This design comes from an exercise in tuning for small area on the open sky130 flow, not from production work. At most, simulation tests tie the RTL to the original design; equivalence was not proved. Some runs may be left out. An edit can pass the tests and still lose a function that they never use. Only the layout flow was run in runs 2, 3 and 8; the RTL was not checked for function there. No activity file was given, so power comes from the tool's default toggle rates.

==> design/flow/design.v <==
module	inv (A, Y);
   input A;
   output Y;
   not u1 (Y,A);
endmodule 
module	and2 (A, B, Y);
   input A, B;
   output Y;
   and u1 (Y,A,B);
endmodule 
module	and3 (A, B, C, Y);
   input A, B,C;
   output Y;
   and u1 (Y,A,B,C);
endmodule 
module	and4 (A,B,C,D, Y);
   input A,B,C,D;
   output Y;
   and u1 (Y,A,B,C,D);
endmodule 
module	and5 (A,B,C,D,E, Y);
   input A,B,C,D,E;
   output Y;
   and u1 (Y,A,B,C,D,E);
endmodule 
module	and8 (A,B,C,D,E,F,G,H, Y);
   input A,B,C,D,E,F,G,H;
   output Y;
   and u1 (Y,A,B,C,D,E,F,G,H);
endmodule 
module	nand2 (A, B, Y);
   input A, B;
   output Y;
   nand u1 (Y,A,B);
endmodule 
module	nand3 (A, B, C, Y);
   input A, B,C;
   output Y;
   nand u1 (Y,A,B,C);
endmodule 
module	nand4 (A,B,C,D, Y);
   input A,B,C,D;
   output Y;
   nand u1 (Y,A,B,C,D);
endmodule 
module	nand5 (A,B,C,D,E, Y);
   input A,B,C,D,E;
   output Y;
   nand u1 (Y,A,B,C,D,E);
endmodule 
module	nand8 (A,B,C,D,E,F,G,H, Y);
   input A,B,C,D,E,F,G,H;
   output Y;
   nand u1 (Y,A,B,C,D,E,F,G,H);
endmodule 
module	xor2 (A, B, Y);
   input A, B;
   output Y;
   xor u1 (Y,A,B);
endmodule 
module	xor3 (A, B, C, Y);
   input A, B,C;
   output Y;
   xor u1 (Y,A,B,C);
endmodule 
module	xor4 (A,B,C,D, Y);
   input A,B,C,D;
   output Y;
   xor u1 (Y,A,B,C,D);
endmodule 
module	xor5 (A,B,C,D,E, Y);
   input A,B,C,D,E;
   output Y;
   xor u1 (Y,A,B,C,D,E);
endmodule 
module	xor8 (A,B,C,D,E,F,G,H, Y);
   input A,B,C,D,E,F,G,H;
   output Y;
   xor u1 (Y,A,B,C,D,E,F,G,H);
endmodule 
module	nor2 (A, B, Y);
   input A, B;
   output Y;
   nor u1 (Y,A,B);
endmodule 
module	or2 (A, B, Y);
   input A, B;
   output Y;
   or u1 (Y,A,B);
endmodule 
module	or8 (A,B,C,D,E,F,G,H, Y);
   input A,B,C,D,E,F,G,H;
   output Y;
   or u1 (Y,A,B,C,D,E,F,G,H);
endmodule 
module	c1908 (InDataBus, InCheckBits, InExtSynBits,
				    ContE, ContB, ContF, ContG, ContH, ContK, ContL,
				    OutDataBus, OutSynCheckBits,
				    ByteParLo, ByteParHi, UncorrError);
   input [15:0] 	InDataBus;
   output [15:0] 	OutDataBus;
   input [5:0] 	InCheckBits;
   output [5:0] 	OutSynCheckBits;
   input [3:0] 	InExtSynBits;
   input 	ContE, ContB, ContF, ContG, ContH, ContK, ContL;
   output 	ByteParLo, ByteParHi, UncorrError;
   TopLevel1908 Ckt1908(InDataBus, InCheckBits, InExtSynBits,
				    ContE, ContB, ContF, ContG, ContH, ContK, ContL,
				    OutDataBus, OutSynCheckBits,
				    ByteParLo, ByteParHi, UncorrError);
endmodule  
module TopLevel1908(InDataBus, InCheckBits, InExtSynBits,
				    ContE, ContB, ContF, ContG, ContH, ContK, ContL,
				    OutDataBus, OutSynCheckBits,
				    ByteParLo, ByteParHi, UncorrError);
   input [15:0]  InDataBus;
   input [5:0]	  InCheckBits;
   input [3:0]	  InExtSynBits;
   input		  ContE, ContB, ContF, ContG, ContH, ContK, ContL;
   output [15:0] OutDataBus;
   output [5:0]  OutSynCheckBits;
   output		  ByteParLo, ByteParHi, UncorrError;
   wire [5:0]	  SynBits, NewSynBits, Not_NewSynBits, AllExtSynBits;
   wire		  ContIntM, ContIntP, CorrectionFlag;
   wire		  CorrectionFlagLo, CorrectionFlagHi;
   wire		  InDBParityLo, InDBParityHi;
   wire [15:0]	  DecodedSyn;
   wire [11:0]	  ProductSyn;
   SyndromeGenerator M1(InDataBus, InCheckBits, ContB, ContG, ContH,
			SynBits, InDBParityLo, InDBParityHi);
   ModifySyndrome M2(SynBits, InExtSynBits, InCheckBits, ContE, ContG, ContH,
		     NewSynBits, Not_NewSynBits, AllExtSynBits,
		     ContIntM, ContIntP);
   SyndromeDecode M3(NewSynBits, Not_NewSynBits, ContIntM, ContIntP,
		     ContE, ContB, ContF, ContG, ContH, ContK, ContL,
		     DecodedSyn, ProductSyn,
		     CorrectionFlag, CorrectionFlagLo, CorrectionFlagHi);
   DataBusCorrect M4(InDataBus, DecodedSyn, OutDataBus);
   SynCheckGenerator M5(SynBits, AllExtSynBits, CorrectionFlag, ContE, ContF, ContB,
			OutSynCheckBits);
   ByteParity M6(InDBParityHi, InCheckBits[3], CorrectionFlagHi, ContB, ContL,
		 ByteParHi);
   ByteParity M7(InDBParityLo, InCheckBits[5], CorrectionFlagLo, ContB, ContK,
		 ByteParLo);
   UncorrErrorGenerator M8(ProductSyn, Not_NewSynBits, CorrectionFlagHi, CorrectionFlagLo,
			   InCheckBits[1], InCheckBits[4],			   
			   ContE, ContF, ContB, ContG, ContH, ContIntM, ContIntP,
			   UncorrError);
endmodule  
module SyndromeGenerator(InDataBus, InCheckBits, ContB, ContG, ContH,
				    SynBits, InDBParityLo, InDBParityHi);
   input [15:0] InDataBus;
   input [5:0]	 InCheckBits;
   input		 ContB, ContG, ContH;
   output [5:0] SynBits;
   output		 InDBParityLo, InDBParityHi;
   wire         line0, line1, line2, line3, line4, line5, line6, line7, line8, line9, line10, 
                   line11, line12, line13, line14, line15, line16, line17, line18, line19, line20,
                   line21, line22, line23, line24, line25, line26, line27, line28, line29, line30, 
                   line31, line32, line33, line34, line35, line36, line37, line38, line39, line40,
                   line41, line42, line43, line44, line45, line46, line47, line48, line49, line50, 
                   line51, line52, line53, line54, line55, line56, line57, line58, line59, line60,
                   line61, line62, line63, line64, line65, line66, line67, line68, line69, line70, 
                   line71, line72, line73, line74, line75, line76, line77, line78, line79,
                   line80, line81, line82, line83, line84, line85, line86, line87, line88, line89, 
                   line90, line91, line92, line93;
  wire         Not_ContB, Not_ContH;
  wire         temp0, temp1, temp2, temp3, temp4, temp5;
   wire [15:0]	 NotInDataBus;
   inv UM1_0( .A(ContB), .Y(Not_ContB) );
   inv UM1_1( .A(ContH), .Y(Not_ContH) );
   and3 UM1_2( .A(InCheckBits[0]), .B(ContG), .C(Not_ContB), .Y(temp0) );
   and3 UM1_3( .A(InCheckBits[1]), .B(Not_ContH), .C(Not_ContB), .Y(temp1) );
   and3 UM1_4( .A(InCheckBits[2]), .B(Not_ContH), .C(Not_ContB), .Y(temp2) );
   and2 UM1_5( .A(InCheckBits[3]), .B(Not_ContB), .Y(temp3) );
   and3 UM1_6( .A(InCheckBits[4]), .B(ContG), .C(Not_ContB), .Y(temp4) );
   and2 UM1_7( .A(InCheckBits[5]), .B(Not_ContB), .Y(temp5) );
   inv UM1_8( .A(InDataBus[0]), .Y(NotInDataBus[0]) ),
      UM1_9( .A(InDataBus[1]), .Y(NotInDataBus[1]) ),
      UM1_10( .A(InDataBus[2]), .Y(NotInDataBus[2]) ),
      UM1_11( .A(InDataBus[3]), .Y(NotInDataBus[3]) ),
      UM1_12( .A(InDataBus[4]), .Y(NotInDataBus[4]) ),
      UM1_13( .A(InDataBus[5]), .Y(NotInDataBus[5]) ),
      UM1_14( .A(InDataBus[6]), .Y(NotInDataBus[6]) ),
      UM1_15( .A(InDataBus[7]), .Y(NotInDataBus[7]) ),
      UM1_16( .A(InDataBus[8]), .Y(NotInDataBus[8]) ),
      UM1_17( .A(InDataBus[9]), .Y(NotInDataBus[9]) ),
      UM1_18( .A(InDataBus[10]), .Y(NotInDataBus[10]) ),
      UM1_19( .A(InDataBus[11]), .Y(NotInDataBus[11]) ),
      UM1_20( .A(InDataBus[12]), .Y(NotInDataBus[12]) ),
      UM1_21( .A(InDataBus[13]), .Y(NotInDataBus[13]) ),
      UM1_22( .A(InDataBus[14]), .Y(NotInDataBus[14]) ),
      UM1_23( .A(InDataBus[15]), .Y(NotInDataBus[15]) );
   xor2 UM1_46( .A(NotInDataBus[7]), .B(NotInDataBus[5]), .Y(line46) );
   xor2 UM1_47( .A(line46), .B(NotInDataBus[2]), .Y(line47) );
   xor2 UM1_48( .A(NotInDataBus[14]), .B(NotInDataBus[9]), .Y(line48) );
   xor2 UM1_49( .A(line48), .B(NotInDataBus[11]), .Y(line49) );
   xor2 UM1_50( .A(line47), .B(line49), .Y(line50) );
   xor2 UM1_51( .A(line50), .B(temp0), .Y(SynBits[0]) );
   xor2 UM1_38( .A(NotInDataBus[8]), .B(NotInDataBus[13]), .Y(line38) );
   xor2 UM1_39( .A(line38), .B(NotInDataBus[15]), .Y(line39) );
   xor2 UM1_40( .A(NotInDataBus[14]), .B(temp1), .Y(line40) );
   xor2 UM1_41( .A(line40), .B(NotInDataBus[10]), .Y(line41) );
   xor2 UM1_42( .A(line39), .B(line41), .Y(line42) );
   xor2 UM1_43( .A(NotInDataBus[7]), .B(NotInDataBus[4]), .Y(line43) );
   xor2 UM1_44( .A(line43), .B(NotInDataBus[1]), .Y(line44) );
   xor2 UM1_45( .A(line42), .B(line44), .Y(SynBits[1]) );
   xor2 UM1_24( .A(NotInDataBus[0]), .B(temp2), .Y(line24) );
   xor2 UM1_25( .A(NotInDataBus[12]), .B(NotInDataBus[11]), .Y(line25) );
   xor2 UM1_26( .A(line25), .B(NotInDataBus[10]), .Y(line26) );
   inv UM1_27( .A(line26), .Y(line27) );
   xor2 UM1_28( .A(NotInDataBus[15]), .B(NotInDataBus[14]), .Y(line28) );
   xor2 UM1_29( .A(line28), .B(NotInDataBus[9]), .Y(line29) );
   xor2 UM1_30( .A(line27), .B(line29), .Y(line30) );
   xor2 UM1_31( .A(NotInDataBus[6]), .B(NotInDataBus[5]), .Y(line31) );
   xor2 UM1_32( .A(line31), .B(NotInDataBus[4]), .Y(line32) );
   inv UM1_33( .A(line32), .Y(line33) );
   xor2 UM1_34( .A(line30), .B(line33), .Y(line34) );
   inv UM1_35( .A(line34), .Y(line35) );
   inv UM1_36( .A(line24), .Y(line36) );
   xor2 UM1_37( .A(line36), .B(line35), .Y(SynBits[2]) );
   xor2 UM1_76( .A(NotInDataBus[3]), .B(NotInDataBus[13]), .Y(line76) );
   xor2 UM1_77( .A(line76), .B(temp3), .Y(line77) );
   xor2 UM1_78( .A(NotInDataBus[2]), .B(NotInDataBus[1]), .Y(line78) );
   xor2 UM1_79( .A(line78), .B(NotInDataBus[0]), .Y(line79) );
   xor2 UM1_80( .A(NotInDataBus[15]), .B(NotInDataBus[14]), .Y(line80) );
   xor2 UM1_81( .A(line80), .B(NotInDataBus[9]), .Y(line81) );
   inv UM1_82( .A(line81), .Y(line82) );
   xor2 UM1_83( .A(line79), .B(line82), .Y(line83) );
   xor2 UM1_84( .A(line83), .B(line27), .Y(line84) );
   inv UM1_85( .A(line84), .Y(line85) );
   xor2 UM1_86( .A(line77), .B(line85), .Y(SynBits[3]) );
   xor2 UM1_52( .A(NotInDataBus[8]), .B(NotInDataBus[13]), .Y(line52) );
   xor2 UM1_53( .A(line52), .B(NotInDataBus[15]), .Y(line53) );
   inv UM1_54( .A(line53), .Y(line54) );
   xor2 UM1_55( .A(NotInDataBus[9]), .B(NotInDataBus[6]), .Y(line55) );
   xor2 UM1_56( .A(line55), .B(NotInDataBus[3]), .Y(line56) );
   inv UM1_57( .A(line56), .Y(line57) );
   xor2 UM1_58( .A(line54), .B(line57), .Y(line58) );
   xor2 UM1_59( .A(temp4), .B(NotInDataBus[12]), .Y(line59) );
   inv UM1_60( .A(line59), .Y(line60) );
   xor2 UM1_61( .A(line58), .B(line60), .Y(SynBits[4]) );
   xor2 UM1_62( .A(line29), .B(NotInDataBus[8]), .Y(line62) );
   xor2 UM1_63( .A(line62), .B(temp5), .Y(line63) );
   inv UM1_64( .A(line63), .Y(line64) );
   xor2 UM1_65( .A(NotInDataBus[2]), .B(NotInDataBus[1]), .Y(line65) );
   xor2 UM1_66( .A(line65), .B(NotInDataBus[0]), .Y(line66) );
   inv UM1_67( .A(line66), .Y(line67) );
   xor2 UM1_68( .A(NotInDataBus[6]), .B(NotInDataBus[5]), .Y(line68) );
   xor2 UM1_69( .A(line68), .B(NotInDataBus[4]), .Y(line69) );
   xor2 UM1_70( .A(line67), .B(line69), .Y(line70) );
   xor2 UM1_71( .A(NotInDataBus[7]), .B(NotInDataBus[3]), .Y(line71) );
   inv UM1_72( .A(line71), .Y(line72) );
   xor2 UM1_73( .A(line70), .B(line72), .Y(line73) );
   xor2 UM1_74( .A(line64), .B(line73), .Y(line74) );
   inv UM1_75( .A(line74), .Y(SynBits[5]) );
   xor2 UM1_87( .A(line67), .B(line69), .Y(line87) );
   xor2 UM1_88( .A(line87), .B(line72), .Y(InDBParityLo) );
   xor2 UM1_89( .A(NotInDataBus[12]), .B(NotInDataBus[11]), .Y(line89) );
   xor2 UM1_90( .A(line89), .B(NotInDataBus[10]), .Y(line90) );
   xor2 UM1_91( .A(line82), .B(line90), .Y(line91) );
   xor2 UM1_92( .A(NotInDataBus[13]), .B(NotInDataBus[8]), .Y(line92) );
   inv UM1_93( .A(line92), .Y(line93) );
   xor2 UM1_94( .A(line91), .B(line93), .Y(InDBParityHi) );
endmodule  
module ModifySyndrome(SynBits, InExtSynBits, InCheckBits, ContE, ContG, ContH,
				  NewSynBits, Not_NewSynBits, AllExtSynBits,
				  ContIntM, ContIntP);
   input [5:0]	 SynBits;
   input [3:0]	 InExtSynBits;
   input [5:0]	 InCheckBits;
   input		 ContE, ContG, ContH;
   output [5:0] NewSynBits, Not_NewSynBits, AllExtSynBits;
   output		 ContIntM, ContIntP;
   wire         Not_ContE, Not_ContH;
   wire         temp0, temp1, temp2, temp3, temp4, temp5, line7, line10;
   inv  UM2_0( .A(ContE), .Y(Not_ContE) );
   and2 UM2_1( .A(SynBits[0]), .B(Not_ContE), .Y(temp0) ),
        UM2_2( .A(SynBits[1]), .B(Not_ContE), .Y(temp1) ),
        UM2_3( .A(SynBits[2]), .B(Not_ContE), .Y(temp2) ),
        UM2_4( .A(SynBits[3]), .B(Not_ContE), .Y(temp3) ),
        UM2_5( .A(SynBits[4]), .B(Not_ContE), .Y(temp4) ),
        UM2_6( .A(SynBits[5]), .B(Not_ContE), .Y(temp5) );
   assign AllExtSynBits[3:0] = InExtSynBits[3:0];
   nand2 UM2_7( .A(ContG), .B(Not_ContE), .Y(line7) );
   and2 UM2_8( .A(InCheckBits[0]), .B(line7), .Y(AllExtSynBits[4]) );
   inv  UM2_9( .A(ContH), .Y(Not_ContH) );
   nand2 UM2_10( .A(Not_ContH), .B(Not_ContE), .Y(line10) );
   and2 UM2_11( .A(line10), .B(InCheckBits[2]), .Y(AllExtSynBits[5]) );
   nand2 UM2_12( .A(InCheckBits[1]), .B(line10), .Y(ContIntM) );
   nand2 UM2_13( .A(InCheckBits[4]), .B(line7), .Y(ContIntP) );
   xor2  UM2_14( .A(temp0), .B(AllExtSynBits[0]), .Y(NewSynBits[0]) ),
        UM2_15( .A(temp1), .B(AllExtSynBits[1]), .Y(NewSynBits[1]) ),
        UM2_16( .A(temp2), .B(AllExtSynBits[2]), .Y(NewSynBits[2]) ),
        UM2_17( .A(temp3), .B(AllExtSynBits[3]), .Y(NewSynBits[3]) ),
        UM2_18( .A(temp4), .B(AllExtSynBits[4]), .Y(NewSynBits[4]) ),
        UM2_19( .A(temp5), .B(AllExtSynBits[5]), .Y(NewSynBits[5]) );
   inv  UM2_20( .A(NewSynBits[0]), .Y(Not_NewSynBits[0]) ),
        UM2_21( .A(NewSynBits[1]), .Y(Not_NewSynBits[1]) ),
        UM2_22( .A(NewSynBits[2]), .Y(Not_NewSynBits[2]) ),
        UM2_23( .A(NewSynBits[3]), .Y(Not_NewSynBits[3]) ),
        UM2_24( .A(NewSynBits[4]), .Y(Not_NewSynBits[4]) ),
        UM2_25( .A(NewSynBits[5]), .Y(Not_NewSynBits[5]) );
endmodule  
module SyndromeDecode(NewSynBits, Not_NewSynBits, ContIntM, ContIntP,
				  ContE, ContB, ContF, ContG, ContH, ContK, ContL,
				  DecodedSyn, ProductSyn,
				  CorrectionFlag, CorrectionFlagLo, CorrectionFlagHi);
   input [5:0]	  NewSynBits, Not_NewSynBits;
   input		  ContIntM, ContIntP;
   input		  ContE, ContB, ContF, ContG, ContH, ContK, ContL;
   output [15:0] DecodedSyn;
   output [11:0] ProductSyn;
   output		  CorrectionFlag, CorrectionFlagLo, CorrectionFlagHi;
   wire         line0, line1, line2, line3, line4, line5, line6, line7;
   wire         Not_ContK, Not_ContL, Not_ContB, NotGH, ContIntLo, ContIntHi;
   inv  UM3_0( .A(ContK), .Y(Not_ContK) );
   inv  UM3_1( .A(ContL), .Y(Not_ContL) );  
   inv  UM3_2( .A(ContB), .Y(Not_ContB) );
   nand2 UM3_3( .A(ContG), .B(ContH), .Y(NotGH) );
   nand4 UM3_4( .A(Not_ContK), .B(ContE), .C(ContB), .D(NotGH), .Y(line4) );
   nand3 UM3_5( .A(ContF), .B(Not_ContB), .C(NotGH), .Y(line5) );
   nand2 UM3_6( .A(line4), .B(line5), .Y(ContIntLo) );
   nand4 UM3_7( .A(Not_ContL), .B(ContE), .C(ContB), .D(NotGH), .Y(line7) );
   nand2 UM3_8( .A(line7), .B(line5), .Y(ContIntHi) );
   and2 UM3_9 ( .A(ContIntM), .B(NewSynBits[5]), .Y(ProductSyn[0]) ),
       UM3_10( .A(Not_NewSynBits[0]), .B(Not_NewSynBits[1]), .Y(ProductSyn[1]) ),
       UM3_11( .A(Not_NewSynBits[4]), .B(Not_NewSynBits[2]), .Y(ProductSyn[2]) ),
       UM3_12( .A(Not_NewSynBits[0]), .B(NewSynBits[1]), .Y(ProductSyn[3]) ),
       UM3_13( .A(NewSynBits[0]), .B(Not_NewSynBits[1]), .Y(ProductSyn[4]) ),
       UM3_14( .A(NewSynBits[4]), .B(Not_NewSynBits[2]), .Y(ProductSyn[5]) ),
       UM3_15( .A(ContIntP), .B(Not_NewSynBits[3]), .Y(ProductSyn[6]) ),
       UM3_16( .A(NewSynBits[4]), .B(NewSynBits[2]), .Y(ProductSyn[7]) ),
       UM3_17( .A(ContIntM), .B(Not_NewSynBits[5]), .Y(ProductSyn[8]) ),
       UM3_18( .A(Not_NewSynBits[4]), .B(NewSynBits[2]), .Y(ProductSyn[9]) ),
       UM3_19( .A(ContIntP), .B(NewSynBits[3]), .Y(ProductSyn[10]) ),
       UM3_20( .A(NewSynBits[0]), .B(NewSynBits[1]), .Y(ProductSyn[11]) );
   and5 UM3_21( .A(ProductSyn[0]), .B(ProductSyn[10]), .C(ProductSyn[9]),
			.D(ProductSyn[1]), .E(ContIntLo), .Y(DecodedSyn[0]) ),
       UM3_22( .A(ProductSyn[0]), .B(ProductSyn[10]), .C(ProductSyn[2]),
			.D(ProductSyn[3]), .E(ContIntLo), .Y(DecodedSyn[1]) ),
       UM3_23( .A(ProductSyn[0]), .B(ProductSyn[10]), .C(ProductSyn[2]),
			.D(ProductSyn[4]), .E(ContIntLo), .Y(DecodedSyn[2]) ),
       UM3_24( .A(ProductSyn[0]), .B(ProductSyn[10]), .C(ProductSyn[5]),
			.D(ProductSyn[1]), .E(ContIntLo), .Y(DecodedSyn[3]) ),
       UM3_25( .A(ProductSyn[0]), .B(ProductSyn[6]), .C(ProductSyn[9]),
			.D(ProductSyn[3]), .E(ContIntLo), .Y(DecodedSyn[4]) ),
       UM3_26( .A(ProductSyn[0]), .B(ProductSyn[6]), .C(ProductSyn[9]),
			.D(ProductSyn[4]), .E(ContIntLo), .Y(DecodedSyn[5]) ),
       UM3_27( .A(ProductSyn[0]), .B(ProductSyn[6]), .C(ProductSyn[7]),
			.D(ProductSyn[1]), .E(ContIntLo), .Y(DecodedSyn[6]) ),
       UM3_28( .A(ProductSyn[0]), .B(ProductSyn[6]), .C(ProductSyn[2]),
			.D(ProductSyn[11]), .E(ContIntLo), .Y(DecodedSyn[7]) ),
       UM3_29( .A(ProductSyn[0]), .B(ProductSyn[6]), .C(ProductSyn[5]),
			.D(ProductSyn[3]), .E(ContIntHi), .Y(DecodedSyn[8]) ),
       UM3_30( .A(ProductSyn[0]), .B(ProductSyn[10]), .C(ProductSyn[7]),
			.D(ProductSyn[4]), .E(ContIntHi), .Y(DecodedSyn[9]) ),
       UM3_31( .A(ProductSyn[8]), .B(ProductSyn[10]), .C(ProductSyn[9]),
			.D(ProductSyn[3]), .E(ContIntHi), .Y(DecodedSyn[10]) ),
       UM3_32( .A(ProductSyn[8]), .B(ProductSyn[10]), .C(ProductSyn[9]),
			.D(ProductSyn[4]), .E(ContIntHi), .Y(DecodedSyn[11]) ),
       UM3_33( .A(ProductSyn[8]), .B(ProductSyn[10]), .C(ProductSyn[7]),
			.D(ProductSyn[1]), .E(ContIntHi), .Y(DecodedSyn[12]) ),
       UM3_34( .A(ProductSyn[8]), .B(ProductSyn[10]), .C(ProductSyn[5]),
			.D(ProductSyn[3]), .E(ContIntHi), .Y(DecodedSyn[13]) ),
       UM3_35( .A(ProductSyn[0]), .B(ProductSyn[10]), .C(ProductSyn[9]),
			.D(ProductSyn[11]), .E(ContIntHi), .Y(DecodedSyn[14]) ),
       UM3_36( .A(ProductSyn[0]), .B(ProductSyn[10]), .C(ProductSyn[7]),
			.D(ProductSyn[3]), .E(ContIntHi), .Y(DecodedSyn[15]) );
   or8 UM3_37( .A(DecodedSyn[0]), .B(DecodedSyn[1]), .C(DecodedSyn[2]),
			.D(DecodedSyn[3]), .E(DecodedSyn[4]), .F(DecodedSyn[5]),
			.G(DecodedSyn[6]), .H(DecodedSyn[7]), .Y(CorrectionFlagLo) );
   or8 UM3_38( .A(DecodedSyn[8]), .B(DecodedSyn[9]), .C(DecodedSyn[10]),
			.D(DecodedSyn[11]), .E(DecodedSyn[12]), .F(DecodedSyn[13]),
			.G(DecodedSyn[14]), .H(DecodedSyn[15]), .Y(CorrectionFlagHi) );
   or2 UM3_39( .A(CorrectionFlagLo), .B(CorrectionFlagHi), .Y(CorrectionFlag) );
endmodule  
module DataBusCorrect(InDataBus, DecodedSyn, OutDataBus);
   input [15:0]  InDataBus, DecodedSyn;
   output [15:0] OutDataBus;
   xor2 UM4_0( .A(InDataBus[0]), .B(DecodedSyn[0]), .Y(OutDataBus[0]) ),
      UM4_1( .A(InDataBus[1]), .B(DecodedSyn[1]), .Y(OutDataBus[1]) ),
      UM4_2( .A(InDataBus[2]), .B(DecodedSyn[2]), .Y(OutDataBus[2]) ),
      UM4_3( .A(InDataBus[3]), .B(DecodedSyn[3]), .Y(OutDataBus[3]) ),
      UM4_4( .A(InDataBus[4]), .B(DecodedSyn[4]), .Y(OutDataBus[4]) ),
      UM4_5( .A(InDataBus[5]), .B(DecodedSyn[5]), .Y(OutDataBus[5]) ),
      UM4_6( .A(InDataBus[6]), .B(DecodedSyn[6]), .Y(OutDataBus[6]) ),
      UM4_7( .A(InDataBus[7]), .B(DecodedSyn[7]), .Y(OutDataBus[7]) ),
      UM4_8( .A(InDataBus[8]), .B(DecodedSyn[8]), .Y(OutDataBus[8]) ),
      UM4_9( .A(InDataBus[9]), .B(DecodedSyn[9]), .Y(OutDataBus[9]) ),
      UM4_10( .A(InDataBus[10]), .B(DecodedSyn[10]), .Y(OutDataBus[10]) ),
      UM4_11( .A(InDataBus[11]), .B(DecodedSyn[11]), .Y(OutDataBus[11]) ),
      UM4_12( .A(InDataBus[12]), .B(DecodedSyn[12]), .Y(OutDataBus[12]) ),
      UM4_13( .A(InDataBus[13]), .B(DecodedSyn[13]), .Y(OutDataBus[13]) ),
      UM4_14( .A(InDataBus[14]), .B(DecodedSyn[14]), .Y(OutDataBus[14]) ),
      UM4_15( .A(InDataBus[15]), .B(DecodedSyn[15]), .Y(OutDataBus[15]) );
endmodule  
module SynCheckGenerator(SynBits, AllExtSynBits, CorrectionFlag, ContE,
					ContF, ContB, OutSynCheckBits);
   input [5:0]	 SynBits, AllExtSynBits;
   input		 CorrectionFlag;
   input		 ContE, ContF, ContB;
   output [5:0] OutSynCheckBits;
   wire         Not_ContF;
   inv  UM5_0( .A(ContF), .Y(Not_ContF) );
   SynCheckSlice UM5_1(SynBits[0], AllExtSynBits[0], CorrectionFlag, ContE,
				   Not_ContF, ContB, OutSynCheckBits[0]),
                 UM5_2(SynBits[1], AllExtSynBits[1], CorrectionFlag, ContE,
				   Not_ContF, ContB, OutSynCheckBits[1]),
                 UM5_3(SynBits[2], AllExtSynBits[2], CorrectionFlag, ContE,
				   Not_ContF, ContB, OutSynCheckBits[2]),
                 UM5_4(SynBits[3], AllExtSynBits[3], CorrectionFlag, ContE,
				   Not_ContF, ContB, OutSynCheckBits[3]),
                 UM5_5(SynBits[4], AllExtSynBits[4], CorrectionFlag, ContE,
				   Not_ContF, ContB, OutSynCheckBits[4]),
                 UM5_6(SynBits[5], AllExtSynBits[5], CorrectionFlag, ContE,
				   Not_ContF, ContB, OutSynCheckBits[5]);
endmodule  
module SynCheckSlice(SynBits_i, AllExtSynBits_i, CorrectionFlag, ContE,
				 NotContF, ContB, OutSynCheckBits_i);
   input	SynBits_i, AllExtSynBits_i;
   input	CorrectionFlag;
   input	ContE, NotContF, ContB;
   output	OutSynCheckBits_i;
   wire         line0, line1, line2 ;
   and3 SCS_0( .A(AllExtSynBits_i), .B(ContE), .C(CorrectionFlag), .Y(line0) );
   xor2  SCS_1( .A(SynBits_i), .B(line0), .Y(line1) );
   nand2 SCS_2( .A(NotContF), .B(ContB), .Y(line2) );
   and2 SCS_3( .A(line2), .B(line1), .Y(OutSynCheckBits_i) );
endmodule  
module ByteParity (InDBParity_N, InCheckBit_N, CorrectionFlag_N, ContB, Cont_N,
			    ByteParity_N);
   input	InDBParity_N, InCheckBit_N, CorrectionFlag_N;
   input	ContB, Cont_N;
   output	ByteParity_N;
   wire         line0, line1, line2, line3, line4, line5, line6, line7, line8;
   wire         Not_Cont_N, Not_ContB, Not_InDBParity_N;
   inv UM6_7_0( .A(ContB), .Y(Not_ContB) ),
      UM6_7_1( .A(Cont_N), .Y(Not_Cont_N) ),
      UM6_7_2( .A(InDBParity_N), .Y(Not_InDBParity_N) );
   nand2 UM6_7_3( .A(ContB), .B(Not_Cont_N), .Y(line3) );
   and2 UM6_7_4( .A(line3), .B(Not_InDBParity_N), .Y(line4) );
   and2 UM6_7_5( .A(CorrectionFlag_N), .B(Not_ContB), .Y(line5) );
   xor2  UM6_7_6( .A(line5), .B(line4), .Y(line6) );
   nand2 UM6_7_7( .A(InCheckBit_N), .B(Cont_N), .Y(line7) );
   and2 UM6_7_8( .A(line7), .B(ContB), .Y(line8) );
   xor2  UM6_7_9( .A(line6), .B(line8), .Y(ByteParity_N) );
endmodule  
module UncorrErrorGenerator (ProductSyn, Not_NewSynBits, CorrectionFlagHi, CorrectionFlagLo,
			     InCheckBit1, InCheckBit4,
			     ContE,ContF, ContB, ContG, ContH, ContIntM, ContIntP,
			     UncorrError);
   input [11:0]	ProductSyn;
   input [5:0]	Not_NewSynBits;
   input	InCheckBit1, InCheckBit4;	
   input	CorrectionFlagHi, CorrectionFlagLo;
   input	ContE, ContF, ContB, ContG, ContH, ContIntM, ContIntP;
   output	UncorrError;
   wire		 UESignal, ErrorFREE;
   wire         line0, line1, line2, line3, line4, line5, line6, line7, line8, line9,
		line10, line11, line12, line13, line14, line15, line16, line17, line18;
   wire         Not_ContH, Not_ContE, Not_ContB, Not_ContF, NotM, NotP, NotGH, ContIntUE, NotCorrFlagHi, NotCorrFlagLo;
   inv  UM8_0( .A(ContH), .Y(Not_ContH) ),
        UM8_1( .A(ContE), .Y(Not_ContE) ),
        UM8_2( .A(ContB), .Y(Not_ContB) ),
        UM8_3( .A(ContF), .Y(Not_ContF) ),
        UM8_4( .A(ContIntM), .Y(NotM) ),
        UM8_5( .A(ContIntP), .Y(NotP) );
   nand2 UM8_6( .A(ContG), .B(ContH), .Y(NotGH) );
   and3 UM8_7( .A(ContF), .B(Not_ContB), .C(NotGH), .Y(ContIntUE) );
   UEGen UM8_8(ProductSyn, ContIntUE, NotM, NotP, Not_NewSynBits[3], Not_NewSynBits[5],
	       UESignal);
   nand2 UM8_9( .A(Not_ContH), .B(Not_ContE), .Y(line9) ),
         UM8_10( .A(InCheckBit1), .B(line9), .Y(line10) ),
         UM8_11( .A(ContG), .B(Not_ContE), .Y(line11) ),
         UM8_12( .A(InCheckBit4), .B(line11), .Y(line12 ) );
   nand8 UM8_13( .A(Not_NewSynBits[0]), .B(Not_NewSynBits[1]), .C(Not_NewSynBits[2]),
		 .D(Not_NewSynBits[3]), .E(Not_NewSynBits[4]), .F(Not_NewSynBits[5]),
		 .G(line10), .H(line12), .Y(ErrorFREE) );
   inv  UM8_14( .A(CorrectionFlagHi), .Y(NotCorrFlagHi) ),
        UM8_15( .A(CorrectionFlagLo), .Y(NotCorrFlagLo) );
   and3 UM8_16( .A(NotCorrFlagLo), .B(NotCorrFlagHi), .C(UESignal), .Y(line16) );
   and4 UM8_17( .A(Not_ContB), .B(ErrorFREE), .C(ContF), .D(line16), .Y(line17) );
   and3 UM8_18( .A(Not_ContB), .B(ErrorFREE), .C(Not_ContF), .Y(line18) );
   nor2 UM8_19( .A(line18), .B(line17), .Y(UncorrError) );
endmodule  
module UEGen(ProductSyn, ContIntUE, NotM, NotP, NotNewSynBit3, NotNewSynBit5,
		   UESignal);
   input [11:0] ProductSyn;
   input	ContIntUE, NotM, NotP, NotNewSynBit3, NotNewSynBit5;
   output	UESignal;
   wire line0, line1, line2, line3, line4, line5, line6, line7, line8, line9;
   and2 UEG_0( .A(NotP), .B(NotNewSynBit3), .Y(line0) ),
        UEG_1( .A(NotM), .B(NotNewSynBit5), .Y(line1) );
   nand5 UEG_2( .A(ProductSyn[0]), .B(ProductSyn[6]), .C(ProductSyn[2]),
		.D(ProductSyn[1]), .E(ContIntUE), .Y(line2) ),
         UEG_3( .A(ProductSyn[8]), .B(ProductSyn[10]), .C(ProductSyn[2]),
		.D(ProductSyn[1]), .E(ContIntUE), .Y(line3) ),
         UEG_4( .A(ProductSyn[8]), .B(ProductSyn[6]), .C(ProductSyn[9]),
		.D(ProductSyn[1]), .E(ContIntUE), .Y(line4) ),
         UEG_5( .A(ProductSyn[8]), .B(ProductSyn[6]), .C(ProductSyn[2]),
		.D(ProductSyn[3]), .E(ContIntUE), .Y(line5) ),
         UEG_6( .A(ProductSyn[8]), .B(ProductSyn[6]), .C(ProductSyn[2]),
		.D(ProductSyn[4]), .E(ContIntUE), .Y(line6) ),
         UEG_7( .A(ProductSyn[8]), .B(ProductSyn[6]), .C(ProductSyn[5]),
		.D(ProductSyn[1]), .E(ContIntUE), .Y(line7) ),
         UEG_8( .A(ProductSyn[8]), .B(line0), .C(ProductSyn[2]),
		.D(ProductSyn[1]), .E(ContIntUE), .Y(line8) ),
         UEG_9( .A(line1), .B(ProductSyn[6]), .C(ProductSyn[2]),
	        .D(ProductSyn[1]), .E(ContIntUE), .Y(line9) );
   and8 UEG_10( .A(line2), .B(line3), .C(line4), .D(line5), .E(line6),
		.F(line7), .G(line8), .H(line9), .Y(UESignal) );
endmodule  
module error_correction # (
    parameter puf_sig_length     = 256,
    parameter ipid_N             = 16
)
(
    input                                clk,
    input                                rst_n,
    input        [1:0]                   pcm_instruction,
    input        [puf_sig_length-1:0]    pcm_puf_in,
    input                                pcm_puf_in_valid,
    input        [$clog2(ipid_N)-1:0]    pcm_ipid_number,
    output logic [puf_sig_length-1:0]    pcm_puf_out,
    output logic                         pcm_puf_out_valid,
    output logic                         pcm_S_c  
);  
typedef enum logic [1:0] {IDLE, PROVISION_ID, CORRECT_SIG} state_t;
state_t state_r; 
logic [(6*(puf_sig_length/16))-1:0] parity_bits [0:ipid_N-1];
wire [puf_sig_length-1:0] temp_corrected_out; 
genvar j;
generate
    for (j =0; j < puf_sig_length/16; j++) begin
        error_module errorX (.data(pcm_puf_in[((j+1)*16)-1:j*16]), .parity(parity_bits[pcm_ipid_number][((j+1)*6)-1:j*6]), .corrected_out(temp_corrected_out[((j+1)*16)-1:j*16]));
    end 
endgenerate 
always @(posedge clk) begin
    if (state_r == PROVISION_ID && pcm_puf_in_valid) begin
        for (int i = 0; i < puf_sig_length/16; i++) begin
            parity_bits[pcm_ipid_number][0+(6*i)] <= pcm_puf_in[2+(16*i)] ^ pcm_puf_in[5+(16*i)] ^ pcm_puf_in[7+(16*i)] ^ pcm_puf_in[9+(16*i)] ^ pcm_puf_in[11+(16*i)] ^ pcm_puf_in[14+(16*i)];
            parity_bits[pcm_ipid_number][1+(6*i)] <= pcm_puf_in[1+(16*i)] ^ pcm_puf_in[4+(16*i)] ^ pcm_puf_in[7+(16*i)] ^ pcm_puf_in[8+(16*i)] ^ pcm_puf_in[10+(16*i)] ^ pcm_puf_in[13+(16*i)] ^ pcm_puf_in[14+(16*i)] ^ pcm_puf_in[15+(16*i)];
            parity_bits[pcm_ipid_number][2+(6*i)] <= pcm_puf_in[0+(16*i)] ^ pcm_puf_in[4+(16*i)] ^ pcm_puf_in[5+(16*i)] ^ pcm_puf_in[6+(16*i)] ^ pcm_puf_in[9+(16*i)] ^ pcm_puf_in[10+(16*i)] ^ pcm_puf_in[11+(16*i)] ^ pcm_puf_in[12+(16*i)] ^ pcm_puf_in[14+(16*i)] ^ pcm_puf_in[15+(16*i)];
            parity_bits[pcm_ipid_number][3+(6*i)] <= pcm_puf_in[0+(16*i)] ^ pcm_puf_in[1+(16*i)] ^ pcm_puf_in[2+(16*i)] ^ pcm_puf_in[3+(16*i)] ^ pcm_puf_in[4+(16*i)] ^ pcm_puf_in[9+(16*i)] ^ pcm_puf_in[10+(16*i)] ^ pcm_puf_in[11+(16*i)] ^ pcm_puf_in[12+(16*i)] ^ pcm_puf_in[13+(16*i)] ^ pcm_puf_in[14+(16*i)] ^ pcm_puf_in[15+(16*i)];
            parity_bits[pcm_ipid_number][4+(6*i)] <= pcm_puf_in[3+(16*i)] ^ pcm_puf_in[6+(16*i)] ^ pcm_puf_in[8+(16*i)] ^ pcm_puf_in[9+(16*i)] ^ pcm_puf_in[12+(16*i)]  ^ pcm_puf_in[13+(16*i)] ^ pcm_puf_in[15+(16*i)];
            parity_bits[pcm_ipid_number][5+(6*i)] <= pcm_puf_in[0+(16*i)] ^ pcm_puf_in[1+(16*i)] ^ pcm_puf_in[2+(16*i)] ^ pcm_puf_in[3+(16*i)] ^ pcm_puf_in[4+(16*i)] ^ pcm_puf_in[5+(16*i)] ^ pcm_puf_in[6+(16*i)] ^ pcm_puf_in[7+(16*i)] ^ pcm_puf_in[8+(16*i)] ^ pcm_puf_in[9+(16*i)] ^ pcm_puf_in[14+(16*i)] ^ pcm_puf_in[15+(16*i)];                 
        end 
    end
end
always @(posedge clk, negedge rst_n) begin
    if (~rst_n) begin
        state_r <= IDLE; 
        pcm_puf_out_valid <= 0;
        pcm_puf_out <= 0; 
        pcm_S_c <= 0; 
    end 
    else begin
        case (state_r) 
            IDLE : begin
                pcm_S_c <= 0; 
                pcm_puf_out_valid <= 0;
                pcm_puf_out_valid <= 0;
                if (pcm_instruction == 2'b01) begin
                    state_r <= PROVISION_ID; 
                end 
                else if (pcm_instruction == 2'b10) begin
                    state_r <= CORRECT_SIG; 
                end 
            end 
            PROVISION_ID : begin  
                if (pcm_puf_in_valid) begin 
                    pcm_S_c <= 1; 
                    if (pcm_instruction == 2'b00) begin 
                        state_r <= IDLE; 
                        pcm_S_c <= 0; 
                    end 
                end 
            end 
            CORRECT_SIG : begin
                pcm_puf_out <= temp_corrected_out; 
                pcm_puf_out_valid <= 1;
                if (pcm_instruction == 2'b00) begin
                    state_r <= IDLE; 
                end 
            end 
        endcase 
    end 
end 
endmodule 
module error_module (
    input   [15:0]  data, 
    input   [5:0]   parity, 
    output logic [15:0]  corrected_out
    );
	wire ContG = 1'b1;
	wire ContH = 1'b0;
	wire ContB = 1'b0;
	wire ContE = 1'b0;
	wire ContF = 1'b1;
	wire ContK = 1'b1;
	wire ContL = 1'b1;
    wire ByteParLo1, ByteParHi1;
	wire UncorrError1;
    wire [5 :0] OutSynCheckBits;
	c1908 error_correction_1 (.InDataBus(data), .InCheckBits(parity), .InExtSynBits(4'b0000), 
	.ContE(ContE), .ContB(ContB), .ContF(ContF), .ContG(ContG), .ContH(ContH), .ContK(ContK), .ContL(ContL),
	.OutDataBus(corrected_out), .ByteParLo(ByteParLo1), .ByteParHi(ByteParHi1), .UncorrError(UncorrError1),
	.OutSynCheckBits(OutSynCheckBits));
endmodule
==> design/flow/run.sh <==
#!/bin/bash
# synth_recipe.tcl (not shown) runs the flow's synth.tcl, then flattens the netlist and writes it again
# the make line also repeats each setting of config.mk as NAME=value (left out here)
make -C /OpenROAD-flow-scripts/flow DESIGN_CONFIG=/design/flow/config.mk WORK_HOME=/design/flow/orfs CLKGATE_MAP_FILE= SYNTH_SCRIPT=/design/flow/synth_recipe.tcl finish
==> design/flow/config.mk <==
export PLATFORM = sky130hd
export DESIGN_NAME = error_correction
export DESIGN_NICKNAME = error_correction
export VERILOG_FILES = /design/flow/design.v
export SDC_FILE = /design/flow/constraint.sdc
export NUM_CORES = 4
export LEC_CHECK = 0
export CAP_MARGIN = 20
export CORE_MARGIN = 2
export CORE_UTILIZATION = 40
export PLACE_DENSITY = 0.6
export SLEW_MARGIN = 20
==> design/flow/constraint.sdc <==
create_clock -name core_clock -period 5.0 [get_ports {clk}]
set_input_delay 1.0000 -clock core_clock [delete_from_list [all_inputs] [get_ports {clk}]]
set_output_delay 1.0000 -clock core_clock [all_outputs]
set_load 0.01 [all_outputs]
==> run_1/m2.png <==
The bar under the picture is 100 µm long. Cells faint in the background.
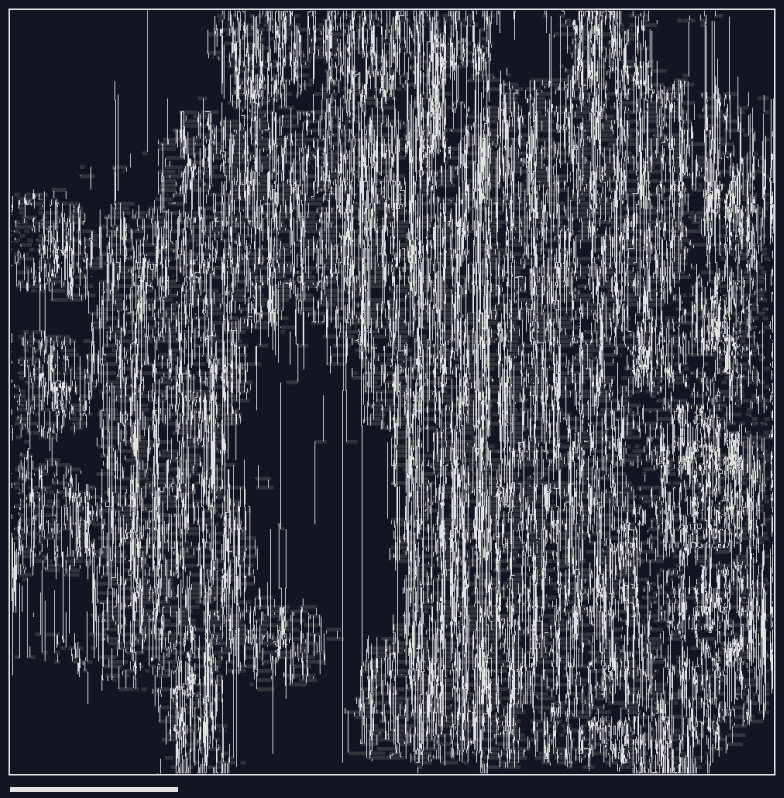
share of all routed wire	49%
wire length on this layer	102 mm
longest straight run	221 µm
post-detailed-routing wire length: 208 mm
met2 global-route usage: 32.9%
Vias: 43,600

==> run_1/port_trees.png <==
The bar under the picture is 100 µm long.
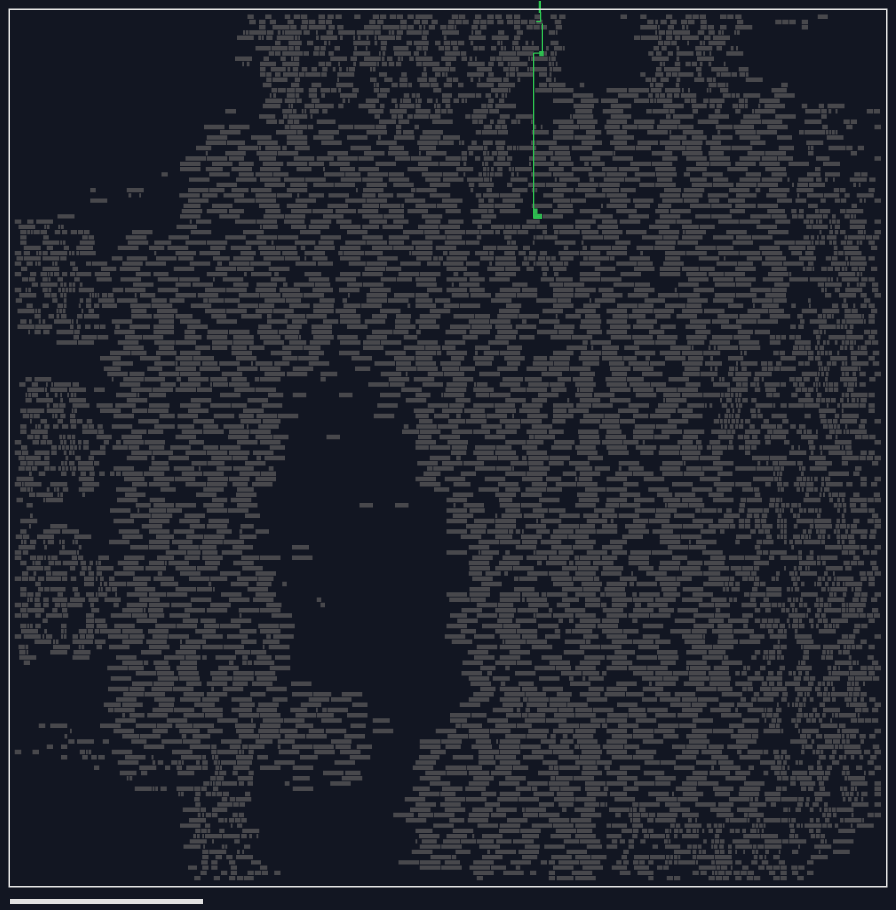
color	port	direction	edge	end cells	buffers	wire
green	pcm_puf_in_valid	input	north	4	1	117 µm
port bufs: 522
top-level port count: 523

==> results list, run 1 <==
- Clock latency on the worst-skew pair: 0.84 ns
* Overflow left after global routing: 0
- In this run the tightest slew margin relative to its limit is 29.9%.
- Synthesis-to-finish area growth: 19.7%
- Leading cell category by total area: sequential cells
* Chain of cells forming the critical path: buf_8, buf_12, buf_4, mux4_1, mux4_2, xnor3_1, nand2_1, nor4_1, xnor2_1, a21oi_1
- Multi-input combinational area share: 28.0%
* Maximum net fanout on the critical path: 37
- At the end of routability-driven placement, the weighted congestion stood at 0.848.
* Transition time at the pin with the least slew margin: 1.05 ns
- Number of buffers inserted to repair setup after CTS: 0
- Crit path launch type: input port
* Post-Syn Nets: 4,703
- Summing every instance area after synthesis gives 0.0809 mm².
- After synthesis, the largest family of logic cells by area is multiplexers.
- Initial antenna violation count: 2
- Initial Utilization: 40.1%
- Data on the critical path arrives at its endpoint at around 4.5 ns.
- The number of global-route vias before repair was about 45,000.
* Simple logic cell fraction of the synthesized area: 5.75%
- Initial DRC count: ~3,800
* Count of mapped cells out of synthesis: between 4,000 and 5,000
- Setup violations remaining at the end of the flow were counted as 0.
- Sequential cell area fraction in the yosys report: 65.1%
- Counting cells, the worst reg-to-reg path comes to 6.
- There are 1,796 flip-flops and latches.
- Counting the fill cells in the layout gives approximately 17,000.
* Combined global-route utilization of all metal layers: 20.0%
- Placed cell areas: ~0.09 mm²
- Async S/R FF share, synth: around 14%
- After synthesis the netlist holds a flip-flop and latch count of roughly 1,800.
- Multi-input combinational cells in the finished layout were counted as 2,413.
- Buffer depth of the longest clock path: 3
- Post-route standard cell area excluding fillers: between 0.09 and 0.1 mm²
- Pre-CTS setup slack: 0.366 ns
- Power consumption: ~48 mW
* Signal buf overhead: 7.59%
- Of the post-synthesis cell area, the dominant cell type holds 57.0%.
- # Taps: 2,672
- Including well taps, the total number of placed cells is 7,604.
- After routing, the total negative slack on setup checks comes to 0 ns.
* Core Region: 0.201 mm²
- Cell family with the largest share of critical-path delay: multiplexers
- Counting both buffers and inverters, the worst setup path holds a total of 3.
* H-tree level count: 4
- Most frequent cells after synthesis: sky130_fd_sc_hd__edfxtp_1, sky130_fd_sc_hd__mux4_2, sky130_fd_sc_hd__xnor2_1
- Number of cell rows: 165
- Post-synthesis xor/xnor area fraction: 11.0%
* Die Span Y: 454 µm
- Number of CTS-inserted buffers: 188
- TritonCTS built the clock tree.
- Entering global routing, the biggest net connects 162 pins.
- Power spread over the standard cell area amounts to 491 mW/mm².
- Setup skew after layout: 0.0596 ns
- Number of design rule violations left after detail routing: 0
- Clock tree synthesis selected as its root buffer the cell sky130_fd_sc_hd__clkbuf_16.
- Dominant cells by area after synthesis: sky130_fd_sc_hd__edfxtp_1, sky130_fd_sc_hd__mux4_2, sky130_fd_sc_hd__dfrtp_1
- Clock-pin slew on the worst setup and hold paths: 0.06 ns
- Clock buffer count: 227
* Dominant cell type by area after synthesis: sky130_fd_sc_hd__edfxtp_1
- For this run, the leading register cell type out of synthesis is sky130_fd_sc_hd__edfxtp_1.
- Antenna cells: 2
* Fin crit share: 75.3%
- Width of the chip: between 400 and 500 µm
- Setup slack closes at 1.23 ns.
- Delay of the slowest cell on the worst path: around 0.63 ns
- The synthesized design contains 1,536 enable-type register cells.
* Endpoints failing hold: 0
* Average vias per placed instance: 5.48
- The detail route stage leaves a number of antenna-violating nets equal to 0.
- Layout cell share with drive strength beyond 1: 20.1%
- RSZ-0062 raised after global routing: no
- Number of iterations in the first detailed-routing pass: 5
* Post-synthesis share of cell area spent on full adders, half adders and majority gates: 0.0928%
- In the final design database the tool counted about 5,400 nets.
- Derived from the worst setup path, the maximum achievable clock frequency is 265 MHz.
- Avg Inst Size Synth: about 18 µm²
- DIE AREA: 0.206 mm²
* Count of inverters not on the clock network in the layout: 19
- Most frequent standard cell in the layout excluding fill and tap cells: sky130_fd_sc_hd__edfxtp_1
- The final number of max-transition violations is 0.
* Critical Path RT: 5.69 ns
- CP Class: in2reg
* Number of standard cells in the layout, taps in and fillers out: ~8,000
- Summed over all cells, the static leakage comes to ~32 nW.
- Path type of the worst min-delay path: in2async
- Multi-input logic area: 0.0271 mm²
- Counting distinct cell types in the post-synthesis netlist gives 80.
* Number of signal-net buffers in the layout: 704
- For this run, the number of Yosys warnings is 1.
* Setup crit end kind: register
- Subtracting the final worst setup slack from the clock period gives 3.77 ns.
- The flow ran to the end and the layout has no timing, DRC or antenna violations.
* Slowest-stage cell, CP: sky130_fd_sc_hd__nor4_1
* Multiplexer fraction of the synthesized cell area: between 10% and 20%
- Max-capacitance violation count: 0
* Clock buf/inv share: 6.53%
- Cell count along the critical path: 10
- Post-DP HPWL: 127 mm
- Global-route wire length before repair: 305 mm
* Cell with the most instances after synthesis: sky130_fd_sc_hd__edfxtp_1
- Resized cells post-CTS: 0
- Maximum vdd drop: 0.370 mV
- Summing the areas of all compound-gate instances in the mapped netlist gives just under 3% of the synthesized area.
- Leaving out fill and tap cells, the most frequent cells in the layout are sky130_fd_sc_hd__edfxtp_1, sky130_fd_sc_hd__clkdlybuf4s50_1, sky130_fd_sc_hd__mux4_2.
- The clock net in this run drives a total of 1,796 sinks.
- For this design, the CTS-stage hold fixing added 0 buffers.
==> run_1/ff_map.png <==
Other sequential cells in the stronger gray, the rest of the logic in the fainter gray.
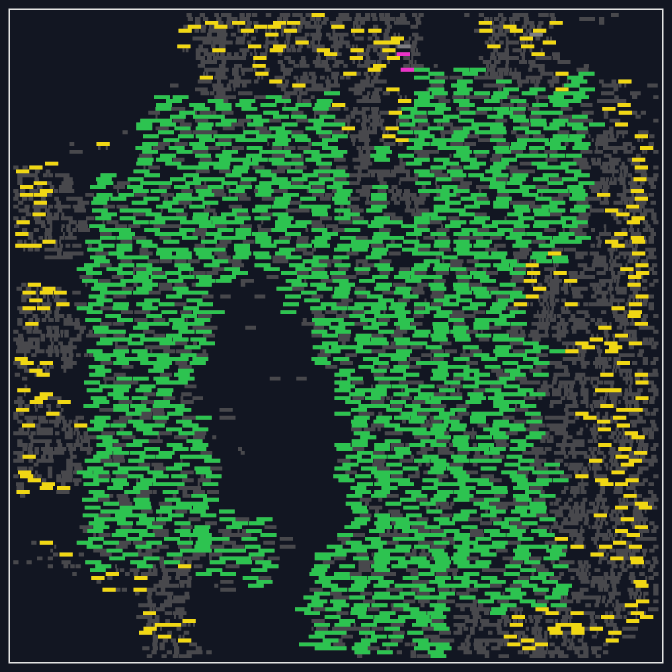
color	name in the netlist	sequential cells
magenta	state_r	2
yellow	pcm_puf_out	256
green	parity_bits	1,536
not colored	2
Seq group: 20.1 mW
sequential cell area: 0.0526 mm²
proportion of cell area occupied by registers: 54.4%

==> run_1/routed.png <==
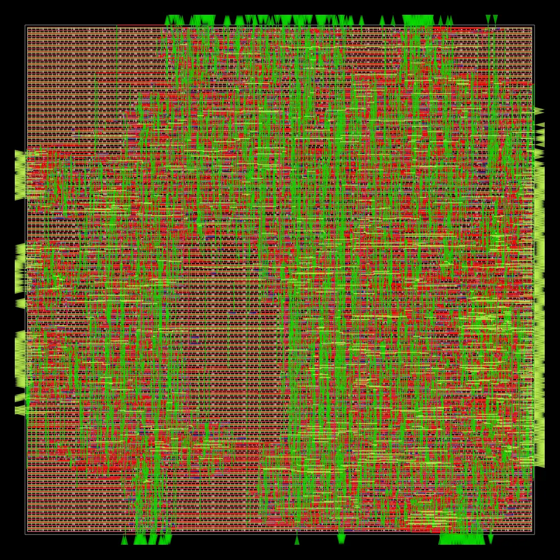
top layer in use: met4
wire length per cell: 26.2 µm

run 1: where the power goes:
| part | switching [mW] | total (mW) | internal (mW) |
|---|---|---|---|
| clock network | 6.08 | 14.3 | 8.24 |
| registers | 0.902 | 20.1 | 19.2 |
| logic | 7.66 | 13.1 | 5.49 |
| total | 14.6 | 47.6 | 32.9 |
run 1: cell families (layout without fill, tap and decap cells):
logic type / after synthesis / in the layout
AOI/OAI and AO/OA: 386 / 386
xor gates and xnor gates: 731 / 731
adders and majority gates: 6 / 6
buffers and inverters: 223 / 1073
DFF: 1796 / 1796
muxes: 484 / 484
other: 0 / 2
and+or+nand+nor: 806 / 806
run 1: worst paths after layout:
check | start | slack (ns) | to
worst max-delay path | pcm_ipid_number[0] | 1.23 | pcm_puf_out[73]
worst min-delay path | rst_n | 0.10 | pcm_puf_out[76]
worst max register to register | parity_bits[15][51] | 1.89 | pcm_puf_out[137]
worst min register to register | pcm_puf_out[224] | 0.49 | pcm_puf_out[224]
max in group asynchronous | rst_n | 3.83 | pcm_puf_out[136]
min in group core_clock | pcm_puf_out[224] | 0.49 | pcm_puf_out[224]
run 1: per-layer routing:
layer	wire length, µm	up-vias	GRT usage [%]	part of all wire [%]
li1	-	19100	-	-
met1	91800	22900	28.3	44
met2	102000	1380	32.9	49
met3	11200	217	2.87	5.4
met4	3630	0	4.59	1.7
met5	0	-	0	0
run 1: worst register-to-register path: cells and delay by family, from the launching register on:
| family | cells | cell delay (ns) |
|---|---|---|
| flip-flops | 1 | 0.36 |
| XOR/XNOR | 2 | 0.76 |
| AND/OR/NAND/NOR | 1 | 0.73 |
| multiplexers | 2 | 1.01 |
| AO/OA/AOI/OAI | 1 | 0.09 |
run 1: state kept, by name, indices dropped and copies added (netlist names):
signal / count
pcm_puf_out: 256
state_r: 2
pcm_S_c: 1
pcm_puf_out_valid: 1
parity_bits: 1536
run 1: stage by stage:
stage               hold slack (ns)  util, %
floorplan                     0.519        -
global placement              0.477     44.8
detailed placement            0.477     44.8
CTS                          0.0811     48.0
global route                  0.101     48.1
finish                        0.104     48.1
==> run_1/closeup.png <==
The bar under the picture is 10 µm long. Region (325, 98) to (355, 128) µm. Cells in gray, sequential cells in the stronger gray; small squares are vias.
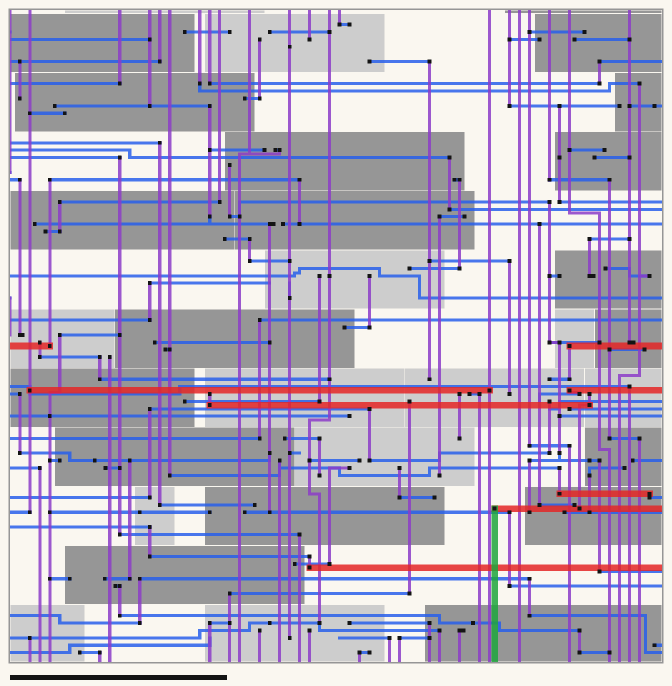

==> run 2: a larger rewrite; changed files in full <==
removed: design/flow/run.sh
==> design/flow/design.v <==
module error_correction # (
    parameter puf_sig_length     = 256,
    parameter ipid_N             = 16
)
(
    input                                clk,
    input                                rst_n,
    input        [1:0]                   pcm_instruction,
    input        [puf_sig_length-1:0]    pcm_puf_in,
    input                                pcm_puf_in_valid,
    input        [$clog2(ipid_N)-1:0]    pcm_ipid_number,
    output logic [puf_sig_length-1:0]    pcm_puf_out,
    output logic                         pcm_puf_out_valid,
    output logic                         pcm_S_c  
);
localparam NW = puf_sig_length/16;
localparam [1:0] IDLE = 2'd0, PROVISION_ID = 2'd1, CORRECT_SIG = 2'd2;
logic [1:0] state_r;
wire [6*NW-1:0] par;    
wire [6*NW-1:0] wchk;   
genvar j;
generate
    for (j = 0; j < NW; j++) begin : w
        wire [15:0] s = pcm_puf_in[16*j +: 16];
        wire t3 = s[0]^s[1]^s[2]^s[3]^s[9]^s[10]^s[11]^s[12]^s[13]^s[14]^s[15];
        assign par[6*j +: 6] = {
            s[0]^s[1]^s[2]^s[3]^s[4]^s[5]^s[6]^s[7]^s[8]^s[9]^s[14]^s[15],
            s[3]^s[6]^s[8]^s[9]^s[12]^s[13]^s[15],
            t3,
            s[0]^s[4]^s[5]^s[6]^s[9]^s[10]^s[11]^s[12]^s[14]^s[15],
            s[1]^s[4]^s[7]^s[8]^s[10]^s[13]^s[14]^s[15],
            s[2]^s[5]^s[7]^s[9]^s[11]^s[14]};
        assign wchk[6*j +: 6] = par[6*j +: 6] ^ {2'b00, s[4], 3'b000};
    end
endgenerate
logic [6*NW-1:0] parity_bits [0:ipid_N-1];
always @(posedge clk) begin
    if (state_r == PROVISION_ID && pcm_puf_in_valid)
        parity_bits[pcm_ipid_number] <= wchk;
end
wire [6*NW-1:0] rd = parity_bits[pcm_ipid_number];
localparam [6*16-1:0] COL = {
    6'b111110, 6'b101111, 6'b011010, 6'b011100, 6'b001101, 6'b001110, 6'b111101, 6'b110010,
    6'b100011, 6'b110100, 6'b100101, 6'b100110, 6'b111000, 6'b101001, 6'b101010, 6'b101100};
wire [puf_sig_length-1:0] corrected;
generate
    for (j = 0; j < NW; j++) begin : d
        wire [5:0] syn = par[6*j +: 6] ^ rd[6*j +: 6];
        genvar i;
        for (i = 0; i < 16; i++) begin : b
            assign corrected[16*j+i] = pcm_puf_in[16*j+i] ^ (syn == COL[6*i +: 6]);
        end
    end
endgenerate
always @(posedge clk, negedge rst_n) begin
    if (~rst_n) begin
        state_r <= IDLE;
        pcm_puf_out_valid <= 0;
        pcm_puf_out <= 0;
        pcm_S_c <= 0;
    end
    else begin
        case (state_r)
            IDLE : begin
                pcm_S_c <= 0;
                pcm_puf_out_valid <= 0;
                if (pcm_instruction == 2'd1) state_r <= PROVISION_ID;
                else if (pcm_instruction == 2'd2) state_r <= CORRECT_SIG;
            end
            PROVISION_ID : begin
                if (pcm_puf_in_valid) begin
                    pcm_S_c <= 1;
                    if (pcm_instruction == 2'd0) begin
                        state_r <= IDLE;
                        pcm_S_c <= 0;
                    end
                end
            end
            CORRECT_SIG : begin
                pcm_puf_out <= corrected;
                pcm_puf_out_valid <= 1;
                if (pcm_instruction == 2'd0) state_r <= IDLE;
            end
            default : ;
        endcase
    end
end
endmodule
==> design/flow/flow/run.sh <==
#!/bin/bash
set -euo pipefail
here=$(pwd)
{
  echo '# synth_recipe.tcl with the ABC script replaced'
  echo 'proc abc {args} {'
  echo '  set i [lsearch -exact $args -script]'
  echo "  if { \$i >= 0 } { set args [lreplace \$args [expr {\$i + 1}] [expr {\$i + 1}] $here/flow/area.abc] }"
  echo '  yosys abc {*}$args'
  echo '}'
  cat synth_recipe.tcl
} > my_synth.tcl
sed -e "s#SYNTH_SCRIPT=[^ ]*#SYNTH_SCRIPT=$here/my_synth.tcl#" standard.sh > my_standard.sh
grep -q "SYNTH_SCRIPT=$here/my_synth.tcl" my_standard.sh
export BUFFER_PORTS_ARGS="-buffer_cell sky130_fd_sc_hd__buf_1"
bash my_standard.sh > flow_make.log 2>&1
==> design/flow/flow/area.abc <==
strash
&get -n
&fraig -x
&put
dc2
strash
&get -n
&dch -f
&nf -R 1000 -p
&put
==> design/flow/standard.sh <==
#!/bin/bash
# synth_recipe.tcl (not shown) runs the flow's synth.tcl, then flattens the netlist and writes it again
# the make line also repeats each setting of config.mk as NAME=value (left out here)
make -C /OpenROAD-flow-scripts/flow DESIGN_CONFIG=/design/flow/config.mk WORK_HOME=/design/flow/orfs CLKGATE_MAP_FILE= SYNTH_SCRIPT=/design/flow/synth_recipe.tcl "${@:-finish}"
==> design/flow/config.mk <==
export PLATFORM = sky130hd
export DESIGN_NAME = error_correction
export DESIGN_NICKNAME = error_correction
export VERILOG_FILES = /design/flow/design.v
export SDC_FILE = /design/flow/constraint.sdc
export NUM_CORES = 4
export LEC_CHECK = 0
export CAP_MARGIN = 20
export CORE_MARGIN = 2
export CORE_UTILIZATION = 55
export CTS_BUF_LIST = sky130_fd_sc_hd__clkbuf_16
export CTS_CLUSTER_DIAMETER = 60
export CTS_CLUSTER_SIZE = 20
export PLACE_DENSITY = 0.65
export SLEW_MARGIN = 20
==> run_2/closeup.png <==
The bar under the picture is 10 µm long. Region (263, 78) to (293, 108) µm. Cells in gray, sequential cells in the stronger gray; small squares are vias.
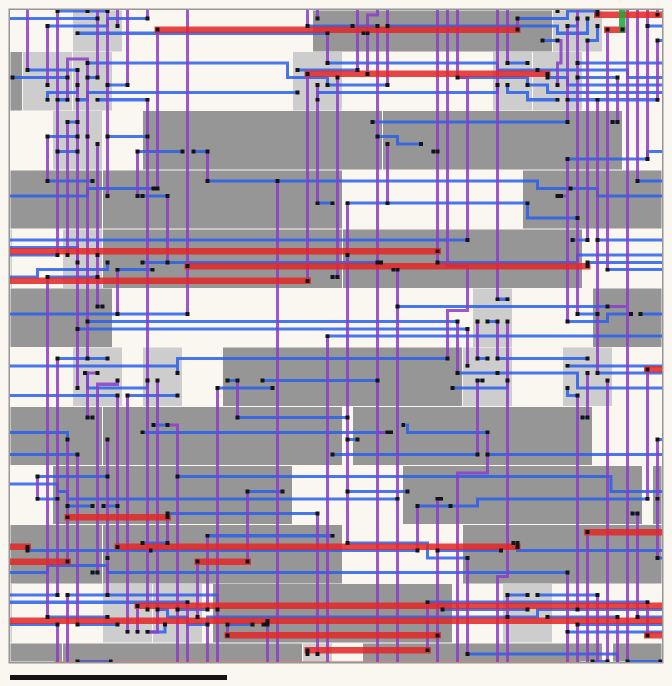
color	layer
blue	M1
purple	M2
green	M4
red	M3
sequential cells in the window	15
cells with their middle in the window	32
most frequent	edfxtp_1 (15), o22ai_1 (11), o21ai_0 (5)
netlist names of flops here include	parity_bits (15)

==> run_2/port_trees.png <==
The bar under the picture is 100 µm long.
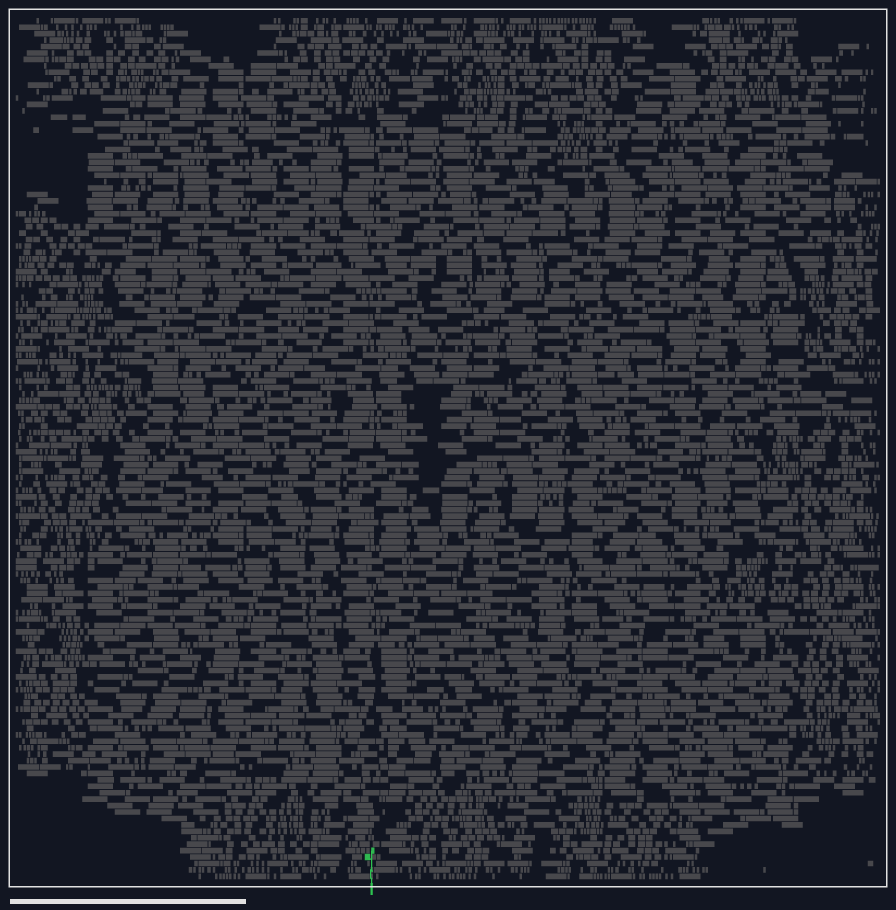
color	port	direction	edge	end cells	buffers	wire
green	pcm_puf_in_valid	input	south	2	1	17.4 µm

==> run_2/ff_map.png <==
Other sequential cells in the stronger gray, the rest of the logic in the fainter gray.
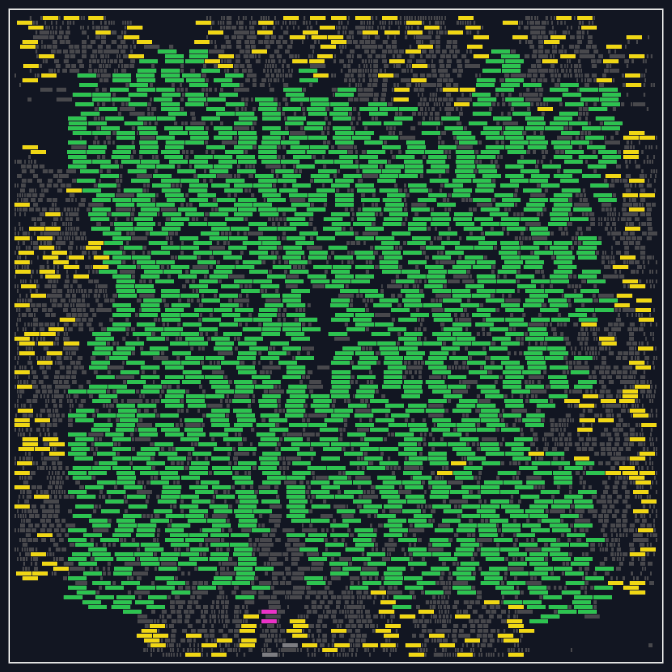
color	name in the netlist	sequential cells
yellow	pcm_puf_out	256
green	parity_bits	1,536
magenta	state_r	2
not colored	2
proportion of cell area occupied by registers: 61.8%
utilization after layout: 63.9%
Seq group: 19.8 mW

==> run_2/m2.png <==
The bar under the picture is 100 µm long. Cells faint in the background.
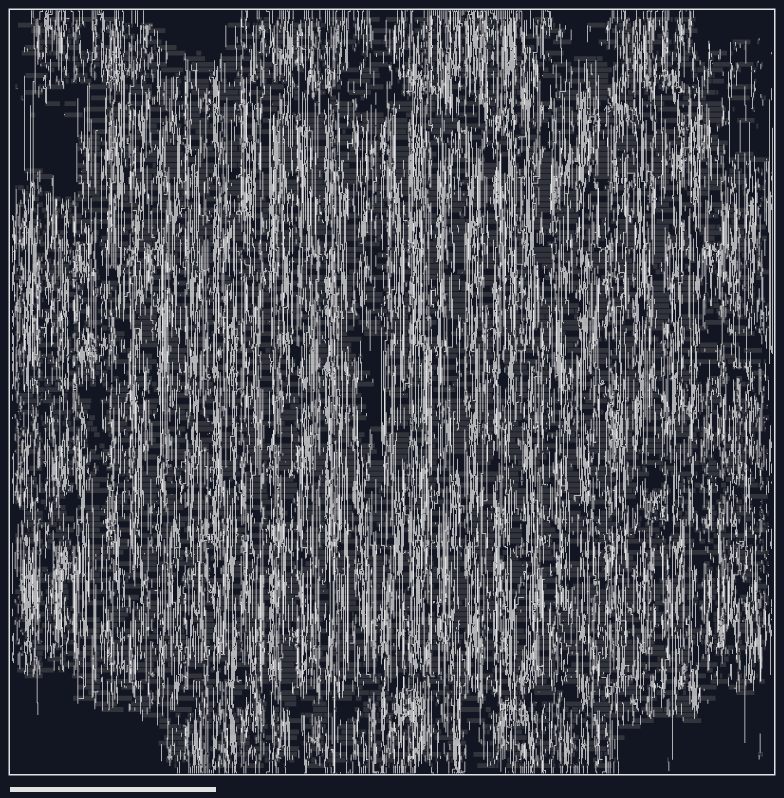
main direction	vertical
longest straight run	128 µm
Vias: 47,600
post-detailed-routing wire length: 192 mm
met2 global-route usage: 45.0%

==> run 2 against run 1 <==
Against the previous run: still clean; design area down 12%; area after synthesis down 8.7%; register-to-register slack better by 0.18 ns; critical path depth up 1; critical endpoint is now pcm_puf_out[78]; largest cell class unchanged; highest routed layer unchanged.
==> results list, run 2 <==
* ANT nets after route: 0
* Transition time at the pin with the least slew margin: 1.12 ns
- The die is between 300 and 400 µm wide.
- Clock latency on the worst-skew pair: 0.80 ns
- Post-CTS timing repair inserted 0 buffers for setup.
- The congestion estimate from routability-driven global placement came to between 0.8 and 0.9.
* Number of cell rows: 134
- GRT met3 Usage: 3.72%
- Total power for the finished layout comes to slightly above 40 mW.
* Outcome: finished clean
- Setup crit end kind: register
* Initial Utilization: 55.4%
- Global-route wire length before repair: 287 mm
- For this design, the slowest cell found on the critical path is sky130_fd_sc_hd__nor4_1.
* Critical Path RT: 5.65 ns
- Max-capacitance violation count: 0
- In the synthesized netlist, the number of instances is 5,133.
* Number of slew-limit violations in the final report: 0
- For this design, the CTS-stage hold fixing added 0 buffers.
- Clock group total power: about 11 mW
* Initial antenna violation count: 0
- The share of total power dissipated in the clock network is 27.2%.
* Pin count of the biggest net entering global routing: 117
- After detailed routing, the wire length on met1 is roughly 80 mm.
- After synthesis the netlist holds a flip-flop and latch count of around 1,800.
* Top layer in use: met4
- The register with the most flip-flops in the layout has 1,536 of them.
* Nets@finish: 6,256
* Biggest registers after layout: parity_bits x1536, pcm_puf_out x256, state_r x2
- The startpoint identified for the worst register-to-register timing path is state_r[1].
- Slew Limit Headroom: between 20% and 30%
- Proportion of power drawn by combinational gates: ~25%
* Most frequent cells after synthesis: sky130_fd_sc_hd__edfxtp_1, sky130_fd_sc_hd__o22ai_1, sky130_fd_sc_hd__xnor2_1
* Avg Inst Size Synth: around 14 µm²
- RSZ-0062 raised after global routing: no
- Dominant cells by area after synthesis: sky130_fd_sc_hd__edfxtp_1, sky130_fd_sc_hd__dfrtp_1, sky130_fd_sc_hd__xnor2_1
- After detailed routing, the number of vias per cell comes to 6.06.
- Fin crit share: approximately three quarters
- Clock-pin slew on the worst setup and hold paths: 0.08 ns
- Crit path launch type: input port
- sky130_fd_sc_hd__edfxtp_1 takes more of the synthesized area than any other cell.
* Worst r2r dst: parity_bits[5][1]
* Routed wl met3: 13.4 mm
- Most frequent standard cell in the layout excluding fill and tap cells: sky130_fd_sc_hd__edfxtp_1
- For this run, the register share of the synthesized area comes to 71.3%.
- Arrival time of the worst setup path: 4.36 ns
* Maximum net fanout on the critical path: 35
- Cell internal power was estimated by the tool at around 28 mW.
- Register-to-Register Path Depth: 5
- Crit path buf inv count: 2
- In this run, synthesis inferred 1,536 flip-flops with an integrated enable.
- TritonCTS built the clock tree.
- Yosys Warn Count: 1
- In this run the cell area measured after placement is 0.0804 mm².
* Number of design rule violations left after detail routing: 0
- The analysis attributes to cell leakage a power of 26.9 nW.
* Top-level port count: 523
* Post-Syn Nets: 5,404
- Synthesis instantiated 27 different standard cells from the library.
- Post-Synthesis Cell Area: 0.0738 mm²
- Number of CTS-inserted buffers: approximately 140
* Power density of the placed cells: 487 mW/mm²
- Total combinational power: 10.4 mW
- sky130_fd_sc_hd__edfxtp_1 is the most common cell in the netlist.
- Chain of cells forming the critical path: buf_1, nand2b_4, buf_4, o22ai_1, o21ai_0, nand4_1, xnor2_1, nand2_1, nor4_1, xnor2_1, a21oi_1
* Sinks on Clock Net: 1,796
- The kind of cell with the highest combined delay along the critical path is simple AND/OR/NAND/NOR gates.
- Setup violations remaining at the end of the flow were counted as 0.
* Die Span Y: around 370 µm
- Counting I/O delays and the setup requirement, the final critical path takes 3.71 ns.
- IR analysis of the VDD net gives a maximum drop of ~0.33 mV.
- Net switching share of the total power: 32.1%
- Achievable clock frequency: 269 MHz
- Combined global-route utilization of all metal layers: 27.5%
- Setup skew after layout: about 0.020 ns
- The group that draws the most power in this run is sequential cells.
- Wire length per cell: between 20 and 25 µm
- In this run, flip-flops and latches consume between 40% and 50% of the power.
* Master cell of the clock root buffer: sky130_fd_sc_hd__clkbuf_16
* Number of iterations in the first detailed-routing pass: 5
- Post-DP HPWL: 107 mm
- Net switching power of the design: 13.3 mW
- Post-route standard cell area excluding fillers: 0.0851 mm²
* Register with the most flip-flops: parity_bits
- Layout cell share with drive strength beyond 1: 7.62%
## run 2: cell types whose count changed in the layout (fill, tap and decap cells not counted), moves of 123 or more
cell / before / now
sky130_fd_sc_hd__clkdlybuf4s50_1: 517 / 0
sky130_fd_sc_hd__mux4_2: 445 / 0
sky130_fd_sc_hd__o22ai_1: 1 / 769
sky130_fd_sc_hd__buf_1: 0 / 521
sky130_fd_sc_hd__o21ai_0: 43 / 387
sky130_fd_sc_hd__xnor2_1: 407 / 582
sky130_fd_sc_hd__xnor3_1: 123 / 0
sky130_fd_sc_hd__nor2_1: 244 / 384
sky130_fd_sc_hd__xor2_1: 120 / 381
## run 2: layout make-up
| type | count | area (µm²) |
|---|---|---|
| Sequential cell | 1796 | 52600 |
| Fill cell | 10000 | 48200 |
| Clock buffer | 145 | 3630 |
| Tap cell | 1768 | 2210 |
| Clock inverter | 88 | 941 |
| Multi-Input combinational cell | 3315 | 21500 |
| Timing Repair Buffer | 713 | 4100 |
| Inverter | 22 | 82.6 |
## run 2: worst max-delay path by stage
stage | start | end | slack, ns | depth (start not counted)
2_1_floorplan | pcm_ipid_number[0] | parity_bits[14][0] | -5.54 | 2
3_3_place_gp | pcm_ipid_number[1] | pcm_puf_out[78] | 0.58 | 12
3_5_place_dp | pcm_ipid_number[0] | pcm_puf_out[78] | 0.49 | 11
4_1_cts | pcm_ipid_number[0] | pcm_puf_out[78] | 1.33 | 11
5_1_grt | pcm_ipid_number[1] | pcm_puf_out[10] | 1.06 | 12
6_report | pcm_ipid_number[0] | pcm_puf_out[78] | 1.29 | 11
## run 2: per-stage QoR
| stage | hold WS, ns | cells | setup WS [ns] |
|---|---|---|---|
| floorplan | 0.521 | 5133 | -5.54 |
| global placement | 0.462 | 7612 | 0.581 |
| detailed placement | 0.468 | 7614 | 0.486 |
| CTS | 0.320 | 7847 | 1.33 |
| global route | 0.360 | 7847 | 1.06 |
| finish | 0.321 | 7847 | 1.29 |
## run 2: logic make-up (layout without fill, tap and decap cells)
| group | Yosys count | after routing | share of synthesized area, % |
|---|---|---|---|
| adder cells (fa/ha/maj) | 6 | 6 | 0.102 |
| AO/OA/AOI/OAI | 1414 | 1414 | 10.9 |
| AND/OR/NAND/NOR | 902 | 902 | 5.84 |
| buffers and inverters | 22 | 968 | 0.112 |
| flip-flops | 1796 | 1796 | 71.3 |
| XOR/XNOR | 993 | 993 | 11.8 |
==> run_2/routed.png <==
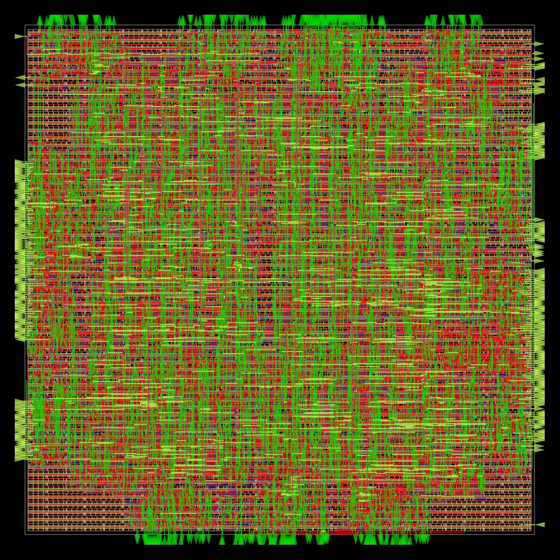

## Run 3: what changed since run 2
--- a/design/flow/config.mk
+++ b/design/flow/config.mk
@@ -8,8 +8,8 @@
 export CAP_MARGIN = 20
 export CORE_MARGIN = 2
 export CORE_UTILIZATION = 55
-export CTS_BUF_LIST = sky130_fd_sc_hd__clkbuf_16
-export CTS_CLUSTER_DIAMETER = 60
-export CTS_CLUSTER_SIZE = 20
+export CTS_BUF_LIST = sky130_fd_sc_hd__clkbuf_8
+export CTS_CLUSTER_DIAMETER = 50
+export CTS_CLUSTER_SIZE = 16
 export PLACE_DENSITY = 0.65
 export SLEW_MARGIN = 20
==> run_3/routed.png <==
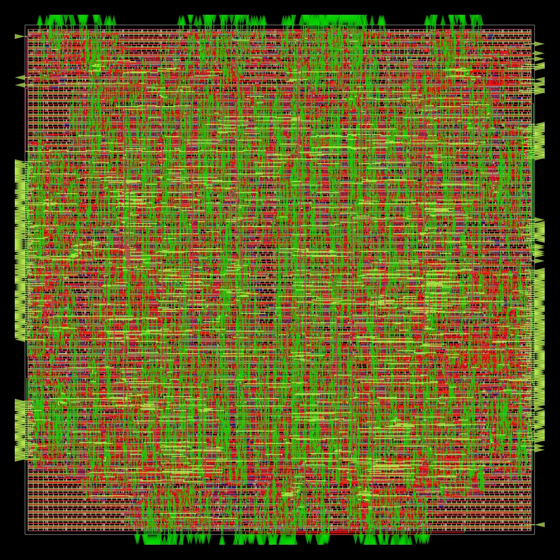
wire length per cell: 24.4 µm
Vias: 47,700

==> run_3/closeup.png <==
The bar under the picture is 10 µm long. Region (263, 78) to (293, 108) µm. Cells in gray, sequential cells in the stronger gray; small squares are vias.
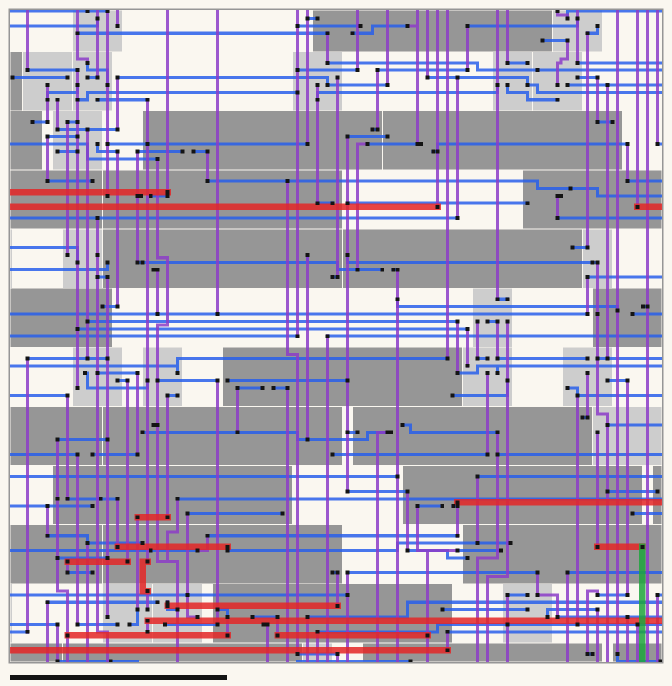
color	layer
blue	M1
red	M3
green	M4
purple	M2
netlist names of flops here include	parity_bits (15)
cells with their middle in the window	34
sequential cells in the window	15
most frequent	edfxtp_1 (15), o22ai_1 (11), o21ai_0 (5)

==> run_3/port_trees.png <==
The bar under the picture is 100 µm long.
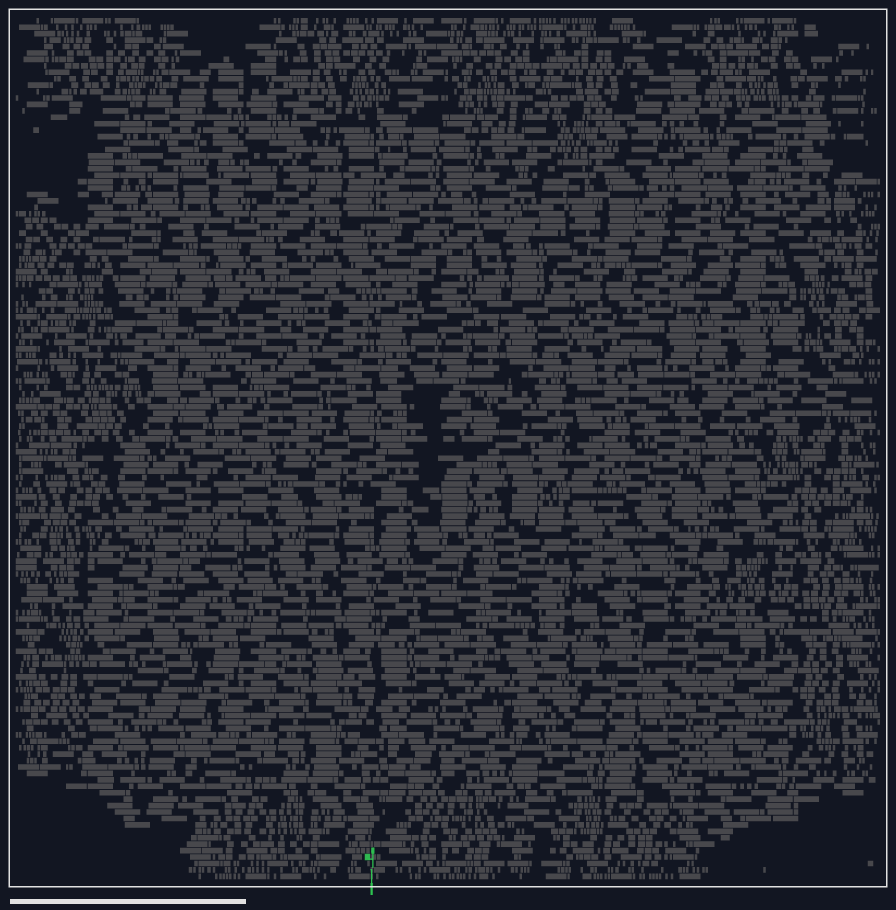
color	port	direction	edge	end cells	buffers	wire
green	pcm_puf_in_valid	input	south	2	1	16.5 µm

==> run_3/ff_map.png <==
Other sequential cells in the stronger gray, the rest of the logic in the fainter gray.
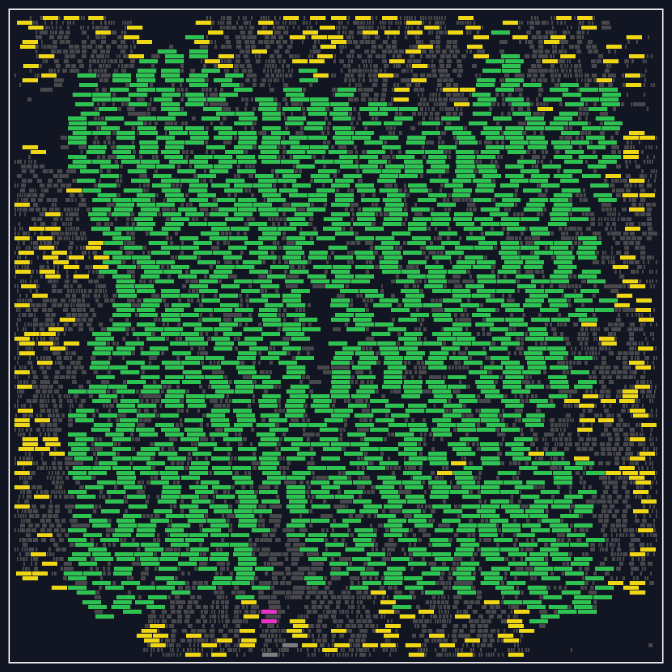
color	name in the netlist	sequential cells
yellow	pcm_puf_out	256
magenta	state_r	2
green	parity_bits	1,536
utilization after layout: 63.1%
proportion of cell area occupied by registers: 62.6%

==> run 3 against run 2 <==
Against the previous run: still clean on timing, DRC and antenna; worst hold slack lost 0.13 ns; combinational power about the same; final cell count grew 0.62%; power is 4.7% lower; sequential power is essentially flat; via count up 0.18%; largest cell class unchanged; largest power group unchanged.
==> results list, run 3 <==
- Outcome: finished clean
* Layout cell share with drive strength beyond 1: 8.24%
- Overflow left after global routing: 0
- The die is between 300 and 400 µm wide.
- For this design the total switching power over the nets is ~13 mW.
* Average vias per placed instance: 6.04
- Summed over all failing endpoints, the final setup total negative slack is 0 ns.
- The synthesized design spends more area on one cell type than any other, namely sky130_fd_sc_hd__edfxtp_1.
- The final-report hold violation count is 0.
* Sequential cell area fraction in the yosys report: 71.3%
- Primary FF master, synth: sky130_fd_sc_hd__edfxtp_1
- Max-cap violations in this run came to 0.
* Most frequent cells after synthesis: sky130_fd_sc_hd__edfxtp_1, sky130_fd_sc_hd__o22ai_1, sky130_fd_sc_hd__xnor2_1
* Net switching share of the total power: 33.1%
- Number of flip-flops under the largest register name: 1,536
- The largest single stage delay on the critical path is 0.50 ns.
- Critical Path RT: ~5.8 ns
- Master cell of the clock root buffer: sky130_fd_sc_hd__clkbuf_8
- Arrival time of the worst setup path: 4.33 ns
- Worst r2r dst: parity_bits[5][1]
- Maximum vdd drop: 0.333 mV
* R2r setup slk: 2.06 ns
* Number of standard cells in the layout, taps in and fillers out: 7,896
- Dividing total power by cell area gives a power density of approximately 470 mW/mm².
- Leak pwr: 26.4 nW
* Synthesis-to-finish area growth: 13.8%
- The mapped netlist covers 0.0738 mm².
- The clock network is responsible for 23.6% of the overall power.
- Final critical path time including I/O delays and setup: ~3.6 ns
- The number of clock buffers added by TritonCTS is 165.
* Placed cell areas: 0.0804 mm²
- During placement, the flow inserted port buffers numbering around 520.
- Fin crit share: 71.2%
- The internal portion of the total power is ~26 mW.
* Yosys Warn Count: 1
- Setup violations remaining at the end of the flow were counted as 0.
* Pin count of the biggest net entering global routing: approximately 120
- Register with the most flip-flops: parity_bits
- STA classifies the critical path endpoint as a register.
- In this run, placement finished with an instance count of 7,614.
- The first global-routing pass estimated 287 mm of wire.
* Proportion of power drawn by combinational gates: 26.2%
* Number of hold-repair buffers added at the cts stage: 0
- Worst hold-check slack: 0.188 ns
- Clock-pin slew on the worst setup and hold paths: 0.09 ns
- The die is 370 µm tall.
* Sinks on Clock Net: 1,796
* DIE AREA: 0.137 mm²
* Number of slew-limit violations in the final report: 0
* Initial Utilization: 55.4%
- Combined global-route utilization of all metal layers: 27.5%
- Dominant cells by area after synthesis: sky130_fd_sc_hd__edfxtp_1, sky130_fd_sc_hd__dfrtp_1, sky130_fd_sc_hd__xnor2_1
- At the pin with the least slew margin, the transition time is roughly 1.1 ns.
* H-tree level count: 4
- Highest-count cells in the layout ignoring fill and taps: sky130_fd_sc_hd__edfxtp_1, sky130_fd_sc_hd__o22ai_1, sky130_fd_sc_hd__xnor2_1
- Number of cell rows: 134
* Path type of the worst min-delay path: in2async
- The clock arrives with 0.0426 ns of skew.
* Area share of the largest cell type after synthesis: a little over three fifths
- Achievable clock frequency: 281 MHz
- At the later pin of the worst-skew pair, clock insertion delay measures slightly above 0.9 ns.
- Number of global-route vias before repair: 46,500
- Chain of cells forming the critical path: buf_1, nand2b_4, buf_12, buf_4, o22ai_1, o21ai_0, nand4_1, xor2_1, nand2_1, nor4_1, xnor2_1, a21oi_1
* Slew Limit Headroom: 28.0%
* RSZ-0062 raised after global routing: no
- GP Congestion: 0.860
- The first TritonRoute pass finished after 6 iterations.
* Buffer depth of the longest clock path: 3
- Post-detailed-routing wire length: approximately 190 mm
- ANT nets after route: 0
* Pre-CTS setup slack: 0.486 ns
- Top-level port count: 523
- Clock tree from TritonCTS: done
- Fill cells: 10,200
- Leaving out fill and tap cells, the most frequent cell in the layout is sky130_fd_sc_hd__edfxtp_1.
* Number of distinct library cells after synthesis: 27
- Yosys mapped a number of flops with a built-in enable equal to 1,536.
* Power consumption: 39.5 mW
* Core Region: 0.133 mm²
- CP Class: in2reg
- For this run, design rule violations remaining after detail routing come to 0.
* Post-route standard cell area excluding fillers: 0.0840 mm²
* Crit path launch type: input port
- When the netlist entered floorplanning its net count stood at roughly 5,400.
- For this run, asynchronously set or reset flops after synthesis account for between 10% and 20%.
- Sequential share of power: 50.2%
* Initial DRC count: roughly 4,900
- Number of buffers inserted to repair setup after CTS: 0
- Register bit total from synthesis: 1,796
- The slowest stage of the critical path belongs to the cell sky130_fd_sc_hd__nor4_1.
- Count of mapped cells out of synthesis: 5,133
- Nets@finish: 6,284
* Resized cells post-CTS: 0
- Measured in cells, the most critical reg-to-reg path has a length of 5.
- Initial antenna violation count: 1
- Each instance of the synthesized netlist takes up on average 14.4 µm².
- The worst register-to-register path begins at state_r[1].
- Cell with the most instances after synthesis: sky130_fd_sc_hd__edfxtp_1
- Along the worst path, the maximum fanout reaches 34.
- Biggest registers after layout: parity_bits x1536, pcm_puf_out x256, state_r x2
- Final setup margin: around 1.4 ns
- The wire-length estimate of the detail-placed layout is between 100 and 150 mm.
[run 3: cell type report]
type | count | area, µm² | share of cell area, %
Multi-Input combinational cell | 3315 | 21500 | 25.6
Antenna cell | 1 | 2.50 | 0.00298
Timing Repair Buffer | 713 | 4100 | 4.88
Clock inverter | 107 | 1100 | 1.30
Tap cell | 1768 | 2210 | 2.63
Sequential cell | 1796 | 52600 | 62.6
Inverter | 22 | 82.6 | 0.0983
Clock buffer | 174 | 2390 | 2.85
[run 3: critical path: cells and delay by family]
family | cells | cell delay, ns
XOR/XNOR | 2 | 0.55
AND/OR/NAND/NOR | 4 | 1.36
AO/OA/AOI/OAI | 3 | 0.41
buffers and inverters | 3 | 0.96
[run 3: kinds of logic (layout without fill, tap and decap cells)]
kind of cell	Yosys count	after routing	synth area share, %
buf+inv	22	1016	0.112
flops	1796	1796	71.3
fa+ha+maj	6	6	0.102
simple gates	902	902	5.84
xor+xnor	993	993	11.8
other cells	0	1	0
compound gates	1414	1414	10.9
[run 3: power groups by stage]
stage               clock [mW]  sequential (mW)  combinational, mW
finish                    9.30             19.8               10.4
global route              10.0             20.0               11.4
CTS                       9.48             19.8               10.3
detailed placement           0             20.2               10.2
global placement             0             20.2               10.0
floorplan                    0             20.5               6.08
[run 3: worst max-delay path by stage]
stage          slack, ns  cells past startpoint          startpoint            endpoint
6_report            1.44                     12  pcm_ipid_number[1]     pcm_puf_out[46]
3_3_place_gp        0.58                     12  pcm_ipid_number[1]     pcm_puf_out[78]
4_1_cts             1.52                     11  pcm_ipid_number[0]     pcm_puf_out[78]
3_5_place_dp        0.49                     11  pcm_ipid_number[0]     pcm_puf_out[78]
2_1_floorplan      -5.54                      2  pcm_ipid_number[0]  parity_bits[14][0]
5_1_grt             1.23                     12  pcm_ipid_number[1]     pcm_puf_out[10]
[run 3: metal layers]
layer | up-vias | track usage [%] | wire [µm]
li1 | 21600 | - | -
met1 | 23800 | 39.4 | 81900
met2 | 1967 | 45.1 | 93400
met3 | 285 | 3.72 | 13300
met4 | 0 | 6.74 | 3870
met5 | - | 0 | 0
==> run_3/m2.png <==
The bar under the picture is 100 µm long. Cells faint in the background.
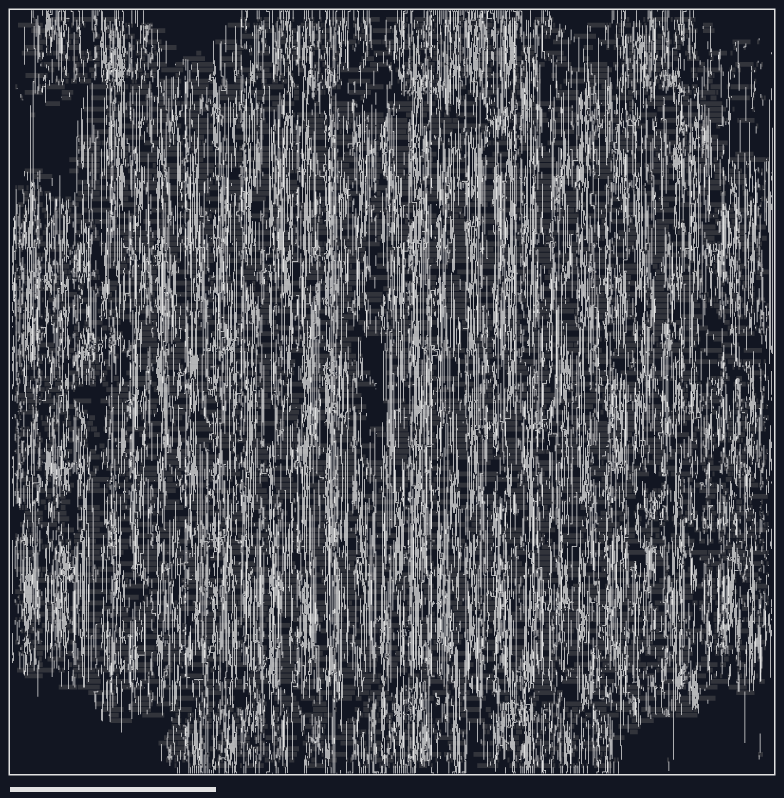

## Run 4: files that changed since run 3, shown whole
==> design/flow/design.v <==
module error_correction # (
    parameter puf_sig_length     = 256,
    parameter ipid_N             = 16
)
(
    input                                clk,
    input                                rst_n,
    input        [1:0]                   pcm_instruction,
    input        [puf_sig_length-1:0]    pcm_puf_in,
    input                                pcm_puf_in_valid,
    input        [$clog2(ipid_N)-1:0]    pcm_ipid_number,
    output logic [puf_sig_length-1:0]    pcm_puf_out,
    output logic                         pcm_puf_out_valid,
    output logic                         pcm_S_c  
);
localparam NW = puf_sig_length/16;
localparam NB = 6*NW;
localparam [1:0] IDLE = 2'd0, PROVISION_ID = 2'd1, CORRECT_SIG = 2'd2;
logic [1:0] state_r;
wire correcting = (state_r == CORRECT_SIG);
wire ncorrecting = ~(state_r == CORRECT_SIG);
wire wen = (state_r == PROVISION_ID) && pcm_puf_in_valid;
wire [ipid_N-1:0] rsel, we, nwe;
genvar k, j;
generate
    for (k = 0; k < ipid_N; k++) begin : sel
        assign rsel[k] = (pcm_ipid_number == k);
        assign we[k]   = wen & rsel[k];
        assign nwe[k]  = ~(wen & rsel[k]);
    end
endgenerate
wire [NB-1:0] wchk;
logic [NB-1:0] parity_bits [0:ipid_N-1];
wire  [NB-1:0] parity_next [0:ipid_N-1];
generate
    for (k = 0; k < ipid_N; k++) begin : st
        ec_hold #(.W(NB)) u_hold (.q(parity_bits[k]), .w(wchk), .we(we[k]), .nwe(nwe[k]), .d(parity_next[k]));
        always @(posedge clk) parity_bits[k] <= parity_next[k];
    end
endgenerate
wire [NB-1:0] rd_n;
ec_read #(.W(NB)) u_read (
    .v0(parity_bits[0]), .v1(parity_bits[1]), .v2(parity_bits[2]), .v3(parity_bits[3]),
    .v4(parity_bits[4]), .v5(parity_bits[5]), .v6(parity_bits[6]), .v7(parity_bits[7]),
    .v8(parity_bits[8]), .v9(parity_bits[9]), .v10(parity_bits[10]), .v11(parity_bits[11]),
    .v12(parity_bits[12]), .v13(parity_bits[13]), .v14(parity_bits[14]), .v15(parity_bits[15]),
    .sel(pcm_ipid_number), .y_n(rd_n));
wire [puf_sig_length-1:0] out_next;
generate
    for (j = 0; j < NW; j++) begin : w
        ec_word u_word (.s(pcm_puf_in[16*j +: 16]), .rd_n(rd_n[6*j +: 6]), .en(correcting), .nen(ncorrecting),
                        .q(pcm_puf_out[16*j +: 16]), .wchk(wchk[6*j +: 6]), .q_next(out_next[16*j +: 16]));
    end
endgenerate
always @(posedge clk, negedge rst_n) begin
    if (~rst_n) begin
        state_r <= IDLE;
        pcm_puf_out_valid <= 0;
        pcm_puf_out <= 0;
        pcm_S_c <= 0;
    end
    else begin
        pcm_puf_out <= out_next;
        case (state_r)
            IDLE : begin
                pcm_S_c <= 0;
                pcm_puf_out_valid <= 0;
                if (pcm_instruction == 2'd1) state_r <= PROVISION_ID;
                else if (pcm_instruction == 2'd2) state_r <= CORRECT_SIG;
            end
            PROVISION_ID : begin
                if (pcm_puf_in_valid) begin
                    pcm_S_c <= 1;
                    if (pcm_instruction == 2'd0) begin
                        state_r <= IDLE;
                        pcm_S_c <= 0;
                    end
                end
            end
            CORRECT_SIG : begin
                pcm_puf_out_valid <= 1;
                if (pcm_instruction == 2'd0) state_r <= IDLE;
            end
            default : ;
        endcase
    end
end
endmodule
module ec_hold #(parameter W = 96) (
    input  [W-1:0] q,
    input  [W-1:0] w,
    input          we,
    input          nwe,
    output [W-1:0] d
);
assign d = (q & {W{nwe}}) | (w & {W{we}});
endmodule
module ec_read #(parameter W = 96) (
    input  [W-1:0] v0, v1, v2, v3, v4, v5, v6, v7, v8, v9, v10, v11, v12, v13, v14, v15,
    input  [3:0]   sel,
    output [W-1:0] y_n
);
wire [15:0] dec;
genvar k;
generate
    for (k = 0; k < 16; k++) begin : d
        assign dec[k] = (sel == k);
    end
endgenerate
assign y_n = ~((v0 & {W{dec[0]}}) | (v1 & {W{dec[1]}}) | (v2 & {W{dec[2]}}) | (v3 & {W{dec[3]}}) |
               (v4 & {W{dec[4]}}) | (v5 & {W{dec[5]}}) | (v6 & {W{dec[6]}}) | (v7 & {W{dec[7]}}) |
               (v8 & {W{dec[8]}}) | (v9 & {W{dec[9]}}) | (v10 & {W{dec[10]}}) | (v11 & {W{dec[11]}}) |
               (v12 & {W{dec[12]}}) | (v13 & {W{dec[13]}}) | (v14 & {W{dec[14]}}) | (v15 & {W{dec[15]}}));
endmodule
module ec_word (
    input  [15:0] s,
    input  [5:0]  rd_n,
    input         en,
    input         nen,    
    input  [15:0] q,
    output [5:0]  wchk,
    output [15:0] q_next
);
wire t3 = s[0]^s[1]^s[2]^s[3]^s[9]^s[10]^s[11]^s[12]^s[13]^s[14]^s[15];
wire [5:0] par = {
    s[0]^s[1]^s[2]^s[3]^s[4]^s[5]^s[6]^s[7]^s[8]^s[9]^s[14]^s[15],
    s[3]^s[6]^s[8]^s[9]^s[12]^s[13]^s[15],
    t3,
    s[0]^s[4]^s[5]^s[6]^s[9]^s[10]^s[11]^s[12]^s[14]^s[15],
    s[1]^s[4]^s[7]^s[8]^s[10]^s[13]^s[14]^s[15],
    s[2]^s[5]^s[7]^s[9]^s[11]^s[14]};
assign wchk = par ^ {2'b00, s[4], 3'b000};
localparam [6*16-1:0] COL = {
    6'b111110, 6'b101111, 6'b011010, 6'b011100, 6'b001101, 6'b001110, 6'b111101, 6'b110010,
    6'b100011, 6'b110100, 6'b100101, 6'b100110, 6'b111000, 6'b101001, 6'b101010, 6'b101100};
wire [5:0] syn = ~(par ^ rd_n);
wire [3:0] pa_n, pb_n, pc_n;
genvar i;
generate
    for (i = 0; i < 4; i++) begin : p
        assign pa_n[i] = ~(syn[1:0] == i);
        assign pb_n[i] = ~(syn[3:2] == i);
        assign pc_n[i] = ~(syn[5:4] == i);
    end
    for (i = 0; i < 16; i++) begin : b
        ec_obit u_bit (.s(s[i]), .a_n(pa_n[COL[6*i +: 2]]), .b_n(pb_n[COL[6*i+2 +: 2]]), .c_n(pc_n[COL[6*i+4 +: 2]]),
                       .q(q[i]), .en(en), .nen(nen), .q_next(q_next[i]));
    end
endgenerate
endmodule
module ec_obit (
    input  s,
    input  a_n,
    input  b_n,
    input  c_n,
    input  q,
    input  en,
    input  nen,    
    output q_next
);
wire x = s ^ ~(a_n | b_n | c_n);
assign q_next = (q & nen) | (x & en);
endmodule
==> design/flow/flow/run.sh <==
#!/bin/bash
# The standard layout (standard.sh), with three changes:
#  - synthesis maps the logic with an area-oriented ABC script (flow/area.abc);
#    everything else in synthesis, and so every register, is as in synth_recipe.tcl
#  - the port buffers use the smallest buffer cell
#  - CTS uses small clock buffers and no dummy loads
# Each tool's output is in flow_make.log here and in orfs/logs/.
set -euo pipefail
here=$(pwd)
{
  echo '# synth_recipe.tcl with the ABC script replaced'
  echo 'proc abc {args} {'
  echo '  set i [lsearch -exact $args -script]'
  echo "  if { \$i >= 0 } { set args [lreplace \$args [expr {\$i + 1}] [expr {\$i + 1}] $here/flow/area.abc] }"
  echo '  yosys abc {*}$args'
  echo '}'
  cat synth_recipe.tcl
} > my_synth.tcl
sed -e "s#SYNTH_SCRIPT=[^ ]*#SYNTH_SCRIPT=$here/my_synth.tcl#" standard.sh > my_standard.sh
grep -q "SYNTH_SCRIPT=$here/my_synth.tcl" my_standard.sh
export BUFFER_PORTS_ARGS="-buffer_cell sky130_fd_sc_hd__buf_1"
export CTS_ARGS="-sink_clustering_enable -repair_clock_nets -buf_list sky130_fd_sc_hd__clkbuf_4 -sink_clustering_size 10 -sink_clustering_max_diameter 40 -dont_use_dummy_load"
bash my_standard.sh > flow_make.log 2>&1
==> design/flow/config.mk <==
export PLATFORM = sky130hd
export DESIGN_NAME = error_correction
export DESIGN_NICKNAME = error_correction
export VERILOG_FILES = /design/flow/design.v
export SDC_FILE = /design/flow/constraint.sdc
export NUM_CORES = 4
export LEC_CHECK = 0
export CAP_MARGIN = 20
export CORE_MARGIN = 2
export CORE_UTILIZATION = 55
export PLACE_DENSITY = 0.65
export SLEW_MARGIN = 20
export SYNTH_HIERARCHICAL = 1
export SYNTH_MINIMUM_KEEP_SIZE = 0
==> run_4/m2.png <==
The bar under the picture is 100 µm long. Cells faint in the background.
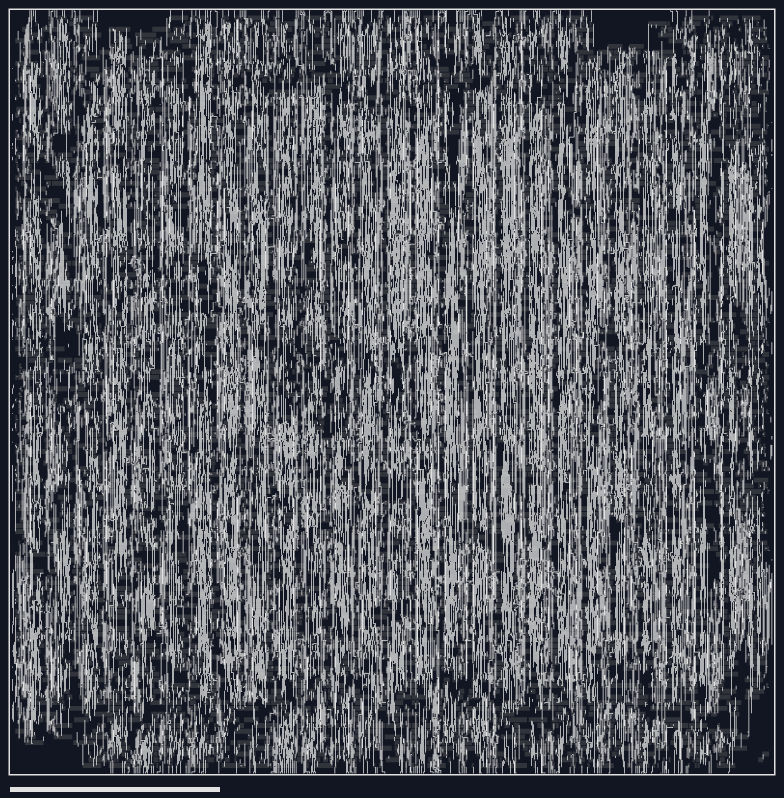
share of all routed wire	44%
longest straight run	139 µm
main direction	vertical
wire length on this layer	116 mm
Vias: 63,600
post-detailed-routing wire length: 262 mm
met2 global-route usage: 59.0%

==> run_4/routed.png <==
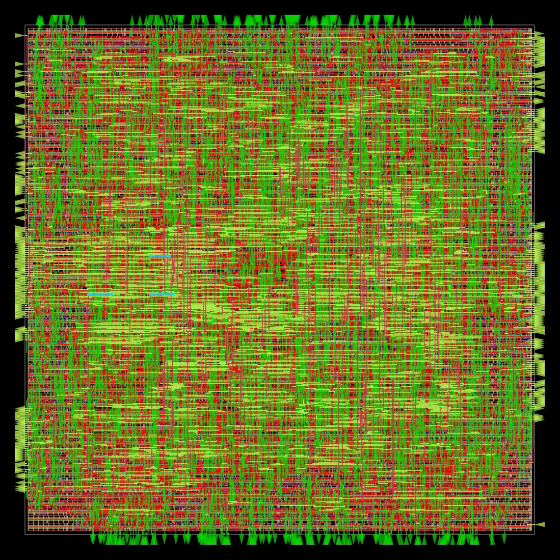
routed wl met3: 30.0 mm
post-route met1 wirelength: 107 mm
top layer in use: met5

==> run_4/closeup.png <==
The bar under the picture is 10 µm long. Region (258, 76) to (288, 106) µm. Cells in gray, sequential cells in the stronger gray; small squares are vias.
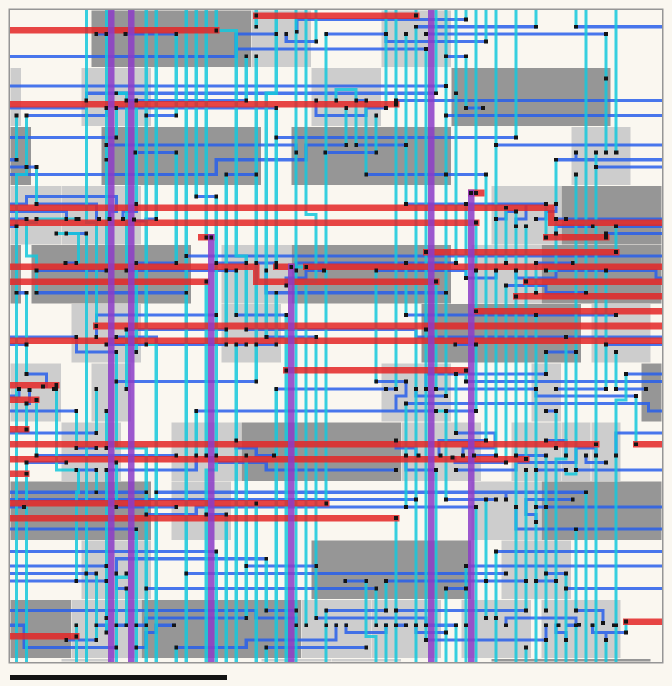
color	layer
blue	M1
red	M3
purple	M4
cyan	M2
most frequent	a22o_1 (16), dfxtp_1 (14), a222oi_1 (4)
netlist names of flops here include	parity_bits (14)
sequential cells in the window	14
cells with their middle in the window	46

==> run_4/port_trees.png <==
The bar under the picture is 100 µm long.
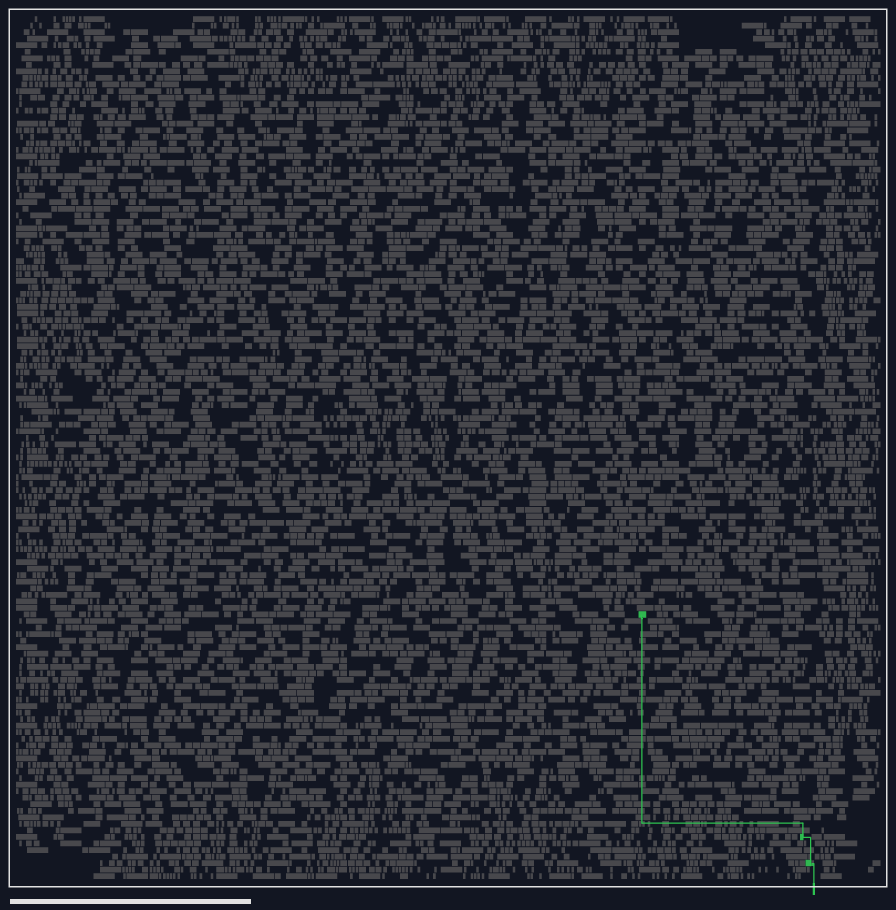
color	port	direction	edge	end cells	buffers	wire
green	pcm_puf_in_valid	input	south	3	1	186 µm

==> run 4 against run 3 <==
Against the previous run: worst hold slack worse by 0.11 ns; non-clock buffer count is 79 higher; routed wire length is 36% higher; final cell count is 16% higher; clock skew is 0.041 ns higher; first-iteration DRC count is 86% higher; sequential power is 12% higher; combinational power is 54% higher.
==> results list, run 4 <==
- The number of different library cells used by synthesis comes to 28.
- Dividing the detail-routed wire length by the instance count gives 28.7 µm.
* Number of design rule violations left after detail routing: 0
- RSZ-0062 raised after global routing: no
- Buffer depth of the longest clock path: 3
- Number of enable flip-flop cells after synthesis: 0
- Counting I/O delays and the setup requirement, the final critical path takes 4.01 ns.
- Including well taps, the total number of placed cells is 8,874.
- Row generation in the floorplan step produced 132 rows.
- Clock tree synthesis inserted a total of 237 buffers.
- Outcome: finished clean
- Setup slack on the worst reg-to-reg path comes out at 0.99 ns.
- VDD sags by at most 0.309 mV.
- Along the worst path, the maximum fanout reaches 54.
* Portion of total power attributed to the clock network: between 15 and 20%
* Overflow left after global routing: 0
* Chain of cells forming the critical path: clkinv_1, ha_1, nand2_1, nor3_1, buf_4, nand2_8, inv_6, buf_12, a22o_1
- Of the post-synthesis cell area, the part taken by muxes is 0%.
* Pin count of the biggest net entering global routing: 129
* Source of the worst hold timing path: pcm_puf_in[247]
- Endpoints failing hold: 0
- In the post-synthesis netlist, the cell with the most instances is sky130_fd_sc_hd__a22o_1.
- Post-DP HPWL: approximately 140 mm
- Resized cells post-CTS: 0
* Async S/R FF share, synth: 14.5%
* Multi-input logic area: 0.0343 mm²
- Most frequent cells after synthesis: sky130_fd_sc_hd__a22o_1, sky130_fd_sc_hd__dfxtp_1, sky130_fd_sc_hd__xnor2_1
- Leaving out filler cells and counting taps, the final layout contains 9,147.
* Launching point of the worst reg2reg path: state_r[1]
- TritonCTS built the clock tree.
- CTS built an H-tree with a depth of 4.
- Between clock sinks in the finished design, the worst skew comes to 0.0837 ns.
- The endpoint identified for the worst register-to-register timing path is parity_bits[8][48].
* Path type of the worst min-delay path: in2reg
- The area growth from synthesis to layout is 13.0%.
- The first global-routing pass estimated between 300 and 400 mm of wire.
- Initial antenna violation count: 6
- Summing the areas of all and, or, nand and nor instances in the mapped netlist gives 5.67% of the synthesized area.
- Register with the most flip-flops: parity_bits
- Port bufs: 522
* Power consumption: between 40 and 50 mW
- Global routing consumed, over all layers together, 38.2% of the routing resources.
- In this run switching power makes up 36.6% of total power.
- Sinks on Clock Net: roughly 1,800
- For this design, the CTS-stage hold fixing added 28 buffers.
- Initial Utilization: about 55%
- Of all cell types, the one taking the most synthesized area is sky130_fd_sc_hd__dfxtp_1.
* Worst hold-check slack: between 0.07 and 0.08 ns
* Primary FF master, synth: sky130_fd_sc_hd__dfxtp_1
- Width of the chip: 364 µm
- Yosys Warn Count: 9
- The first routing iteration left 9,070 violations.
- Number of flip-flops under the largest register name: roughly 1,500
* Worst-case hold path end point: pcm_puf_out[247]
* Highest-count cells in the layout ignoring fill and taps: sky130_fd_sc_hd__a22o_1, sky130_fd_sc_hd__dfxtp_1, sky130_fd_sc_hd__buf_1
* Sequential share of power: 49.0%
- Top-level port count: roughly 520
* Core Region: between 0.1 and 0.15 mm²
* Max-capacitance violation count: 0
- Fin crit share: between 80% and 90%
- Capture point of the worst path: parity_bits[8][48]
* Post-Synthesis Cell Area: 0.0713 mm²
- In this run the power spent charging and discharging nets is 16.5 mW.
* Transition time at the pin with the least slew margin: 1.18 ns
- The die covers about 0.13 mm².
- Nets@finish: 7,670
- Headroom to the max-slew limit came out at 21.5%.
- Master cell of the clock root buffer: sky130_fd_sc_hd__clkbuf_4
- Post-synthesis share of cell area spent on full adders, half adders and majority gates: 0.105%
- Derived from the worst setup path, the maximum achievable clock frequency is ~250 MHz.
- Utilization after layout: a little over three fifths
* Avg Inst Size Synth: about 11 µm²
- The final number of max-transition violations came to 0.
- STA classifies the critical path startpoint as a register.
- The critical path starts at state_r[1].
* Average vias per placed instance: roughly 7.0
* Count of mapped cells out of synthesis: approximately 6,400
- Post-synthesis xor/xnor area fraction: 9.62%
- The top cell type by area accounts for 43.1% of the synthesized area.
* CP Class: reg2reg
* Clock-pin slew on the worst setup and hold paths: 0.10 ns
* Critical Path RT: 6.18 ns
- Clock latency on the worst-skew pair: ~1.3 ns
- Number of global-route vias before repair: 61,200
- STA classifies the critical path endpoint as a register.
* Slowest-stage cell, CP: sky130_fd_sc_hd__inv_6
- Yosys attributes the largest share of cell area to sky130_fd_sc_hd__dfxtp_1, sky130_fd_sc_hd__a22o_1, sky130_fd_sc_hd__dfrtp_1.
- In the final layout, the registers with the most flip-flops are parity_bits x1536, pcm_puf_out x256, state_r x2.
* Power density of the placed cells: 558 mW/mm²
* Total negative slack for setup checks: 0 ns
- On the worst path, the slowest cell contributes a delay of 0.73 ns.
-- run 4: changes by cell type after synthesis, moves of 35 or more --
cell / delta
sky130_fd_sc_hd__xor2_1: -110
sky130_fd_sc_hd__a22oi_1: +86
sky130_fd_sc_hd__nor3_1: +200
sky130_fd_sc_hd__edfxtp_1: -1536
sky130_fd_sc_hd__o21ai_0: -128
sky130_fd_sc_hd__nor2_1: -291
sky130_fd_sc_hd__o22ai_1: -768
sky130_fd_sc_hd__a22o_1: +1568
sky130_fd_sc_hd__dfxtp_1: +1536
sky130_fd_sc_hd__a222oi_1: +365
sky130_fd_sc_hd__nand2b_1: -35
sky130_fd_sc_hd__a21o_1: +256
sky130_fd_sc_hd__xnor2_1: -99
sky130_fd_sc_hd__nand2_1: +260
-- run 4: modules after synthesis (local to each module, per instance), excerpt --
module	copies in the design	area [µm²]
ec_word	16	478
ec_obit	256	22.5
error_correction	1	37600
-- run 4: per-stage QoR --
step	instance area [µm²]	worst slack, ns
floorplan	71500	-0.519
global placement	78600	0.395
detailed placement	78600	0.338
CTS	80600	1.06
global route	80600	0.947
finish	80600	0.985
-- run 4: layer usage --
metal  up-vias  GRT usage [%]  share of wire, %
li1      27600              -                 -
met1     31300           51.9                41
met2      3996           59.0                44
met3       681           9.20                11
met4         6           13.9               3.2
met5         -          0.218             0.018
-- run 4: kinds of logic after synthesis --
logic type,count (synthesis)
buffers and inverters,39
DFF,1796
xor gates and xnor gates,784
adders and majority gates,6
AOI/OAI and AO/OA,2841
and+or+nand+nor,902
-- run 4: final cells by class --
class                           instances  share of cell area [%]
Multi-Input combinational cell       4533                    42.6
Sequential cell                      1796                    46.2
Inverter                               39                   0.287
Tap cell                             1742                    2.70
Timing Repair Buffer                  792                    6.03
Clock buffer                          237                    2.21
Antenna cell                            8                  0.0248
-- run 4: power groups by stage --
stage	registers (mW)	logic (mW)	clock network (mW)
after floorplan	22.0	10.9	0
after global placement	22.1	15.5	0
after detailed placement	22.2	15.8	0
after CTS	21.9	15.8	7.02
after global routing	22.6	17.4	7.60
final	22.1	16.0	6.94
-- run 4: worst max-delay path, delay by kind of cell (launching register included) --
family                   cells  cell delay, ns
flip-flops                   1            0.43
adder cells (fa/ha/maj)      1            0.40
AND/OR/NAND/NOR              3            1.37
AO/OA/AOI/OAI                1            0.18
buffers and inverters        4            1.50
==> run_4/ff_map.png <==
Other sequential cells in the stronger gray, the rest of the logic in the fainter gray.
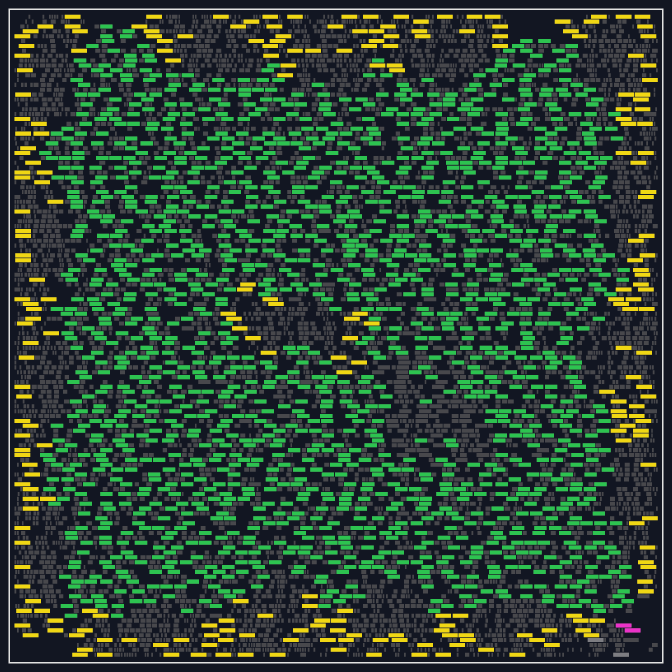

## Run 5: what changed since run 4
--- a/design/flow/config.mk
+++ b/design/flow/config.mk
@@ -5,10 +5,11 @@
 export SDC_FILE = /design/flow/constraint.sdc
 export NUM_CORES = 4
 export LEC_CHECK = 0
-export CAP_MARGIN = 20
+export CAP_MARGIN = 5
 export CORE_MARGIN = 2
 export CORE_UTILIZATION = 55
+export GPL_TIMING_DRIVEN = 0
 export PLACE_DENSITY = 0.65
-export SLEW_MARGIN = 20
+export SLEW_MARGIN = 5
 export SYNTH_HIERARCHICAL = 1
 export SYNTH_MINIMUM_KEEP_SIZE = 0
==> run_5/ff_map.png <==
Other sequential cells in the stronger gray, the rest of the logic in the fainter gray.
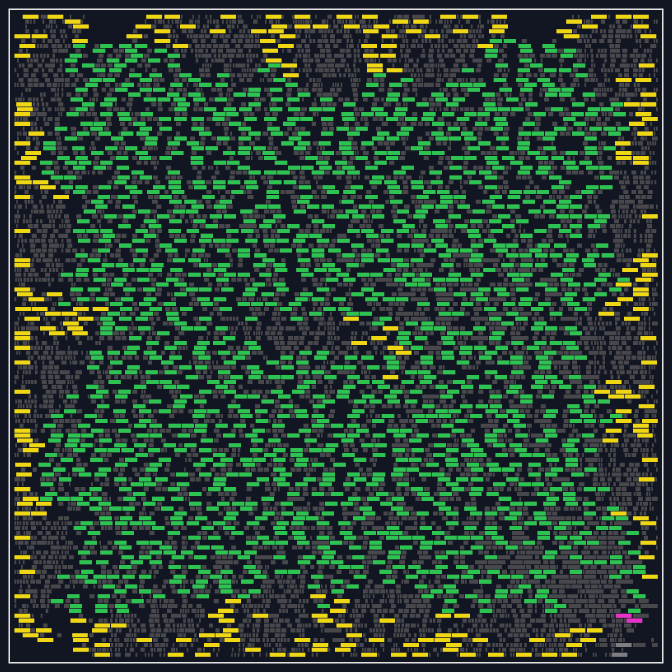
color	name in the netlist	sequential cells
yellow	pcm_puf_out	256
magenta	state_r	2
green	parity_bits	1,536
not colored	2
Seq group: 22.0 mW
utilization after layout: 63.7%
proportion of cell area occupied by registers: 45.3%

==> run_5/routed.png <==
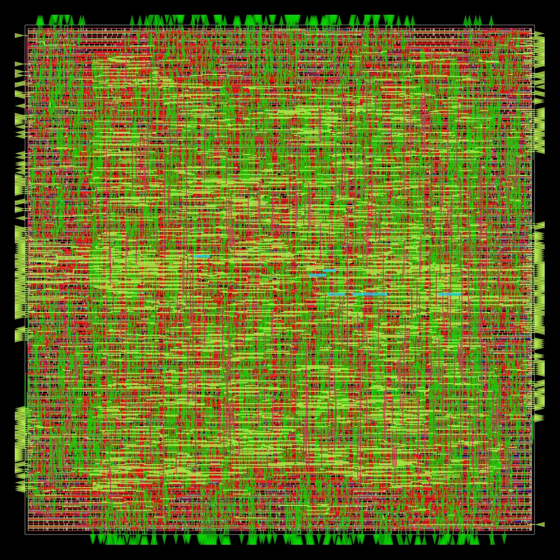
combined global-route utilization of all metal layers: 38.8%
sum of met2 wire segment lengths after detailed routing: 118 mm
Vias: 63,800
wire length per cell: 29.4 µm

==> run 5 against run 4 <==
Against the previous run: still clean; utilization grew 1.3 points; area after synthesis stayed put; first-iteration DRC count grew 9.2%; die area did not move; worst hold slack better by 0.0067 ns; clock skew rose by 0.019 ns; combinational power is essentially flat; register-to-register slack worse by 0.32 ns; final cell count is 0.67% lower; worst setup slack got worse by 0.64 ns; sequential cell count unchanged; highest routed layer unchanged.
==> results list, run 5 <==
- The run finished with no timing, DRC or antenna violations.
* Maximum net fanout on the critical path: 15
* ANT nets after route: 0
- The worst setup path is launched from an input port.
- Number of iterations in the first detailed-routing pass: 10
- sky130_fd_sc_hd__a22o_1 is the most common cell in the netlist.
- Die Span Y: between 300 and 400 µm
- Number of distinct library cells after synthesis: 28
- In this run the cell area of the synthesized design comes to 0.0713 mm².
* Async S/R FF share, synth: 14.5%
- On the critical path, the stage with the largest delay is an instance of sky130_fd_sc_hd__buf_1.
- Number of buffers inserted to repair setup after CTS: 0
* Primary FF master, synth: sky130_fd_sc_hd__dfxtp_1
- sky130_fd_sc_hd__dfxtp_1 takes more of the synthesized area than any other cell.
- The initial antenna violation count was 11.
* Core Region: between 0.1 and 0.15 mm²
- Pre-CTS setup slack: -0.752 ns
* Register bit total from synthesis: 1,796
- Leaving out fill and tap cells, the most frequent cell in the layout is sky130_fd_sc_hd__a22o_1.
- Entering global routing, the biggest net connects 130 pins.
* Number of CTS-inserted buffers: 239
- Global-route wire length before repair: just under 400 mm
- Fin crit share: 93.0%
- H-tree level count: 4
* Sinks on Clock Net: 1,796
- The post-route netlist has 7.29% of its cells at a drive strength greater than 1.
- Worst hold-check slack: 0.0828 ns
* Width of the chip: about 360 µm
- Biggest registers after layout: parity_bits x1536, pcm_puf_out x256, state_r x2
* Master cell of the clock root buffer: sky130_fd_sc_hd__clkbuf_4
- DIE AREA: 0.133 mm²
- In the layout the commonest cells are sky130_fd_sc_hd__a22o_1, sky130_fd_sc_hd__dfxtp_1, sky130_fd_sc_hd__buf_1.
- For this configuration, the core starts out at a cell density of between 50 and 60%.
- At the pin with the least slew margin, the transition time is 1.35 ns.
* Setup crit end kind: register
- Counting both buffers and inverters, the worst setup path holds a total of 5.
- Resized cells post-CTS: 0
- The min-delay analysis places its worst path in the category in2reg.
- Number of hold-repair buffers added at the cts stage: 38
- The floorplan has ~130 rows.
- Top-level port count: 523
* Port bufs: 522
- Summed over all nets, the half-perimeter wirelength after detailed placement is ~150 mm.
- Clock tree from TritonCTS: done
- The final number of max-transition violations came to 0.
* Leak pwr: 32.3 nW
- Avg Inst Size Synth: around 11 µm²
* Overflow left after global routing: 0
- Nets@finish: between 7,000 and 8,000
- Number of enable flip-flop cells after synthesis: 0
- Average vias per placed instance: 7.02
* Delay of the slowest cell on the worst path: 0.87 ns
* Initial DRC count: around 9,900
- Slew Limit Headroom: between 9 and 10%
- The most numerous cell type found on the critical path is sky130_fd_sc_hd__buf_16.
- Number of global-route vias before repair: slightly above 60,000
* GP Congestion: 0.869
- Area share of the largest cell type after synthesis: 43.1%
- The area growth from synthesis to layout is 15.4%.
- The routed design could run at a clock period as short as 4.65 ns.
- The cell count after synthesis came out at 6,368.
- Sorting the synthesized cells by how often they occur yields sky130_fd_sc_hd__a22o_1, sky130_fd_sc_hd__dfxtp_1, sky130_fd_sc_hd__xnor2_1.
- Post-Syn Nets: 6,639
* Maximum vdd drop: 0.425 mV
- Cell family with the largest share of critical-path delay: simple AND/OR/NAND/NOR gates
* Chain of cells forming the critical path: buf_1, nand2b_1, nor3_4, buf_16, buf_16, buf_8, buf_16, a222oi_1, nand4_1, nor2_1, xnor2_1, nand2_1, nor3_1, o21ai_0, a21oi_1, a21o_1
* Arrival time of the worst setup path: roughly 6 ns
- Max-capacitance violation count: 0
- At the worst endpoint, the required time is 6.28 ns.
- Clock latency on the worst-skew pair: 1.34 ns
- On the final layout, the worst clock skew is 0.102 ns.
- Number of flip-flops under the largest register name: 1,536
- Clock-pin slew on the worst setup and hold paths: 0.10 ns
* R2r setup slk: 0.67 ns
- Power density of the placed cells: 545 mW/mm²
- Buffer depth of the longest clock path: 3
* Endpoints failing hold: 0
- Setup violations remaining at the end of the flow were counted as 0.
- After synthesis, the cell types taking the most area are sky130_fd_sc_hd__dfxtp_1, sky130_fd_sc_hd__a22o_1, sky130_fd_sc_hd__dfrtp_1.
- Sequential cell area fraction in the yosys report: 52.2%
* CP Class: in2reg
- Number of design rule violations left after detail routing: 0
* RSZ-0062 raised after global routing: no
- Timing would allow up to 215 MHz.
- Yosys Warn Count: 9
* Final setup margin: 0.348 ns
* Register with the most flip-flops: parity_bits
==> run_5/closeup.png <==
The bar under the picture is 10 µm long. Region (258, 76) to (288, 106) µm. Cells in gray, sequential cells in the stronger gray; small squares are vias.
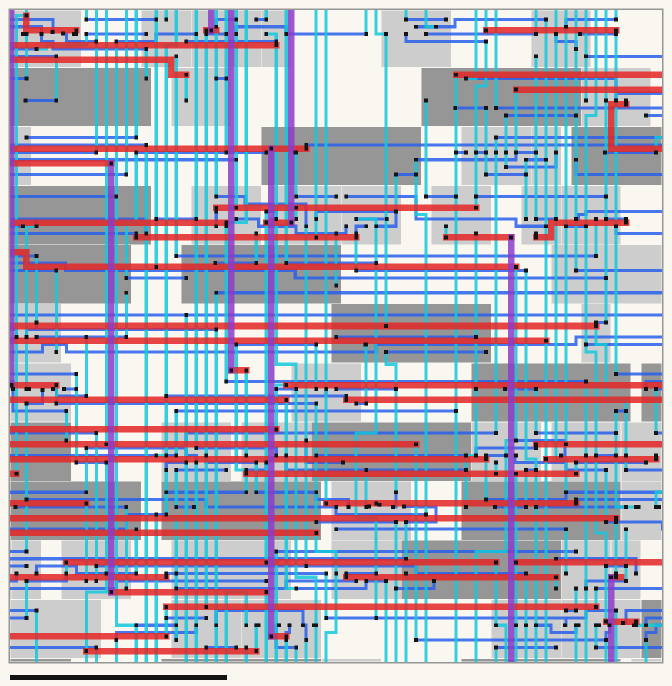
color	layer
purple	M4
cyan	M2
red	M3
blue	M1
cells with their middle in the window	52
sequential cells in the window	14
netlist names of flops here include	parity_bits (14)
most frequent	a22o_1 (17), dfxtp_1 (14), a222oi_1 (6)

==> run_5/m2.png <==
The bar under the picture is 100 µm long. Cells faint in the background.
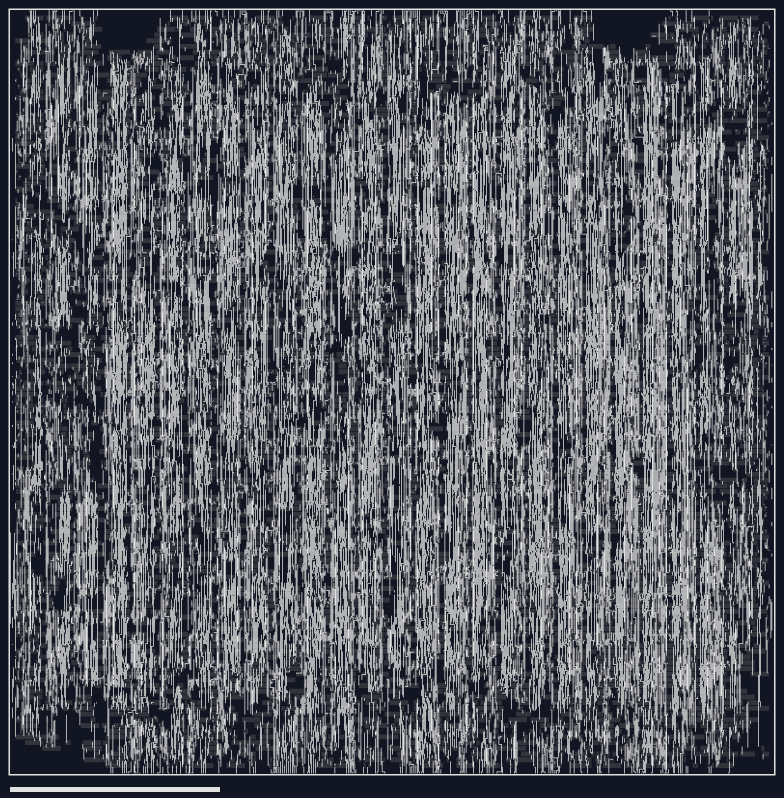
nets with wire on the layer	6,698
wire length on this layer	118 mm
share of all routed wire	44%
longest straight run	83.0 µm
post-detailed-routing wire length: 267 mm
met2 global-route usage: 59.9%

-- run 5: cell counts after synthesis --
Identical to the previous run, type by type.
-- run 5: cell type report --
| type | instances | area, µm² |
|---|---|---|
| Antenna cell | 10 | 25.0 |
| Clock buffer | 239 | 1790 |
| Fill cell | 10600 | 46900 |
| Inverter | 39 | 239 |
| Multi-Input combinational cell | 4533 | 34900 |
| Sequential cell | 1796 | 37300 |
| Tap cell | 1742 | 2180 |
| Timing Repair Buffer | 727 | 5910 |
-- run 5: metrics by stage --
stage	instances	utilization [%]	cell area [µm²]	setup TNS, ns	power, mW
6_report	9086	63.7	82300	0	44.9
5_1_grt	9082	63.7	82300	0	47.3
4_1_cts	9076	63.6	82200	0	44.5
3_5_place_dp	8799	61.9	80000	-125.55	37.7
3_3_place_gp	8632	58.6	75600	-	36.8
2_1_floorplan	6368	-	71500	-99.59	32.9
-- run 5: final timing paths --
kind                                        to                from  cells after the start
min                           pcm_puf_out[195]     pcm_puf_in[195]                      3
max in group asynchronous      pcm_puf_out[58]               rst_n                      6
max reg2reg                parity_bits[14][23]          state_r[1]                      9
min reg2reg                   pcm_puf_out[181]    pcm_puf_out[181]                      1
min in group asynchronous     pcm_puf_out[216]               rst_n                      2
max                            pcm_puf_out[85]  pcm_ipid_number[2]                     16
-- run 5: kinds of logic (layout without fill, tap and decap cells) --
kind of cell | after synthesis | count (layout) | synth area share (%)
compound gates | 2841 | 2841 | 32.2
flops | 1796 | 1796 | 52.2
simple gates | 902 | 902 | 5.67
xor+xnor | 784 | 784 | 9.62
buf+inv | 39 | 1005 | 0.205
fa+ha+maj | 6 | 6 | 0.105
other cells | 0 | 10 | 0
-- run 5: metal layers --
metal | part of all wire [%] | vias to the layer above | routed length [µm] | track usage (%)
met2 | 44 | 4225 | 118000 | 59.9
met3 | 12 | 714 | 32100 | 9.15
met4 | 3.2 | 12 | 8470 | 13.8
met5 | 0.027 | - | 73 | 0
met1 | 40 | 31400 | 108000 | 53.2
li1 | - | 27500 | - | -
-- run 5: power by group --
| group | total (mW) | leakage [nW] | switching [mW] | internal (mW) |
|---|---|---|---|---|
| Sequential | 22.0 | 15.7 | 2.71 | 19.3 |
| Clock | 6.95 | 1.10 | 4.78 | 2.17 |
| Combinational | 15.9 | 15.5 | 8.90 | 7.05 |
| Total | 44.9 | 32.3 | 16.4 | 28.5 |
==> run_5/port_trees.png <==
The bar under the picture is 100 µm long.
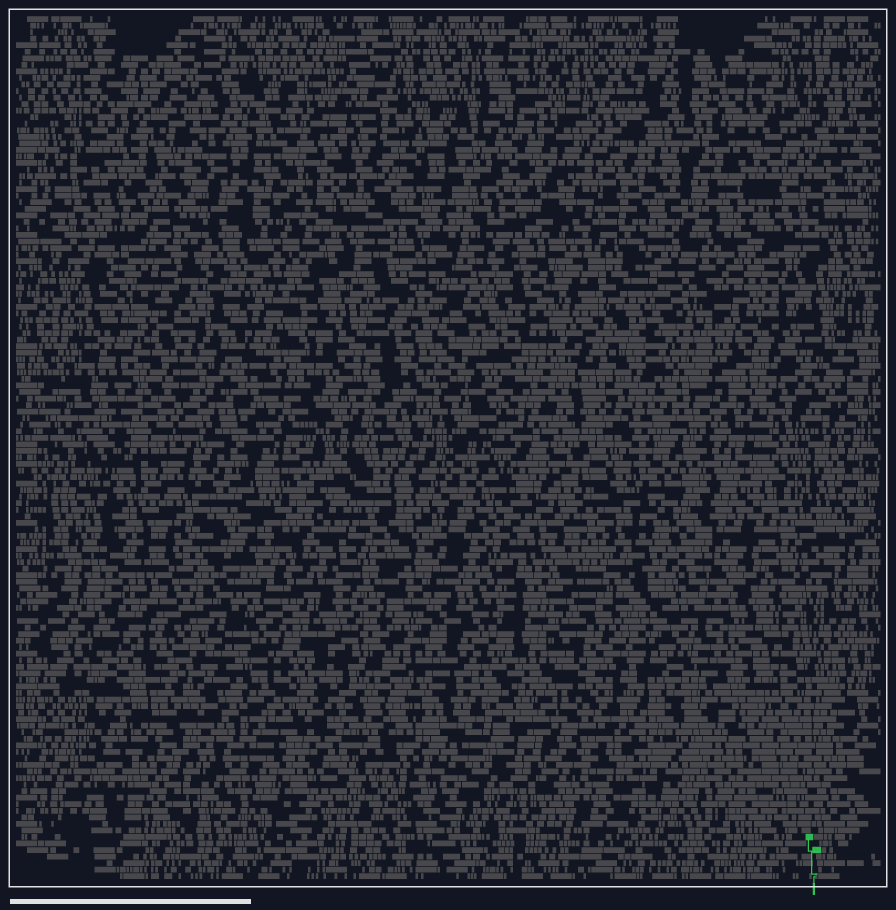

## Run 6: what changed since run 5
--- a/design/flow/flow/run.sh
+++ b/design/flow/flow/run.sh
@@ -19,5 +19,5 @@
 sed -e "s#SYNTH_SCRIPT=[^ ]*#SYNTH_SCRIPT=$here/my_synth.tcl#" standard.sh > my_standard.sh
 grep -q "SYNTH_SCRIPT=$here/my_synth.tcl" my_standard.sh
 export BUFFER_PORTS_ARGS="-buffer_cell sky130_fd_sc_hd__buf_1"
-export CTS_ARGS="-sink_clustering_enable -repair_clock_nets -buf_list sky130_fd_sc_hd__clkbuf_4 -sink_clustering_size 10 -sink_clustering_max_diameter 40 -dont_use_dummy_load"
+export CTS_ARGS="-sink_clustering_enable -repair_clock_nets -buf_list sky130_fd_sc_hd__clkbuf_4 -sink_clustering_size 9 -sink_clustering_max_diameter 40 -dont_use_dummy_load"
 bash my_standard.sh > flow_make.log 2>&1
==> design/flow/config.mk (replaced) <==
export PLATFORM = sky130hd
export DESIGN_NAME = error_correction
export DESIGN_NICKNAME = error_correction
export VERILOG_FILES = /design/flow/design.v
export SDC_FILE = /design/flow/constraint.sdc
export NUM_CORES = 4
export LEC_CHECK = 0
export CAP_MARGIN = 20
export CORE_MARGIN = 2
export CORE_UTILIZATION = 55
export PLACE_DENSITY = 0.65
export SLEW_MARGIN = 20
export SYNTH_HIERARCHICAL = 1
export SYNTH_MINIMUM_KEEP_SIZE = 0
==> run_6/port_trees.png <==
The bar under the picture is 100 µm long.
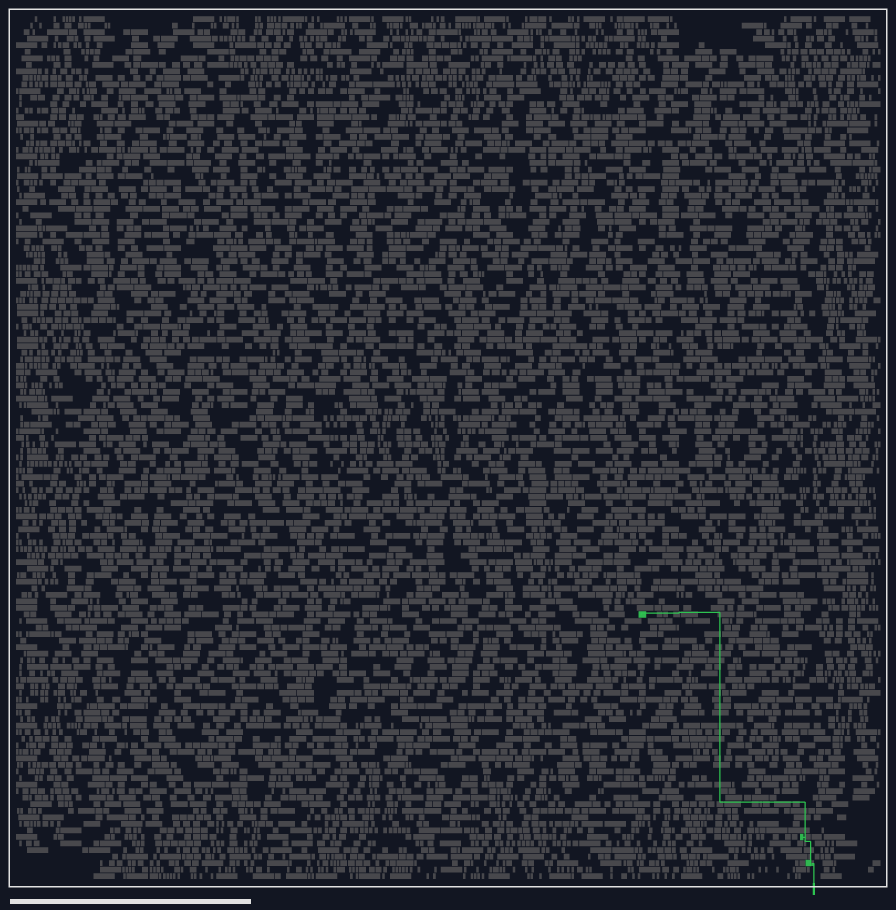
color	port	direction	edge	end cells	buffers	wire
green	pcm_puf_in_valid	input	south	3	1	189 µm

==> run_6/m2.png <==
The bar under the picture is 100 µm long. Cells faint in the background.
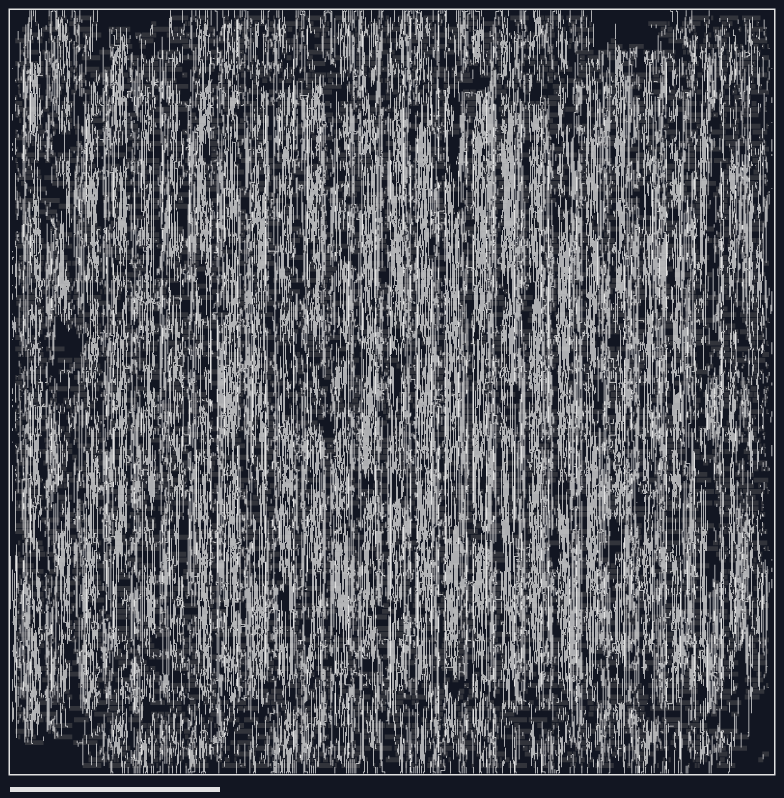
share of all routed wire	44%
nets with wire on the layer	6,724
wire length on this layer	116 mm
main direction	vertical
post-detailed-routing wire length: 263 mm
Vias: 63,800
met2 global-route usage: 58.8%

==> run_6/routed.png <==
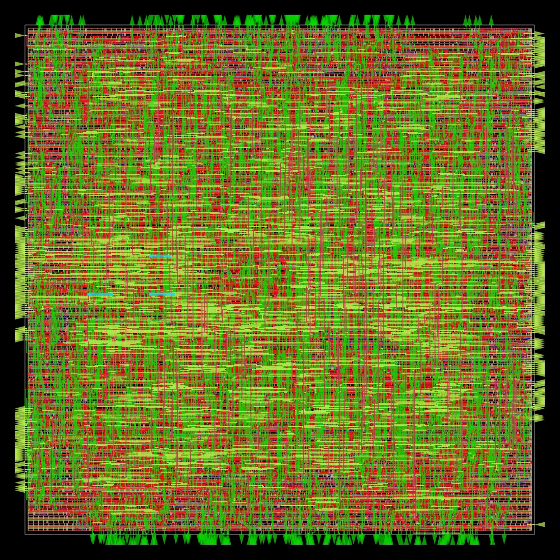
wire length per cell: 28.6 µm
post-route met1 wirelength: 107 mm
routed wl met3: 31.5 mm
combined global-route utilization of all metal layers: 38.3%
sum of met2 wire segment lengths after detailed routing: 116 mm

==> run_6/closeup.png <==
The bar under the picture is 10 µm long. Region (258, 76) to (288, 106) µm. Cells in gray, sequential cells in the stronger gray; small squares are vias.
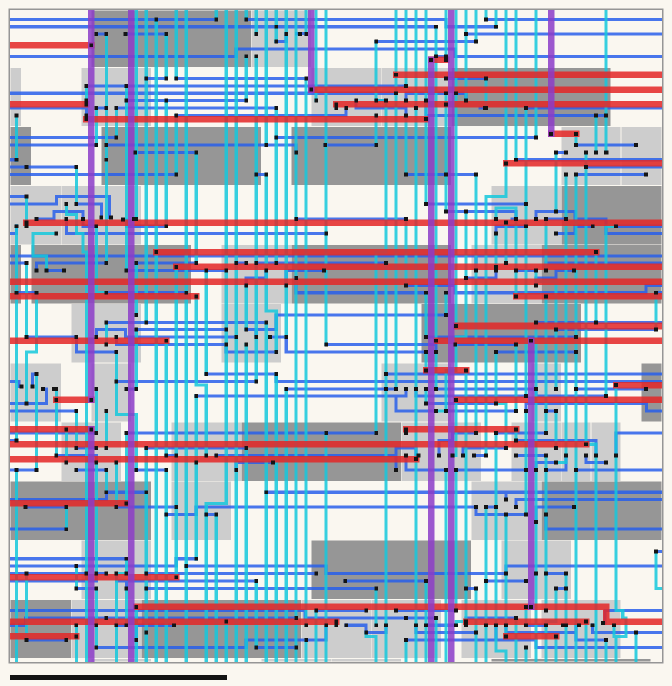
color	layer
red	M3
purple	M4
cyan	M2
blue	M1
netlist names of flops here include	parity_bits (14)
most frequent	a22o_1 (16), dfxtp_1 (14), a222oi_1 (4)
cells with their middle in the window	46
sequential cells in the window	14

==> run 6 against run 5 <==
Against the previous run: still clean; final cell count up 1.2%; first-iteration DRC count down 4.0%; register-to-register slack better by 0.23 ns; critical path depth down 7; combinational power about the same; die area unchanged; worst hold slack better by 0.030 ns; global-route usage down 0.53 points; design area down 1.6%; area after synthesis unchanged; critical endpoint is now parity_bits[8][48]; largest cell class unchanged; largest power group unchanged.
==> results list, run 6 <==
* Outcome: finished clean
* Register with the most flip-flops: parity_bits
- Dominant cells by area after synthesis: sky130_fd_sc_hd__dfxtp_1, sky130_fd_sc_hd__a22o_1, sky130_fd_sc_hd__dfrtp_1
* Sequential share of power: around half
- Clock latency on the worst-skew pair: 1.31 ns
* Crit path launch type: register
- In this run the cell area of the synthesized design comes to 0.0713 mm².
- The final layout contains between 7,000 and 8,000 nets.
* Seq group: about 22 mW
- In the post-synthesis netlist, the cell with the most instances is sky130_fd_sc_hd__a22o_1.
- Clock-pin slew on the worst setup and hold paths: ~0.10 ns
* Number of flip-flops under the largest register name: 1,536
* Clock tree from TritonCTS: done
* Initial antenna violation count: 6
- Port bufs: 522
- The final-report hold violation count is 0.
- Utilization after layout: roughly 63%
- Top-level port count: between 500 and 600
* Multiplexer fraction of the synthesized cell area: 0%
- CTS placed an instance of sky130_fd_sc_hd__clkbuf_4 at the clock tree root.
* Initial DRC count: 9,505
* Power density of the placed cells: 564 mW/mm²
- The post-route netlist has under 10% of its cells at a drive strength greater than 1.
- Overflow left after global routing: 0
* Final critical path time including I/O delays and setup: 4.10 ns
- In this run, placement finished with an instance count of 8,874.
* Number of slew-limit violations in the final report: 0
* Post-DP HPWL: roughly 140 mm
- Final setup margin: 0.904 ns
* Most frequent cells after synthesis: sky130_fd_sc_hd__a22o_1, sky130_fd_sc_hd__dfxtp_1, sky130_fd_sc_hd__xnor2_1
* Highest-count cells in the layout ignoring fill and taps: sky130_fd_sc_hd__a22o_1, sky130_fd_sc_hd__dfxtp_1, sky130_fd_sc_hd__buf_1
- Worst Hold Depth: 3
- The clock net in this run drives a total of 1,796 sinks.
* Main power-consuming group: sequential cells
- In this run the biggest area consumer among cell types represents 43.1% of the synthesized area.
- Per report_power, the Clock row totals around 7.6 mW.
- Max-cap violations in this run came to 0.
- GP Congestion: 0.881
- Before CTS, the worst setup slack after placement is 0.338 ns.
- Count of mapped cells out of synthesis: 6,368
- Proportion of power drawn by combinational gates: 35.1%
* Number of distinct library cells after synthesis: 28
* Achievable clock frequency: 244 MHz
- Power consumption: 45.7 mW
- Die Span Y: 364 µm
* Number of global-route vias before repair: 61,500
- The synthesized design contains 0 enable-type register cells.
* Net switching share of the total power: 36.4%
- Setup skew after layout: 0.113 ns
* DIE AREA: roughly 0.13 mm²
* Slew Limit Headroom: 20.6%
- Buffers inserted during clock tree synthesis total 284.
* Maximum vdd drop: around 0.29 mV
* H-tree level count: 5
- Post-synthesis share of cell area spent on full adders, half adders and majority gates: 0.105%
- RSZ-0062 raised after global routing: no
- Resized cells post-CTS: 0
- The setup path with the least slack is of type reg2reg.
- Width of the chip: 364 µm
* Number of buffers inserted to repair setup after CTS: 0
* Worst hold-check slack: ~0.11 ns
- Transition time at the pin with the least slew margin: roughly 1.2 ns
- In this run the remaining antenna-violating nets after routing total 0.
- Of the synthesized area, sequential elements account for 52.2%.
- Of the total synthesized cell area, the portion taken by AND, OR, NAND and NOR gates is 5.67%.
- Async S/R FF share, synth: 14.5%
- Avg Inst Size Synth: 11.2 µm²
- The synthesized netlist devotes 32.2% of its cell area to compound gates.
- Largest family of logic cells by synthesized area: compound AO/OA/AOI/OAI gates
- Global-route wire length before repair: between 300 and 400 mm
- Synthesis-to-finish area growth: 13.5%
- The library cell used most frequently in the layout, excluding fill and tap cells, is sky130_fd_sc_hd__a22o_1.
- Setup violations remaining at the end of the flow were counted as 0.
- Dominant cell type by area after synthesis: sky130_fd_sc_hd__dfxtp_1
- For the worst setup path, the data required time is 6.16 ns.
- Counting every net in the synthesized netlist gives ~6,600.
- Initial Utilization: a little under three fifths
- Register-to-Register Path Depth: 9
- After detailed routing, the number of remaining DRC violations is 0.
- Maximum net fanout on the critical path: 54
- Biggest registers after layout: parity_bits x1536, pcm_puf_out x256, state_r x2
- Internal power comes to 29.0 mW.
- Portion of total power attributed to the clock network: between 10% and 20%
* Yosys Warn Count: 9
- After detailed routing, the number of vias per cell comes to ~6.9.
* Net switching power of the design: 16.6 mW
* Register bit total from synthesis: 1,796
- Number of iterations in the first detailed-routing pass: 9
* Primary FF master, synth: sky130_fd_sc_hd__dfxtp_1
- Entering global routing, the biggest net connects 129 pins.
* Leak pwr: between 30 and 40 nW
* Arrival time of the worst setup path: 5.26 ns
* Setup crit end kind: register
* Fin crit share: about 80%
- The path class of the tightest hold or removal check is in2reg.
- Post-synthesis xor/xnor area fraction: 9.62%
- Row generation in the floorplan step produced 132 rows.
- Core Region: 0.129 mm²
- Excluding fillers, the count of instances in the completed layout stands at 9,193.
- Buffer depth of the longest clock path: 4
- Total combinational power: around 16 mW
## run 6: routing by layer
layer  vias up  track usage [%]  share of wire [%]
li1      27700                -                  -
met2      4079             58.8                 44
met3       738             10.0                 12
met4         6             13.9                3.4
met1     31200             52.0                 41
met5         -                0              0.017
## run 6: layout make-up
cell class                      count  area, µm²
Tap cell                         1742       2180
Fill cell                       10900      48200
Antenna cell                        8       20.0
Timing Repair Buffer              791       4850
Inverter                           39        231
Clock buffer                      284       2130
Multi-Input combinational cell   4533      34300
Sequential cell                  1796      37300
## run 6: critical path, stage by stage (launching register included)
cell,delay (ns)
sky130_fd_sc_hd__dfrtp_1,0.44
sky130_fd_sc_hd__clkinv_1,0.10
sky130_fd_sc_hd__ha_1,0.43
sky130_fd_sc_hd__nand2_1,0.48
sky130_fd_sc_hd__nor3_1,0.59
sky130_fd_sc_hd__buf_4,0.28
sky130_fd_sc_hd__nand2_8,0.32
sky130_fd_sc_hd__inv_6,0.74
sky130_fd_sc_hd__buf_12,0.39
sky130_fd_sc_hd__a22o_1,0.18
## run 6: path summary, 6_finish.rpt
path                                start                  to  slack [ns]
setup / recovery               state_r[1]  parity_bits[8][48]        0.90
hold / removal             pcm_puf_in[24]     pcm_puf_out[24]        0.11
setup reg to reg               state_r[1]  parity_bits[8][48]        0.90
hold reg to reg            pcm_puf_out[8]      pcm_puf_out[8]        0.48
max in group asynchronous           rst_n      pcm_puf_out[2]        3.49
min in group asynchronous           rst_n    pcm_puf_out[223]        0.43
## run 6: per-stage QoR
stage	cell area (µm²)	TNS, ns
2_1_floorplan	71500	-99.59
3_3_place_gp	78600	0
3_5_place_dp	78600	0
4_1_cts	81000	0
5_1_grt	81000	0
6_report	81000	0
## run 6: what timing repair did
item | CTS | global route
hold buffers | 27 | 0
hold endpoints to repair | 70 | 0
setup endpoints to repair | 0 | 0
## run 6: logic make-up after synthesis
| group | Yosys count |
|---|---|
| buffers and inverters | 39 |
| AND/OR/NAND/NOR | 902 |
| XOR/XNOR | 784 |
| adder cells (fa/ha/maj) | 6 |
| flip-flops | 1796 |
| AO/OA/AOI/OAI | 2841 |
## run 6: Yosys stat by module (local to each module, per instance), excerpt
module,times used,flops+latches,area [µm²]
ec_obit,256,0,22.5
error_correction,1,1796,37600
ec_word,16,0,478
==> run_6/ff_map.png <==
Other sequential cells in the stronger gray, the rest of the logic in the fainter gray.
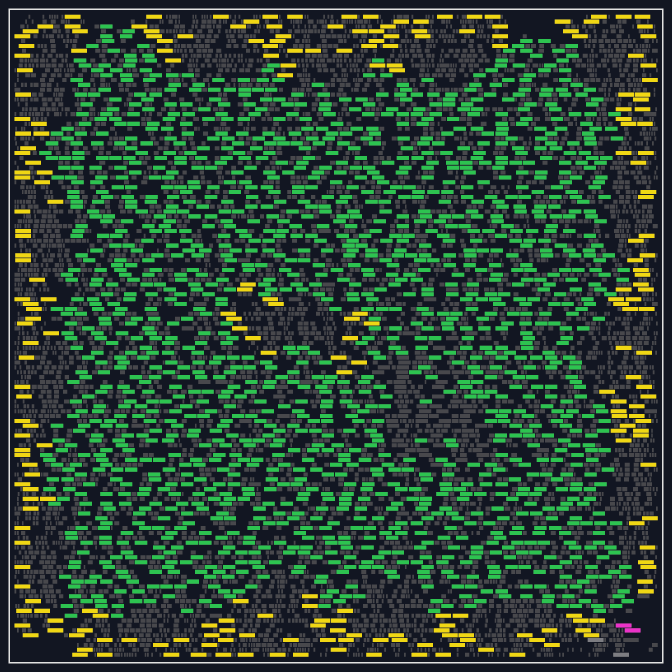

## Run 7: what changed since run 6
--- a/design/flow/config.mk
+++ b/design/flow/config.mk
@@ -7,8 +7,8 @@
 export LEC_CHECK = 0
 export CAP_MARGIN = 20
 export CORE_MARGIN = 2
-export CORE_UTILIZATION = 55
-export PLACE_DENSITY = 0.65
+export CORE_UTILIZATION = 65
+export PLACE_DENSITY = 0.75
 export SLEW_MARGIN = 20
 export SYNTH_HIERARCHICAL = 1
 export SYNTH_MINIMUM_KEEP_SIZE = 0
==> run_7/ff_map.png <==
Other sequential cells in the stronger gray, the rest of the logic in the fainter gray.
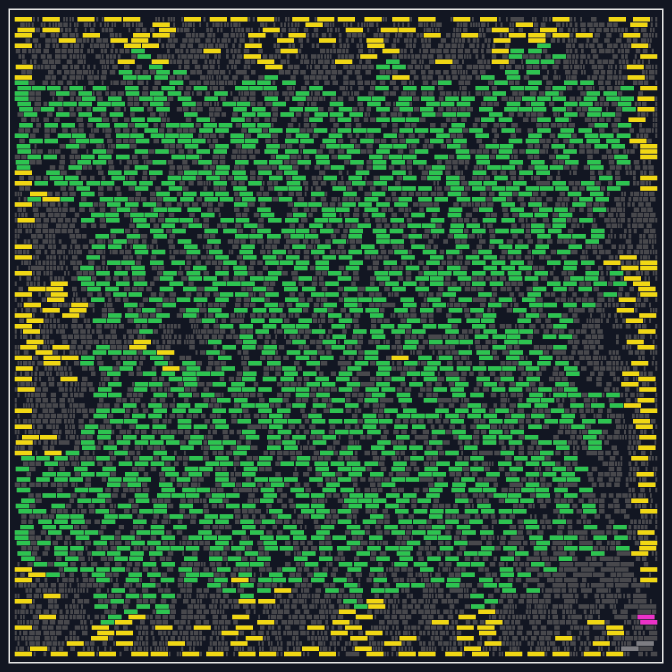
color	name in the netlist	sequential cells
yellow	pcm_puf_out	256
magenta	state_r	2
green	parity_bits	1,536
not colored	2
sequential cell area: 0.0373 mm²
utilization after layout: 73.4%

==> run_7/port_trees.png <==
The bar under the picture is 100 µm long.
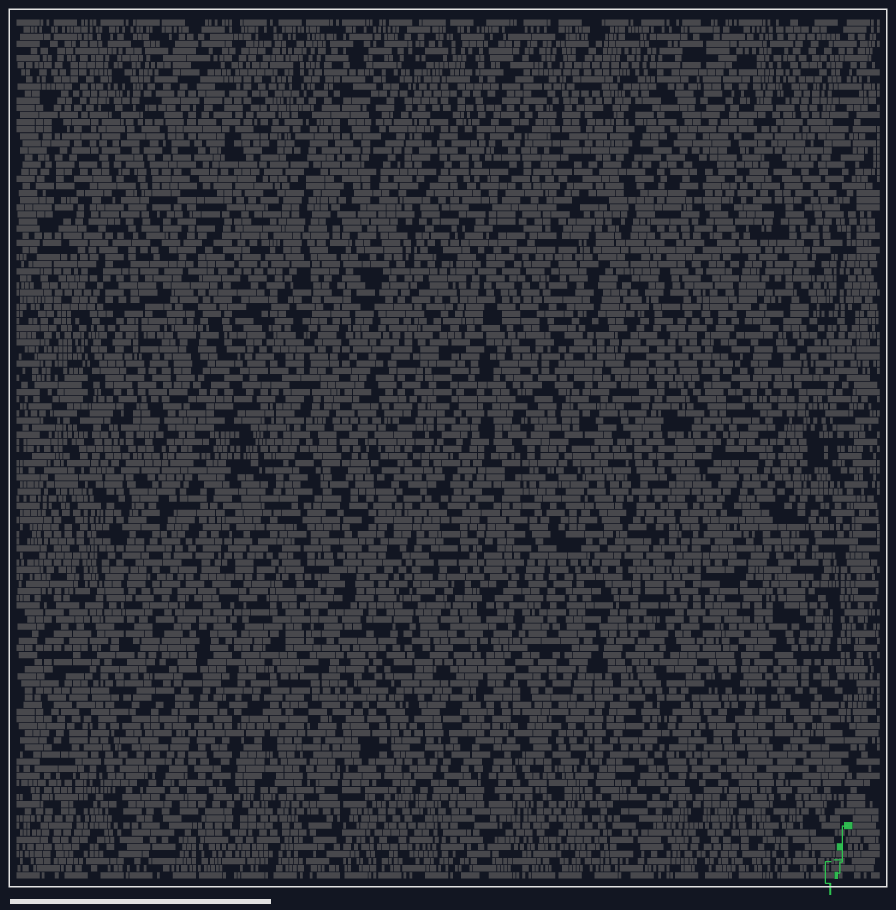
color	port	direction	edge	end cells	buffers	wire
green	pcm_puf_in_valid	input	south	3	1	39.4 µm

==> run_7/routed.png <==
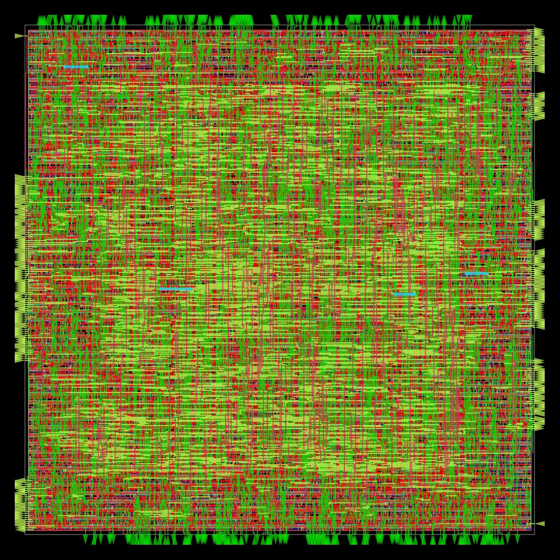
routed wl met3: 34.1 mm
combined global-route utilization of all metal layers: 42.6%
wire length per cell: 28.5 µm
post-detailed-routing wire length: 250 mm

==> run_7/closeup.png <==
The bar under the picture is 10 µm long. Region (236, 69) to (266, 99) µm. Cells in gray, sequential cells in the stronger gray; small squares are vias.
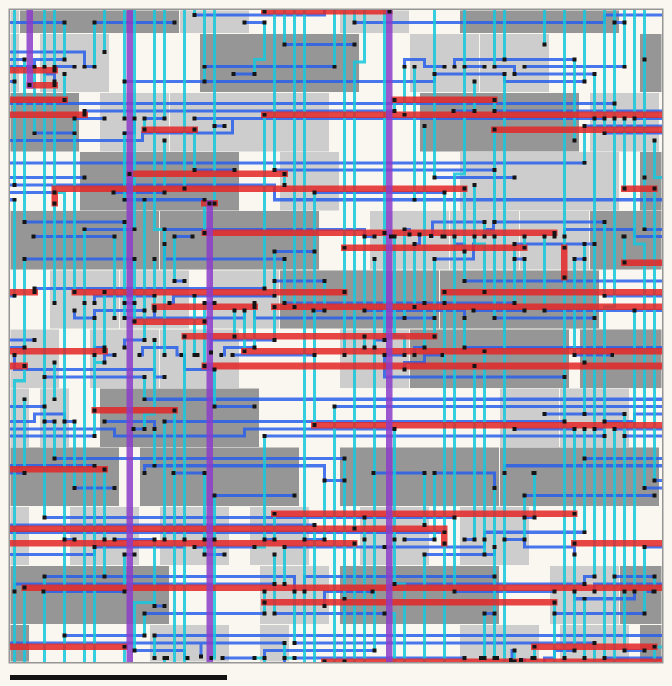
color	layer
purple	M4
red	M3
blue	M1
cyan	M2
most frequent	a22o_1 (20), dfxtp_1 (16), a222oi_1 (4)
cells with their middle in the window	48
netlist names of flops here include	parity_bits (16)
sequential cells in the window	16

==> run 7 against run 6 <==
Against the previous run: worst hold slack improved by 0.023 ns; power fell by 1.3%; fmax rose by 8.1%; critical path depth rose by 4; combinational power barely moved; clock-buffer cell count fell by 45; sequential cell count did not move; first-iteration DRC count rose by 8.4%; worst setup slack improved by 0.31 ns; register-to-register slack improved by 0.61 ns; final cell count fell by 4.6%; synthesized cell count did not move; critical endpoint is now pcm_puf_out[92]; largest cell class unchanged.
==> results list, run 7 <==
- Critical Path Source: pcm_ipid_number[0]
* Highest-count cells in the layout ignoring fill and taps: sky130_fd_sc_hd__a22o_1, sky130_fd_sc_hd__dfxtp_1, sky130_fd_sc_hd__buf_1
- Pin placement for this block handled 523 I/O pins.
* Post-Synthesis Cell Area: 0.0713 mm²
- Chain of cells forming the critical path: buf_1, nand2b_1, nor2_4, a222oi_1, nand4_1, a211oi_1, buf_4, xnor2_1, nand2_1, nor3_1, o21ai_0, a21oi_1, a21o_1
- Area share of the largest cell type after synthesis: 43.1%
- Of the total power, the share spent switching nets is between 30% and 40%.
- Path type of the worst min-delay path: in2reg
- In the routed layout, each cell is associated on average with a via count of approximately 7.3.
* Slowest-stage cell, CP: sky130_fd_sc_hd__nor2_4
- Master cell of the clock root buffer: sky130_fd_sc_hd__clkbuf_4
- Number of buffers inserted to repair setup after CTS: 0
- Counting flops and latches in the post-synthesis netlist gives 1,796.
- Power density of the placed cells: around 560 mW/mm²
- After synthesis, the share of flip-flops with an asynchronous set or reset is ~14%.
* Width of the chip: 335 µm
- The number of global-route vias before repair is between 60,000 and 70,000.
- Setup-violating endpoint count in the final report: 0
- GP Congestion: 0.945
* Final critical path time including I/O delays and setup: 3.79 ns
* Arrival time of the worst setup path: about 5 ns
* Delay of the slowest cell on the worst path: just over 1 ns
- Number of enable flip-flop cells after synthesis: 0
- Sinks on Clock Net: 1,796
* Dominant cells by area after synthesis: sky130_fd_sc_hd__dfxtp_1, sky130_fd_sc_hd__a22o_1, sky130_fd_sc_hd__dfrtp_1
- Portion of total power attributed to the clock network: 15.3%
- Internal portion of total power: about 29 mW
- Slew Limit Headroom: 12.4%
* Crit path launch type: input port
* Buffer depth of the longest clock path: 3
* Resized cells post-CTS: 0
- In this run the worst path has a maximum fanout of 23.
- Overflow left after global routing: 0
- Leak pwr: 31.5 nW
- The final-report hold violation count is 0.
* Vias: 64,400
* Biggest registers after layout: parity_bits x1536, pcm_puf_out x256, state_r x2
- The run finished with no timing, DRC or antenna violations.
- The worst register-to-register path begins at state_r[1].
- CP Class: in2reg
* H-tree level count: 4
- In this run, flip-flops and latches consume 49.0% of the power.
* Cell with the most instances after synthesis: sky130_fd_sc_hd__a22o_1
- Number of flip-flops under the largest register name: 1,536
- Post-DP HPWL: 142 mm
- Primary FF master, synth: sky130_fd_sc_hd__dfxtp_1
- Together, buffers and inverters on the worst path number 2.
* Max-capacitance violation count: 0
* Global-route wire length before repair: 375 mm
- After layout, the worst path uses between 70% and 80% of the clock period.
- The final number of max-transition violations is 0.
* Number of CTS-inserted buffers: roughly 240
- The largest total area in the synthesized netlist belongs to sky130_fd_sc_hd__dfxtp_1.
* Number of placed instances, taps included: between 8,000 and 9,000
- The count of buffers added on input and output ports is 522.
- Number of standard cells in the layout, taps in and fillers out: ~9,000
- Yosys Warn Count: 9
* Total negative slack for setup checks: 0 ns
- Clock-pin slew on the worst setup and hold paths: 0.08 ns
- ANT nets after route: 0
* Maximum vdd drop: 0.331 mV
- Clock latency on the worst-skew pair: 1.24 ns
- Count of mapped cells out of synthesis: 6,368
- RSZ-0062 raised after global routing: no
- In this run the power spent charging and discharging nets is between 15 and 20 mW.
- The cell family contributing the most delay on the critical path is simple AND/OR/NAND/NOR gates.
- Power consumption: about 45 mW
- The floorplan has 121 rows.
- Proportion of power drawn by combinational gates: 35.7%
- Final setup margin: approximately 1.2 ns
- STA classifies the critical path endpoint as a register.
- Layout cell share with drive strength beyond 1: 7.09%
- Pin count of the biggest net entering global routing: 132
- Avg Inst Size Synth: 11.2 µm²
* Sequential cell area fraction in the yosys report: 52.2%
- The library cell used most frequently in the layout, excluding fill and tap cells, is sky130_fd_sc_hd__a22o_1.
- Clock tree from TritonCTS: done
- Pre-CTS setup slack: roughly 0.28 ns
- Register with the most flip-flops: parity_bits
* Nets@finish: 7,631
- Post-Syn Nets: 6,639
- Number of iterations in the first detailed-routing pass: 11
- For this block, the initial DRC count from the detailed router was 10,300.
- In this run the most critical hold path is launched from pcm_puf_in[122].
- From synthesis to final layout, the design area changed by 11.9%.
- DIE AREA: 0.112 mm²
* Initial Utilization: 65.5%
- For this run, design rule violations remaining after detail routing come to 0.
- Number of hold-repair buffers added at the cts stage: 1
* Most frequent cells after synthesis: sky130_fd_sc_hd__a22o_1, sky130_fd_sc_hd__dfxtp_1, sky130_fd_sc_hd__xnor2_1
- For the final database, setup skew stands at 0.0858 ns.
- In this run, distinct cell masters in the synthesized netlist total 28.
- The die is 335 µm tall.
- Transition time at the pin with the least slew margin: 1.31 ns
- Critical Path RT: 6.11 ns
- Core Region: 0.109 mm²
- Achievable clock frequency: around 260 MHz
- The initial antenna violation count came to 5.
-- run 7: layer usage --
layer,vias up,share of wire (%),track usage [%]
met5,-,0.024,0.174
met1,31000,39,57.9
met3,964,14,10.2
met2,4942,43,64.7
li1,27500,-,-
met4,8,4.4,18.4
-- run 7: final cells by class --
type                            instances  area [µm²]
Multi-Input combinational cell       4533       34300
Inverter                               39         234
Clock buffer                          239        1790
Fill cell                            8159       29000
Antenna cell                            2        5.00
Tap cell                             1414        1770
Timing Repair Buffer                  751        4440
Sequential cell                      1796       37300
-- run 7: power groups by stage --
stage               Clock, mW  Sequential [mW]  Combinational (mW)
floorplan                   0             22.0                10.9
global placement            0             22.0                15.3
detailed placement          0             22.2                15.7
CTS                      6.89             21.9                15.8
global route             7.47             22.5                17.3
finish                   6.90             22.1                16.1
-- run 7: metrics by stage --
step           cell area (µm²)  hold slack, ns
2_1_floorplan            71500           0.455
3_3_place_gp             78000           0.459
3_5_place_dp             78000           0.466
4_1_cts                  79800          0.0401
5_1_grt                  79800           0.146
6_report                 79800           0.136
-- run 7: per-module statistics from Yosys, one instance, submodules excluded, a selection --
| module | flip-flops and latches | cells inside |
|---|---|---|
| ec_word | 0 | 62 |
| error_correction | 1796 | 1866 |
| ec_obit | 0 | 4 |
-- run 7: cell families after synthesis --
group,Yosys count,share of synthesized area [%]
xor gates and xnor gates,784,9.62
and+or+nand+nor,902,5.67
adders and majority gates,6,0.105
AOI/OAI and AO/OA,2841,32.2
buffers and inverters,39,0.205
DFF,1796,52.2
-- run 7: final timing paths --
path | cells after the start | end | slack [ns]
min in group asynchronous | 2 | pcm_puf_out[126] | 0.46
min reg2reg | 1 | pcm_puf_out[21] | 0.48
max | 13 | pcm_puf_out[92] | 1.21
max in group asynchronous | 4 | pcm_puf_out[229] | 3.42
min | 3 | pcm_puf_out[122] | 0.14
max reg2reg | 8 | parity_bits[12][84] | 1.51
==> run_7/m2.png <==
The bar under the picture is 100 µm long. Cells faint in the background.
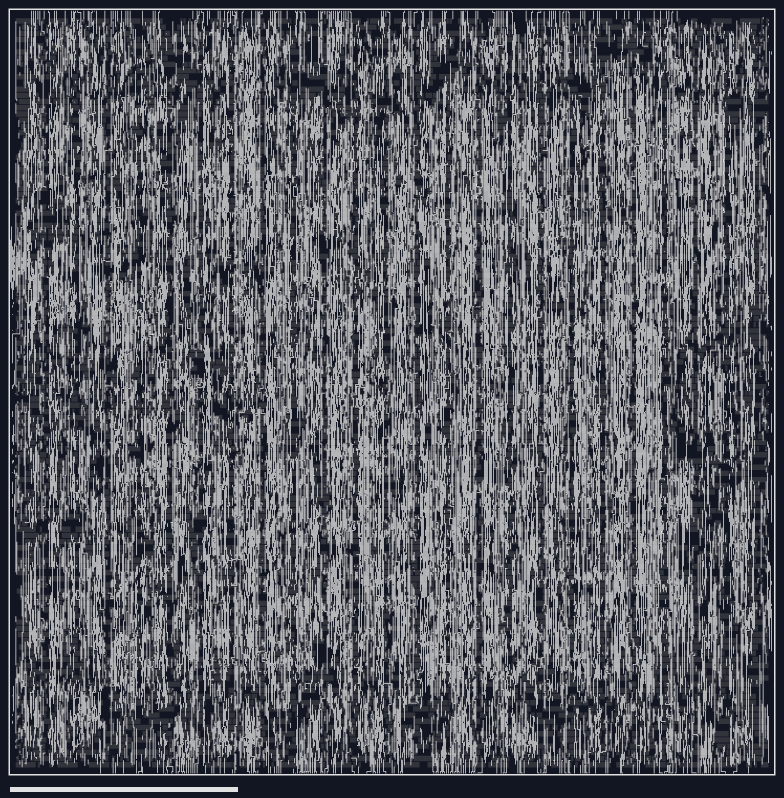

## Run 8: what changed since run 7
--- a/design/flow/design.v
+++ b/design/flow/design.v
@@ -20,21 +20,21 @@
 wire correcting = (state_r == CORRECT_SIG);
 wire ncorrecting = ~(state_r == CORRECT_SIG);
 wire wen = (state_r == PROVISION_ID) && pcm_puf_in_valid;
-wire [ipid_N-1:0] rsel, we, nwe;
+wire [ipid_N-1:0] dec, nwe;
 genvar k, j;
 generate
     for (k = 0; k < ipid_N; k++) begin : sel
-        assign rsel[k] = (pcm_ipid_number == k);
-        assign we[k]   = wen & rsel[k];
-        assign nwe[k]  = ~(wen & rsel[k]);
+        assign dec[k] = (pcm_ipid_number == k);
+        assign nwe[k] = ~(wen & dec[k]);
     end
 endgenerate
 wire [NB-1:0] wchk;
+wire [NB-1:0] wdata = wchk & {NB{wen}};
 logic [NB-1:0] parity_bits [0:ipid_N-1];
 wire  [NB-1:0] parity_next [0:ipid_N-1];
 generate
     for (k = 0; k < ipid_N; k++) begin : st
-        ec_hold #(.W(NB)) u_hold (.q(parity_bits[k]), .w(wchk), .we(we[k]), .nwe(nwe[k]), .d(parity_next[k]));
+        ec_hold #(.W(NB)) u_hold (.q(parity_bits[k]), .w(wdata), .load(dec[k]), .keep(nwe[k]), .d(parity_next[k]));
         always @(posedge clk) parity_bits[k] <= parity_next[k];
     end
 endgenerate
@@ -44,7 +44,7 @@
     .v4(parity_bits[4]), .v5(parity_bits[5]), .v6(parity_bits[6]), .v7(parity_bits[7]),
     .v8(parity_bits[8]), .v9(parity_bits[9]), .v10(parity_bits[10]), .v11(parity_bits[11]),
     .v12(parity_bits[12]), .v13(parity_bits[13]), .v14(parity_bits[14]), .v15(parity_bits[15]),
-    .sel(pcm_ipid_number), .y_n(rd_n));
+    .dec(dec), .y_n(rd_n));
 wire [puf_sig_length-1:0] out_next;
 generate
     for (j = 0; j < NW; j++) begin : w
@@ -89,24 +89,17 @@
 module ec_hold #(parameter W = 96) (
     input  [W-1:0] q,
     input  [W-1:0] w,
-    input          we,
-    input          nwe,
+    input          load,
+    input          keep,
     output [W-1:0] d
 );
-assign d = (q & {W{nwe}}) | (w & {W{we}});
+assign d = (q & {W{keep}}) | (w & {W{load}});
 endmodule
 module ec_read #(parameter W = 96) (
     input  [W-1:0] v0, v1, v2, v3, v4, v5, v6, v7, v8, v9, v10, v11, v12, v13, v14, v15,
-    input  [3:0]   sel,
+    input  [15:0]  dec,    
     output [W-1:0] y_n
 );
-wire [15:0] dec;
-genvar k;
-generate
-    for (k = 0; k < 16; k++) begin : d
-        assign dec[k] = (sel == k);
-    end
-endgenerate
 assign y_n = ~((v0 & {W{dec[0]}}) | (v1 & {W{dec[1]}}) | (v2 & {W{dec[2]}}) | (v3 & {W{dec[3]}}) |
                (v4 & {W{dec[4]}}) | (v5 & {W{dec[5]}}) | (v6 & {W{dec[6]}}) | (v7 & {W{dec[7]}}) |
                (v8 & {W{dec[8]}}) | (v9 & {W{dec[9]}}) | (v10 & {W{dec[10]}}) | (v11 & {W{dec[11]}}) |
--- a/design/flow/config.mk
+++ b/design/flow/config.mk
@@ -7,8 +7,8 @@
 export LEC_CHECK = 0
 export CAP_MARGIN = 20
 export CORE_MARGIN = 2
-export CORE_UTILIZATION = 65
-export PLACE_DENSITY = 0.75
+export CORE_UTILIZATION = 55
+export PLACE_DENSITY = 0.65
 export SLEW_MARGIN = 20
 export SYNTH_HIERARCHICAL = 1
 export SYNTH_MINIMUM_KEEP_SIZE = 0
==> run_8/m2.png <==
The bar under the picture is 100 µm long. Cells faint in the background.
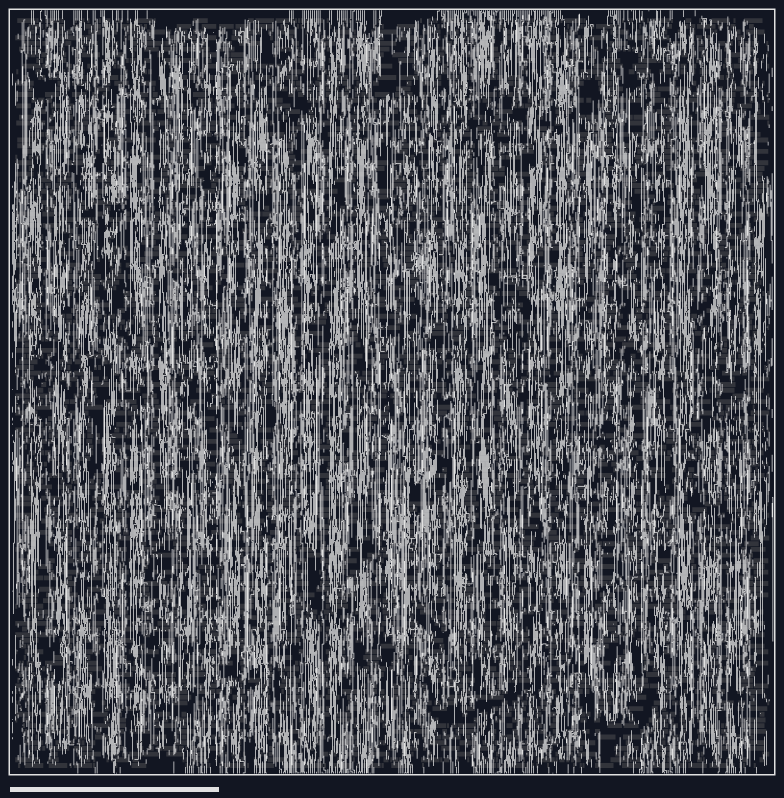
share of all routed wire	45%
main direction	vertical
nets with wire on the layer	6,751
longest straight run	115 µm
wire length on this layer	106 mm
post-detailed-routing wire length: 233 mm
Vias: 61,800
met2 global-route usage: 53.0%

==> run_8/ff_map.png <==
Other sequential cells in the stronger gray, the rest of the logic in the fainter gray.
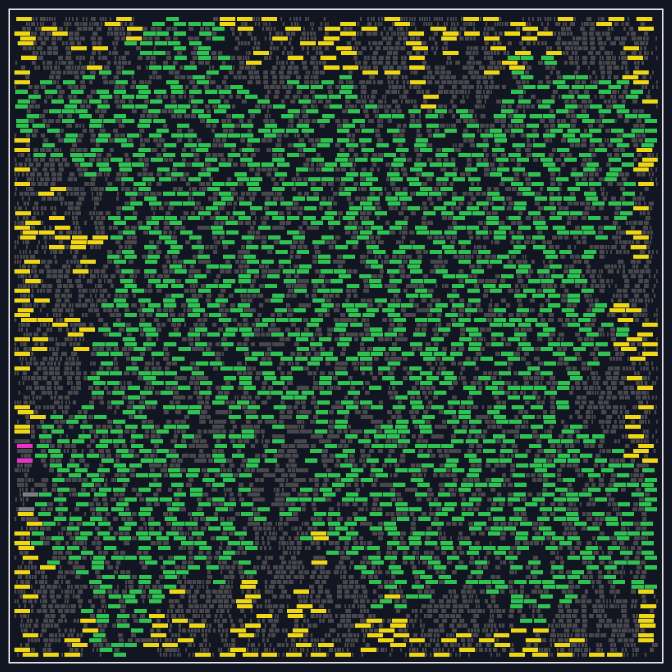
color	name in the netlist	sequential cells
green	parity_bits	1,536
yellow	pcm_puf_out	256
magenta	state_r	2
not colored	2
utilization after layout: 63.2%
proportion of cell area occupied by registers: 45.4%

==> run_8/routed.png <==
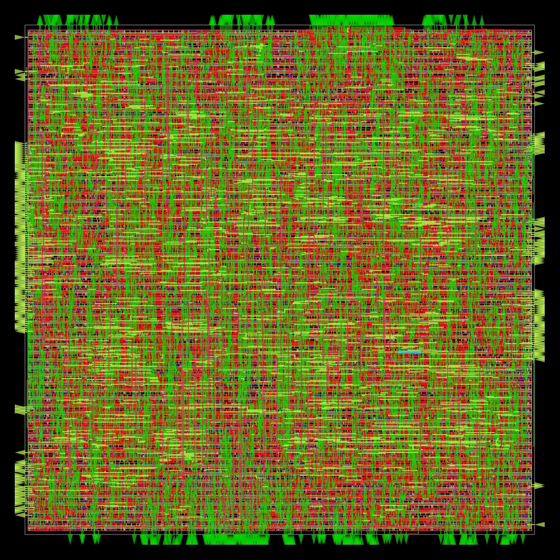
post-route met1 wirelength: 103 mm
sum of met2 wire segment lengths after detailed routing: 106 mm
routed wl met3: 17.6 mm

==> run_8/closeup.png <==
The bar under the picture is 10 µm long. Region (259, 76) to (289, 106) µm. Cells in gray, sequential cells in the stronger gray; small squares are vias.
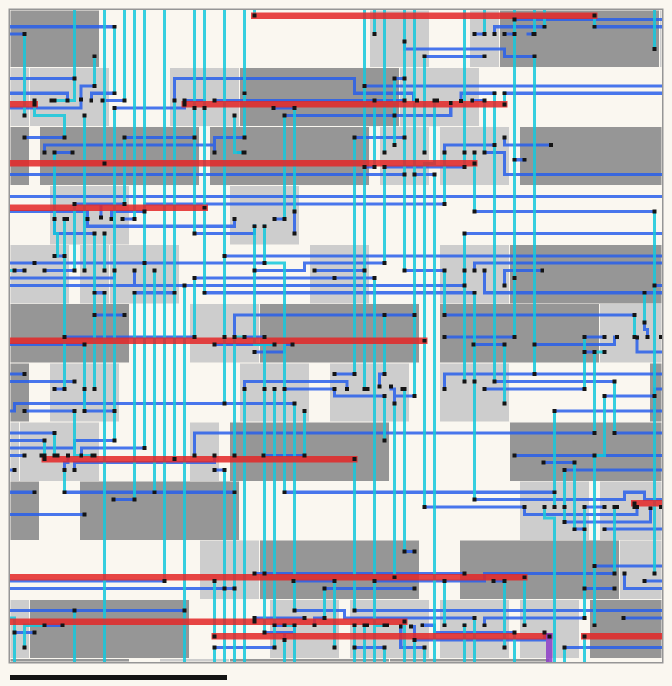
color	layer
cyan	M2
blue	M1
purple	M4
red	M3
netlist names of flops here include	parity_bits (16)
cells with their middle in the window	46
sequential cells in the window	16
most frequent	dfxtp_1 (16), a22o_1 (14), a222oi_1 (8)

==> run 8 against run 7 <==
Against the previous run: design area up 2.7%; critical path depth is 1 higher; via count decreased by 4.0%; synthesized cell count increased by 1.3%; largest power group unchanged.
==> results list, run 8 <==
* Number of distinct library cells after synthesis: 26
- Most used routing layer in global routing: met2
- Source of the worst hold timing path: pcm_puf_in[122]
* Initial Utilization: 55.4%
- Static timing analysis puts the maximum clock frequency at 284 MHz.
* Master cell of the clock root buffer: sky130_fd_sc_hd__clkbuf_4
- Fill cells: about 11,000
* Number of design rule violations left after detail routing: 0
- Register bit total from synthesis: 1,796
- The setup check on the worst reg-to-reg path leaves a slack of 1.83 ns.
- Critical Path RT: 6.16 ns
- After synthesis, the share of flip-flops with an asynchronous set or reset is 14.5%.
- For the final routed database, the setup TNS stands at 0 ns.
* Clock latency on the worst-skew pair: between 1 and 1.5 ns
- Transition time at the pin with the least slew margin: 1.08 ns
* Yosys Warn Count: 9
* Initial antenna violation count: 7
* Launching point of the worst reg2reg path: state_r[1]
* Number of slew-limit violations in the final report: 0
- The worst setup path is captured at a register.
* Port bufs: approximately 520
- Nets@finish: 7,749
* Clock tree from TritonCTS: done
- The count of nets left with antenna violations once routing finished came out at 0.
* RSZ-0062 raised after global routing: no
- Cells with a size suffix above 1 make up 9.39% of the layout.
- Routability-driven placement finished with a final weighted congestion of 0.893.
- Worst Hold Depth: 3
- After synthesis, the cell types taking the most area are sky130_fd_sc_hd__dfxtp_1, sky130_fd_sc_hd__a22o_1, sky130_fd_sc_hd__dfrtp_1.
* Max-capacitance violation count: 0
- Entering global routing, the biggest net connects 125 pins.
- Biggest registers after layout: parity_bits x1536, pcm_puf_out x256, state_r x2
- After clock tree synthesis, the setup repair step added 0 buffers.
- Slew Limit Headroom: 28.0%
- Leak pwr: approximately 32 nW
* Dominant cell type by area after synthesis: sky130_fd_sc_hd__dfxtp_1
- GRT met3 Usage: between 4 and 5%
- After detailed routing, the average wire length per cell comes to 25.3 µm.
- In the routed layout, each cell is associated on average with a via count of 6.70.
* Path type of the worst min-delay path: in2reg
* Outcome: finished clean
* Buffer depth of the longest clock path: 4
- Met1 usage: 47.9%
- After clock tree synthesis, the flow added hold-fix buffers numbering 7.
- CP Class: in2reg
- Overflow left after global routing: 0
- Sequential cell area fraction in the yosys report: 51.8%
* Endpoints failing hold: 0
- Primary FF master, synth: sky130_fd_sc_hd__dfxtp_1
* Core Region: 0.130 mm²
- Number of flip-flops under the largest register name: around 1,500
* Power density of the placed cells: 539 mW/mm²
- For hold timing, the worst endpoint is pcm_puf_out[122].
- CTS built an H-tree with a depth of 5.
- Summing internal, switching and leakage power gives 44.2 mW.
* Resized cells post-CTS: 0
* Register-to-Register Path Depth: 6
- The clock net in this run drives a total of 1,796 sinks.
- Maximum net fanout on the critical path: 41
- Ranked by flip-flop count, first place goes to parity_bits.
- Width of the chip: 365 µm
- Of the post-synthesis cell area, the dominant cell type holds 42.8%.
- The floorplan step defined a die boundary enclosing 0.134 mm².
- In the post-synthesis netlist, the cell with the most instances is sky130_fd_sc_hd__a22o_1.
* Fin crit share: 70.4%
- Across the VDD grid, the largest voltage drop is between 0.6 and 0.7 mV.
* Most frequent standard cell in the layout excluding fill and tap cells: sky130_fd_sc_hd__a22o_1
- Worst r2r dst: parity_bits[11][25]
* Top-level port count: 523
* Post-Synthesis Cell Area: a little over 0.07 mm²
- Sequential cell area: 0.0373 mm²
- Clock-pin slew on the worst setup and hold paths: 0.09 ns
- Final critical path time including I/O delays and setup: between 3 and 4 ns
- Number of enable flip-flop cells after synthesis: 0
- TritonCTS created 277 clock buffers.
* Initial DRC count: 7,914
- Worst hold-check slack: roughly 0.099 ns
- Post-Syn Nets: 6,720
- Signal routing reaches up to met5.
- Setup-violating endpoint count in the final report: 0
* Most frequent cells after synthesis: sky130_fd_sc_hd__a22o_1, sky130_fd_sc_hd__dfxtp_1, sky130_fd_sc_hd__xnor2_1
* Count of mapped cells out of synthesis: roughly 6,400
- Synthesis-to-finish area growth: 14.1%
- The first global-routing pass estimated 355 mm of wire.
* Multi-input logic area: 0.0356 mm²
- The top cell types in the final layout, fill and taps aside, are sky130_fd_sc_hd__a22o_1, sky130_fd_sc_hd__dfxtp_1, sky130_fd_sc_hd__buf_1.
- Crit path launch type: input port
- The first detailed-routing pass took 8 iterations.
- The average instance in the mapped netlist occupies 11.1 µm².
- Global routing consumed, over all layers together, 33.7% of the routing resources.
- The number of global-route vias before repair was between 50,000 and 60,000.
- Number of cell rows: 132
- The floorplan step set the die height to roughly 370 µm.
- Arrival time of the worst setup path: ~4.7 ns
- Setup skew after layout: roughly 0.093 ns
- Detailed placement ended at an HPWL of around 140 mm.
[run 8: final cells by class]
type / count / area share (%)
multi-input cells: 4629 / 43.4
well taps: 1742 / 2.66
repair buffers: 750 / 5.84
flip-flops and latches: 1796 / 45.4
clock buffers: 277 / 2.54
inverters: 24 / 0.119
diodes: 10 / 0.0305
[run 8: power breakdown]
| group | total (mW) | leakage [nW] | internal (mW) | switching (mW) |
|---|---|---|---|---|
| sequential | 22.0 | 15.7 | 19.3 | 2.74 |
| clock | 7.43 | 1.27 | 2.56 | 4.87 |
| combinational | 14.7 | 15.4 | 6.81 | 7.92 |
[run 8: metrics by stage]
stage	setup slack [ns]	cells	area, µm²
finish	1.48	9228	82000
global route	1.18	9227	82000
CTS	1.64	9218	82000
detailed placement	0.342	8934	79800
global placement	0.360	8934	79800
floorplan	-4.08	6449	72700
[run 8: worst max path at each step]
stage                                   from                end  slack, ns  depth (start not counted)
after global routing      pcm_ipid_number[3]   pcm_puf_out[224]       1.18                         14
after detailed placement  pcm_ipid_number[3]   pcm_puf_out[224]       0.34                         14
after global placement    pcm_ipid_number[3]   pcm_puf_out[224]       0.36                         14
final                     pcm_ipid_number[3]   pcm_puf_out[224]       1.48                         14
after floorplan           pcm_ipid_number[1]  parity_bits[0][0]      -4.08                          3
after CTS                 pcm_ipid_number[3]   pcm_puf_out[224]       1.64                         14
[run 8: critical path: stages]
cell                       delay [ns]
sky130_fd_sc_hd__buf_1           0.44
sky130_fd_sc_hd__nand2b_1        0.44
sky130_fd_sc_hd__nor3_4          0.18
sky130_fd_sc_hd__buf_12          0.22
sky130_fd_sc_hd__a222oi_1        0.41
sky130_fd_sc_hd__nand4_1         0.16
sky130_fd_sc_hd__a211oi_1        0.50
sky130_fd_sc_hd__buf_4           0.22
sky130_fd_sc_hd__xor2_1          0.21
sky130_fd_sc_hd__nand2_2         0.18
sky130_fd_sc_hd__nor3_1          0.30
sky130_fd_sc_hd__o21ai_0         0.11
sky130_fd_sc_hd__a21oi_1         0.17
sky130_fd_sc_hd__a21o_1          0.10
[run 8: logic make-up after synthesis]
family                     after synthesis  synth area share (%)
buffers and inverters                   24                 0.125
xor gates and xnor gates               784                  9.55
adders and majority gates                6                 0.104
and+or+nand+nor                        982                  6.35
AOI/OAI and AO/OA                     2857                  32.0
DFF                                   1796                  51.8
==> run_8/port_trees.png <==
The bar under the picture is 100 µm long.
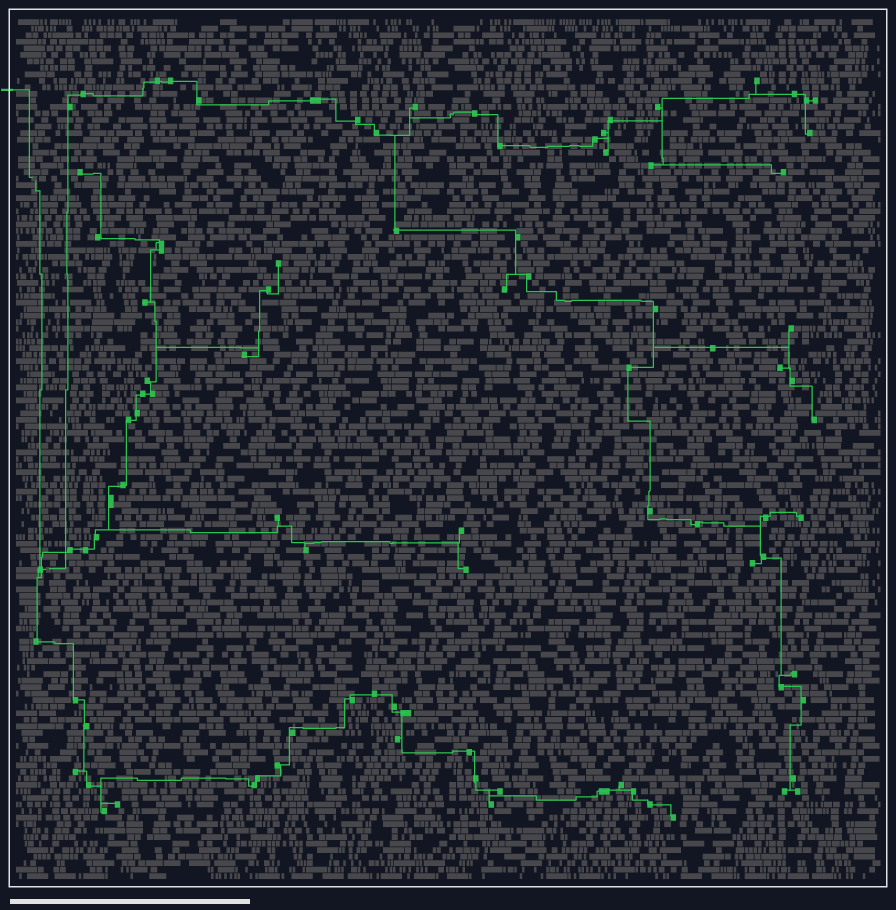

--- run 9 (changed files replaced; the others as in run 8) ---
==> design/flow/design.v <==
module error_correction # (
    parameter puf_sig_length     = 256,
    parameter ipid_N             = 16
)
(
    input                                clk,
    input                                rst_n,
    input        [1:0]                   pcm_instruction,
    input        [puf_sig_length-1:0]    pcm_puf_in,
    input                                pcm_puf_in_valid,
    input        [$clog2(ipid_N)-1:0]    pcm_ipid_number,
    output logic [puf_sig_length-1:0]    pcm_puf_out,
    output logic                         pcm_puf_out_valid,
    output logic                         pcm_S_c  
);
localparam NW = puf_sig_length/16;
localparam NB = 6*NW;
localparam [1:0] IDLE = 2'd0, PROVISION_ID = 2'd1, CORRECT_SIG = 2'd2;
logic [1:0] state_r;
wire correcting = (state_r == CORRECT_SIG);
wire ncorrecting = ~(state_r == CORRECT_SIG);
wire wen = (state_r == PROVISION_ID) && pcm_puf_in_valid;
wire [ipid_N-1:0] rsel, we, nwe;
genvar k, j;
generate
    for (k = 0; k < ipid_N; k++) begin : sel
        assign rsel[k] = (pcm_ipid_number == k);
        assign we[k]   = wen & rsel[k];
        assign nwe[k]  = ~(wen & rsel[k]);
    end
endgenerate
wire [NB-1:0] wchk;
logic [NB-1:0] parity_bits [0:ipid_N-1];
wire  [NB-1:0] parity_next [0:ipid_N-1];
generate
    for (k = 0; k < ipid_N; k++) begin : st
        ec_hold #(.W(NB)) u_hold (.q(parity_bits[k]), .w(wchk), .we(we[k]), .nwe(nwe[k]), .d(parity_next[k]));
        always @(posedge clk) parity_bits[k] <= parity_next[k];
    end
endgenerate
wire [NB-1:0] rd_n;
ec_read #(.W(NB)) u_read (
    .v0(parity_bits[0]), .v1(parity_bits[1]), .v2(parity_bits[2]), .v3(parity_bits[3]),
    .v4(parity_bits[4]), .v5(parity_bits[5]), .v6(parity_bits[6]), .v7(parity_bits[7]),
    .v8(parity_bits[8]), .v9(parity_bits[9]), .v10(parity_bits[10]), .v11(parity_bits[11]),
    .v12(parity_bits[12]), .v13(parity_bits[13]), .v14(parity_bits[14]), .v15(parity_bits[15]),
    .sel(pcm_ipid_number), .y_n(rd_n));
wire [puf_sig_length-1:0] out_next;
generate
    for (j = 0; j < NW; j++) begin : w
        ec_word u_word (.s(pcm_puf_in[16*j +: 16]), .rd_n(rd_n[6*j +: 6]), .en(correcting), .nen(ncorrecting),
                        .q(pcm_puf_out[16*j +: 16]), .wchk(wchk[6*j +: 6]), .q_next(out_next[16*j +: 16]));
    end
endgenerate
always @(posedge clk, negedge rst_n) begin
    if (~rst_n) begin
        state_r <= IDLE;
        pcm_puf_out_valid <= 0;
        pcm_puf_out <= 0;
        pcm_S_c <= 0;
    end
    else begin
        pcm_puf_out <= out_next;
        case (state_r)
            IDLE : begin
                pcm_S_c <= 0;
                pcm_puf_out_valid <= 0;
                if (pcm_instruction == 2'd1) state_r <= PROVISION_ID;
                else if (pcm_instruction == 2'd2) state_r <= CORRECT_SIG;
            end
            PROVISION_ID : begin
                if (pcm_puf_in_valid) begin
                    pcm_S_c <= 1;
                    if (pcm_instruction == 2'd0) begin
                        state_r <= IDLE;
                        pcm_S_c <= 0;
                    end
                end
            end
            CORRECT_SIG : begin
                pcm_puf_out_valid <= 1;
                if (pcm_instruction == 2'd0) state_r <= IDLE;
            end
            default : ;
        endcase
    end
end
endmodule
module ec_hold #(parameter W = 96) (
    input  [W-1:0] q,
    input  [W-1:0] w,
    input          we,
    input          nwe,
    output [W-1:0] d
);
assign d = (q & {W{nwe}}) | (w & {W{we}});
endmodule
module ec_read #(parameter W = 96) (
    input  [W-1:0] v0, v1, v2, v3, v4, v5, v6, v7, v8, v9, v10, v11, v12, v13, v14, v15,
    input  [3:0]   sel,
    output [W-1:0] y_n
);
wire [15:0] dec_n;    
genvar k;
generate
    for (k = 0; k < 16; k++) begin : d
        assign dec_n[k] = ~(sel == k);
    end
endgenerate
assign y_n = ~((v0 | {W{dec_n[0]}}) & (v1 | {W{dec_n[1]}}) & (v2 | {W{dec_n[2]}}) & (v3 | {W{dec_n[3]}}) &
               (v4 | {W{dec_n[4]}}) & (v5 | {W{dec_n[5]}}) & (v6 | {W{dec_n[6]}}) & (v7 | {W{dec_n[7]}}) &
               (v8 | {W{dec_n[8]}}) & (v9 | {W{dec_n[9]}}) & (v10 | {W{dec_n[10]}}) & (v11 | {W{dec_n[11]}}) &
               (v12 | {W{dec_n[12]}}) & (v13 | {W{dec_n[13]}}) & (v14 | {W{dec_n[14]}}) & (v15 | {W{dec_n[15]}}));
endmodule
module ec_word (
    input  [15:0] s,
    input  [5:0]  rd_n,
    input         en,
    input         nen,    
    input  [15:0] q,
    output [5:0]  wchk,
    output [15:0] q_next
);
wire [47:0] x;
wire       par3;    
assign x[15:0] = s;
ec_xor u_x0 (.a(x[13]), .b(x[15]), .y(x[16]));
ec_xor u_x1 (.a(x[10]), .b(x[14]), .y(x[17]));
ec_xor u_x2 (.a(x[9]), .b(x[11]), .y(x[18]));
ec_xor u_x3 (.a(x[12]), .b(x[18]), .y(x[19]));
ec_xor u_x4 (.a(x[1]), .b(x[16]), .y(x[20]));
ec_xor u_x5 (.a(x[0]), .b(x[19]), .y(x[21]));
ec_xor u_x6 (.a(x[17]), .b(x[21]), .y(x[22]));
ec_xor u_x7 (.a(x[5]), .b(x[6]), .y(x[23]));
ec_xor u_x8 (.a(x[3]), .b(x[8]), .y(x[24]));
ec_xor u_x9 (.a(x[4]), .b(x[23]), .y(x[25]));
ec_xor u_x10 (.a(x[7]), .b(x[14]), .y(x[26]));
ec_xor u_x11 (.a(x[3]), .b(x[22]), .y(x[27]));
ec_xor u_x12 (.a(x[4]), .b(x[20]), .y(x[28]));
ec_xor u_x13 (.a(x[9]), .b(x[24]), .y(x[29]));
ec_xor u_x14 (.a(x[2]), .b(x[27]), .y(x[30]));
ec_xor u_x15 (.a(x[2]), .b(x[26]), .y(x[31]));
assign wchk[3] = x[28] ^ x[30];
ec_xor u_x17 (.a(x[15]), .b(x[25]), .y(x[33]));
ec_xor u_x18 (.a(x[16]), .b(x[29]), .y(x[34]));
ec_xor u_x19 (.a(x[0]), .b(x[29]), .y(x[35]));
ec_xor u_x20 (.a(x[6]), .b(x[34]), .y(x[36]));
ec_xor u_x21 (.a(x[8]), .b(x[17]), .y(x[37]));
ec_xor u_x22 (.a(x[5]), .b(x[18]), .y(x[38]));
ec_xor u_x23 (.a(x[7]), .b(x[28]), .y(x[39]));
assign wchk[1] = x[37] ^ x[39];
assign wchk[4] = x[12] ^ x[36];
ec_xor u_x26 (.a(x[31]), .b(x[35]), .y(x[42]));
assign par3 = x[20] ^ x[30];
ec_xor u_x28 (.a(x[1]), .b(x[42]), .y(x[44]));
assign wchk[0] = x[31] ^ x[38];
assign wchk[5] = x[33] ^ x[44];
assign wchk[2] = x[22] ^ x[33];
wire [5:0] syn_n = {wchk[5:4], par3, wchk[2:0]} ^ rd_n;    
ec_dec u_dec (.syn_n(syn_n), .s(s), .q(q), .en(en), .nen(nen), .q_next(q_next));
endmodule
module ec_dec (
    input  [5:0]  syn_n,    
    input  [15:0] s,
    input  [15:0] q,
    input         en,
    input         nen,    
    output [15:0] q_next
);
localparam [6*16-1:0] COL = {
    6'b111110, 6'b101111, 6'b011010, 6'b011100, 6'b001101, 6'b001110, 6'b111101, 6'b110010,
    6'b100011, 6'b110100, 6'b100101, 6'b100110, 6'b111000, 6'b101001, 6'b101010, 6'b101100};
wire [5:0] syn = ~syn_n;
wire [3:0] pa_n, pb_n, pc_n;
genvar i;
generate
    for (i = 0; i < 4; i++) begin : p
        assign pa_n[i] = ~(syn[1:0] == i);
        assign pb_n[i] = ~(syn[3:2] == i);
        assign pc_n[i] = ~(syn[5:4] == i);
    end
    for (i = 0; i < 16; i++) begin : b
        ec_obit u_bit (.s(s[i]), .a_n(pa_n[COL[6*i +: 2]]), .b_n(pb_n[COL[6*i+2 +: 2]]), .c_n(pc_n[COL[6*i+4 +: 2]]),
                       .q(q[i]), .en(en), .nen(nen), .q_next(q_next[i]));
    end
endgenerate
endmodule
module ec_obit (
    input  s,
    input  a_n,
    input  b_n,
    input  c_n,
    input  q,
    input  en,
    input  nen,    
    output q_next
);
wire x = s ^ ~(a_n | b_n | c_n);
assign q_next = (q & nen) | (x & en);
endmodule
module ec_xor (
    input  a,
    input  b,
    output y
);
assign y = a ^ b;
endmodule
==> design/flow/config.mk <==
export PLATFORM = sky130hd
export DESIGN_NAME = error_correction
export DESIGN_NICKNAME = error_correction
export VERILOG_FILES = /design/flow/design.v
export SDC_FILE = /design/flow/constraint.sdc
export NUM_CORES = 4
export LEC_CHECK = 0
export CAP_MARGIN = 20
export CORE_MARGIN = 2
export CORE_UTILIZATION = 72
export PLACE_DENSITY = 0.8
export SLEW_MARGIN = 20
export SYNTH_HIERARCHICAL = 1
export SYNTH_MINIMUM_KEEP_SIZE = 0
==> run_9/port_trees.png <==
The bar under the picture is 100 µm long.
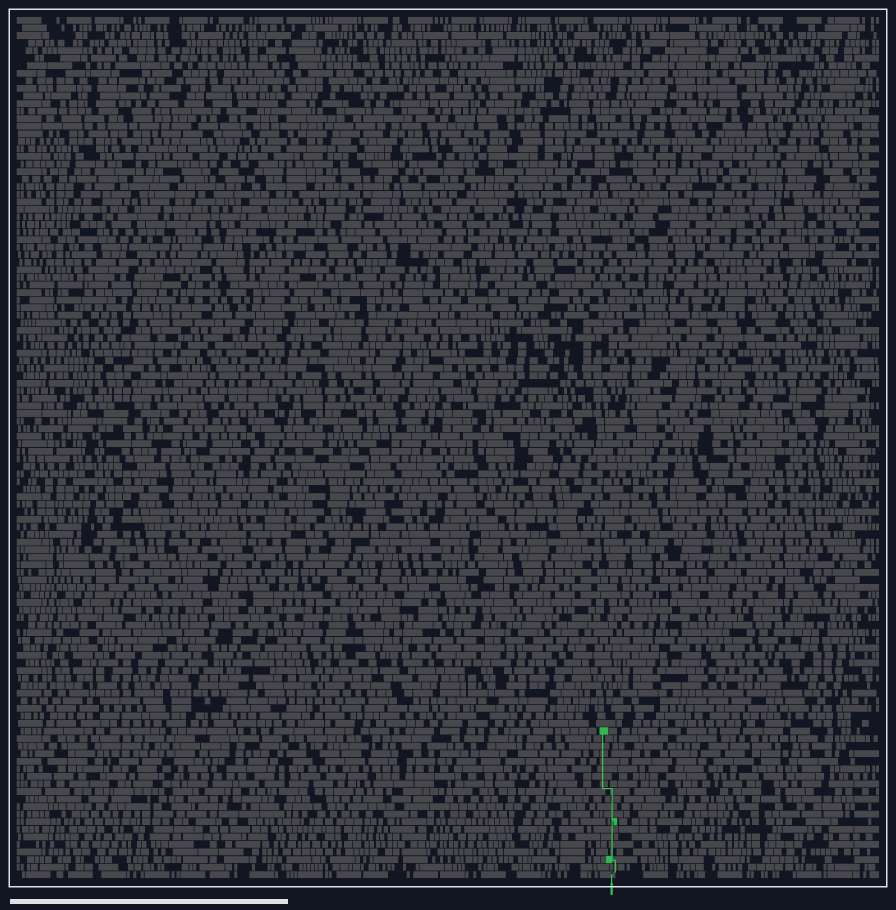
color	port	direction	edge	end cells	buffers	wire
green	pcm_puf_in_valid	input	south	3	1	63.4 µm

==> run_9/ff_map.png <==
Other sequential cells in the stronger gray, the rest of the logic in the fainter gray.
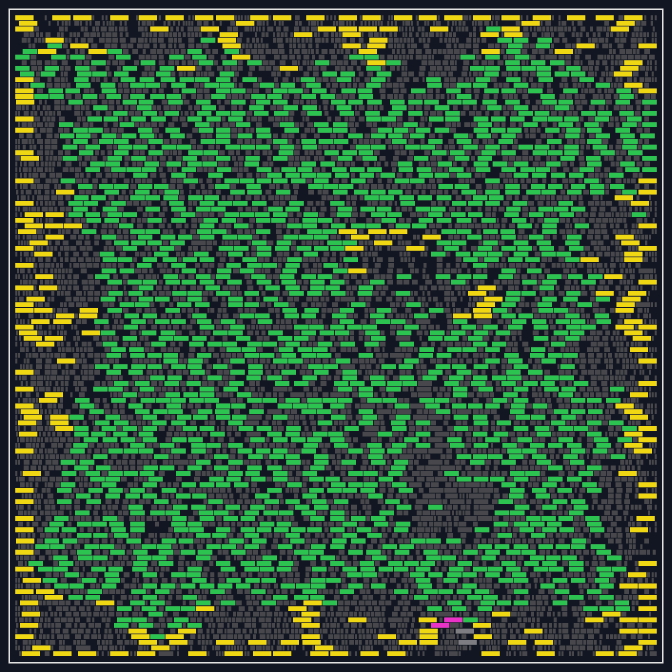
color	name in the netlist	sequential cells
green	parity_bits	1,536
yellow	pcm_puf_out	256
magenta	state_r	2
not colored	2
proportion of cell area occupied by registers: 47.7%
utilization after layout: 81.1%
Seq group: 22.2 mW

==> run 9 against run 8 <==
Against the previous run: design area fell by 4.8%; fmax fell by 7.3%; power rose by 1.1%; clock power fell by 9.2%; critical path depth fell by 6; utilization rose by 18 points; clock-buffer cell count fell by 46; final cell count fell by 6.8%; largest cell class unchanged.
==> results list, run 9 <==
- The Yosys step of the flow raised 9 warnings.
- Summing the areas of all xor and xnor instances in the mapped netlist gives 7.64% of the synthesized area.
- The analysis attributes to cell leakage a power of 32.5 nW.
* Initial Utilization: between 70 and 80%
- In this run the power spent charging and discharging nets is 16.3 mW.
- In this run the worst path has a maximum fanout of 59.
* Number of slew-limit violations in the final report: 0
* Met2 global-route usage: 71.5%
- Yosys mapped a number of flops with a built-in enable equal to 0.
- Most frequent cells after synthesis: sky130_fd_sc_hd__a22o_1, sky130_fd_sc_hd__dfxtp_1, sky130_fd_sc_hd__o22ai_1
- Number of global-route vias before repair: between 60,000 and 70,000
* Slew Limit Headroom: 14.3%
- Wire segments on met3 add up to around 37 mm in the final route.
- The floorplan step defined a core boundary enclosing 0.0963 mm².
* Resized cells post-CTS: 0
- Sequential cell area fraction in the yosys report: between 50% and 60%
- Number of standard cells in the layout, taps in and fillers out: 8,600
- After the first detailed-routing iteration, the DRC count stood at 9,755.
* Pin count of the biggest net entering global routing: around 110
- For this block, the via count after detailed routing is 65,200.
- Per report_power, the combinational group accounts for 35.1% of the total.
- The min-delay analysis places its worst path in the category in2reg.
* DIE AREA: around 0.099 mm²
- Nets@finish: approximately 7,600
* Sequential share of power: between 40% and 50%
- The layout has 6,330 filler cells.
* Register-to-Register Path Depth: 8
- The initial antenna violation count came to 10.
* Met1 usage: 61.7%
- Buffers placed on the I/O ports in this run total 522.
- Setup-violating endpoint count in the final report: 0
- Main power-consuming group: sequential cells
- Arrival time of the worst setup path: 4.94 ns
- Multiplexer cells account for 0% of the synthesized area.
- Number of design rule violations left after detail routing: 0
* Max-capacitance violation count: 0
- During I/O placement, the number of pins put on the boundary was 523.
- Fin crit share: 75.9%
- The number of nets handed over by synthesis was 6,575.
- The largest total area in the synthesized netlist belongs to sky130_fd_sc_hd__dfxtp_1.
- For this block, the routed nets add up to 248 mm of wire.
- Clock skew on the completed layout was measured at 0.143 ns.
- The first global-routing pass estimated 371 mm of wire.
- Data on the critical path is required at its endpoint by 6.14 ns.
- CP Class: reg2reg
- TritonCTS built the clock tree.
- Post-route standard cell area excluding fillers: 0.0781 mm²
- For this run the aggregate overflow at the end of global routing stands at 0.
- Synthesis produced a netlist whose cell count is 6,304.
* Worst Hold Depth: 3
- Net switching is 36.4% of the power.
* Number of CTS-inserted buffers: 231
- Dominant cells by area after synthesis: sky130_fd_sc_hd__dfxtp_1, sky130_fd_sc_hd__a22o_1, sky130_fd_sc_hd__dfrtp_1
* Number of distinct library cells after synthesis: 25
- Hold is met by 0.0978 ns.
- Most used routing layer in global routing: met2
- Primary FF master, synth: sky130_fd_sc_hd__dfxtp_1
- Based on the critical path, the design can be clocked at up to 263 MHz.
- Summing all placed instances gives a cell area of 0.0763 mm².
* Register bit total from synthesis: 1,796
* Average vias per placed instance: 7.59
- Portion of total power attributed to the clock network: 15.1%
* Buffer depth of the longest clock path: 3
- The H-tree was split into 4 levels.
* R2r setup slk: 1.20 ns
* Number of iterations in the first detailed-routing pass: 6
* Layout cell share with drive strength beyond 1: 7.44%
* Setup crit end kind: register
- IR analysis of the VDD net gives a maximum drop of 0.443 mV.
* Sinks on Clock Net: 1,796
- Register with the most flip-flops: parity_bits
- The final-report hold violation count is 0.
* Sum of met2 wire segment lengths after detailed routing: 106 mm
- GP Congestion: approximately 0.95
* Simple logic cell fraction of the synthesized area: approximately 6%
- By area, the combinational part of the netlist is dominated by compound AO/OA/AOI/OAI gates.
* Power density of the placed cells: 572 mW/mm²
- Area share of the largest cell type after synthesis: 44.1%
- Setup repair after global routing left no endpoint under its margin.
- The worst setup path is launched from a register.
* Post-Synthesis Cell Area: 0.0697 mm²
- Clock-pin slew was measured on the worst setup and hold paths at 0.10 ns.
* Async S/R FF share, synth: ~14%
- The tree is rooted in a sky130_fd_sc_hd__clkbuf_4.
* Clock latency on the worst-skew pair: 1.27 ns
- Number of placed instances, taps included: 8,353
* Fraction of the mapped netlist area in compound gates: 32.7%
- GRT met3 Usage: ~14%
- Outcome: finished clean
- Compared with the post-synthesis result, the final layout area differs by 12.0%.
- The clock network consumes a total of 6.75 mW.
- Biggest registers after layout: parity_bits x1536, pcm_puf_out x256, state_r x2
* Total negative slack for setup checks: 0 ns
- Avg Inst Size Synth: around 11 µm²
- Die Span Y: about 320 µm
* Final critical path time including I/O delays and setup: 3.80 ns
- Highest-count cells in the layout ignoring fill and taps: sky130_fd_sc_hd__a22o_1, sky130_fd_sc_hd__dfxtp_1, sky130_fd_sc_hd__o22ai_1
- Width of the chip: 315 µm
* Post-DP HPWL: 139 mm
- Once detail routing completed, the nets flagged for antenna violations numbered 0.
- The highest layer touched by signal routing is met5.
* Number of flip-flops under the largest register name: about 1,500
- Number of cell rows: 114
- The internal portion of the total power is approximately 28 mW.
- Post-synthesis share of cell area spent on full adders, half adders and majority gates: 0.108%
* Total combinational power: approximately 16 mW
- Transition time at the pin with the least slew margin: roughly 1.3 ns
==> run_9/closeup.png <==
The bar under the picture is 10 µm long. Region (221, 64) to (251, 94) µm. Cells in gray, sequential cells in the stronger gray; small squares are vias.
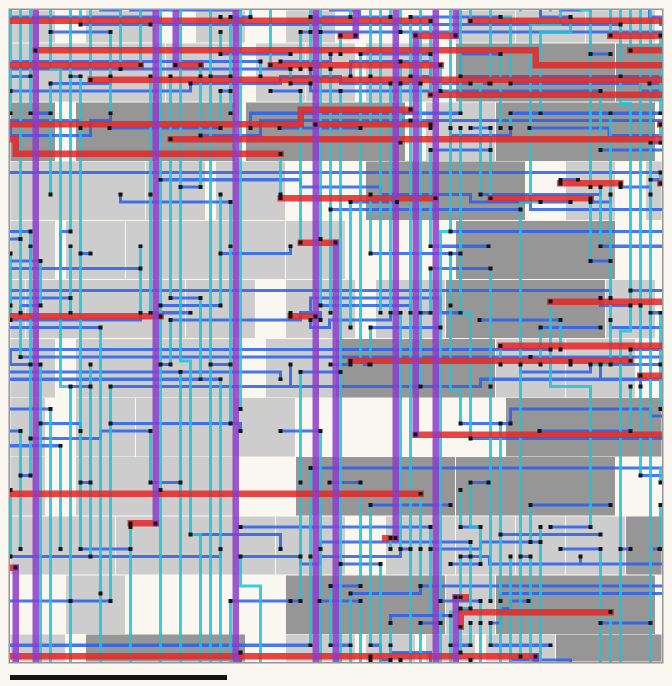
color	layer
cyan	M2
purple	M4
blue	M1
red	M3
netlist names of flops here include	parity_bits (13)
cells with their middle in the window	58
sequential cells in the window	13
most frequent	a22o_1 (13), dfxtp_1 (13), nand2_8 (8)

==> run_9/routed.png <==
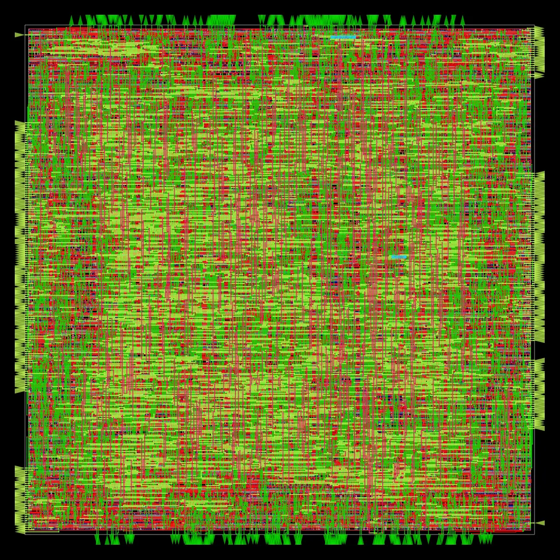
wire length per cell: 28.8 µm
combined global-route utilization of all metal layers: 47.8%
post-route met1 wirelength: 88.7 mm

==> run 9: worst max-delay path, stage by stage (launching register included) <==
cell and delay, ns:
sky130_fd_sc_hd__dfrtp_1 0.43, sky130_fd_sc_hd__clkinv_1 0.10, sky130_fd_sc_hd__ha_1 0.26, sky130_fd_sc_hd__nand2_1 0.24, sky130_fd_sc_hd__nor2_1 0.73, sky130_fd_sc_hd__nand2_8 0.53, sky130_fd_sc_hd__inv_6 0.84, sky130_fd_sc_hd__buf_12 0.37
sky130_fd_sc_hd__a22o_1 0.18
==> run 9: final cells by class <==
type / count / area, µm² / area share [%]
Timing Repair Buffer: 774 / 4470 / 5.73
Antenna cell: 15 / 37.5 / 0.0481
Tap cell: 1276 / 1600 / 2.05
Sequential cell: 1796 / 37300 / 47.7
Inverter: 23 / 174 / 0.223
Multi-Input combinational cell: 4485 / 32800 / 42.0
Clock buffer: 231 / 1730 / 2.22
==> run 9: kinds of logic (layout without fill, tap and decap cells) <==
logic type	after synthesis	count (layout)
flops	1796	1796
fa+ha+maj	6	6
buf+inv	23	1028
other cells	0	15
xor+xnor	608	608
simple gates	793	793
compound gates	3078	3078
==> run 9: per-stage QoR <==
| step | setup WS (ns) | total power, mW | utilization [%] |
|---|---|---|---|
| 2_1_floorplan | -0.519 | 32.5 | - |
| 3_3_place_gp | 0.520 | 36.8 | 79.2 |
| 3_5_place_dp | 0.494 | 37.5 | 79.2 |
| 4_1_cts | 1.38 | 44.0 | 81.0 |
| 5_1_grt | 1.21 | 46.7 | 81.1 |
| 6_report | 1.20 | 44.7 | 81.1 |
==> run 9: repair_timing <==
action | CTS | global route
buffers inserted | 0 | 0
hold buffers | 1 | 0
endpoints found under the hold margin | 43 | 0
==> run 9: worst paths after layout <==
check,end,start
hold reg to reg,pcm_puf_out[161],pcm_puf_out[161]
min in group asynchronous,pcm_puf_out[233],rst_n
max in group asynchronous,pcm_puf_out[142],rst_n
setup reg to reg,parity_bits[9][1],state_r[1]
hold / removal,pcm_puf_out[11],pcm_puf_in[11]
setup / recovery,parity_bits[9][1],state_r[1]
==> run 9: Yosys stat by module, one instance, submodules excluded, excerpt <==
module / times used / flops+latches
error_correction: 1 / 1796
ec_dec: 16 / 0
ec_word: 16 / 0
ec_obit: 256 / 0
ec_xor: 400 / 0
==> run_9/m2.png <==
The bar under the picture is 100 µm long. Cells faint in the background.
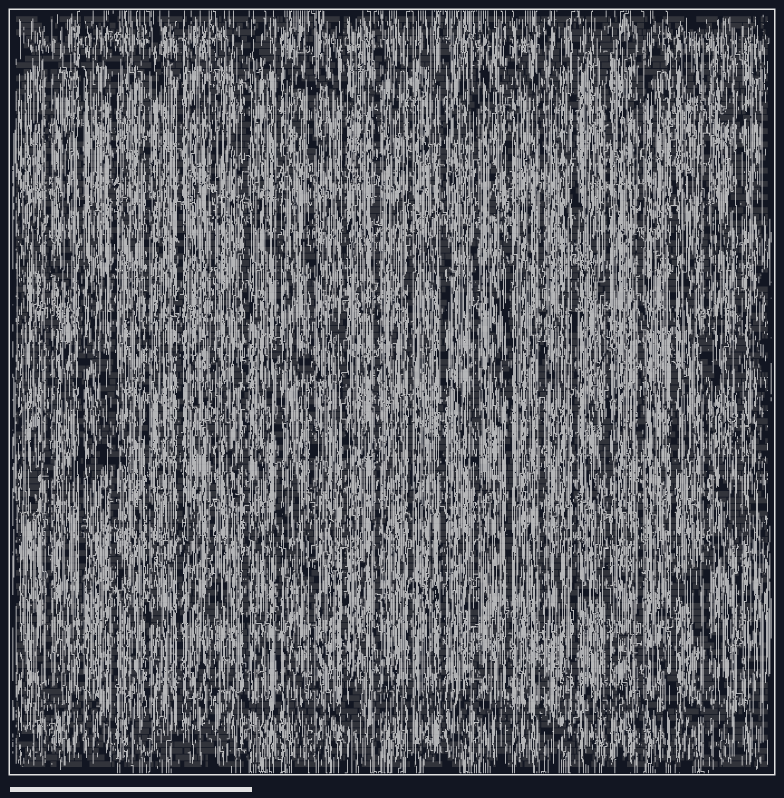

## Run 10: what changed since run 9
==> design/flow/config.mk (replaced) <==
export PLATFORM = sky130hd
export DESIGN_NAME = error_correction
export DESIGN_NICKNAME = error_correction
export VERILOG_FILES = /design/flow/design.v
export SDC_FILE = /design/flow/constraint.sdc
export NUM_CORES = 4
export LEC_CHECK = 0
export CAP_MARGIN = 0
export CORE_MARGIN = 2
export CORE_UTILIZATION = 65
export PLACE_DENSITY = 0.75
export SLEW_MARGIN = 0
export SYNTH_HIERARCHICAL = 1
export SYNTH_MINIMUM_KEEP_SIZE = 0
==> run_10/m2.png <==
The bar under the picture is 100 µm long. Cells faint in the background.
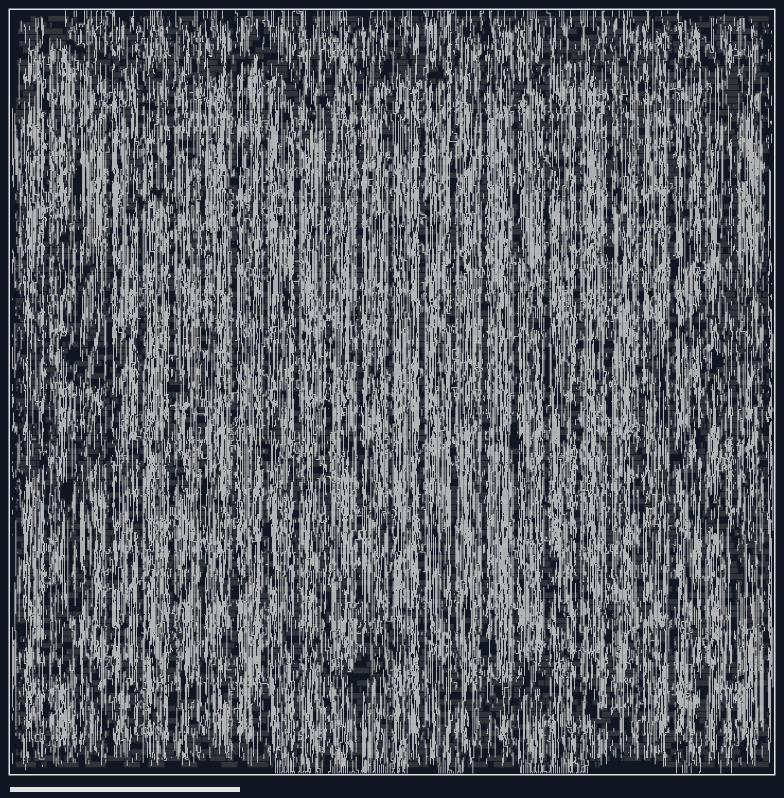
longest straight run	94.9 µm
share of all routed wire	44%
post-detailed-routing wire length: 246 mm
met2 global-route usage: 66.9%
Vias: 63,400

==> run_10/closeup.png <==
The bar under the picture is 10 µm long. Region (234, 68) to (264, 98) µm. Cells in gray, sequential cells in the stronger gray; small squares are vias.
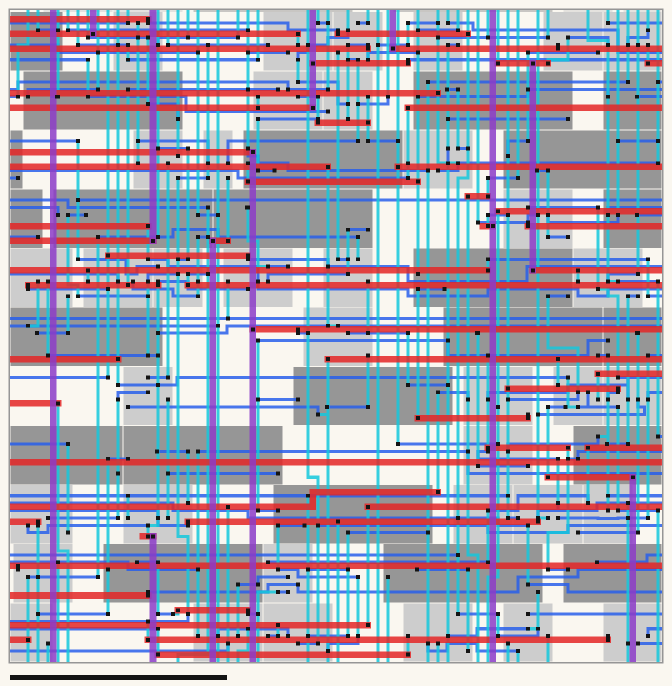
color	layer
red	M3
blue	M1
purple	M4
cyan	M2
netlist names of flops here include	parity_bits (17)
sequential cells in the window	17
most frequent	a22o_1 (20), dfxtp_1 (17), o22ai_1 (10)
cells with their middle in the window	54

==> run 10 against run 9 <==
Against the previous run: combinational power about the same; clock skew down 0.032 ns; fmax up 4.1%; clock-buffer cell count up 4; die area up 11%; final cell count up 1.4%; synthesized cell count unchanged; non-clock buffer count up 4; sequential power about the same; register-to-register slack better by 0.15 ns; still clean on timing, DRC and antenna; power down 0.43%.
==> results list, run 10 <==
- Maximum vdd drop: 0.437 mV
- Delay of the slowest cell on the worst path: 0.78 ns
* Number of signal-net buffers in the layout: 778
- The critical path is of the reg2reg type.
* Count of inverters not on the clock network in the layout: 23
* Sequential cell area: 0.0373 mm²
- The path class of the tightest hold or removal check is in2reg.
- Crit path launch type: register
- Counting every instance in the synthesized netlist gives 6,304.
- Placed cell areas: 0.0764 mm²
- Detailed routing placed a total of 30.6 mm of wire on met3.
* Setup-violating endpoint count in the final report: 0
* Clock buf/inv share: 2.26%
- Combined global-route utilization of all metal layers: 42.8%
* Resized cells post-CTS: 0
- Master cell of the clock root buffer: sky130_fd_sc_hd__clkbuf_4
* Initial antenna violation count: 4
- The worst register-to-register path has a setup slack of approximately 1.4 ns.
- Core Region: 0.107 mm²
* Area share of the largest cell type after synthesis: 44.1%
- Leading cell category by total area: sequential cells
- Dominant cells by area after synthesis: sky130_fd_sc_hd__dfxtp_1, sky130_fd_sc_hd__a22o_1, sky130_fd_sc_hd__dfrtp_1
- The floorplan step set the die width to ~330 µm.
- Measured in cells, the most critical reg-to-reg path has a length of 8.
- The pre-antenna-repair detailed-routing pass consisted of 8 iterations.
* Global-route wire length before repair: 370 mm
* Max-capacitance violation count: 0
- Of the total power, the share spent switching nets is 36.0%.
- Per report_power, the combinational group accounts for 35.1% of the total.
- For the pin with the worst max-slew slack, the measured transition is 1.24 ns.
- Dominant cell type by area after synthesis: sky130_fd_sc_hd__dfxtp_1
- Headroom to the max-slew limit came out at 17.2%.
- The critical path crosses 8 cells after its start point.
- Synthesis produced a netlist with a net count of 6,575.
- Met1 usage: around 57%
- For the final database, setup skew stands at 0.111 ns.
* Overflow left after global routing: 0
* Die Span Y: ~330 µm
- Multi-input combinational area share: between 40% and 50%
* Layout cell share with drive strength beyond 1: 7.53%
- Of all nets on the critical path, the largest fanout is 60.
- Number of enable flip-flop cells after synthesis: 0
- The HPWL after detailed placement is 137 mm.
- GRT met3 Usage: 10.3%
* Top-level port count: 523
* Fin crit share: 73.0%
- Portion of total power attributed to the clock network: 15.3%
- The H-tree was split into 4 levels.
- The clock passes through at most 3 buffers.
- Avg Inst Size Synth: roughly 11 µm²
- Clock latency on the worst-skew pair: 1.25 ns
- For the worst setup path, the data required time is 6.12 ns.
* Total negative slack for setup checks: 0 ns
* RSZ-0062 raised after global routing: no
* Slowest-stage cell, CP: sky130_fd_sc_hd__inv_6
- Chain of cells forming the critical path: clkinv_1, ha_1, nand2_1, nor2_1, nand2_8, inv_6, buf_4, a22o_1
- The final number of max-transition violations came to 0.
* Post-route standard cell area excluding fillers: 0.0782 mm²
- Clock-pin slew on the worst setup and hold paths: 0.10 ns
* Worst hold-check slack: 0.137 ns
* Initial Utilization: between 60% and 70%
* DIE AREA: 0.110 mm²
* Yosys Warn Count: 9
- Primary FF master, synth: sky130_fd_sc_hd__dfxtp_1
- Multi-input logic area: 0.0328 mm²
* Launching point of the worst reg2reg path: state_r[1]
- Number of distinct library cells after synthesis: 25
- GP Congestion: 0.937
- Fill cells: 8,051
* Net switching power of the design: 16.0 mW
- The detail route stage leaves a number of antenna-violating nets equal to 0.
- Buffers inserted during clock tree synthesis total 235.
* Setup crit end kind: register
* Antenna cells: 2
* Port bufs: about 520
- The top cell types in the final layout, fill and taps aside, are sky130_fd_sc_hd__a22o_1, sky130_fd_sc_hd__dfxtp_1, sky130_fd_sc_hd__o22ai_1.
- After synthesis the cells add up to between 0.06 and 0.07 mm².
* Sequential cell area fraction in the yosys report: 53.4%
- Number of cell rows: 120
* Post-route met1 wirelength: roughly 97 mm
- Clock buffer count: approximately 240
* Number of combinational gates with multiple inputs: 4,485
- Wire length per cell: 28.3 µm
- The final-report hold violation count was 0.
* Number of hold-repair buffers added at the cts stage: 1
- Async S/R FF share, synth: 14.5%
- Internal portion of total power: 28.4 mW
- Biggest registers after layout: parity_bits x1536, pcm_puf_out x256, state_r x2
- Initial DRC count: about 7,700
- From synthesis to final layout, the design area changed by 12.2%.
* Most used routing layer in global routing: met2
- Entering global routing, the biggest net connects 129 pins.
* Sequential share of power: 49.6%
- Top layer in use: met5
* Number of buffers inserted to repair setup after CTS: 0
* Number of design rule violations left after detail routing: 0
- Outcome: finished clean
- # Taps: between 1,000 and 1,500
* Sum of met2 wire segment lengths after detailed routing: 109 mm
* Achievable clock frequency: 274 MHz
* Clock tree from TritonCTS: done
- Worst-case hold path end point: pcm_puf_out[93]
==> run_10/port_trees.png <==
The bar under the picture is 100 µm long.
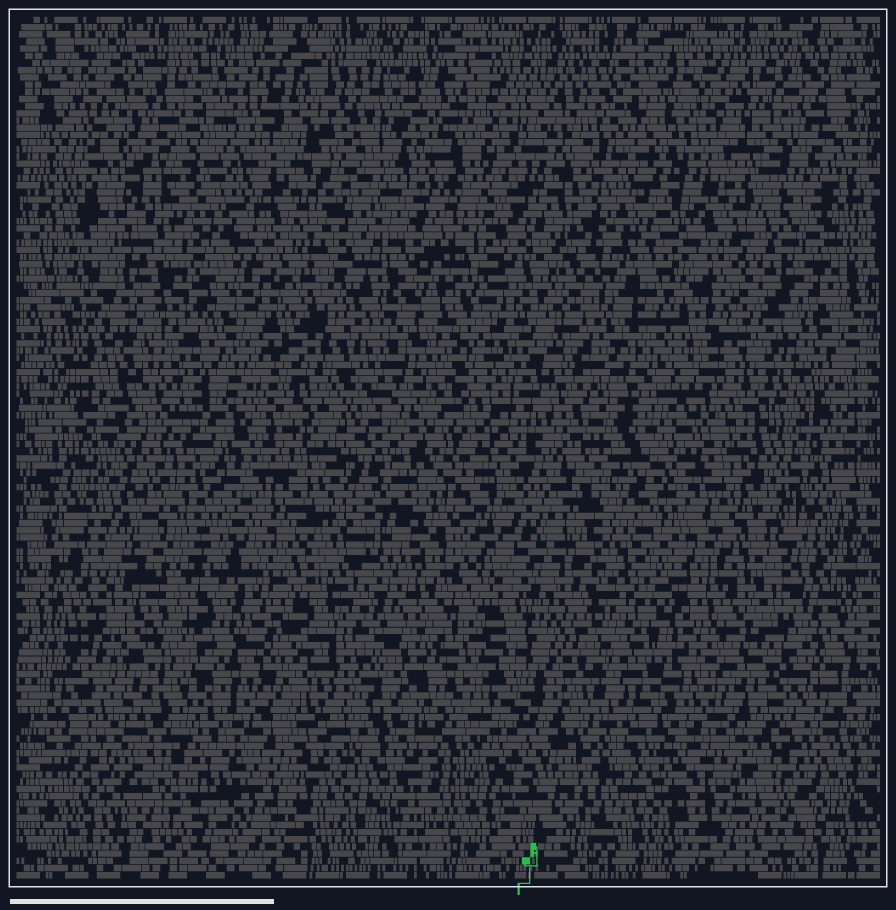
color	port	direction	edge	end cells	buffers	wire
green	pcm_puf_in_valid	input	south	3	1	26.4 µm

==> run_10/ff_map.png <==
Other sequential cells in the stronger gray, the rest of the logic in the fainter gray.
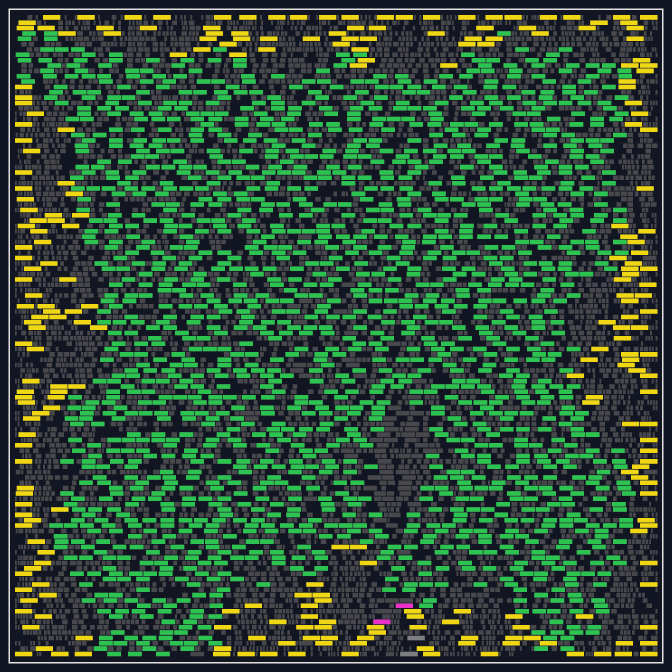
color	name in the netlist	sequential cells
yellow	pcm_puf_out	256
green	parity_bits	1,536
magenta	state_r	2
proportion of cell area occupied by registers: 47.6%
Seq group: 22.1 mW
utilization after layout: 73.3%

run 10: cell counts after synthesis:
Identical to the previous run, type by type.
run 10: worst register-to-register path: stages, from the launching register on:
cell	delay [ns]
sky130_fd_sc_hd__dfrtp_1	0.44
sky130_fd_sc_hd__clkinv_1	0.10
sky130_fd_sc_hd__ha_1	0.21
sky130_fd_sc_hd__nand2_1	0.23
sky130_fd_sc_hd__nor2_1	0.73
sky130_fd_sc_hd__nand2_8	0.40
sky130_fd_sc_hd__inv_6	0.82
sky130_fd_sc_hd__buf_4	0.47
sky130_fd_sc_hd__a22o_1	0.21
run 10: metrics by stage:
step | cells | util, % | setup WS [ns] | total power, mW
after floorplan | 6304 | - | -0.519 | 32.5
after CTS | 8719 | 73.3 | 1.47 | 44.0
final | 8722 | 73.3 | 1.35 | 44.5
after global placement | 8483 | 71.6 | 0.437 | 36.8
after detailed placement | 8483 | 71.6 | 0.406 | 37.4
after global routing | 8722 | 73.3 | 1.27 | 46.7
run 10: how the worst max path moves through the flow:
stage	to	from	slack, ns
after floorplan	parity_bits[5][0]	pcm_puf_in_valid	-0.52
final	parity_bits[1][22]	state_r[1]	1.35
after global placement	pcm_puf_out[103]	pcm_ipid_number[3]	0.44
after CTS	parity_bits[1][18]	state_r[1]	1.47
after global routing	pcm_puf_out[55]	pcm_ipid_number[2]	1.27
after detailed placement	pcm_puf_out[156]	pcm_ipid_number[3]	0.41
run 10: per-module statistics from Yosys, one instance, submodules excluded, excerpt:
module            cells  flip-flops and latches  cell area, µm²  copies in the design
error_correction   1866                    1796           37600                     1
ec_word              13                       0             114                    16
ec_dec               12                       0            67.6                    16
ec_obit               4                       0            22.5                   256
ec_xor                1                       0            8.76                   400
run 10: power by group through the flow:
stage          logic (mW)  registers, mW  clock network, mW
2_1_floorplan        10.5           22.0                  0
3_3_place_gp         14.8           22.0                  0
3_5_place_dp         15.2           22.2                  0
4_1_cts              15.3           21.9               6.81
5_1_grt              16.7           22.5               7.38
6_report             15.6           22.1               6.81
run 10: kinds of logic after synthesis:
kind of cell | count (synthesis) | synth area share [%]
compound gates | 3078 | 32.7
flops | 1796 | 53.4
simple gates | 793 | 6.02
xor+xnor | 608 | 7.64
buf+inv | 23 | 0.124
fa+ha+maj | 6 | 0.108
==> run_10/routed.png <==
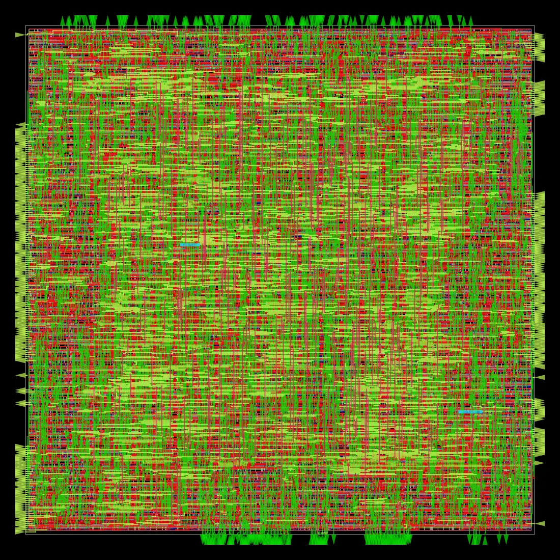

## Run 11: what changed since run 10
--- a/design/flow/flow/run.sh
+++ b/design/flow/flow/run.sh
@@ -4,6 +4,8 @@
 #    everything else in synthesis, and so every register, is as in synth_recipe.tcl
 #  - the port buffers use the smallest buffer cell
 #  - CTS uses small clock buffers and no dummy loads
+#  - no setup repair at floorplan (the netlist has no buffers to remove), and global route
+#    downsizes gates that have positive slack (RECOVER_POWER)
 # Each tool's output is in flow_make.log here and in orfs/logs/.
 set -euo pipefail
 here=$(pwd)
@@ -20,4 +22,6 @@
 grep -q "SYNTH_SCRIPT=$here/my_synth.tcl" my_standard.sh
 export BUFFER_PORTS_ARGS="-buffer_cell sky130_fd_sc_hd__buf_1"
 export CTS_ARGS="-sink_clustering_enable -repair_clock_nets -buf_list sky130_fd_sc_hd__clkbuf_4 -sink_clustering_size 9 -sink_clustering_max_diameter 40 -dont_use_dummy_load"
+export REMOVE_ABC_BUFFERS=1
+export RECOVER_POWER=100
 bash my_standard.sh > flow_make.log 2>&1
--- a/design/flow/config.mk
+++ b/design/flow/config.mk
@@ -5,10 +5,10 @@
 export SDC_FILE = /design/flow/constraint.sdc
 export NUM_CORES = 4
 export LEC_CHECK = 0
-export CAP_MARGIN = 0
+export CAP_MARGIN = 20
 export CORE_MARGIN = 2
 export CORE_UTILIZATION = 65
 export PLACE_DENSITY = 0.75
-export SLEW_MARGIN = 0
+export SLEW_MARGIN = 20
 export SYNTH_HIERARCHICAL = 1
 export SYNTH_MINIMUM_KEEP_SIZE = 0
==> run_11/routed.png <==
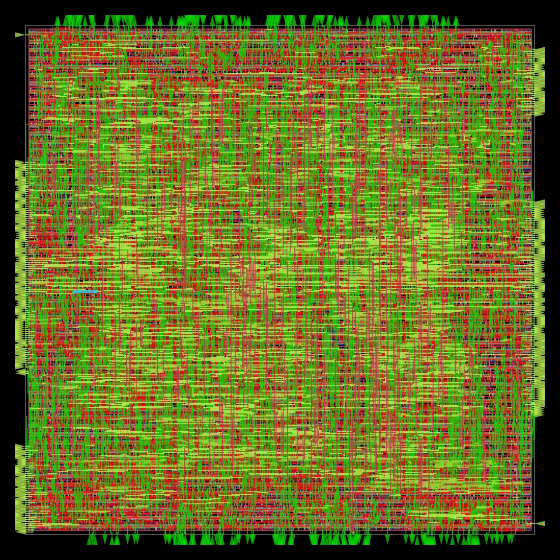
sum of met2 wire segment lengths after detailed routing: 108 mm
combined global-route utilization of all metal layers: 43.0%
wire length per cell: 28.4 µm

==> run_11/ff_map.png <==
Other sequential cells in the stronger gray, the rest of the logic in the fainter gray.
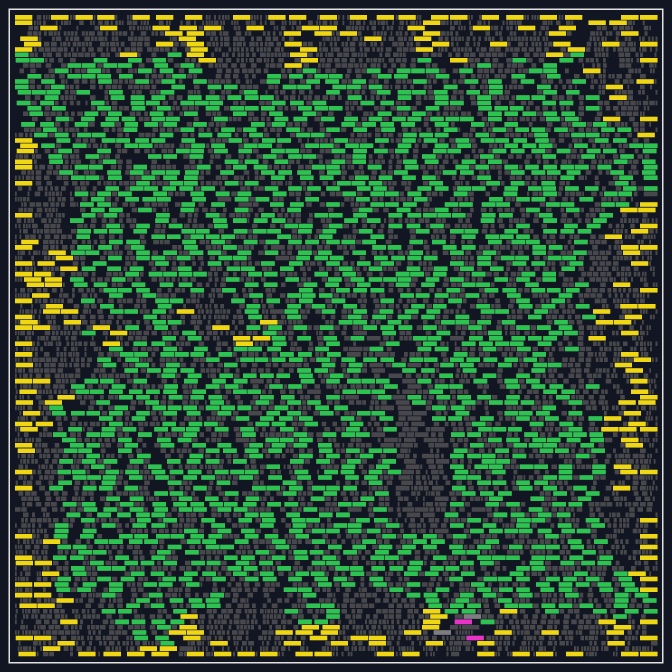
color	name in the netlist	sequential cells
green	parity_bits	1,536
yellow	pcm_puf_out	256
magenta	state_r	2
proportion of cell area occupied by registers: 47.7%
utilization after layout: 73.1%

==> run_11/m2.png <==
The bar under the picture is 100 µm long. Cells faint in the background.
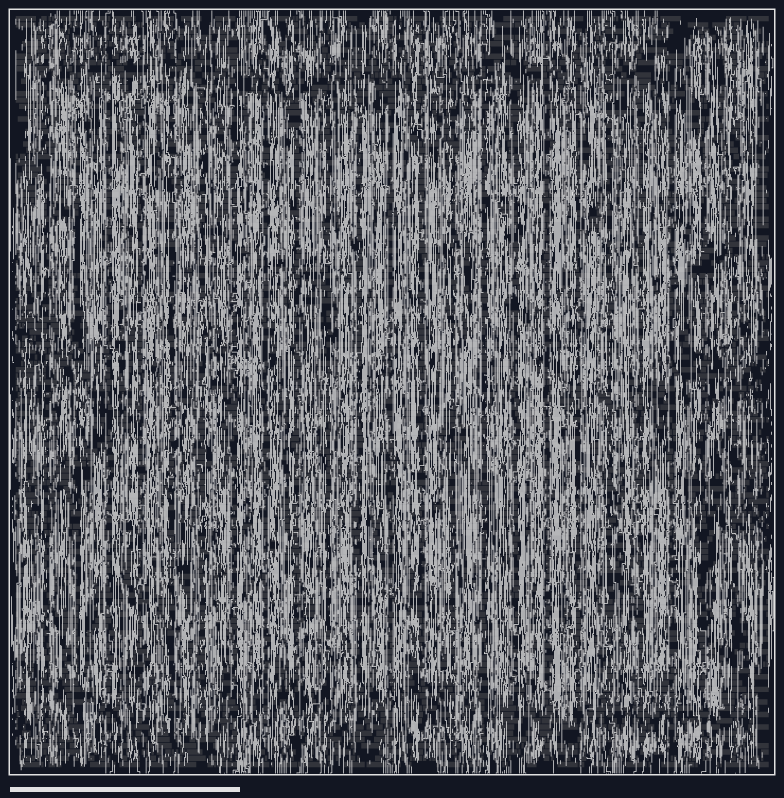
share of all routed wire	44%
nets with wire on the layer	6,668
longest straight run	113 µm
wire length on this layer	108 mm
Vias: 63,600
post-detailed-routing wire length: 248 mm
met2 global-route usage: 66.0%

==> run_11/closeup.png <==
The bar under the picture is 10 µm long. Region (234, 68) to (264, 98) µm. Cells in gray, sequential cells in the stronger gray; small squares are vias.
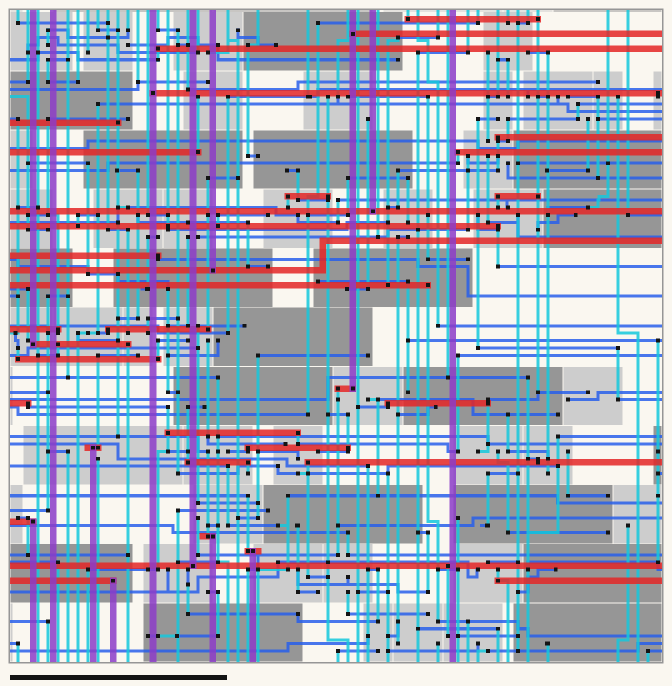
color	layer
blue	M1
purple	M4
red	M3
cyan	M2
netlist names of flops here include	parity_bits (17)
sequential cells in the window	17
most frequent	dfxtp_1 (17), a22o_1 (16), o22ai_1 (8)
cells with their middle in the window	53

==> run 11 against run 10 <==
Against the previous run: highest routed layer unchanged; fmax decreased by 19%; now fails the layout checks on capacitance limit, slew limit; die area unchanged; clock power about the same; sequential cell count unchanged.
==> results list, run 11 <==
- Number of cell rows: 120
- Along the worst path, the maximum fanout reaches between 50 and 60.
- Biggest registers after layout: parity_bits x1536, pcm_puf_out x256, state_r x2
- Register-to-Register Path Depth: 8
- Count of mapped cells out of synthesis: 6,304
- After detailed routing, the wire length on met1 is between 90 and 100 mm.
- The worst-case IR drop observed on VDD is approximately 0.33 mV.
- Master cell of the clock root buffer: sky130_fd_sc_hd__clkbuf_4
* Multi-input logic area: 0.0326 mm²
* Number of CTS-inserted buffers: 234
* GP Congestion: around 0.92
* Area share of the largest cell type after synthesis: around 44%
- The sequential cells in the finished layout cover a total of 0.0373 mm².
- Sinks on Clock Net: 1,796
* H-tree level count: 4
- Setup skew after layout: just under 0.1 ns
- The register with the most flip-flops in the final layout is parity_bits.
* Routed wl met3: 30.5 mm
- Pre-CTS setup slack: about 0.39 ns
- Transition time at the pin with the least slew margin: ~3.7 ns
- In the routed layout, each cell is associated on average with a via count of 7.28.
- Setup-violating endpoint count in the final report: 0
- Clock tree from TritonCTS: done
- CP Class: reg2reg
- The worst path uses 90.0% of the clock period.
- The run did not pass the layout checks because of capacitance limit, slew limit.
* Dominant cells by area after synthesis: sky130_fd_sc_hd__dfxtp_1, sky130_fd_sc_hd__a22o_1, sky130_fd_sc_hd__dfrtp_1
- Of the synthesized area, sequential elements account for 53.4%.
- The number of setup buffers added after CTS is 0.
* Leak pwr: 32.5 nW
* Critical Path RT: 6.05 ns
- Nets@finish: between 7,000 and 8,000
* Slowest-stage cell, CP: sky130_fd_sc_hd__clkinvlp_4
- Number of slew-limit violations in the final report: 945
* Arrival time of the worst setup path: 5.56 ns
* Chain of cells forming the critical path: clkinv_1, ha_1, nand2_1, nor2_1, nand3_4, clkinvlp_4, clkbuf_1, a22o_1
- STA classifies the critical path endpoint as a register.
- Initial DRC count: 8,106
- Top layer in use: met5
* Register bit total from synthesis: approximately 1,800
- Async S/R FF share, synth: about 14%
- After synthesis, the netlist uses 25 different library cells.
- Power consumption: roughly 44 mW
* Max-capacitance violation count: 17
- sky130_fd_sc_hd__dfxtp_1 takes more of the synthesized area than any other cell.
* Die Span Y: between 300 and 400 µm
- Sorting the synthesized cells by how often they occur yields sky130_fd_sc_hd__a22o_1, sky130_fd_sc_hd__dfxtp_1, sky130_fd_sc_hd__o22ai_1.
- Buffers placed on the I/O ports in this run total 522.
* Global-route wire length before repair: 371 mm
- Number of enable flip-flop cells after synthesis: 0
- Static timing analysis puts the maximum clock frequency at 222 MHz.
* Delay of the slowest cell on the worst path: around 1.5 ns
- Slew Limit Headroom: -144%
- RSZ-0062 raised after global routing: no
- Pin count of the biggest net entering global routing: 130
* Post-route standard cell area excluding fillers: 0.0781 mm²
- Buffer depth of the longest clock path: 3
- Fill cells in the final layout number 8,094.
* Worst Hold Depth: 3
- Post-DP HPWL: 138 mm
- ANT nets after route: 0
* Final critical path time including I/O delays and setup: approximately 4.5 ns
- The path class of the tightest hold or removal check is in2reg.
- Compared with the post-synthesis result, the final layout area differs by 12.0%.
- Counting tap cells, the placed design contains a total of around 8,500 instances.
- For this configuration, the core starts out at a cell density of around 65%.
- Number of design rule violations left after detail routing: 0
- The register with the most flip-flops in the layout has 1,536 of them.
- Clock latency on the worst-skew pair: 1.26 ns
- Number of global-route vias before repair: 61,500
* Crit path launch type: register
- Of the cells placed in the final design, the portion with a size suffix greater than 1 is 7.14%.
- Final setup margin: 0.500 ns
- Post-Synthesis Cell Area: about 0.07 mm²
- The floorplan step defined a die boundary enclosing 0.110 mm².
- The total overflow left after global routing is 0.
- Highest-count cells in the layout ignoring fill and taps: sky130_fd_sc_hd__a22o_1, sky130_fd_sc_hd__dfxtp_1, sky130_fd_sc_hd__o22ai_1
- Each instance of the synthesized netlist takes up on average ~11 µm².
* Core Region: 0.107 mm²
- Yosys Warn Count: 9
- Placed cell areas: approximately 0.076 mm²
* Top-level port count: 523
* Total negative slack for setup checks: 0 ns
- Power density of the placed cells: about 570 mW/mm²
- Clock-pin slew was measured on the worst setup and hold paths at 0.10 ns.
- Width of the chip: about 330 µm
* Endpoints failing hold: 0
* Outcome: failed layout checks
* Initial antenna violation count: 7
* Primary FF master, synth: sky130_fd_sc_hd__dfxtp_1
- Number of standard cells in the layout, taps in and fillers out: around 8,700
* Worst hold-check slack: 0.124 ns
- Number of iterations in the first detailed-routing pass: 8
run 11: logic make-up after synthesis:
kind of cell | Yosys count | synth area share, %
DFF | 1796 | 53.4
and+or+nand+nor | 793 | 6.02
buffers and inverters | 23 | 0.124
AOI/OAI and AO/OA | 3078 | 32.7
adders and majority gates | 6 | 0.108
xor gates and xnor gates | 608 | 7.64
run 11: final timing paths:
path | slack (ns) | start | end
setup / recovery | 0.50 | state_r[1] | parity_bits[13][40]
hold / removal | 0.12 | pcm_puf_in[107] | pcm_puf_out[107]
setup reg to reg | 0.50 | state_r[1] | parity_bits[13][40]
hold reg to reg | 0.48 | pcm_puf_out[157] | pcm_puf_out[157]
max in group asynchronous | 1.32 | rst_n | pcm_puf_out[120]
min in group asynchronous | 1.60 | rst_n | pcm_puf_out[116]
run 11: timing repair:
action,4_1_cts,5_1_grt
hold endpoints to repair,48,0
hold buffers,1,0
gates resized for setup,0,0
run 11: layer usage:
metal,up-vias,global-route usage (%)
met5,-,0
met4,2,20.5
met3,1043,10.8
met2,4628,66.0
met1,30600,57.1
li1,27300,-
run 11: where the power goes:
| part | switching, mW | internal (mW) | total, mW |
|---|---|---|---|
| Sequential | 2.83 | 19.3 | 22.1 |
| Clock | 4.66 | 2.13 | 6.79 |
| Combinational | 8.55 | 6.97 | 15.5 |
| Total | 16.0 | 28.4 | 44.4 |
run 11: area by class of cell:
| class | count | share of cell area (%) |
|---|---|---|
| sequential | 1796 | 47.7 |
| multi-input combinational | 4485 | 41.8 |
| timing repair buffer | 786 | 5.74 |
| clock buffer | 234 | 2.25 |
| tap | 1403 | 2.25 |
| inverter | 23 | 0.205 |
| antenna | 11 | 0.0353 |
run 11: critical path: cells and delay by family (launching register included):
family / cells / cell delay [ns]
AO/OA/AOI/OAI: 1 / 0.39
adder cells (fa/ha/maj): 1 / 0.28
buffers and inverters: 3 / 2.51
flip-flops: 1 / 0.43
AND/OR/NAND/NOR: 3 / 0.69
run 11: Yosys stat by module (local to each module, per instance), excerpt:
| module | copies in the design | cells inside | cell area [µm²] | flip-flops and latches |
|---|---|---|---|---|
| ec_word | 16 | 13 | 114 | 0 |
| error_correction | 1 | 1866 | 37600 | 1796 |
| ec_obit | 256 | 4 | 22.5 | 0 |
| ec_dec | 16 | 12 | 67.6 | 0 |
| ec_xor | 400 | 1 | 8.76 | 0 |
==> run_11/port_trees.png <==
The bar under the picture is 100 µm long.
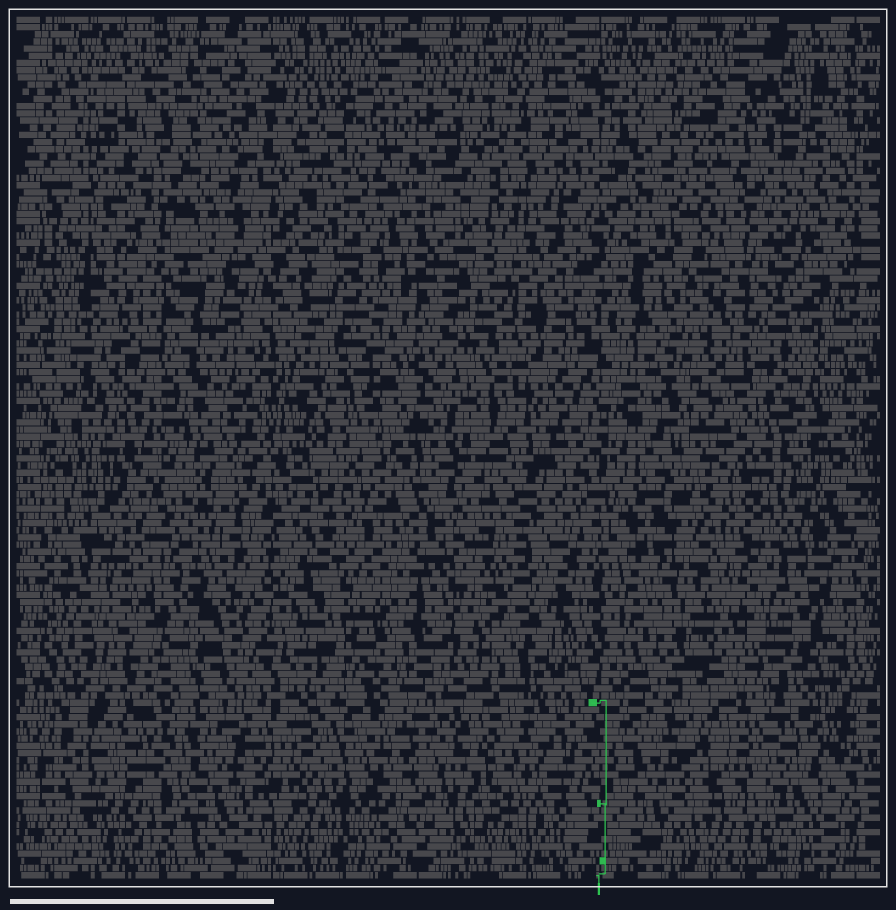

## Run 12: what changed since run 11
--- a/design/flow/flow/run.sh
+++ b/design/flow/flow/run.sh
@@ -6,6 +6,8 @@
 #  - CTS uses small clock buffers and no dummy loads
 #  - no setup repair at floorplan (the netlist has no buffers to remove), and global route
 #    downsizes gates that have positive slack (RECOVER_POWER)
+#  - timing-driven global placement does not keep its early buffering (GPL_KEEP_OVERFLOW=0);
+#    the resizer step after placement buffers the nets instead
 # Each tool's output is in flow_make.log here and in orfs/logs/.
 set -euo pipefail
 here=$(pwd)
@@ -24,4 +26,5 @@
 export CTS_ARGS="-sink_clustering_enable -repair_clock_nets -buf_list sky130_fd_sc_hd__clkbuf_4 -sink_clustering_size 9 -sink_clustering_max_diameter 40 -dont_use_dummy_load"
 export REMOVE_ABC_BUFFERS=1
 export RECOVER_POWER=100
+export GPL_KEEP_OVERFLOW=0
 bash my_standard.sh > flow_make.log 2>&1
==> run_12/port_trees.png <==
The bar under the picture is 100 µm long.
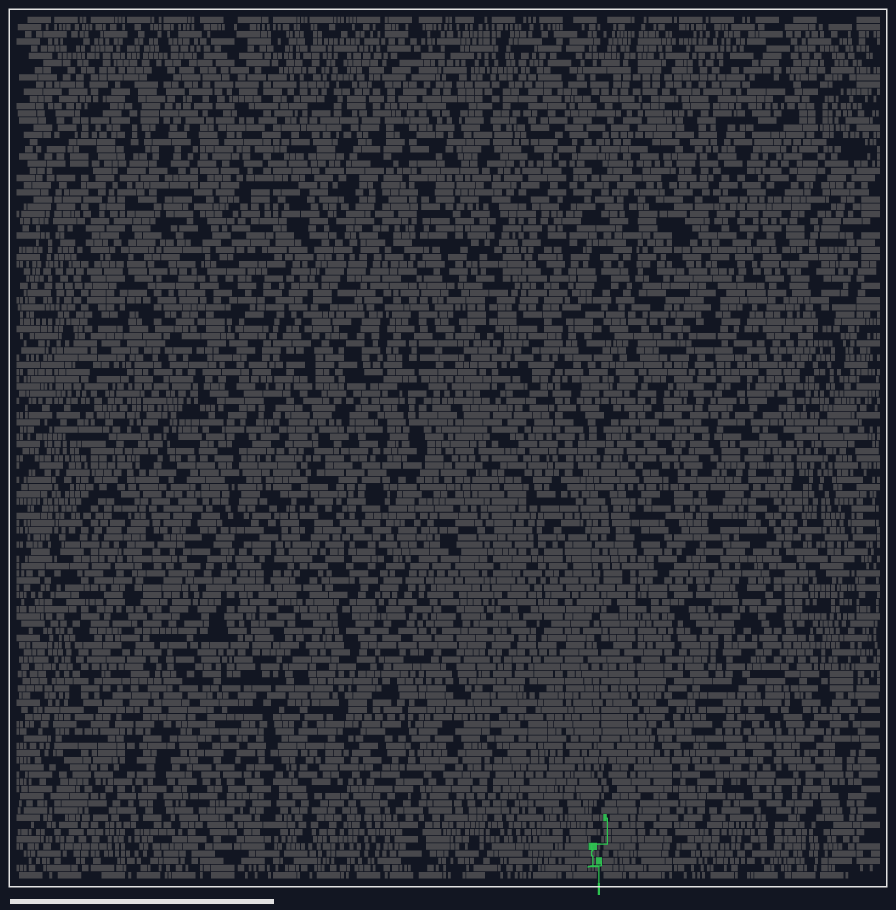
color	port	direction	edge	end cells	buffers	wire
green	pcm_puf_in_valid	input	south	3	1	43.1 µm

==> run_12/ff_map.png <==
Other sequential cells in the stronger gray, the rest of the logic in the fainter gray.
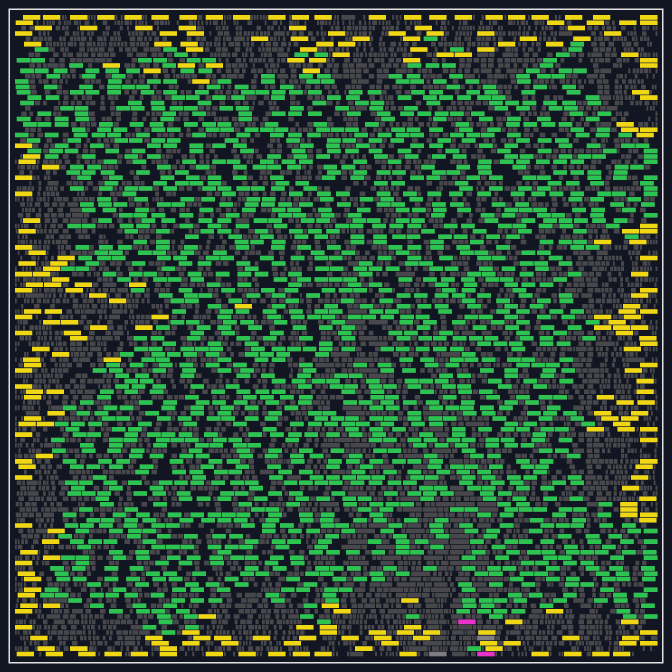
color	name in the netlist	sequential cells
magenta	state_r	2
yellow	pcm_puf_out	256
green	parity_bits	1,536
not colored	2
proportion of cell area occupied by registers: 47.3%
utilization after layout: 73.8%

==> run 12 against run 11 <==
Against the previous run: fails the layout checks on capacitance limit, slew limit, setup timing; worst setup slack worse by 0.51 ns; sequential share of layout area down 0.46 points; power down 0.18%; sequential cell count unchanged; worst hold slack better by 0.024 ns; routed wire length up 1.5%; critical endpoint is now parity_bits[4][77]; largest power group unchanged.
==> results list, run 12 <==
* Achievable clock frequency: 200 MHz
- The cell area that synthesis handed to floorplanning was ~0.07 mm².
* Port bufs: 522
- In this run the clock root is driven by a sky130_fd_sc_hd__clkbuf_4.
* Register bit total from synthesis: 1,796
- Ranked by flip-flop count, first place goes to parity_bits.
* Clock latency on the worst-skew pair: 1.29 ns
- Primary FF master, synth: sky130_fd_sc_hd__dfxtp_1
* CP Class: reg2reg
- Number of distinct library cells after synthesis: 25
- The largest single stage delay on the critical path is 1.50 ns.
- Avg Inst Size Synth: around 11 µm²
- Dominant cells by area after synthesis: sky130_fd_sc_hd__dfxtp_1, sky130_fd_sc_hd__a22o_1, sky130_fd_sc_hd__dfrtp_1
- Leak pwr: 32.4 nW
* Number of iterations in the first detailed-routing pass: 9
- Transition time at the pin with the least slew margin: about 2.7 ns
* Fin crit share: 100%
- The worst setup path is launched from a register.
* Outcome: failed layout checks
* Global-route wire length before repair: 377 mm
- The number of global-route vias before repair is slightly above 60,000.
- For this block, the initial DRC count from the detailed router was a little under 9,000.
- RSZ-0062 raised after global routing: no
* Number of design rule violations left after detail routing: 0
* Maximum vdd drop: 0.458 mV
- Sinks on Clock Net: 1,796
* Final setup margin: -0.00793 ns
- Post-route standard cell area excluding fillers: 0.0788 mm²
- Number of CTS-inserted buffers: ~240
* Pin count of the biggest net entering global routing: 86
* Setup skew after layout: between 0.1 and 0.15 ns
- Die Span Y: 332 µm
* Path type of the worst min-delay path: in2reg
- Among cell families on the critical path, the largest total delay comes from buffers and inverters.
- For the finished layout, the period the worst path requires is 5.01 ns.
- The design draws 44.3 mW.
* Crit path buf inv count: 4
* Number of enable flip-flop cells after synthesis: 0
- Power density of the placed cells: 563 mW/mm²
- GP Congestion: between 0.9 and 1
- Biggest registers after layout: parity_bits x1536, pcm_puf_out x256, state_r x2
* Blocking Checks: capacitance limit, slew limit, setup timing
* Max-capacitance violation count: 17
* Initial antenna violation count: 6
* Async S/R FF share, synth: 14.5%
- Buffer depth of the longest clock path: 3
- The area growth from synthesis to layout is 13.1%.
* Count of mapped cells out of synthesis: 6,304
* Layout cell share with drive strength beyond 1: 6.87%
- Average vias per placed instance: 7.44
* Overflow left after global routing: 0
- Pre-CTS setup slack: -0.595 ns
- H-tree level count: 4
* Chain of cells forming the critical path: clkinv_1, ha_1, nand4b_1, or3_1, buf_16, clkinvlp_4, buf_6, a22o_1
* Post-detailed-routing wire length: 251 mm
- Number of flip-flops under the largest register name: around 1,500
- Fraction of the mapped netlist area in compound gates: 32.7%
* Highest-count cells in the layout ignoring fill and taps: sky130_fd_sc_hd__a22o_1, sky130_fd_sc_hd__dfxtp_1, sky130_fd_sc_hd__o22ai_1
- Post-DP HPWL: 143 mm
- Simple logic cell fraction of the synthesized area: around 6%
* ANT nets after route: 0
- The die covers around 0.11 mm².
* Clock-pin slew on the worst setup and hold paths: ~0.090 ns
- During synthesis, Yosys emitted a total of 9 warnings.
- Combined global-route utilization of all metal layers: 43.6%
* Largest family of logic cells by synthesized area: compound AO/OA/AOI/OAI gates
- Slowest-stage cell, CP: sky130_fd_sc_hd__or3_1
- The portion of synthesized area spent on multiplexers is 0%.
- STA classifies the critical path endpoint as a register.
- At the worst endpoint, the required time is 6.10 ns.
- Summed over all instances, the cell type with the most area after synthesis is sky130_fd_sc_hd__dfxtp_1.
* Width of the chip: 332 µm
- For the worst setup path, the data arrival time is ~6.1 ns.
- Top-level port count: 523
* Clock tree from TritonCTS: done
- Core Region: approximately 0.11 mm²
- Placed cell areas: 0.0772 mm²
* Nets@finish: 7,461
- Headroom to the max-slew limit came out at -77.6%.
* Number of cell rows: 120
- Most frequent cells after synthesis: sky130_fd_sc_hd__a22o_1, sky130_fd_sc_hd__dfxtp_1, sky130_fd_sc_hd__o22ai_1
- Number of slew-limit violations in the final report: between 600 and 700
- Sequential cell area fraction in the yosys report: 53.4%
- Initial Utilization: approximately 65%
- Fill cells: 7,666
- Setup violations remaining at the end of the flow were counted as 1.
- In this run the worst path has a maximum fanout of 58.
- In this run the biggest area consumer among cell types represents 44.1% of the synthesized area.
- After Yosys synthesis, XOR and XNOR cells account for 7.64% of the synthesized area.
- Post-synthesis share of cell area spent on full adders, half adders and majority gates: 0.108%
* Endpoints failing hold: 0
==> run_12/closeup.png <==
The bar under the picture is 10 µm long. Region (234, 68) to (264, 98) µm. Cells in gray, sequential cells in the stronger gray; small squares are vias.
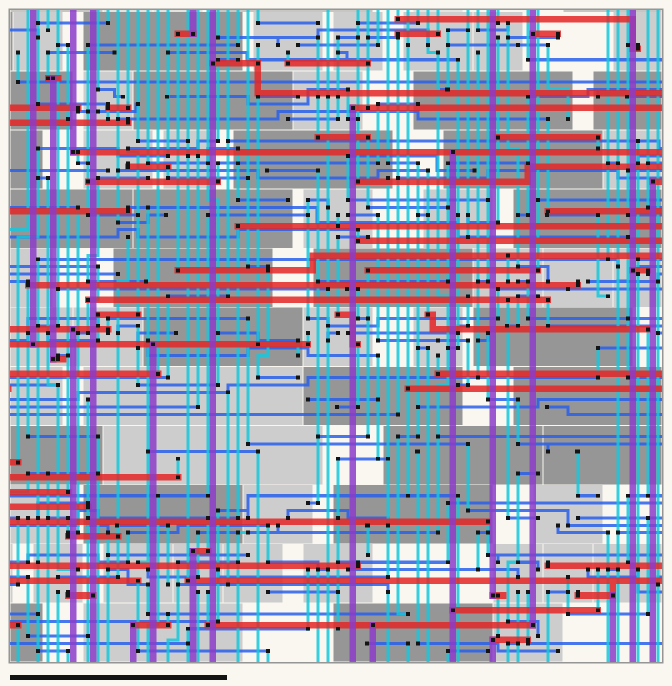
color	layer
blue	M1
purple	M4
red	M3
cyan	M2
cells with their middle in the window	55
sequential cells in the window	20
netlist names of flops here include	parity_bits (20)
most frequent	dfxtp_1 (20), a22o_1 (19), o22ai_1 (11)

==> run_12/routed.png <==
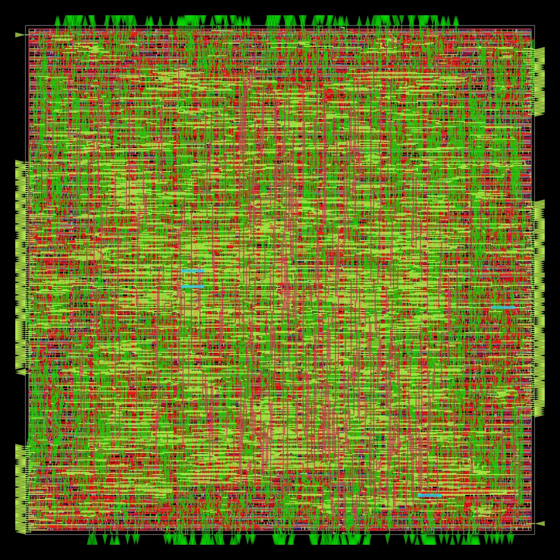
Vias: 63,900
post-route met1 wirelength: 95.9 mm
routed wl met3: 33.6 mm
sum of met2 wire segment lengths after detailed routing: 109 mm
wire length per cell: 29.3 µm

[run 12: per-module statistics from Yosys (local to each module, per instance), a selection]
module / cell area [µm²] / copies in the design
ec_word: 114 / 16
error_correction: 37600 / 1
ec_dec: 67.6 / 16
ec_obit: 22.5 / 256
ec_xor: 8.76 / 400
[run 12: power breakdown]
part           switching (mW)  total (mW)  internal (mW)
Sequential               2.83        22.1           19.3
Clock                    4.70        6.86           2.16
Combinational            8.61        15.4           6.75
Total                    16.1        44.3           28.2
[run 12: stage by stage]
step                      TNS (ns)  hold WS [ns]  cells
after global routing             0         0.134   8592
final                     -0.00793         0.148   8593
after global placement           -         0.459   8229
after CTS                        0        0.0588   8590
after detailed placement   -105.36         0.466   8351
after floorplan           -2055.57         0.456   6304
[run 12: path summary, 6_finish.rpt]
| check | startpoint | endpoint | slack [ns] | cells after the start |
|---|---|---|---|---|
| hold / removal | pcm_puf_in[189] | pcm_puf_out[189] | 0.15 | 3 |
| min in group asynchronous | rst_n | pcm_puf_out[72] | 0.42 | 2 |
| setup / recovery | state_r[1] | parity_bits[4][77] | -0.008 | 8 |
| setup reg to reg | state_r[1] | parity_bits[4][77] | -0.008 | 8 |
| hold reg to reg | pcm_puf_out[125] | pcm_puf_out[125] | 0.47 | 1 |
| max in group asynchronous | rst_n | pcm_puf_out[18] | 0.95 | 6 |
[run 12: cell type report]
type / instances / area (µm²) / area share (%)
tap: 1403 / 1760 / 2.23
inverter: 23 / 149 / 0.189
timing repair buffer: 646 / 4570 / 5.79
sequential: 1796 / 37300 / 47.3
multi-input combinational: 4485 / 33300 / 42.3
antenna: 2 / 5.00 / 0.00635
clock buffer: 238 / 1790 / 2.27
[run 12: per-layer routing]
metal | up-vias | part of all wire (%) | global-route usage [%] | wire, µm
met3 | 1103 | 13 | 11.4 | 33600
met5 | - | 0.021 | 0 | 53
li1 | 26900 | - | - | -
met4 | 8 | 4.9 | 20.6 | 12300
met1 | 30800 | 38 | 58.0 | 95900
met2 | 5059 | 44 | 66.6 | 109000
[run 12: worst min-delay path: stages]
cell and delay (ns):
sky130_fd_sc_hd__buf_1 0.11, sky130_fd_sc_hd__a21oi_1 0.14, sky130_fd_sc_hd__a21o_1 0.09
[run 12: repair_timing]
| action | in CTS | in global routing |
|---|---|---|
| setup buffers | 0 | 0 |
| endpoints found under the hold margin | 15 | 0 |
| hold buffers | 1 | 0 |
| resized for setup | 0 | 0 |

-- what the ideal ports hide --
In the flow no input, the clock included, has a driving cell. The finished layouts below were timed again as built, in two steps. Step 1 (the two cells are an assumption about what drives the block):
set clk [get_ports {clk}]
set_driving_cell -lib_cell sky130_fd_sc_hd__clkbuf_16 $clk
set_driving_cell -lib_cell sky130_fd_sc_hd__buf_2 [delete_from_list [all_inputs] $clk]
Step 2 times the ports against the registers' clock, not the clock port: input delays grow and output delays shrink by t, the midpoint of the rising clock arrivals with the driver on. Slacks: no drivers / after step 1 / after step 2; pairs: no drivers / after step 1.
| run | t, ns | setup slack, ns | worst data-port slew with drivers (ns) |
|---|---|---|---|
| run 1 | 0.899 | 1.233 / 1.271 / 0.372 | 0.12 |
| run 2 | 0.867 | 1.288 / 1.296 / 0.428 | 0.07 |
| run 3 | 0.982 | 1.439 / 1.439 / 0.457 | 0.07 |
| run 4 | 1.365 | 0.985 / 0.985 / 0.126 | 0.15 |
| run 5 | 1.372 | 0.348 / 0.378 / -0.994 | 0.20 |
| run 6 | 1.339 | 0.904 / 0.904 / 0.157 | 0.15 |
| run 7 | 1.261 | 1.211 / 1.234 / -0.027 | 0.13 |
| run 8 | 1.346 | 1.481 / 1.477 / 0.131 | 0.23 |
| run 9 | 1.281 | 1.204 / 1.204 / 0.167 | 0.13 |
| run 10 | 1.272 | 1.352 / 1.352 / 0.190 | 0.07 |
| run 11 | 1.284 | 0.500 / 0.500 / -0.433 | 0.23 |
| run 12 | 1.294 | -0.008 / -0.008 / -1.082 | 0.27 |
For run 8, which loses most, drivers alone change the setup slack by -0.004 ns; drivers and shift together by -1.350 ns.
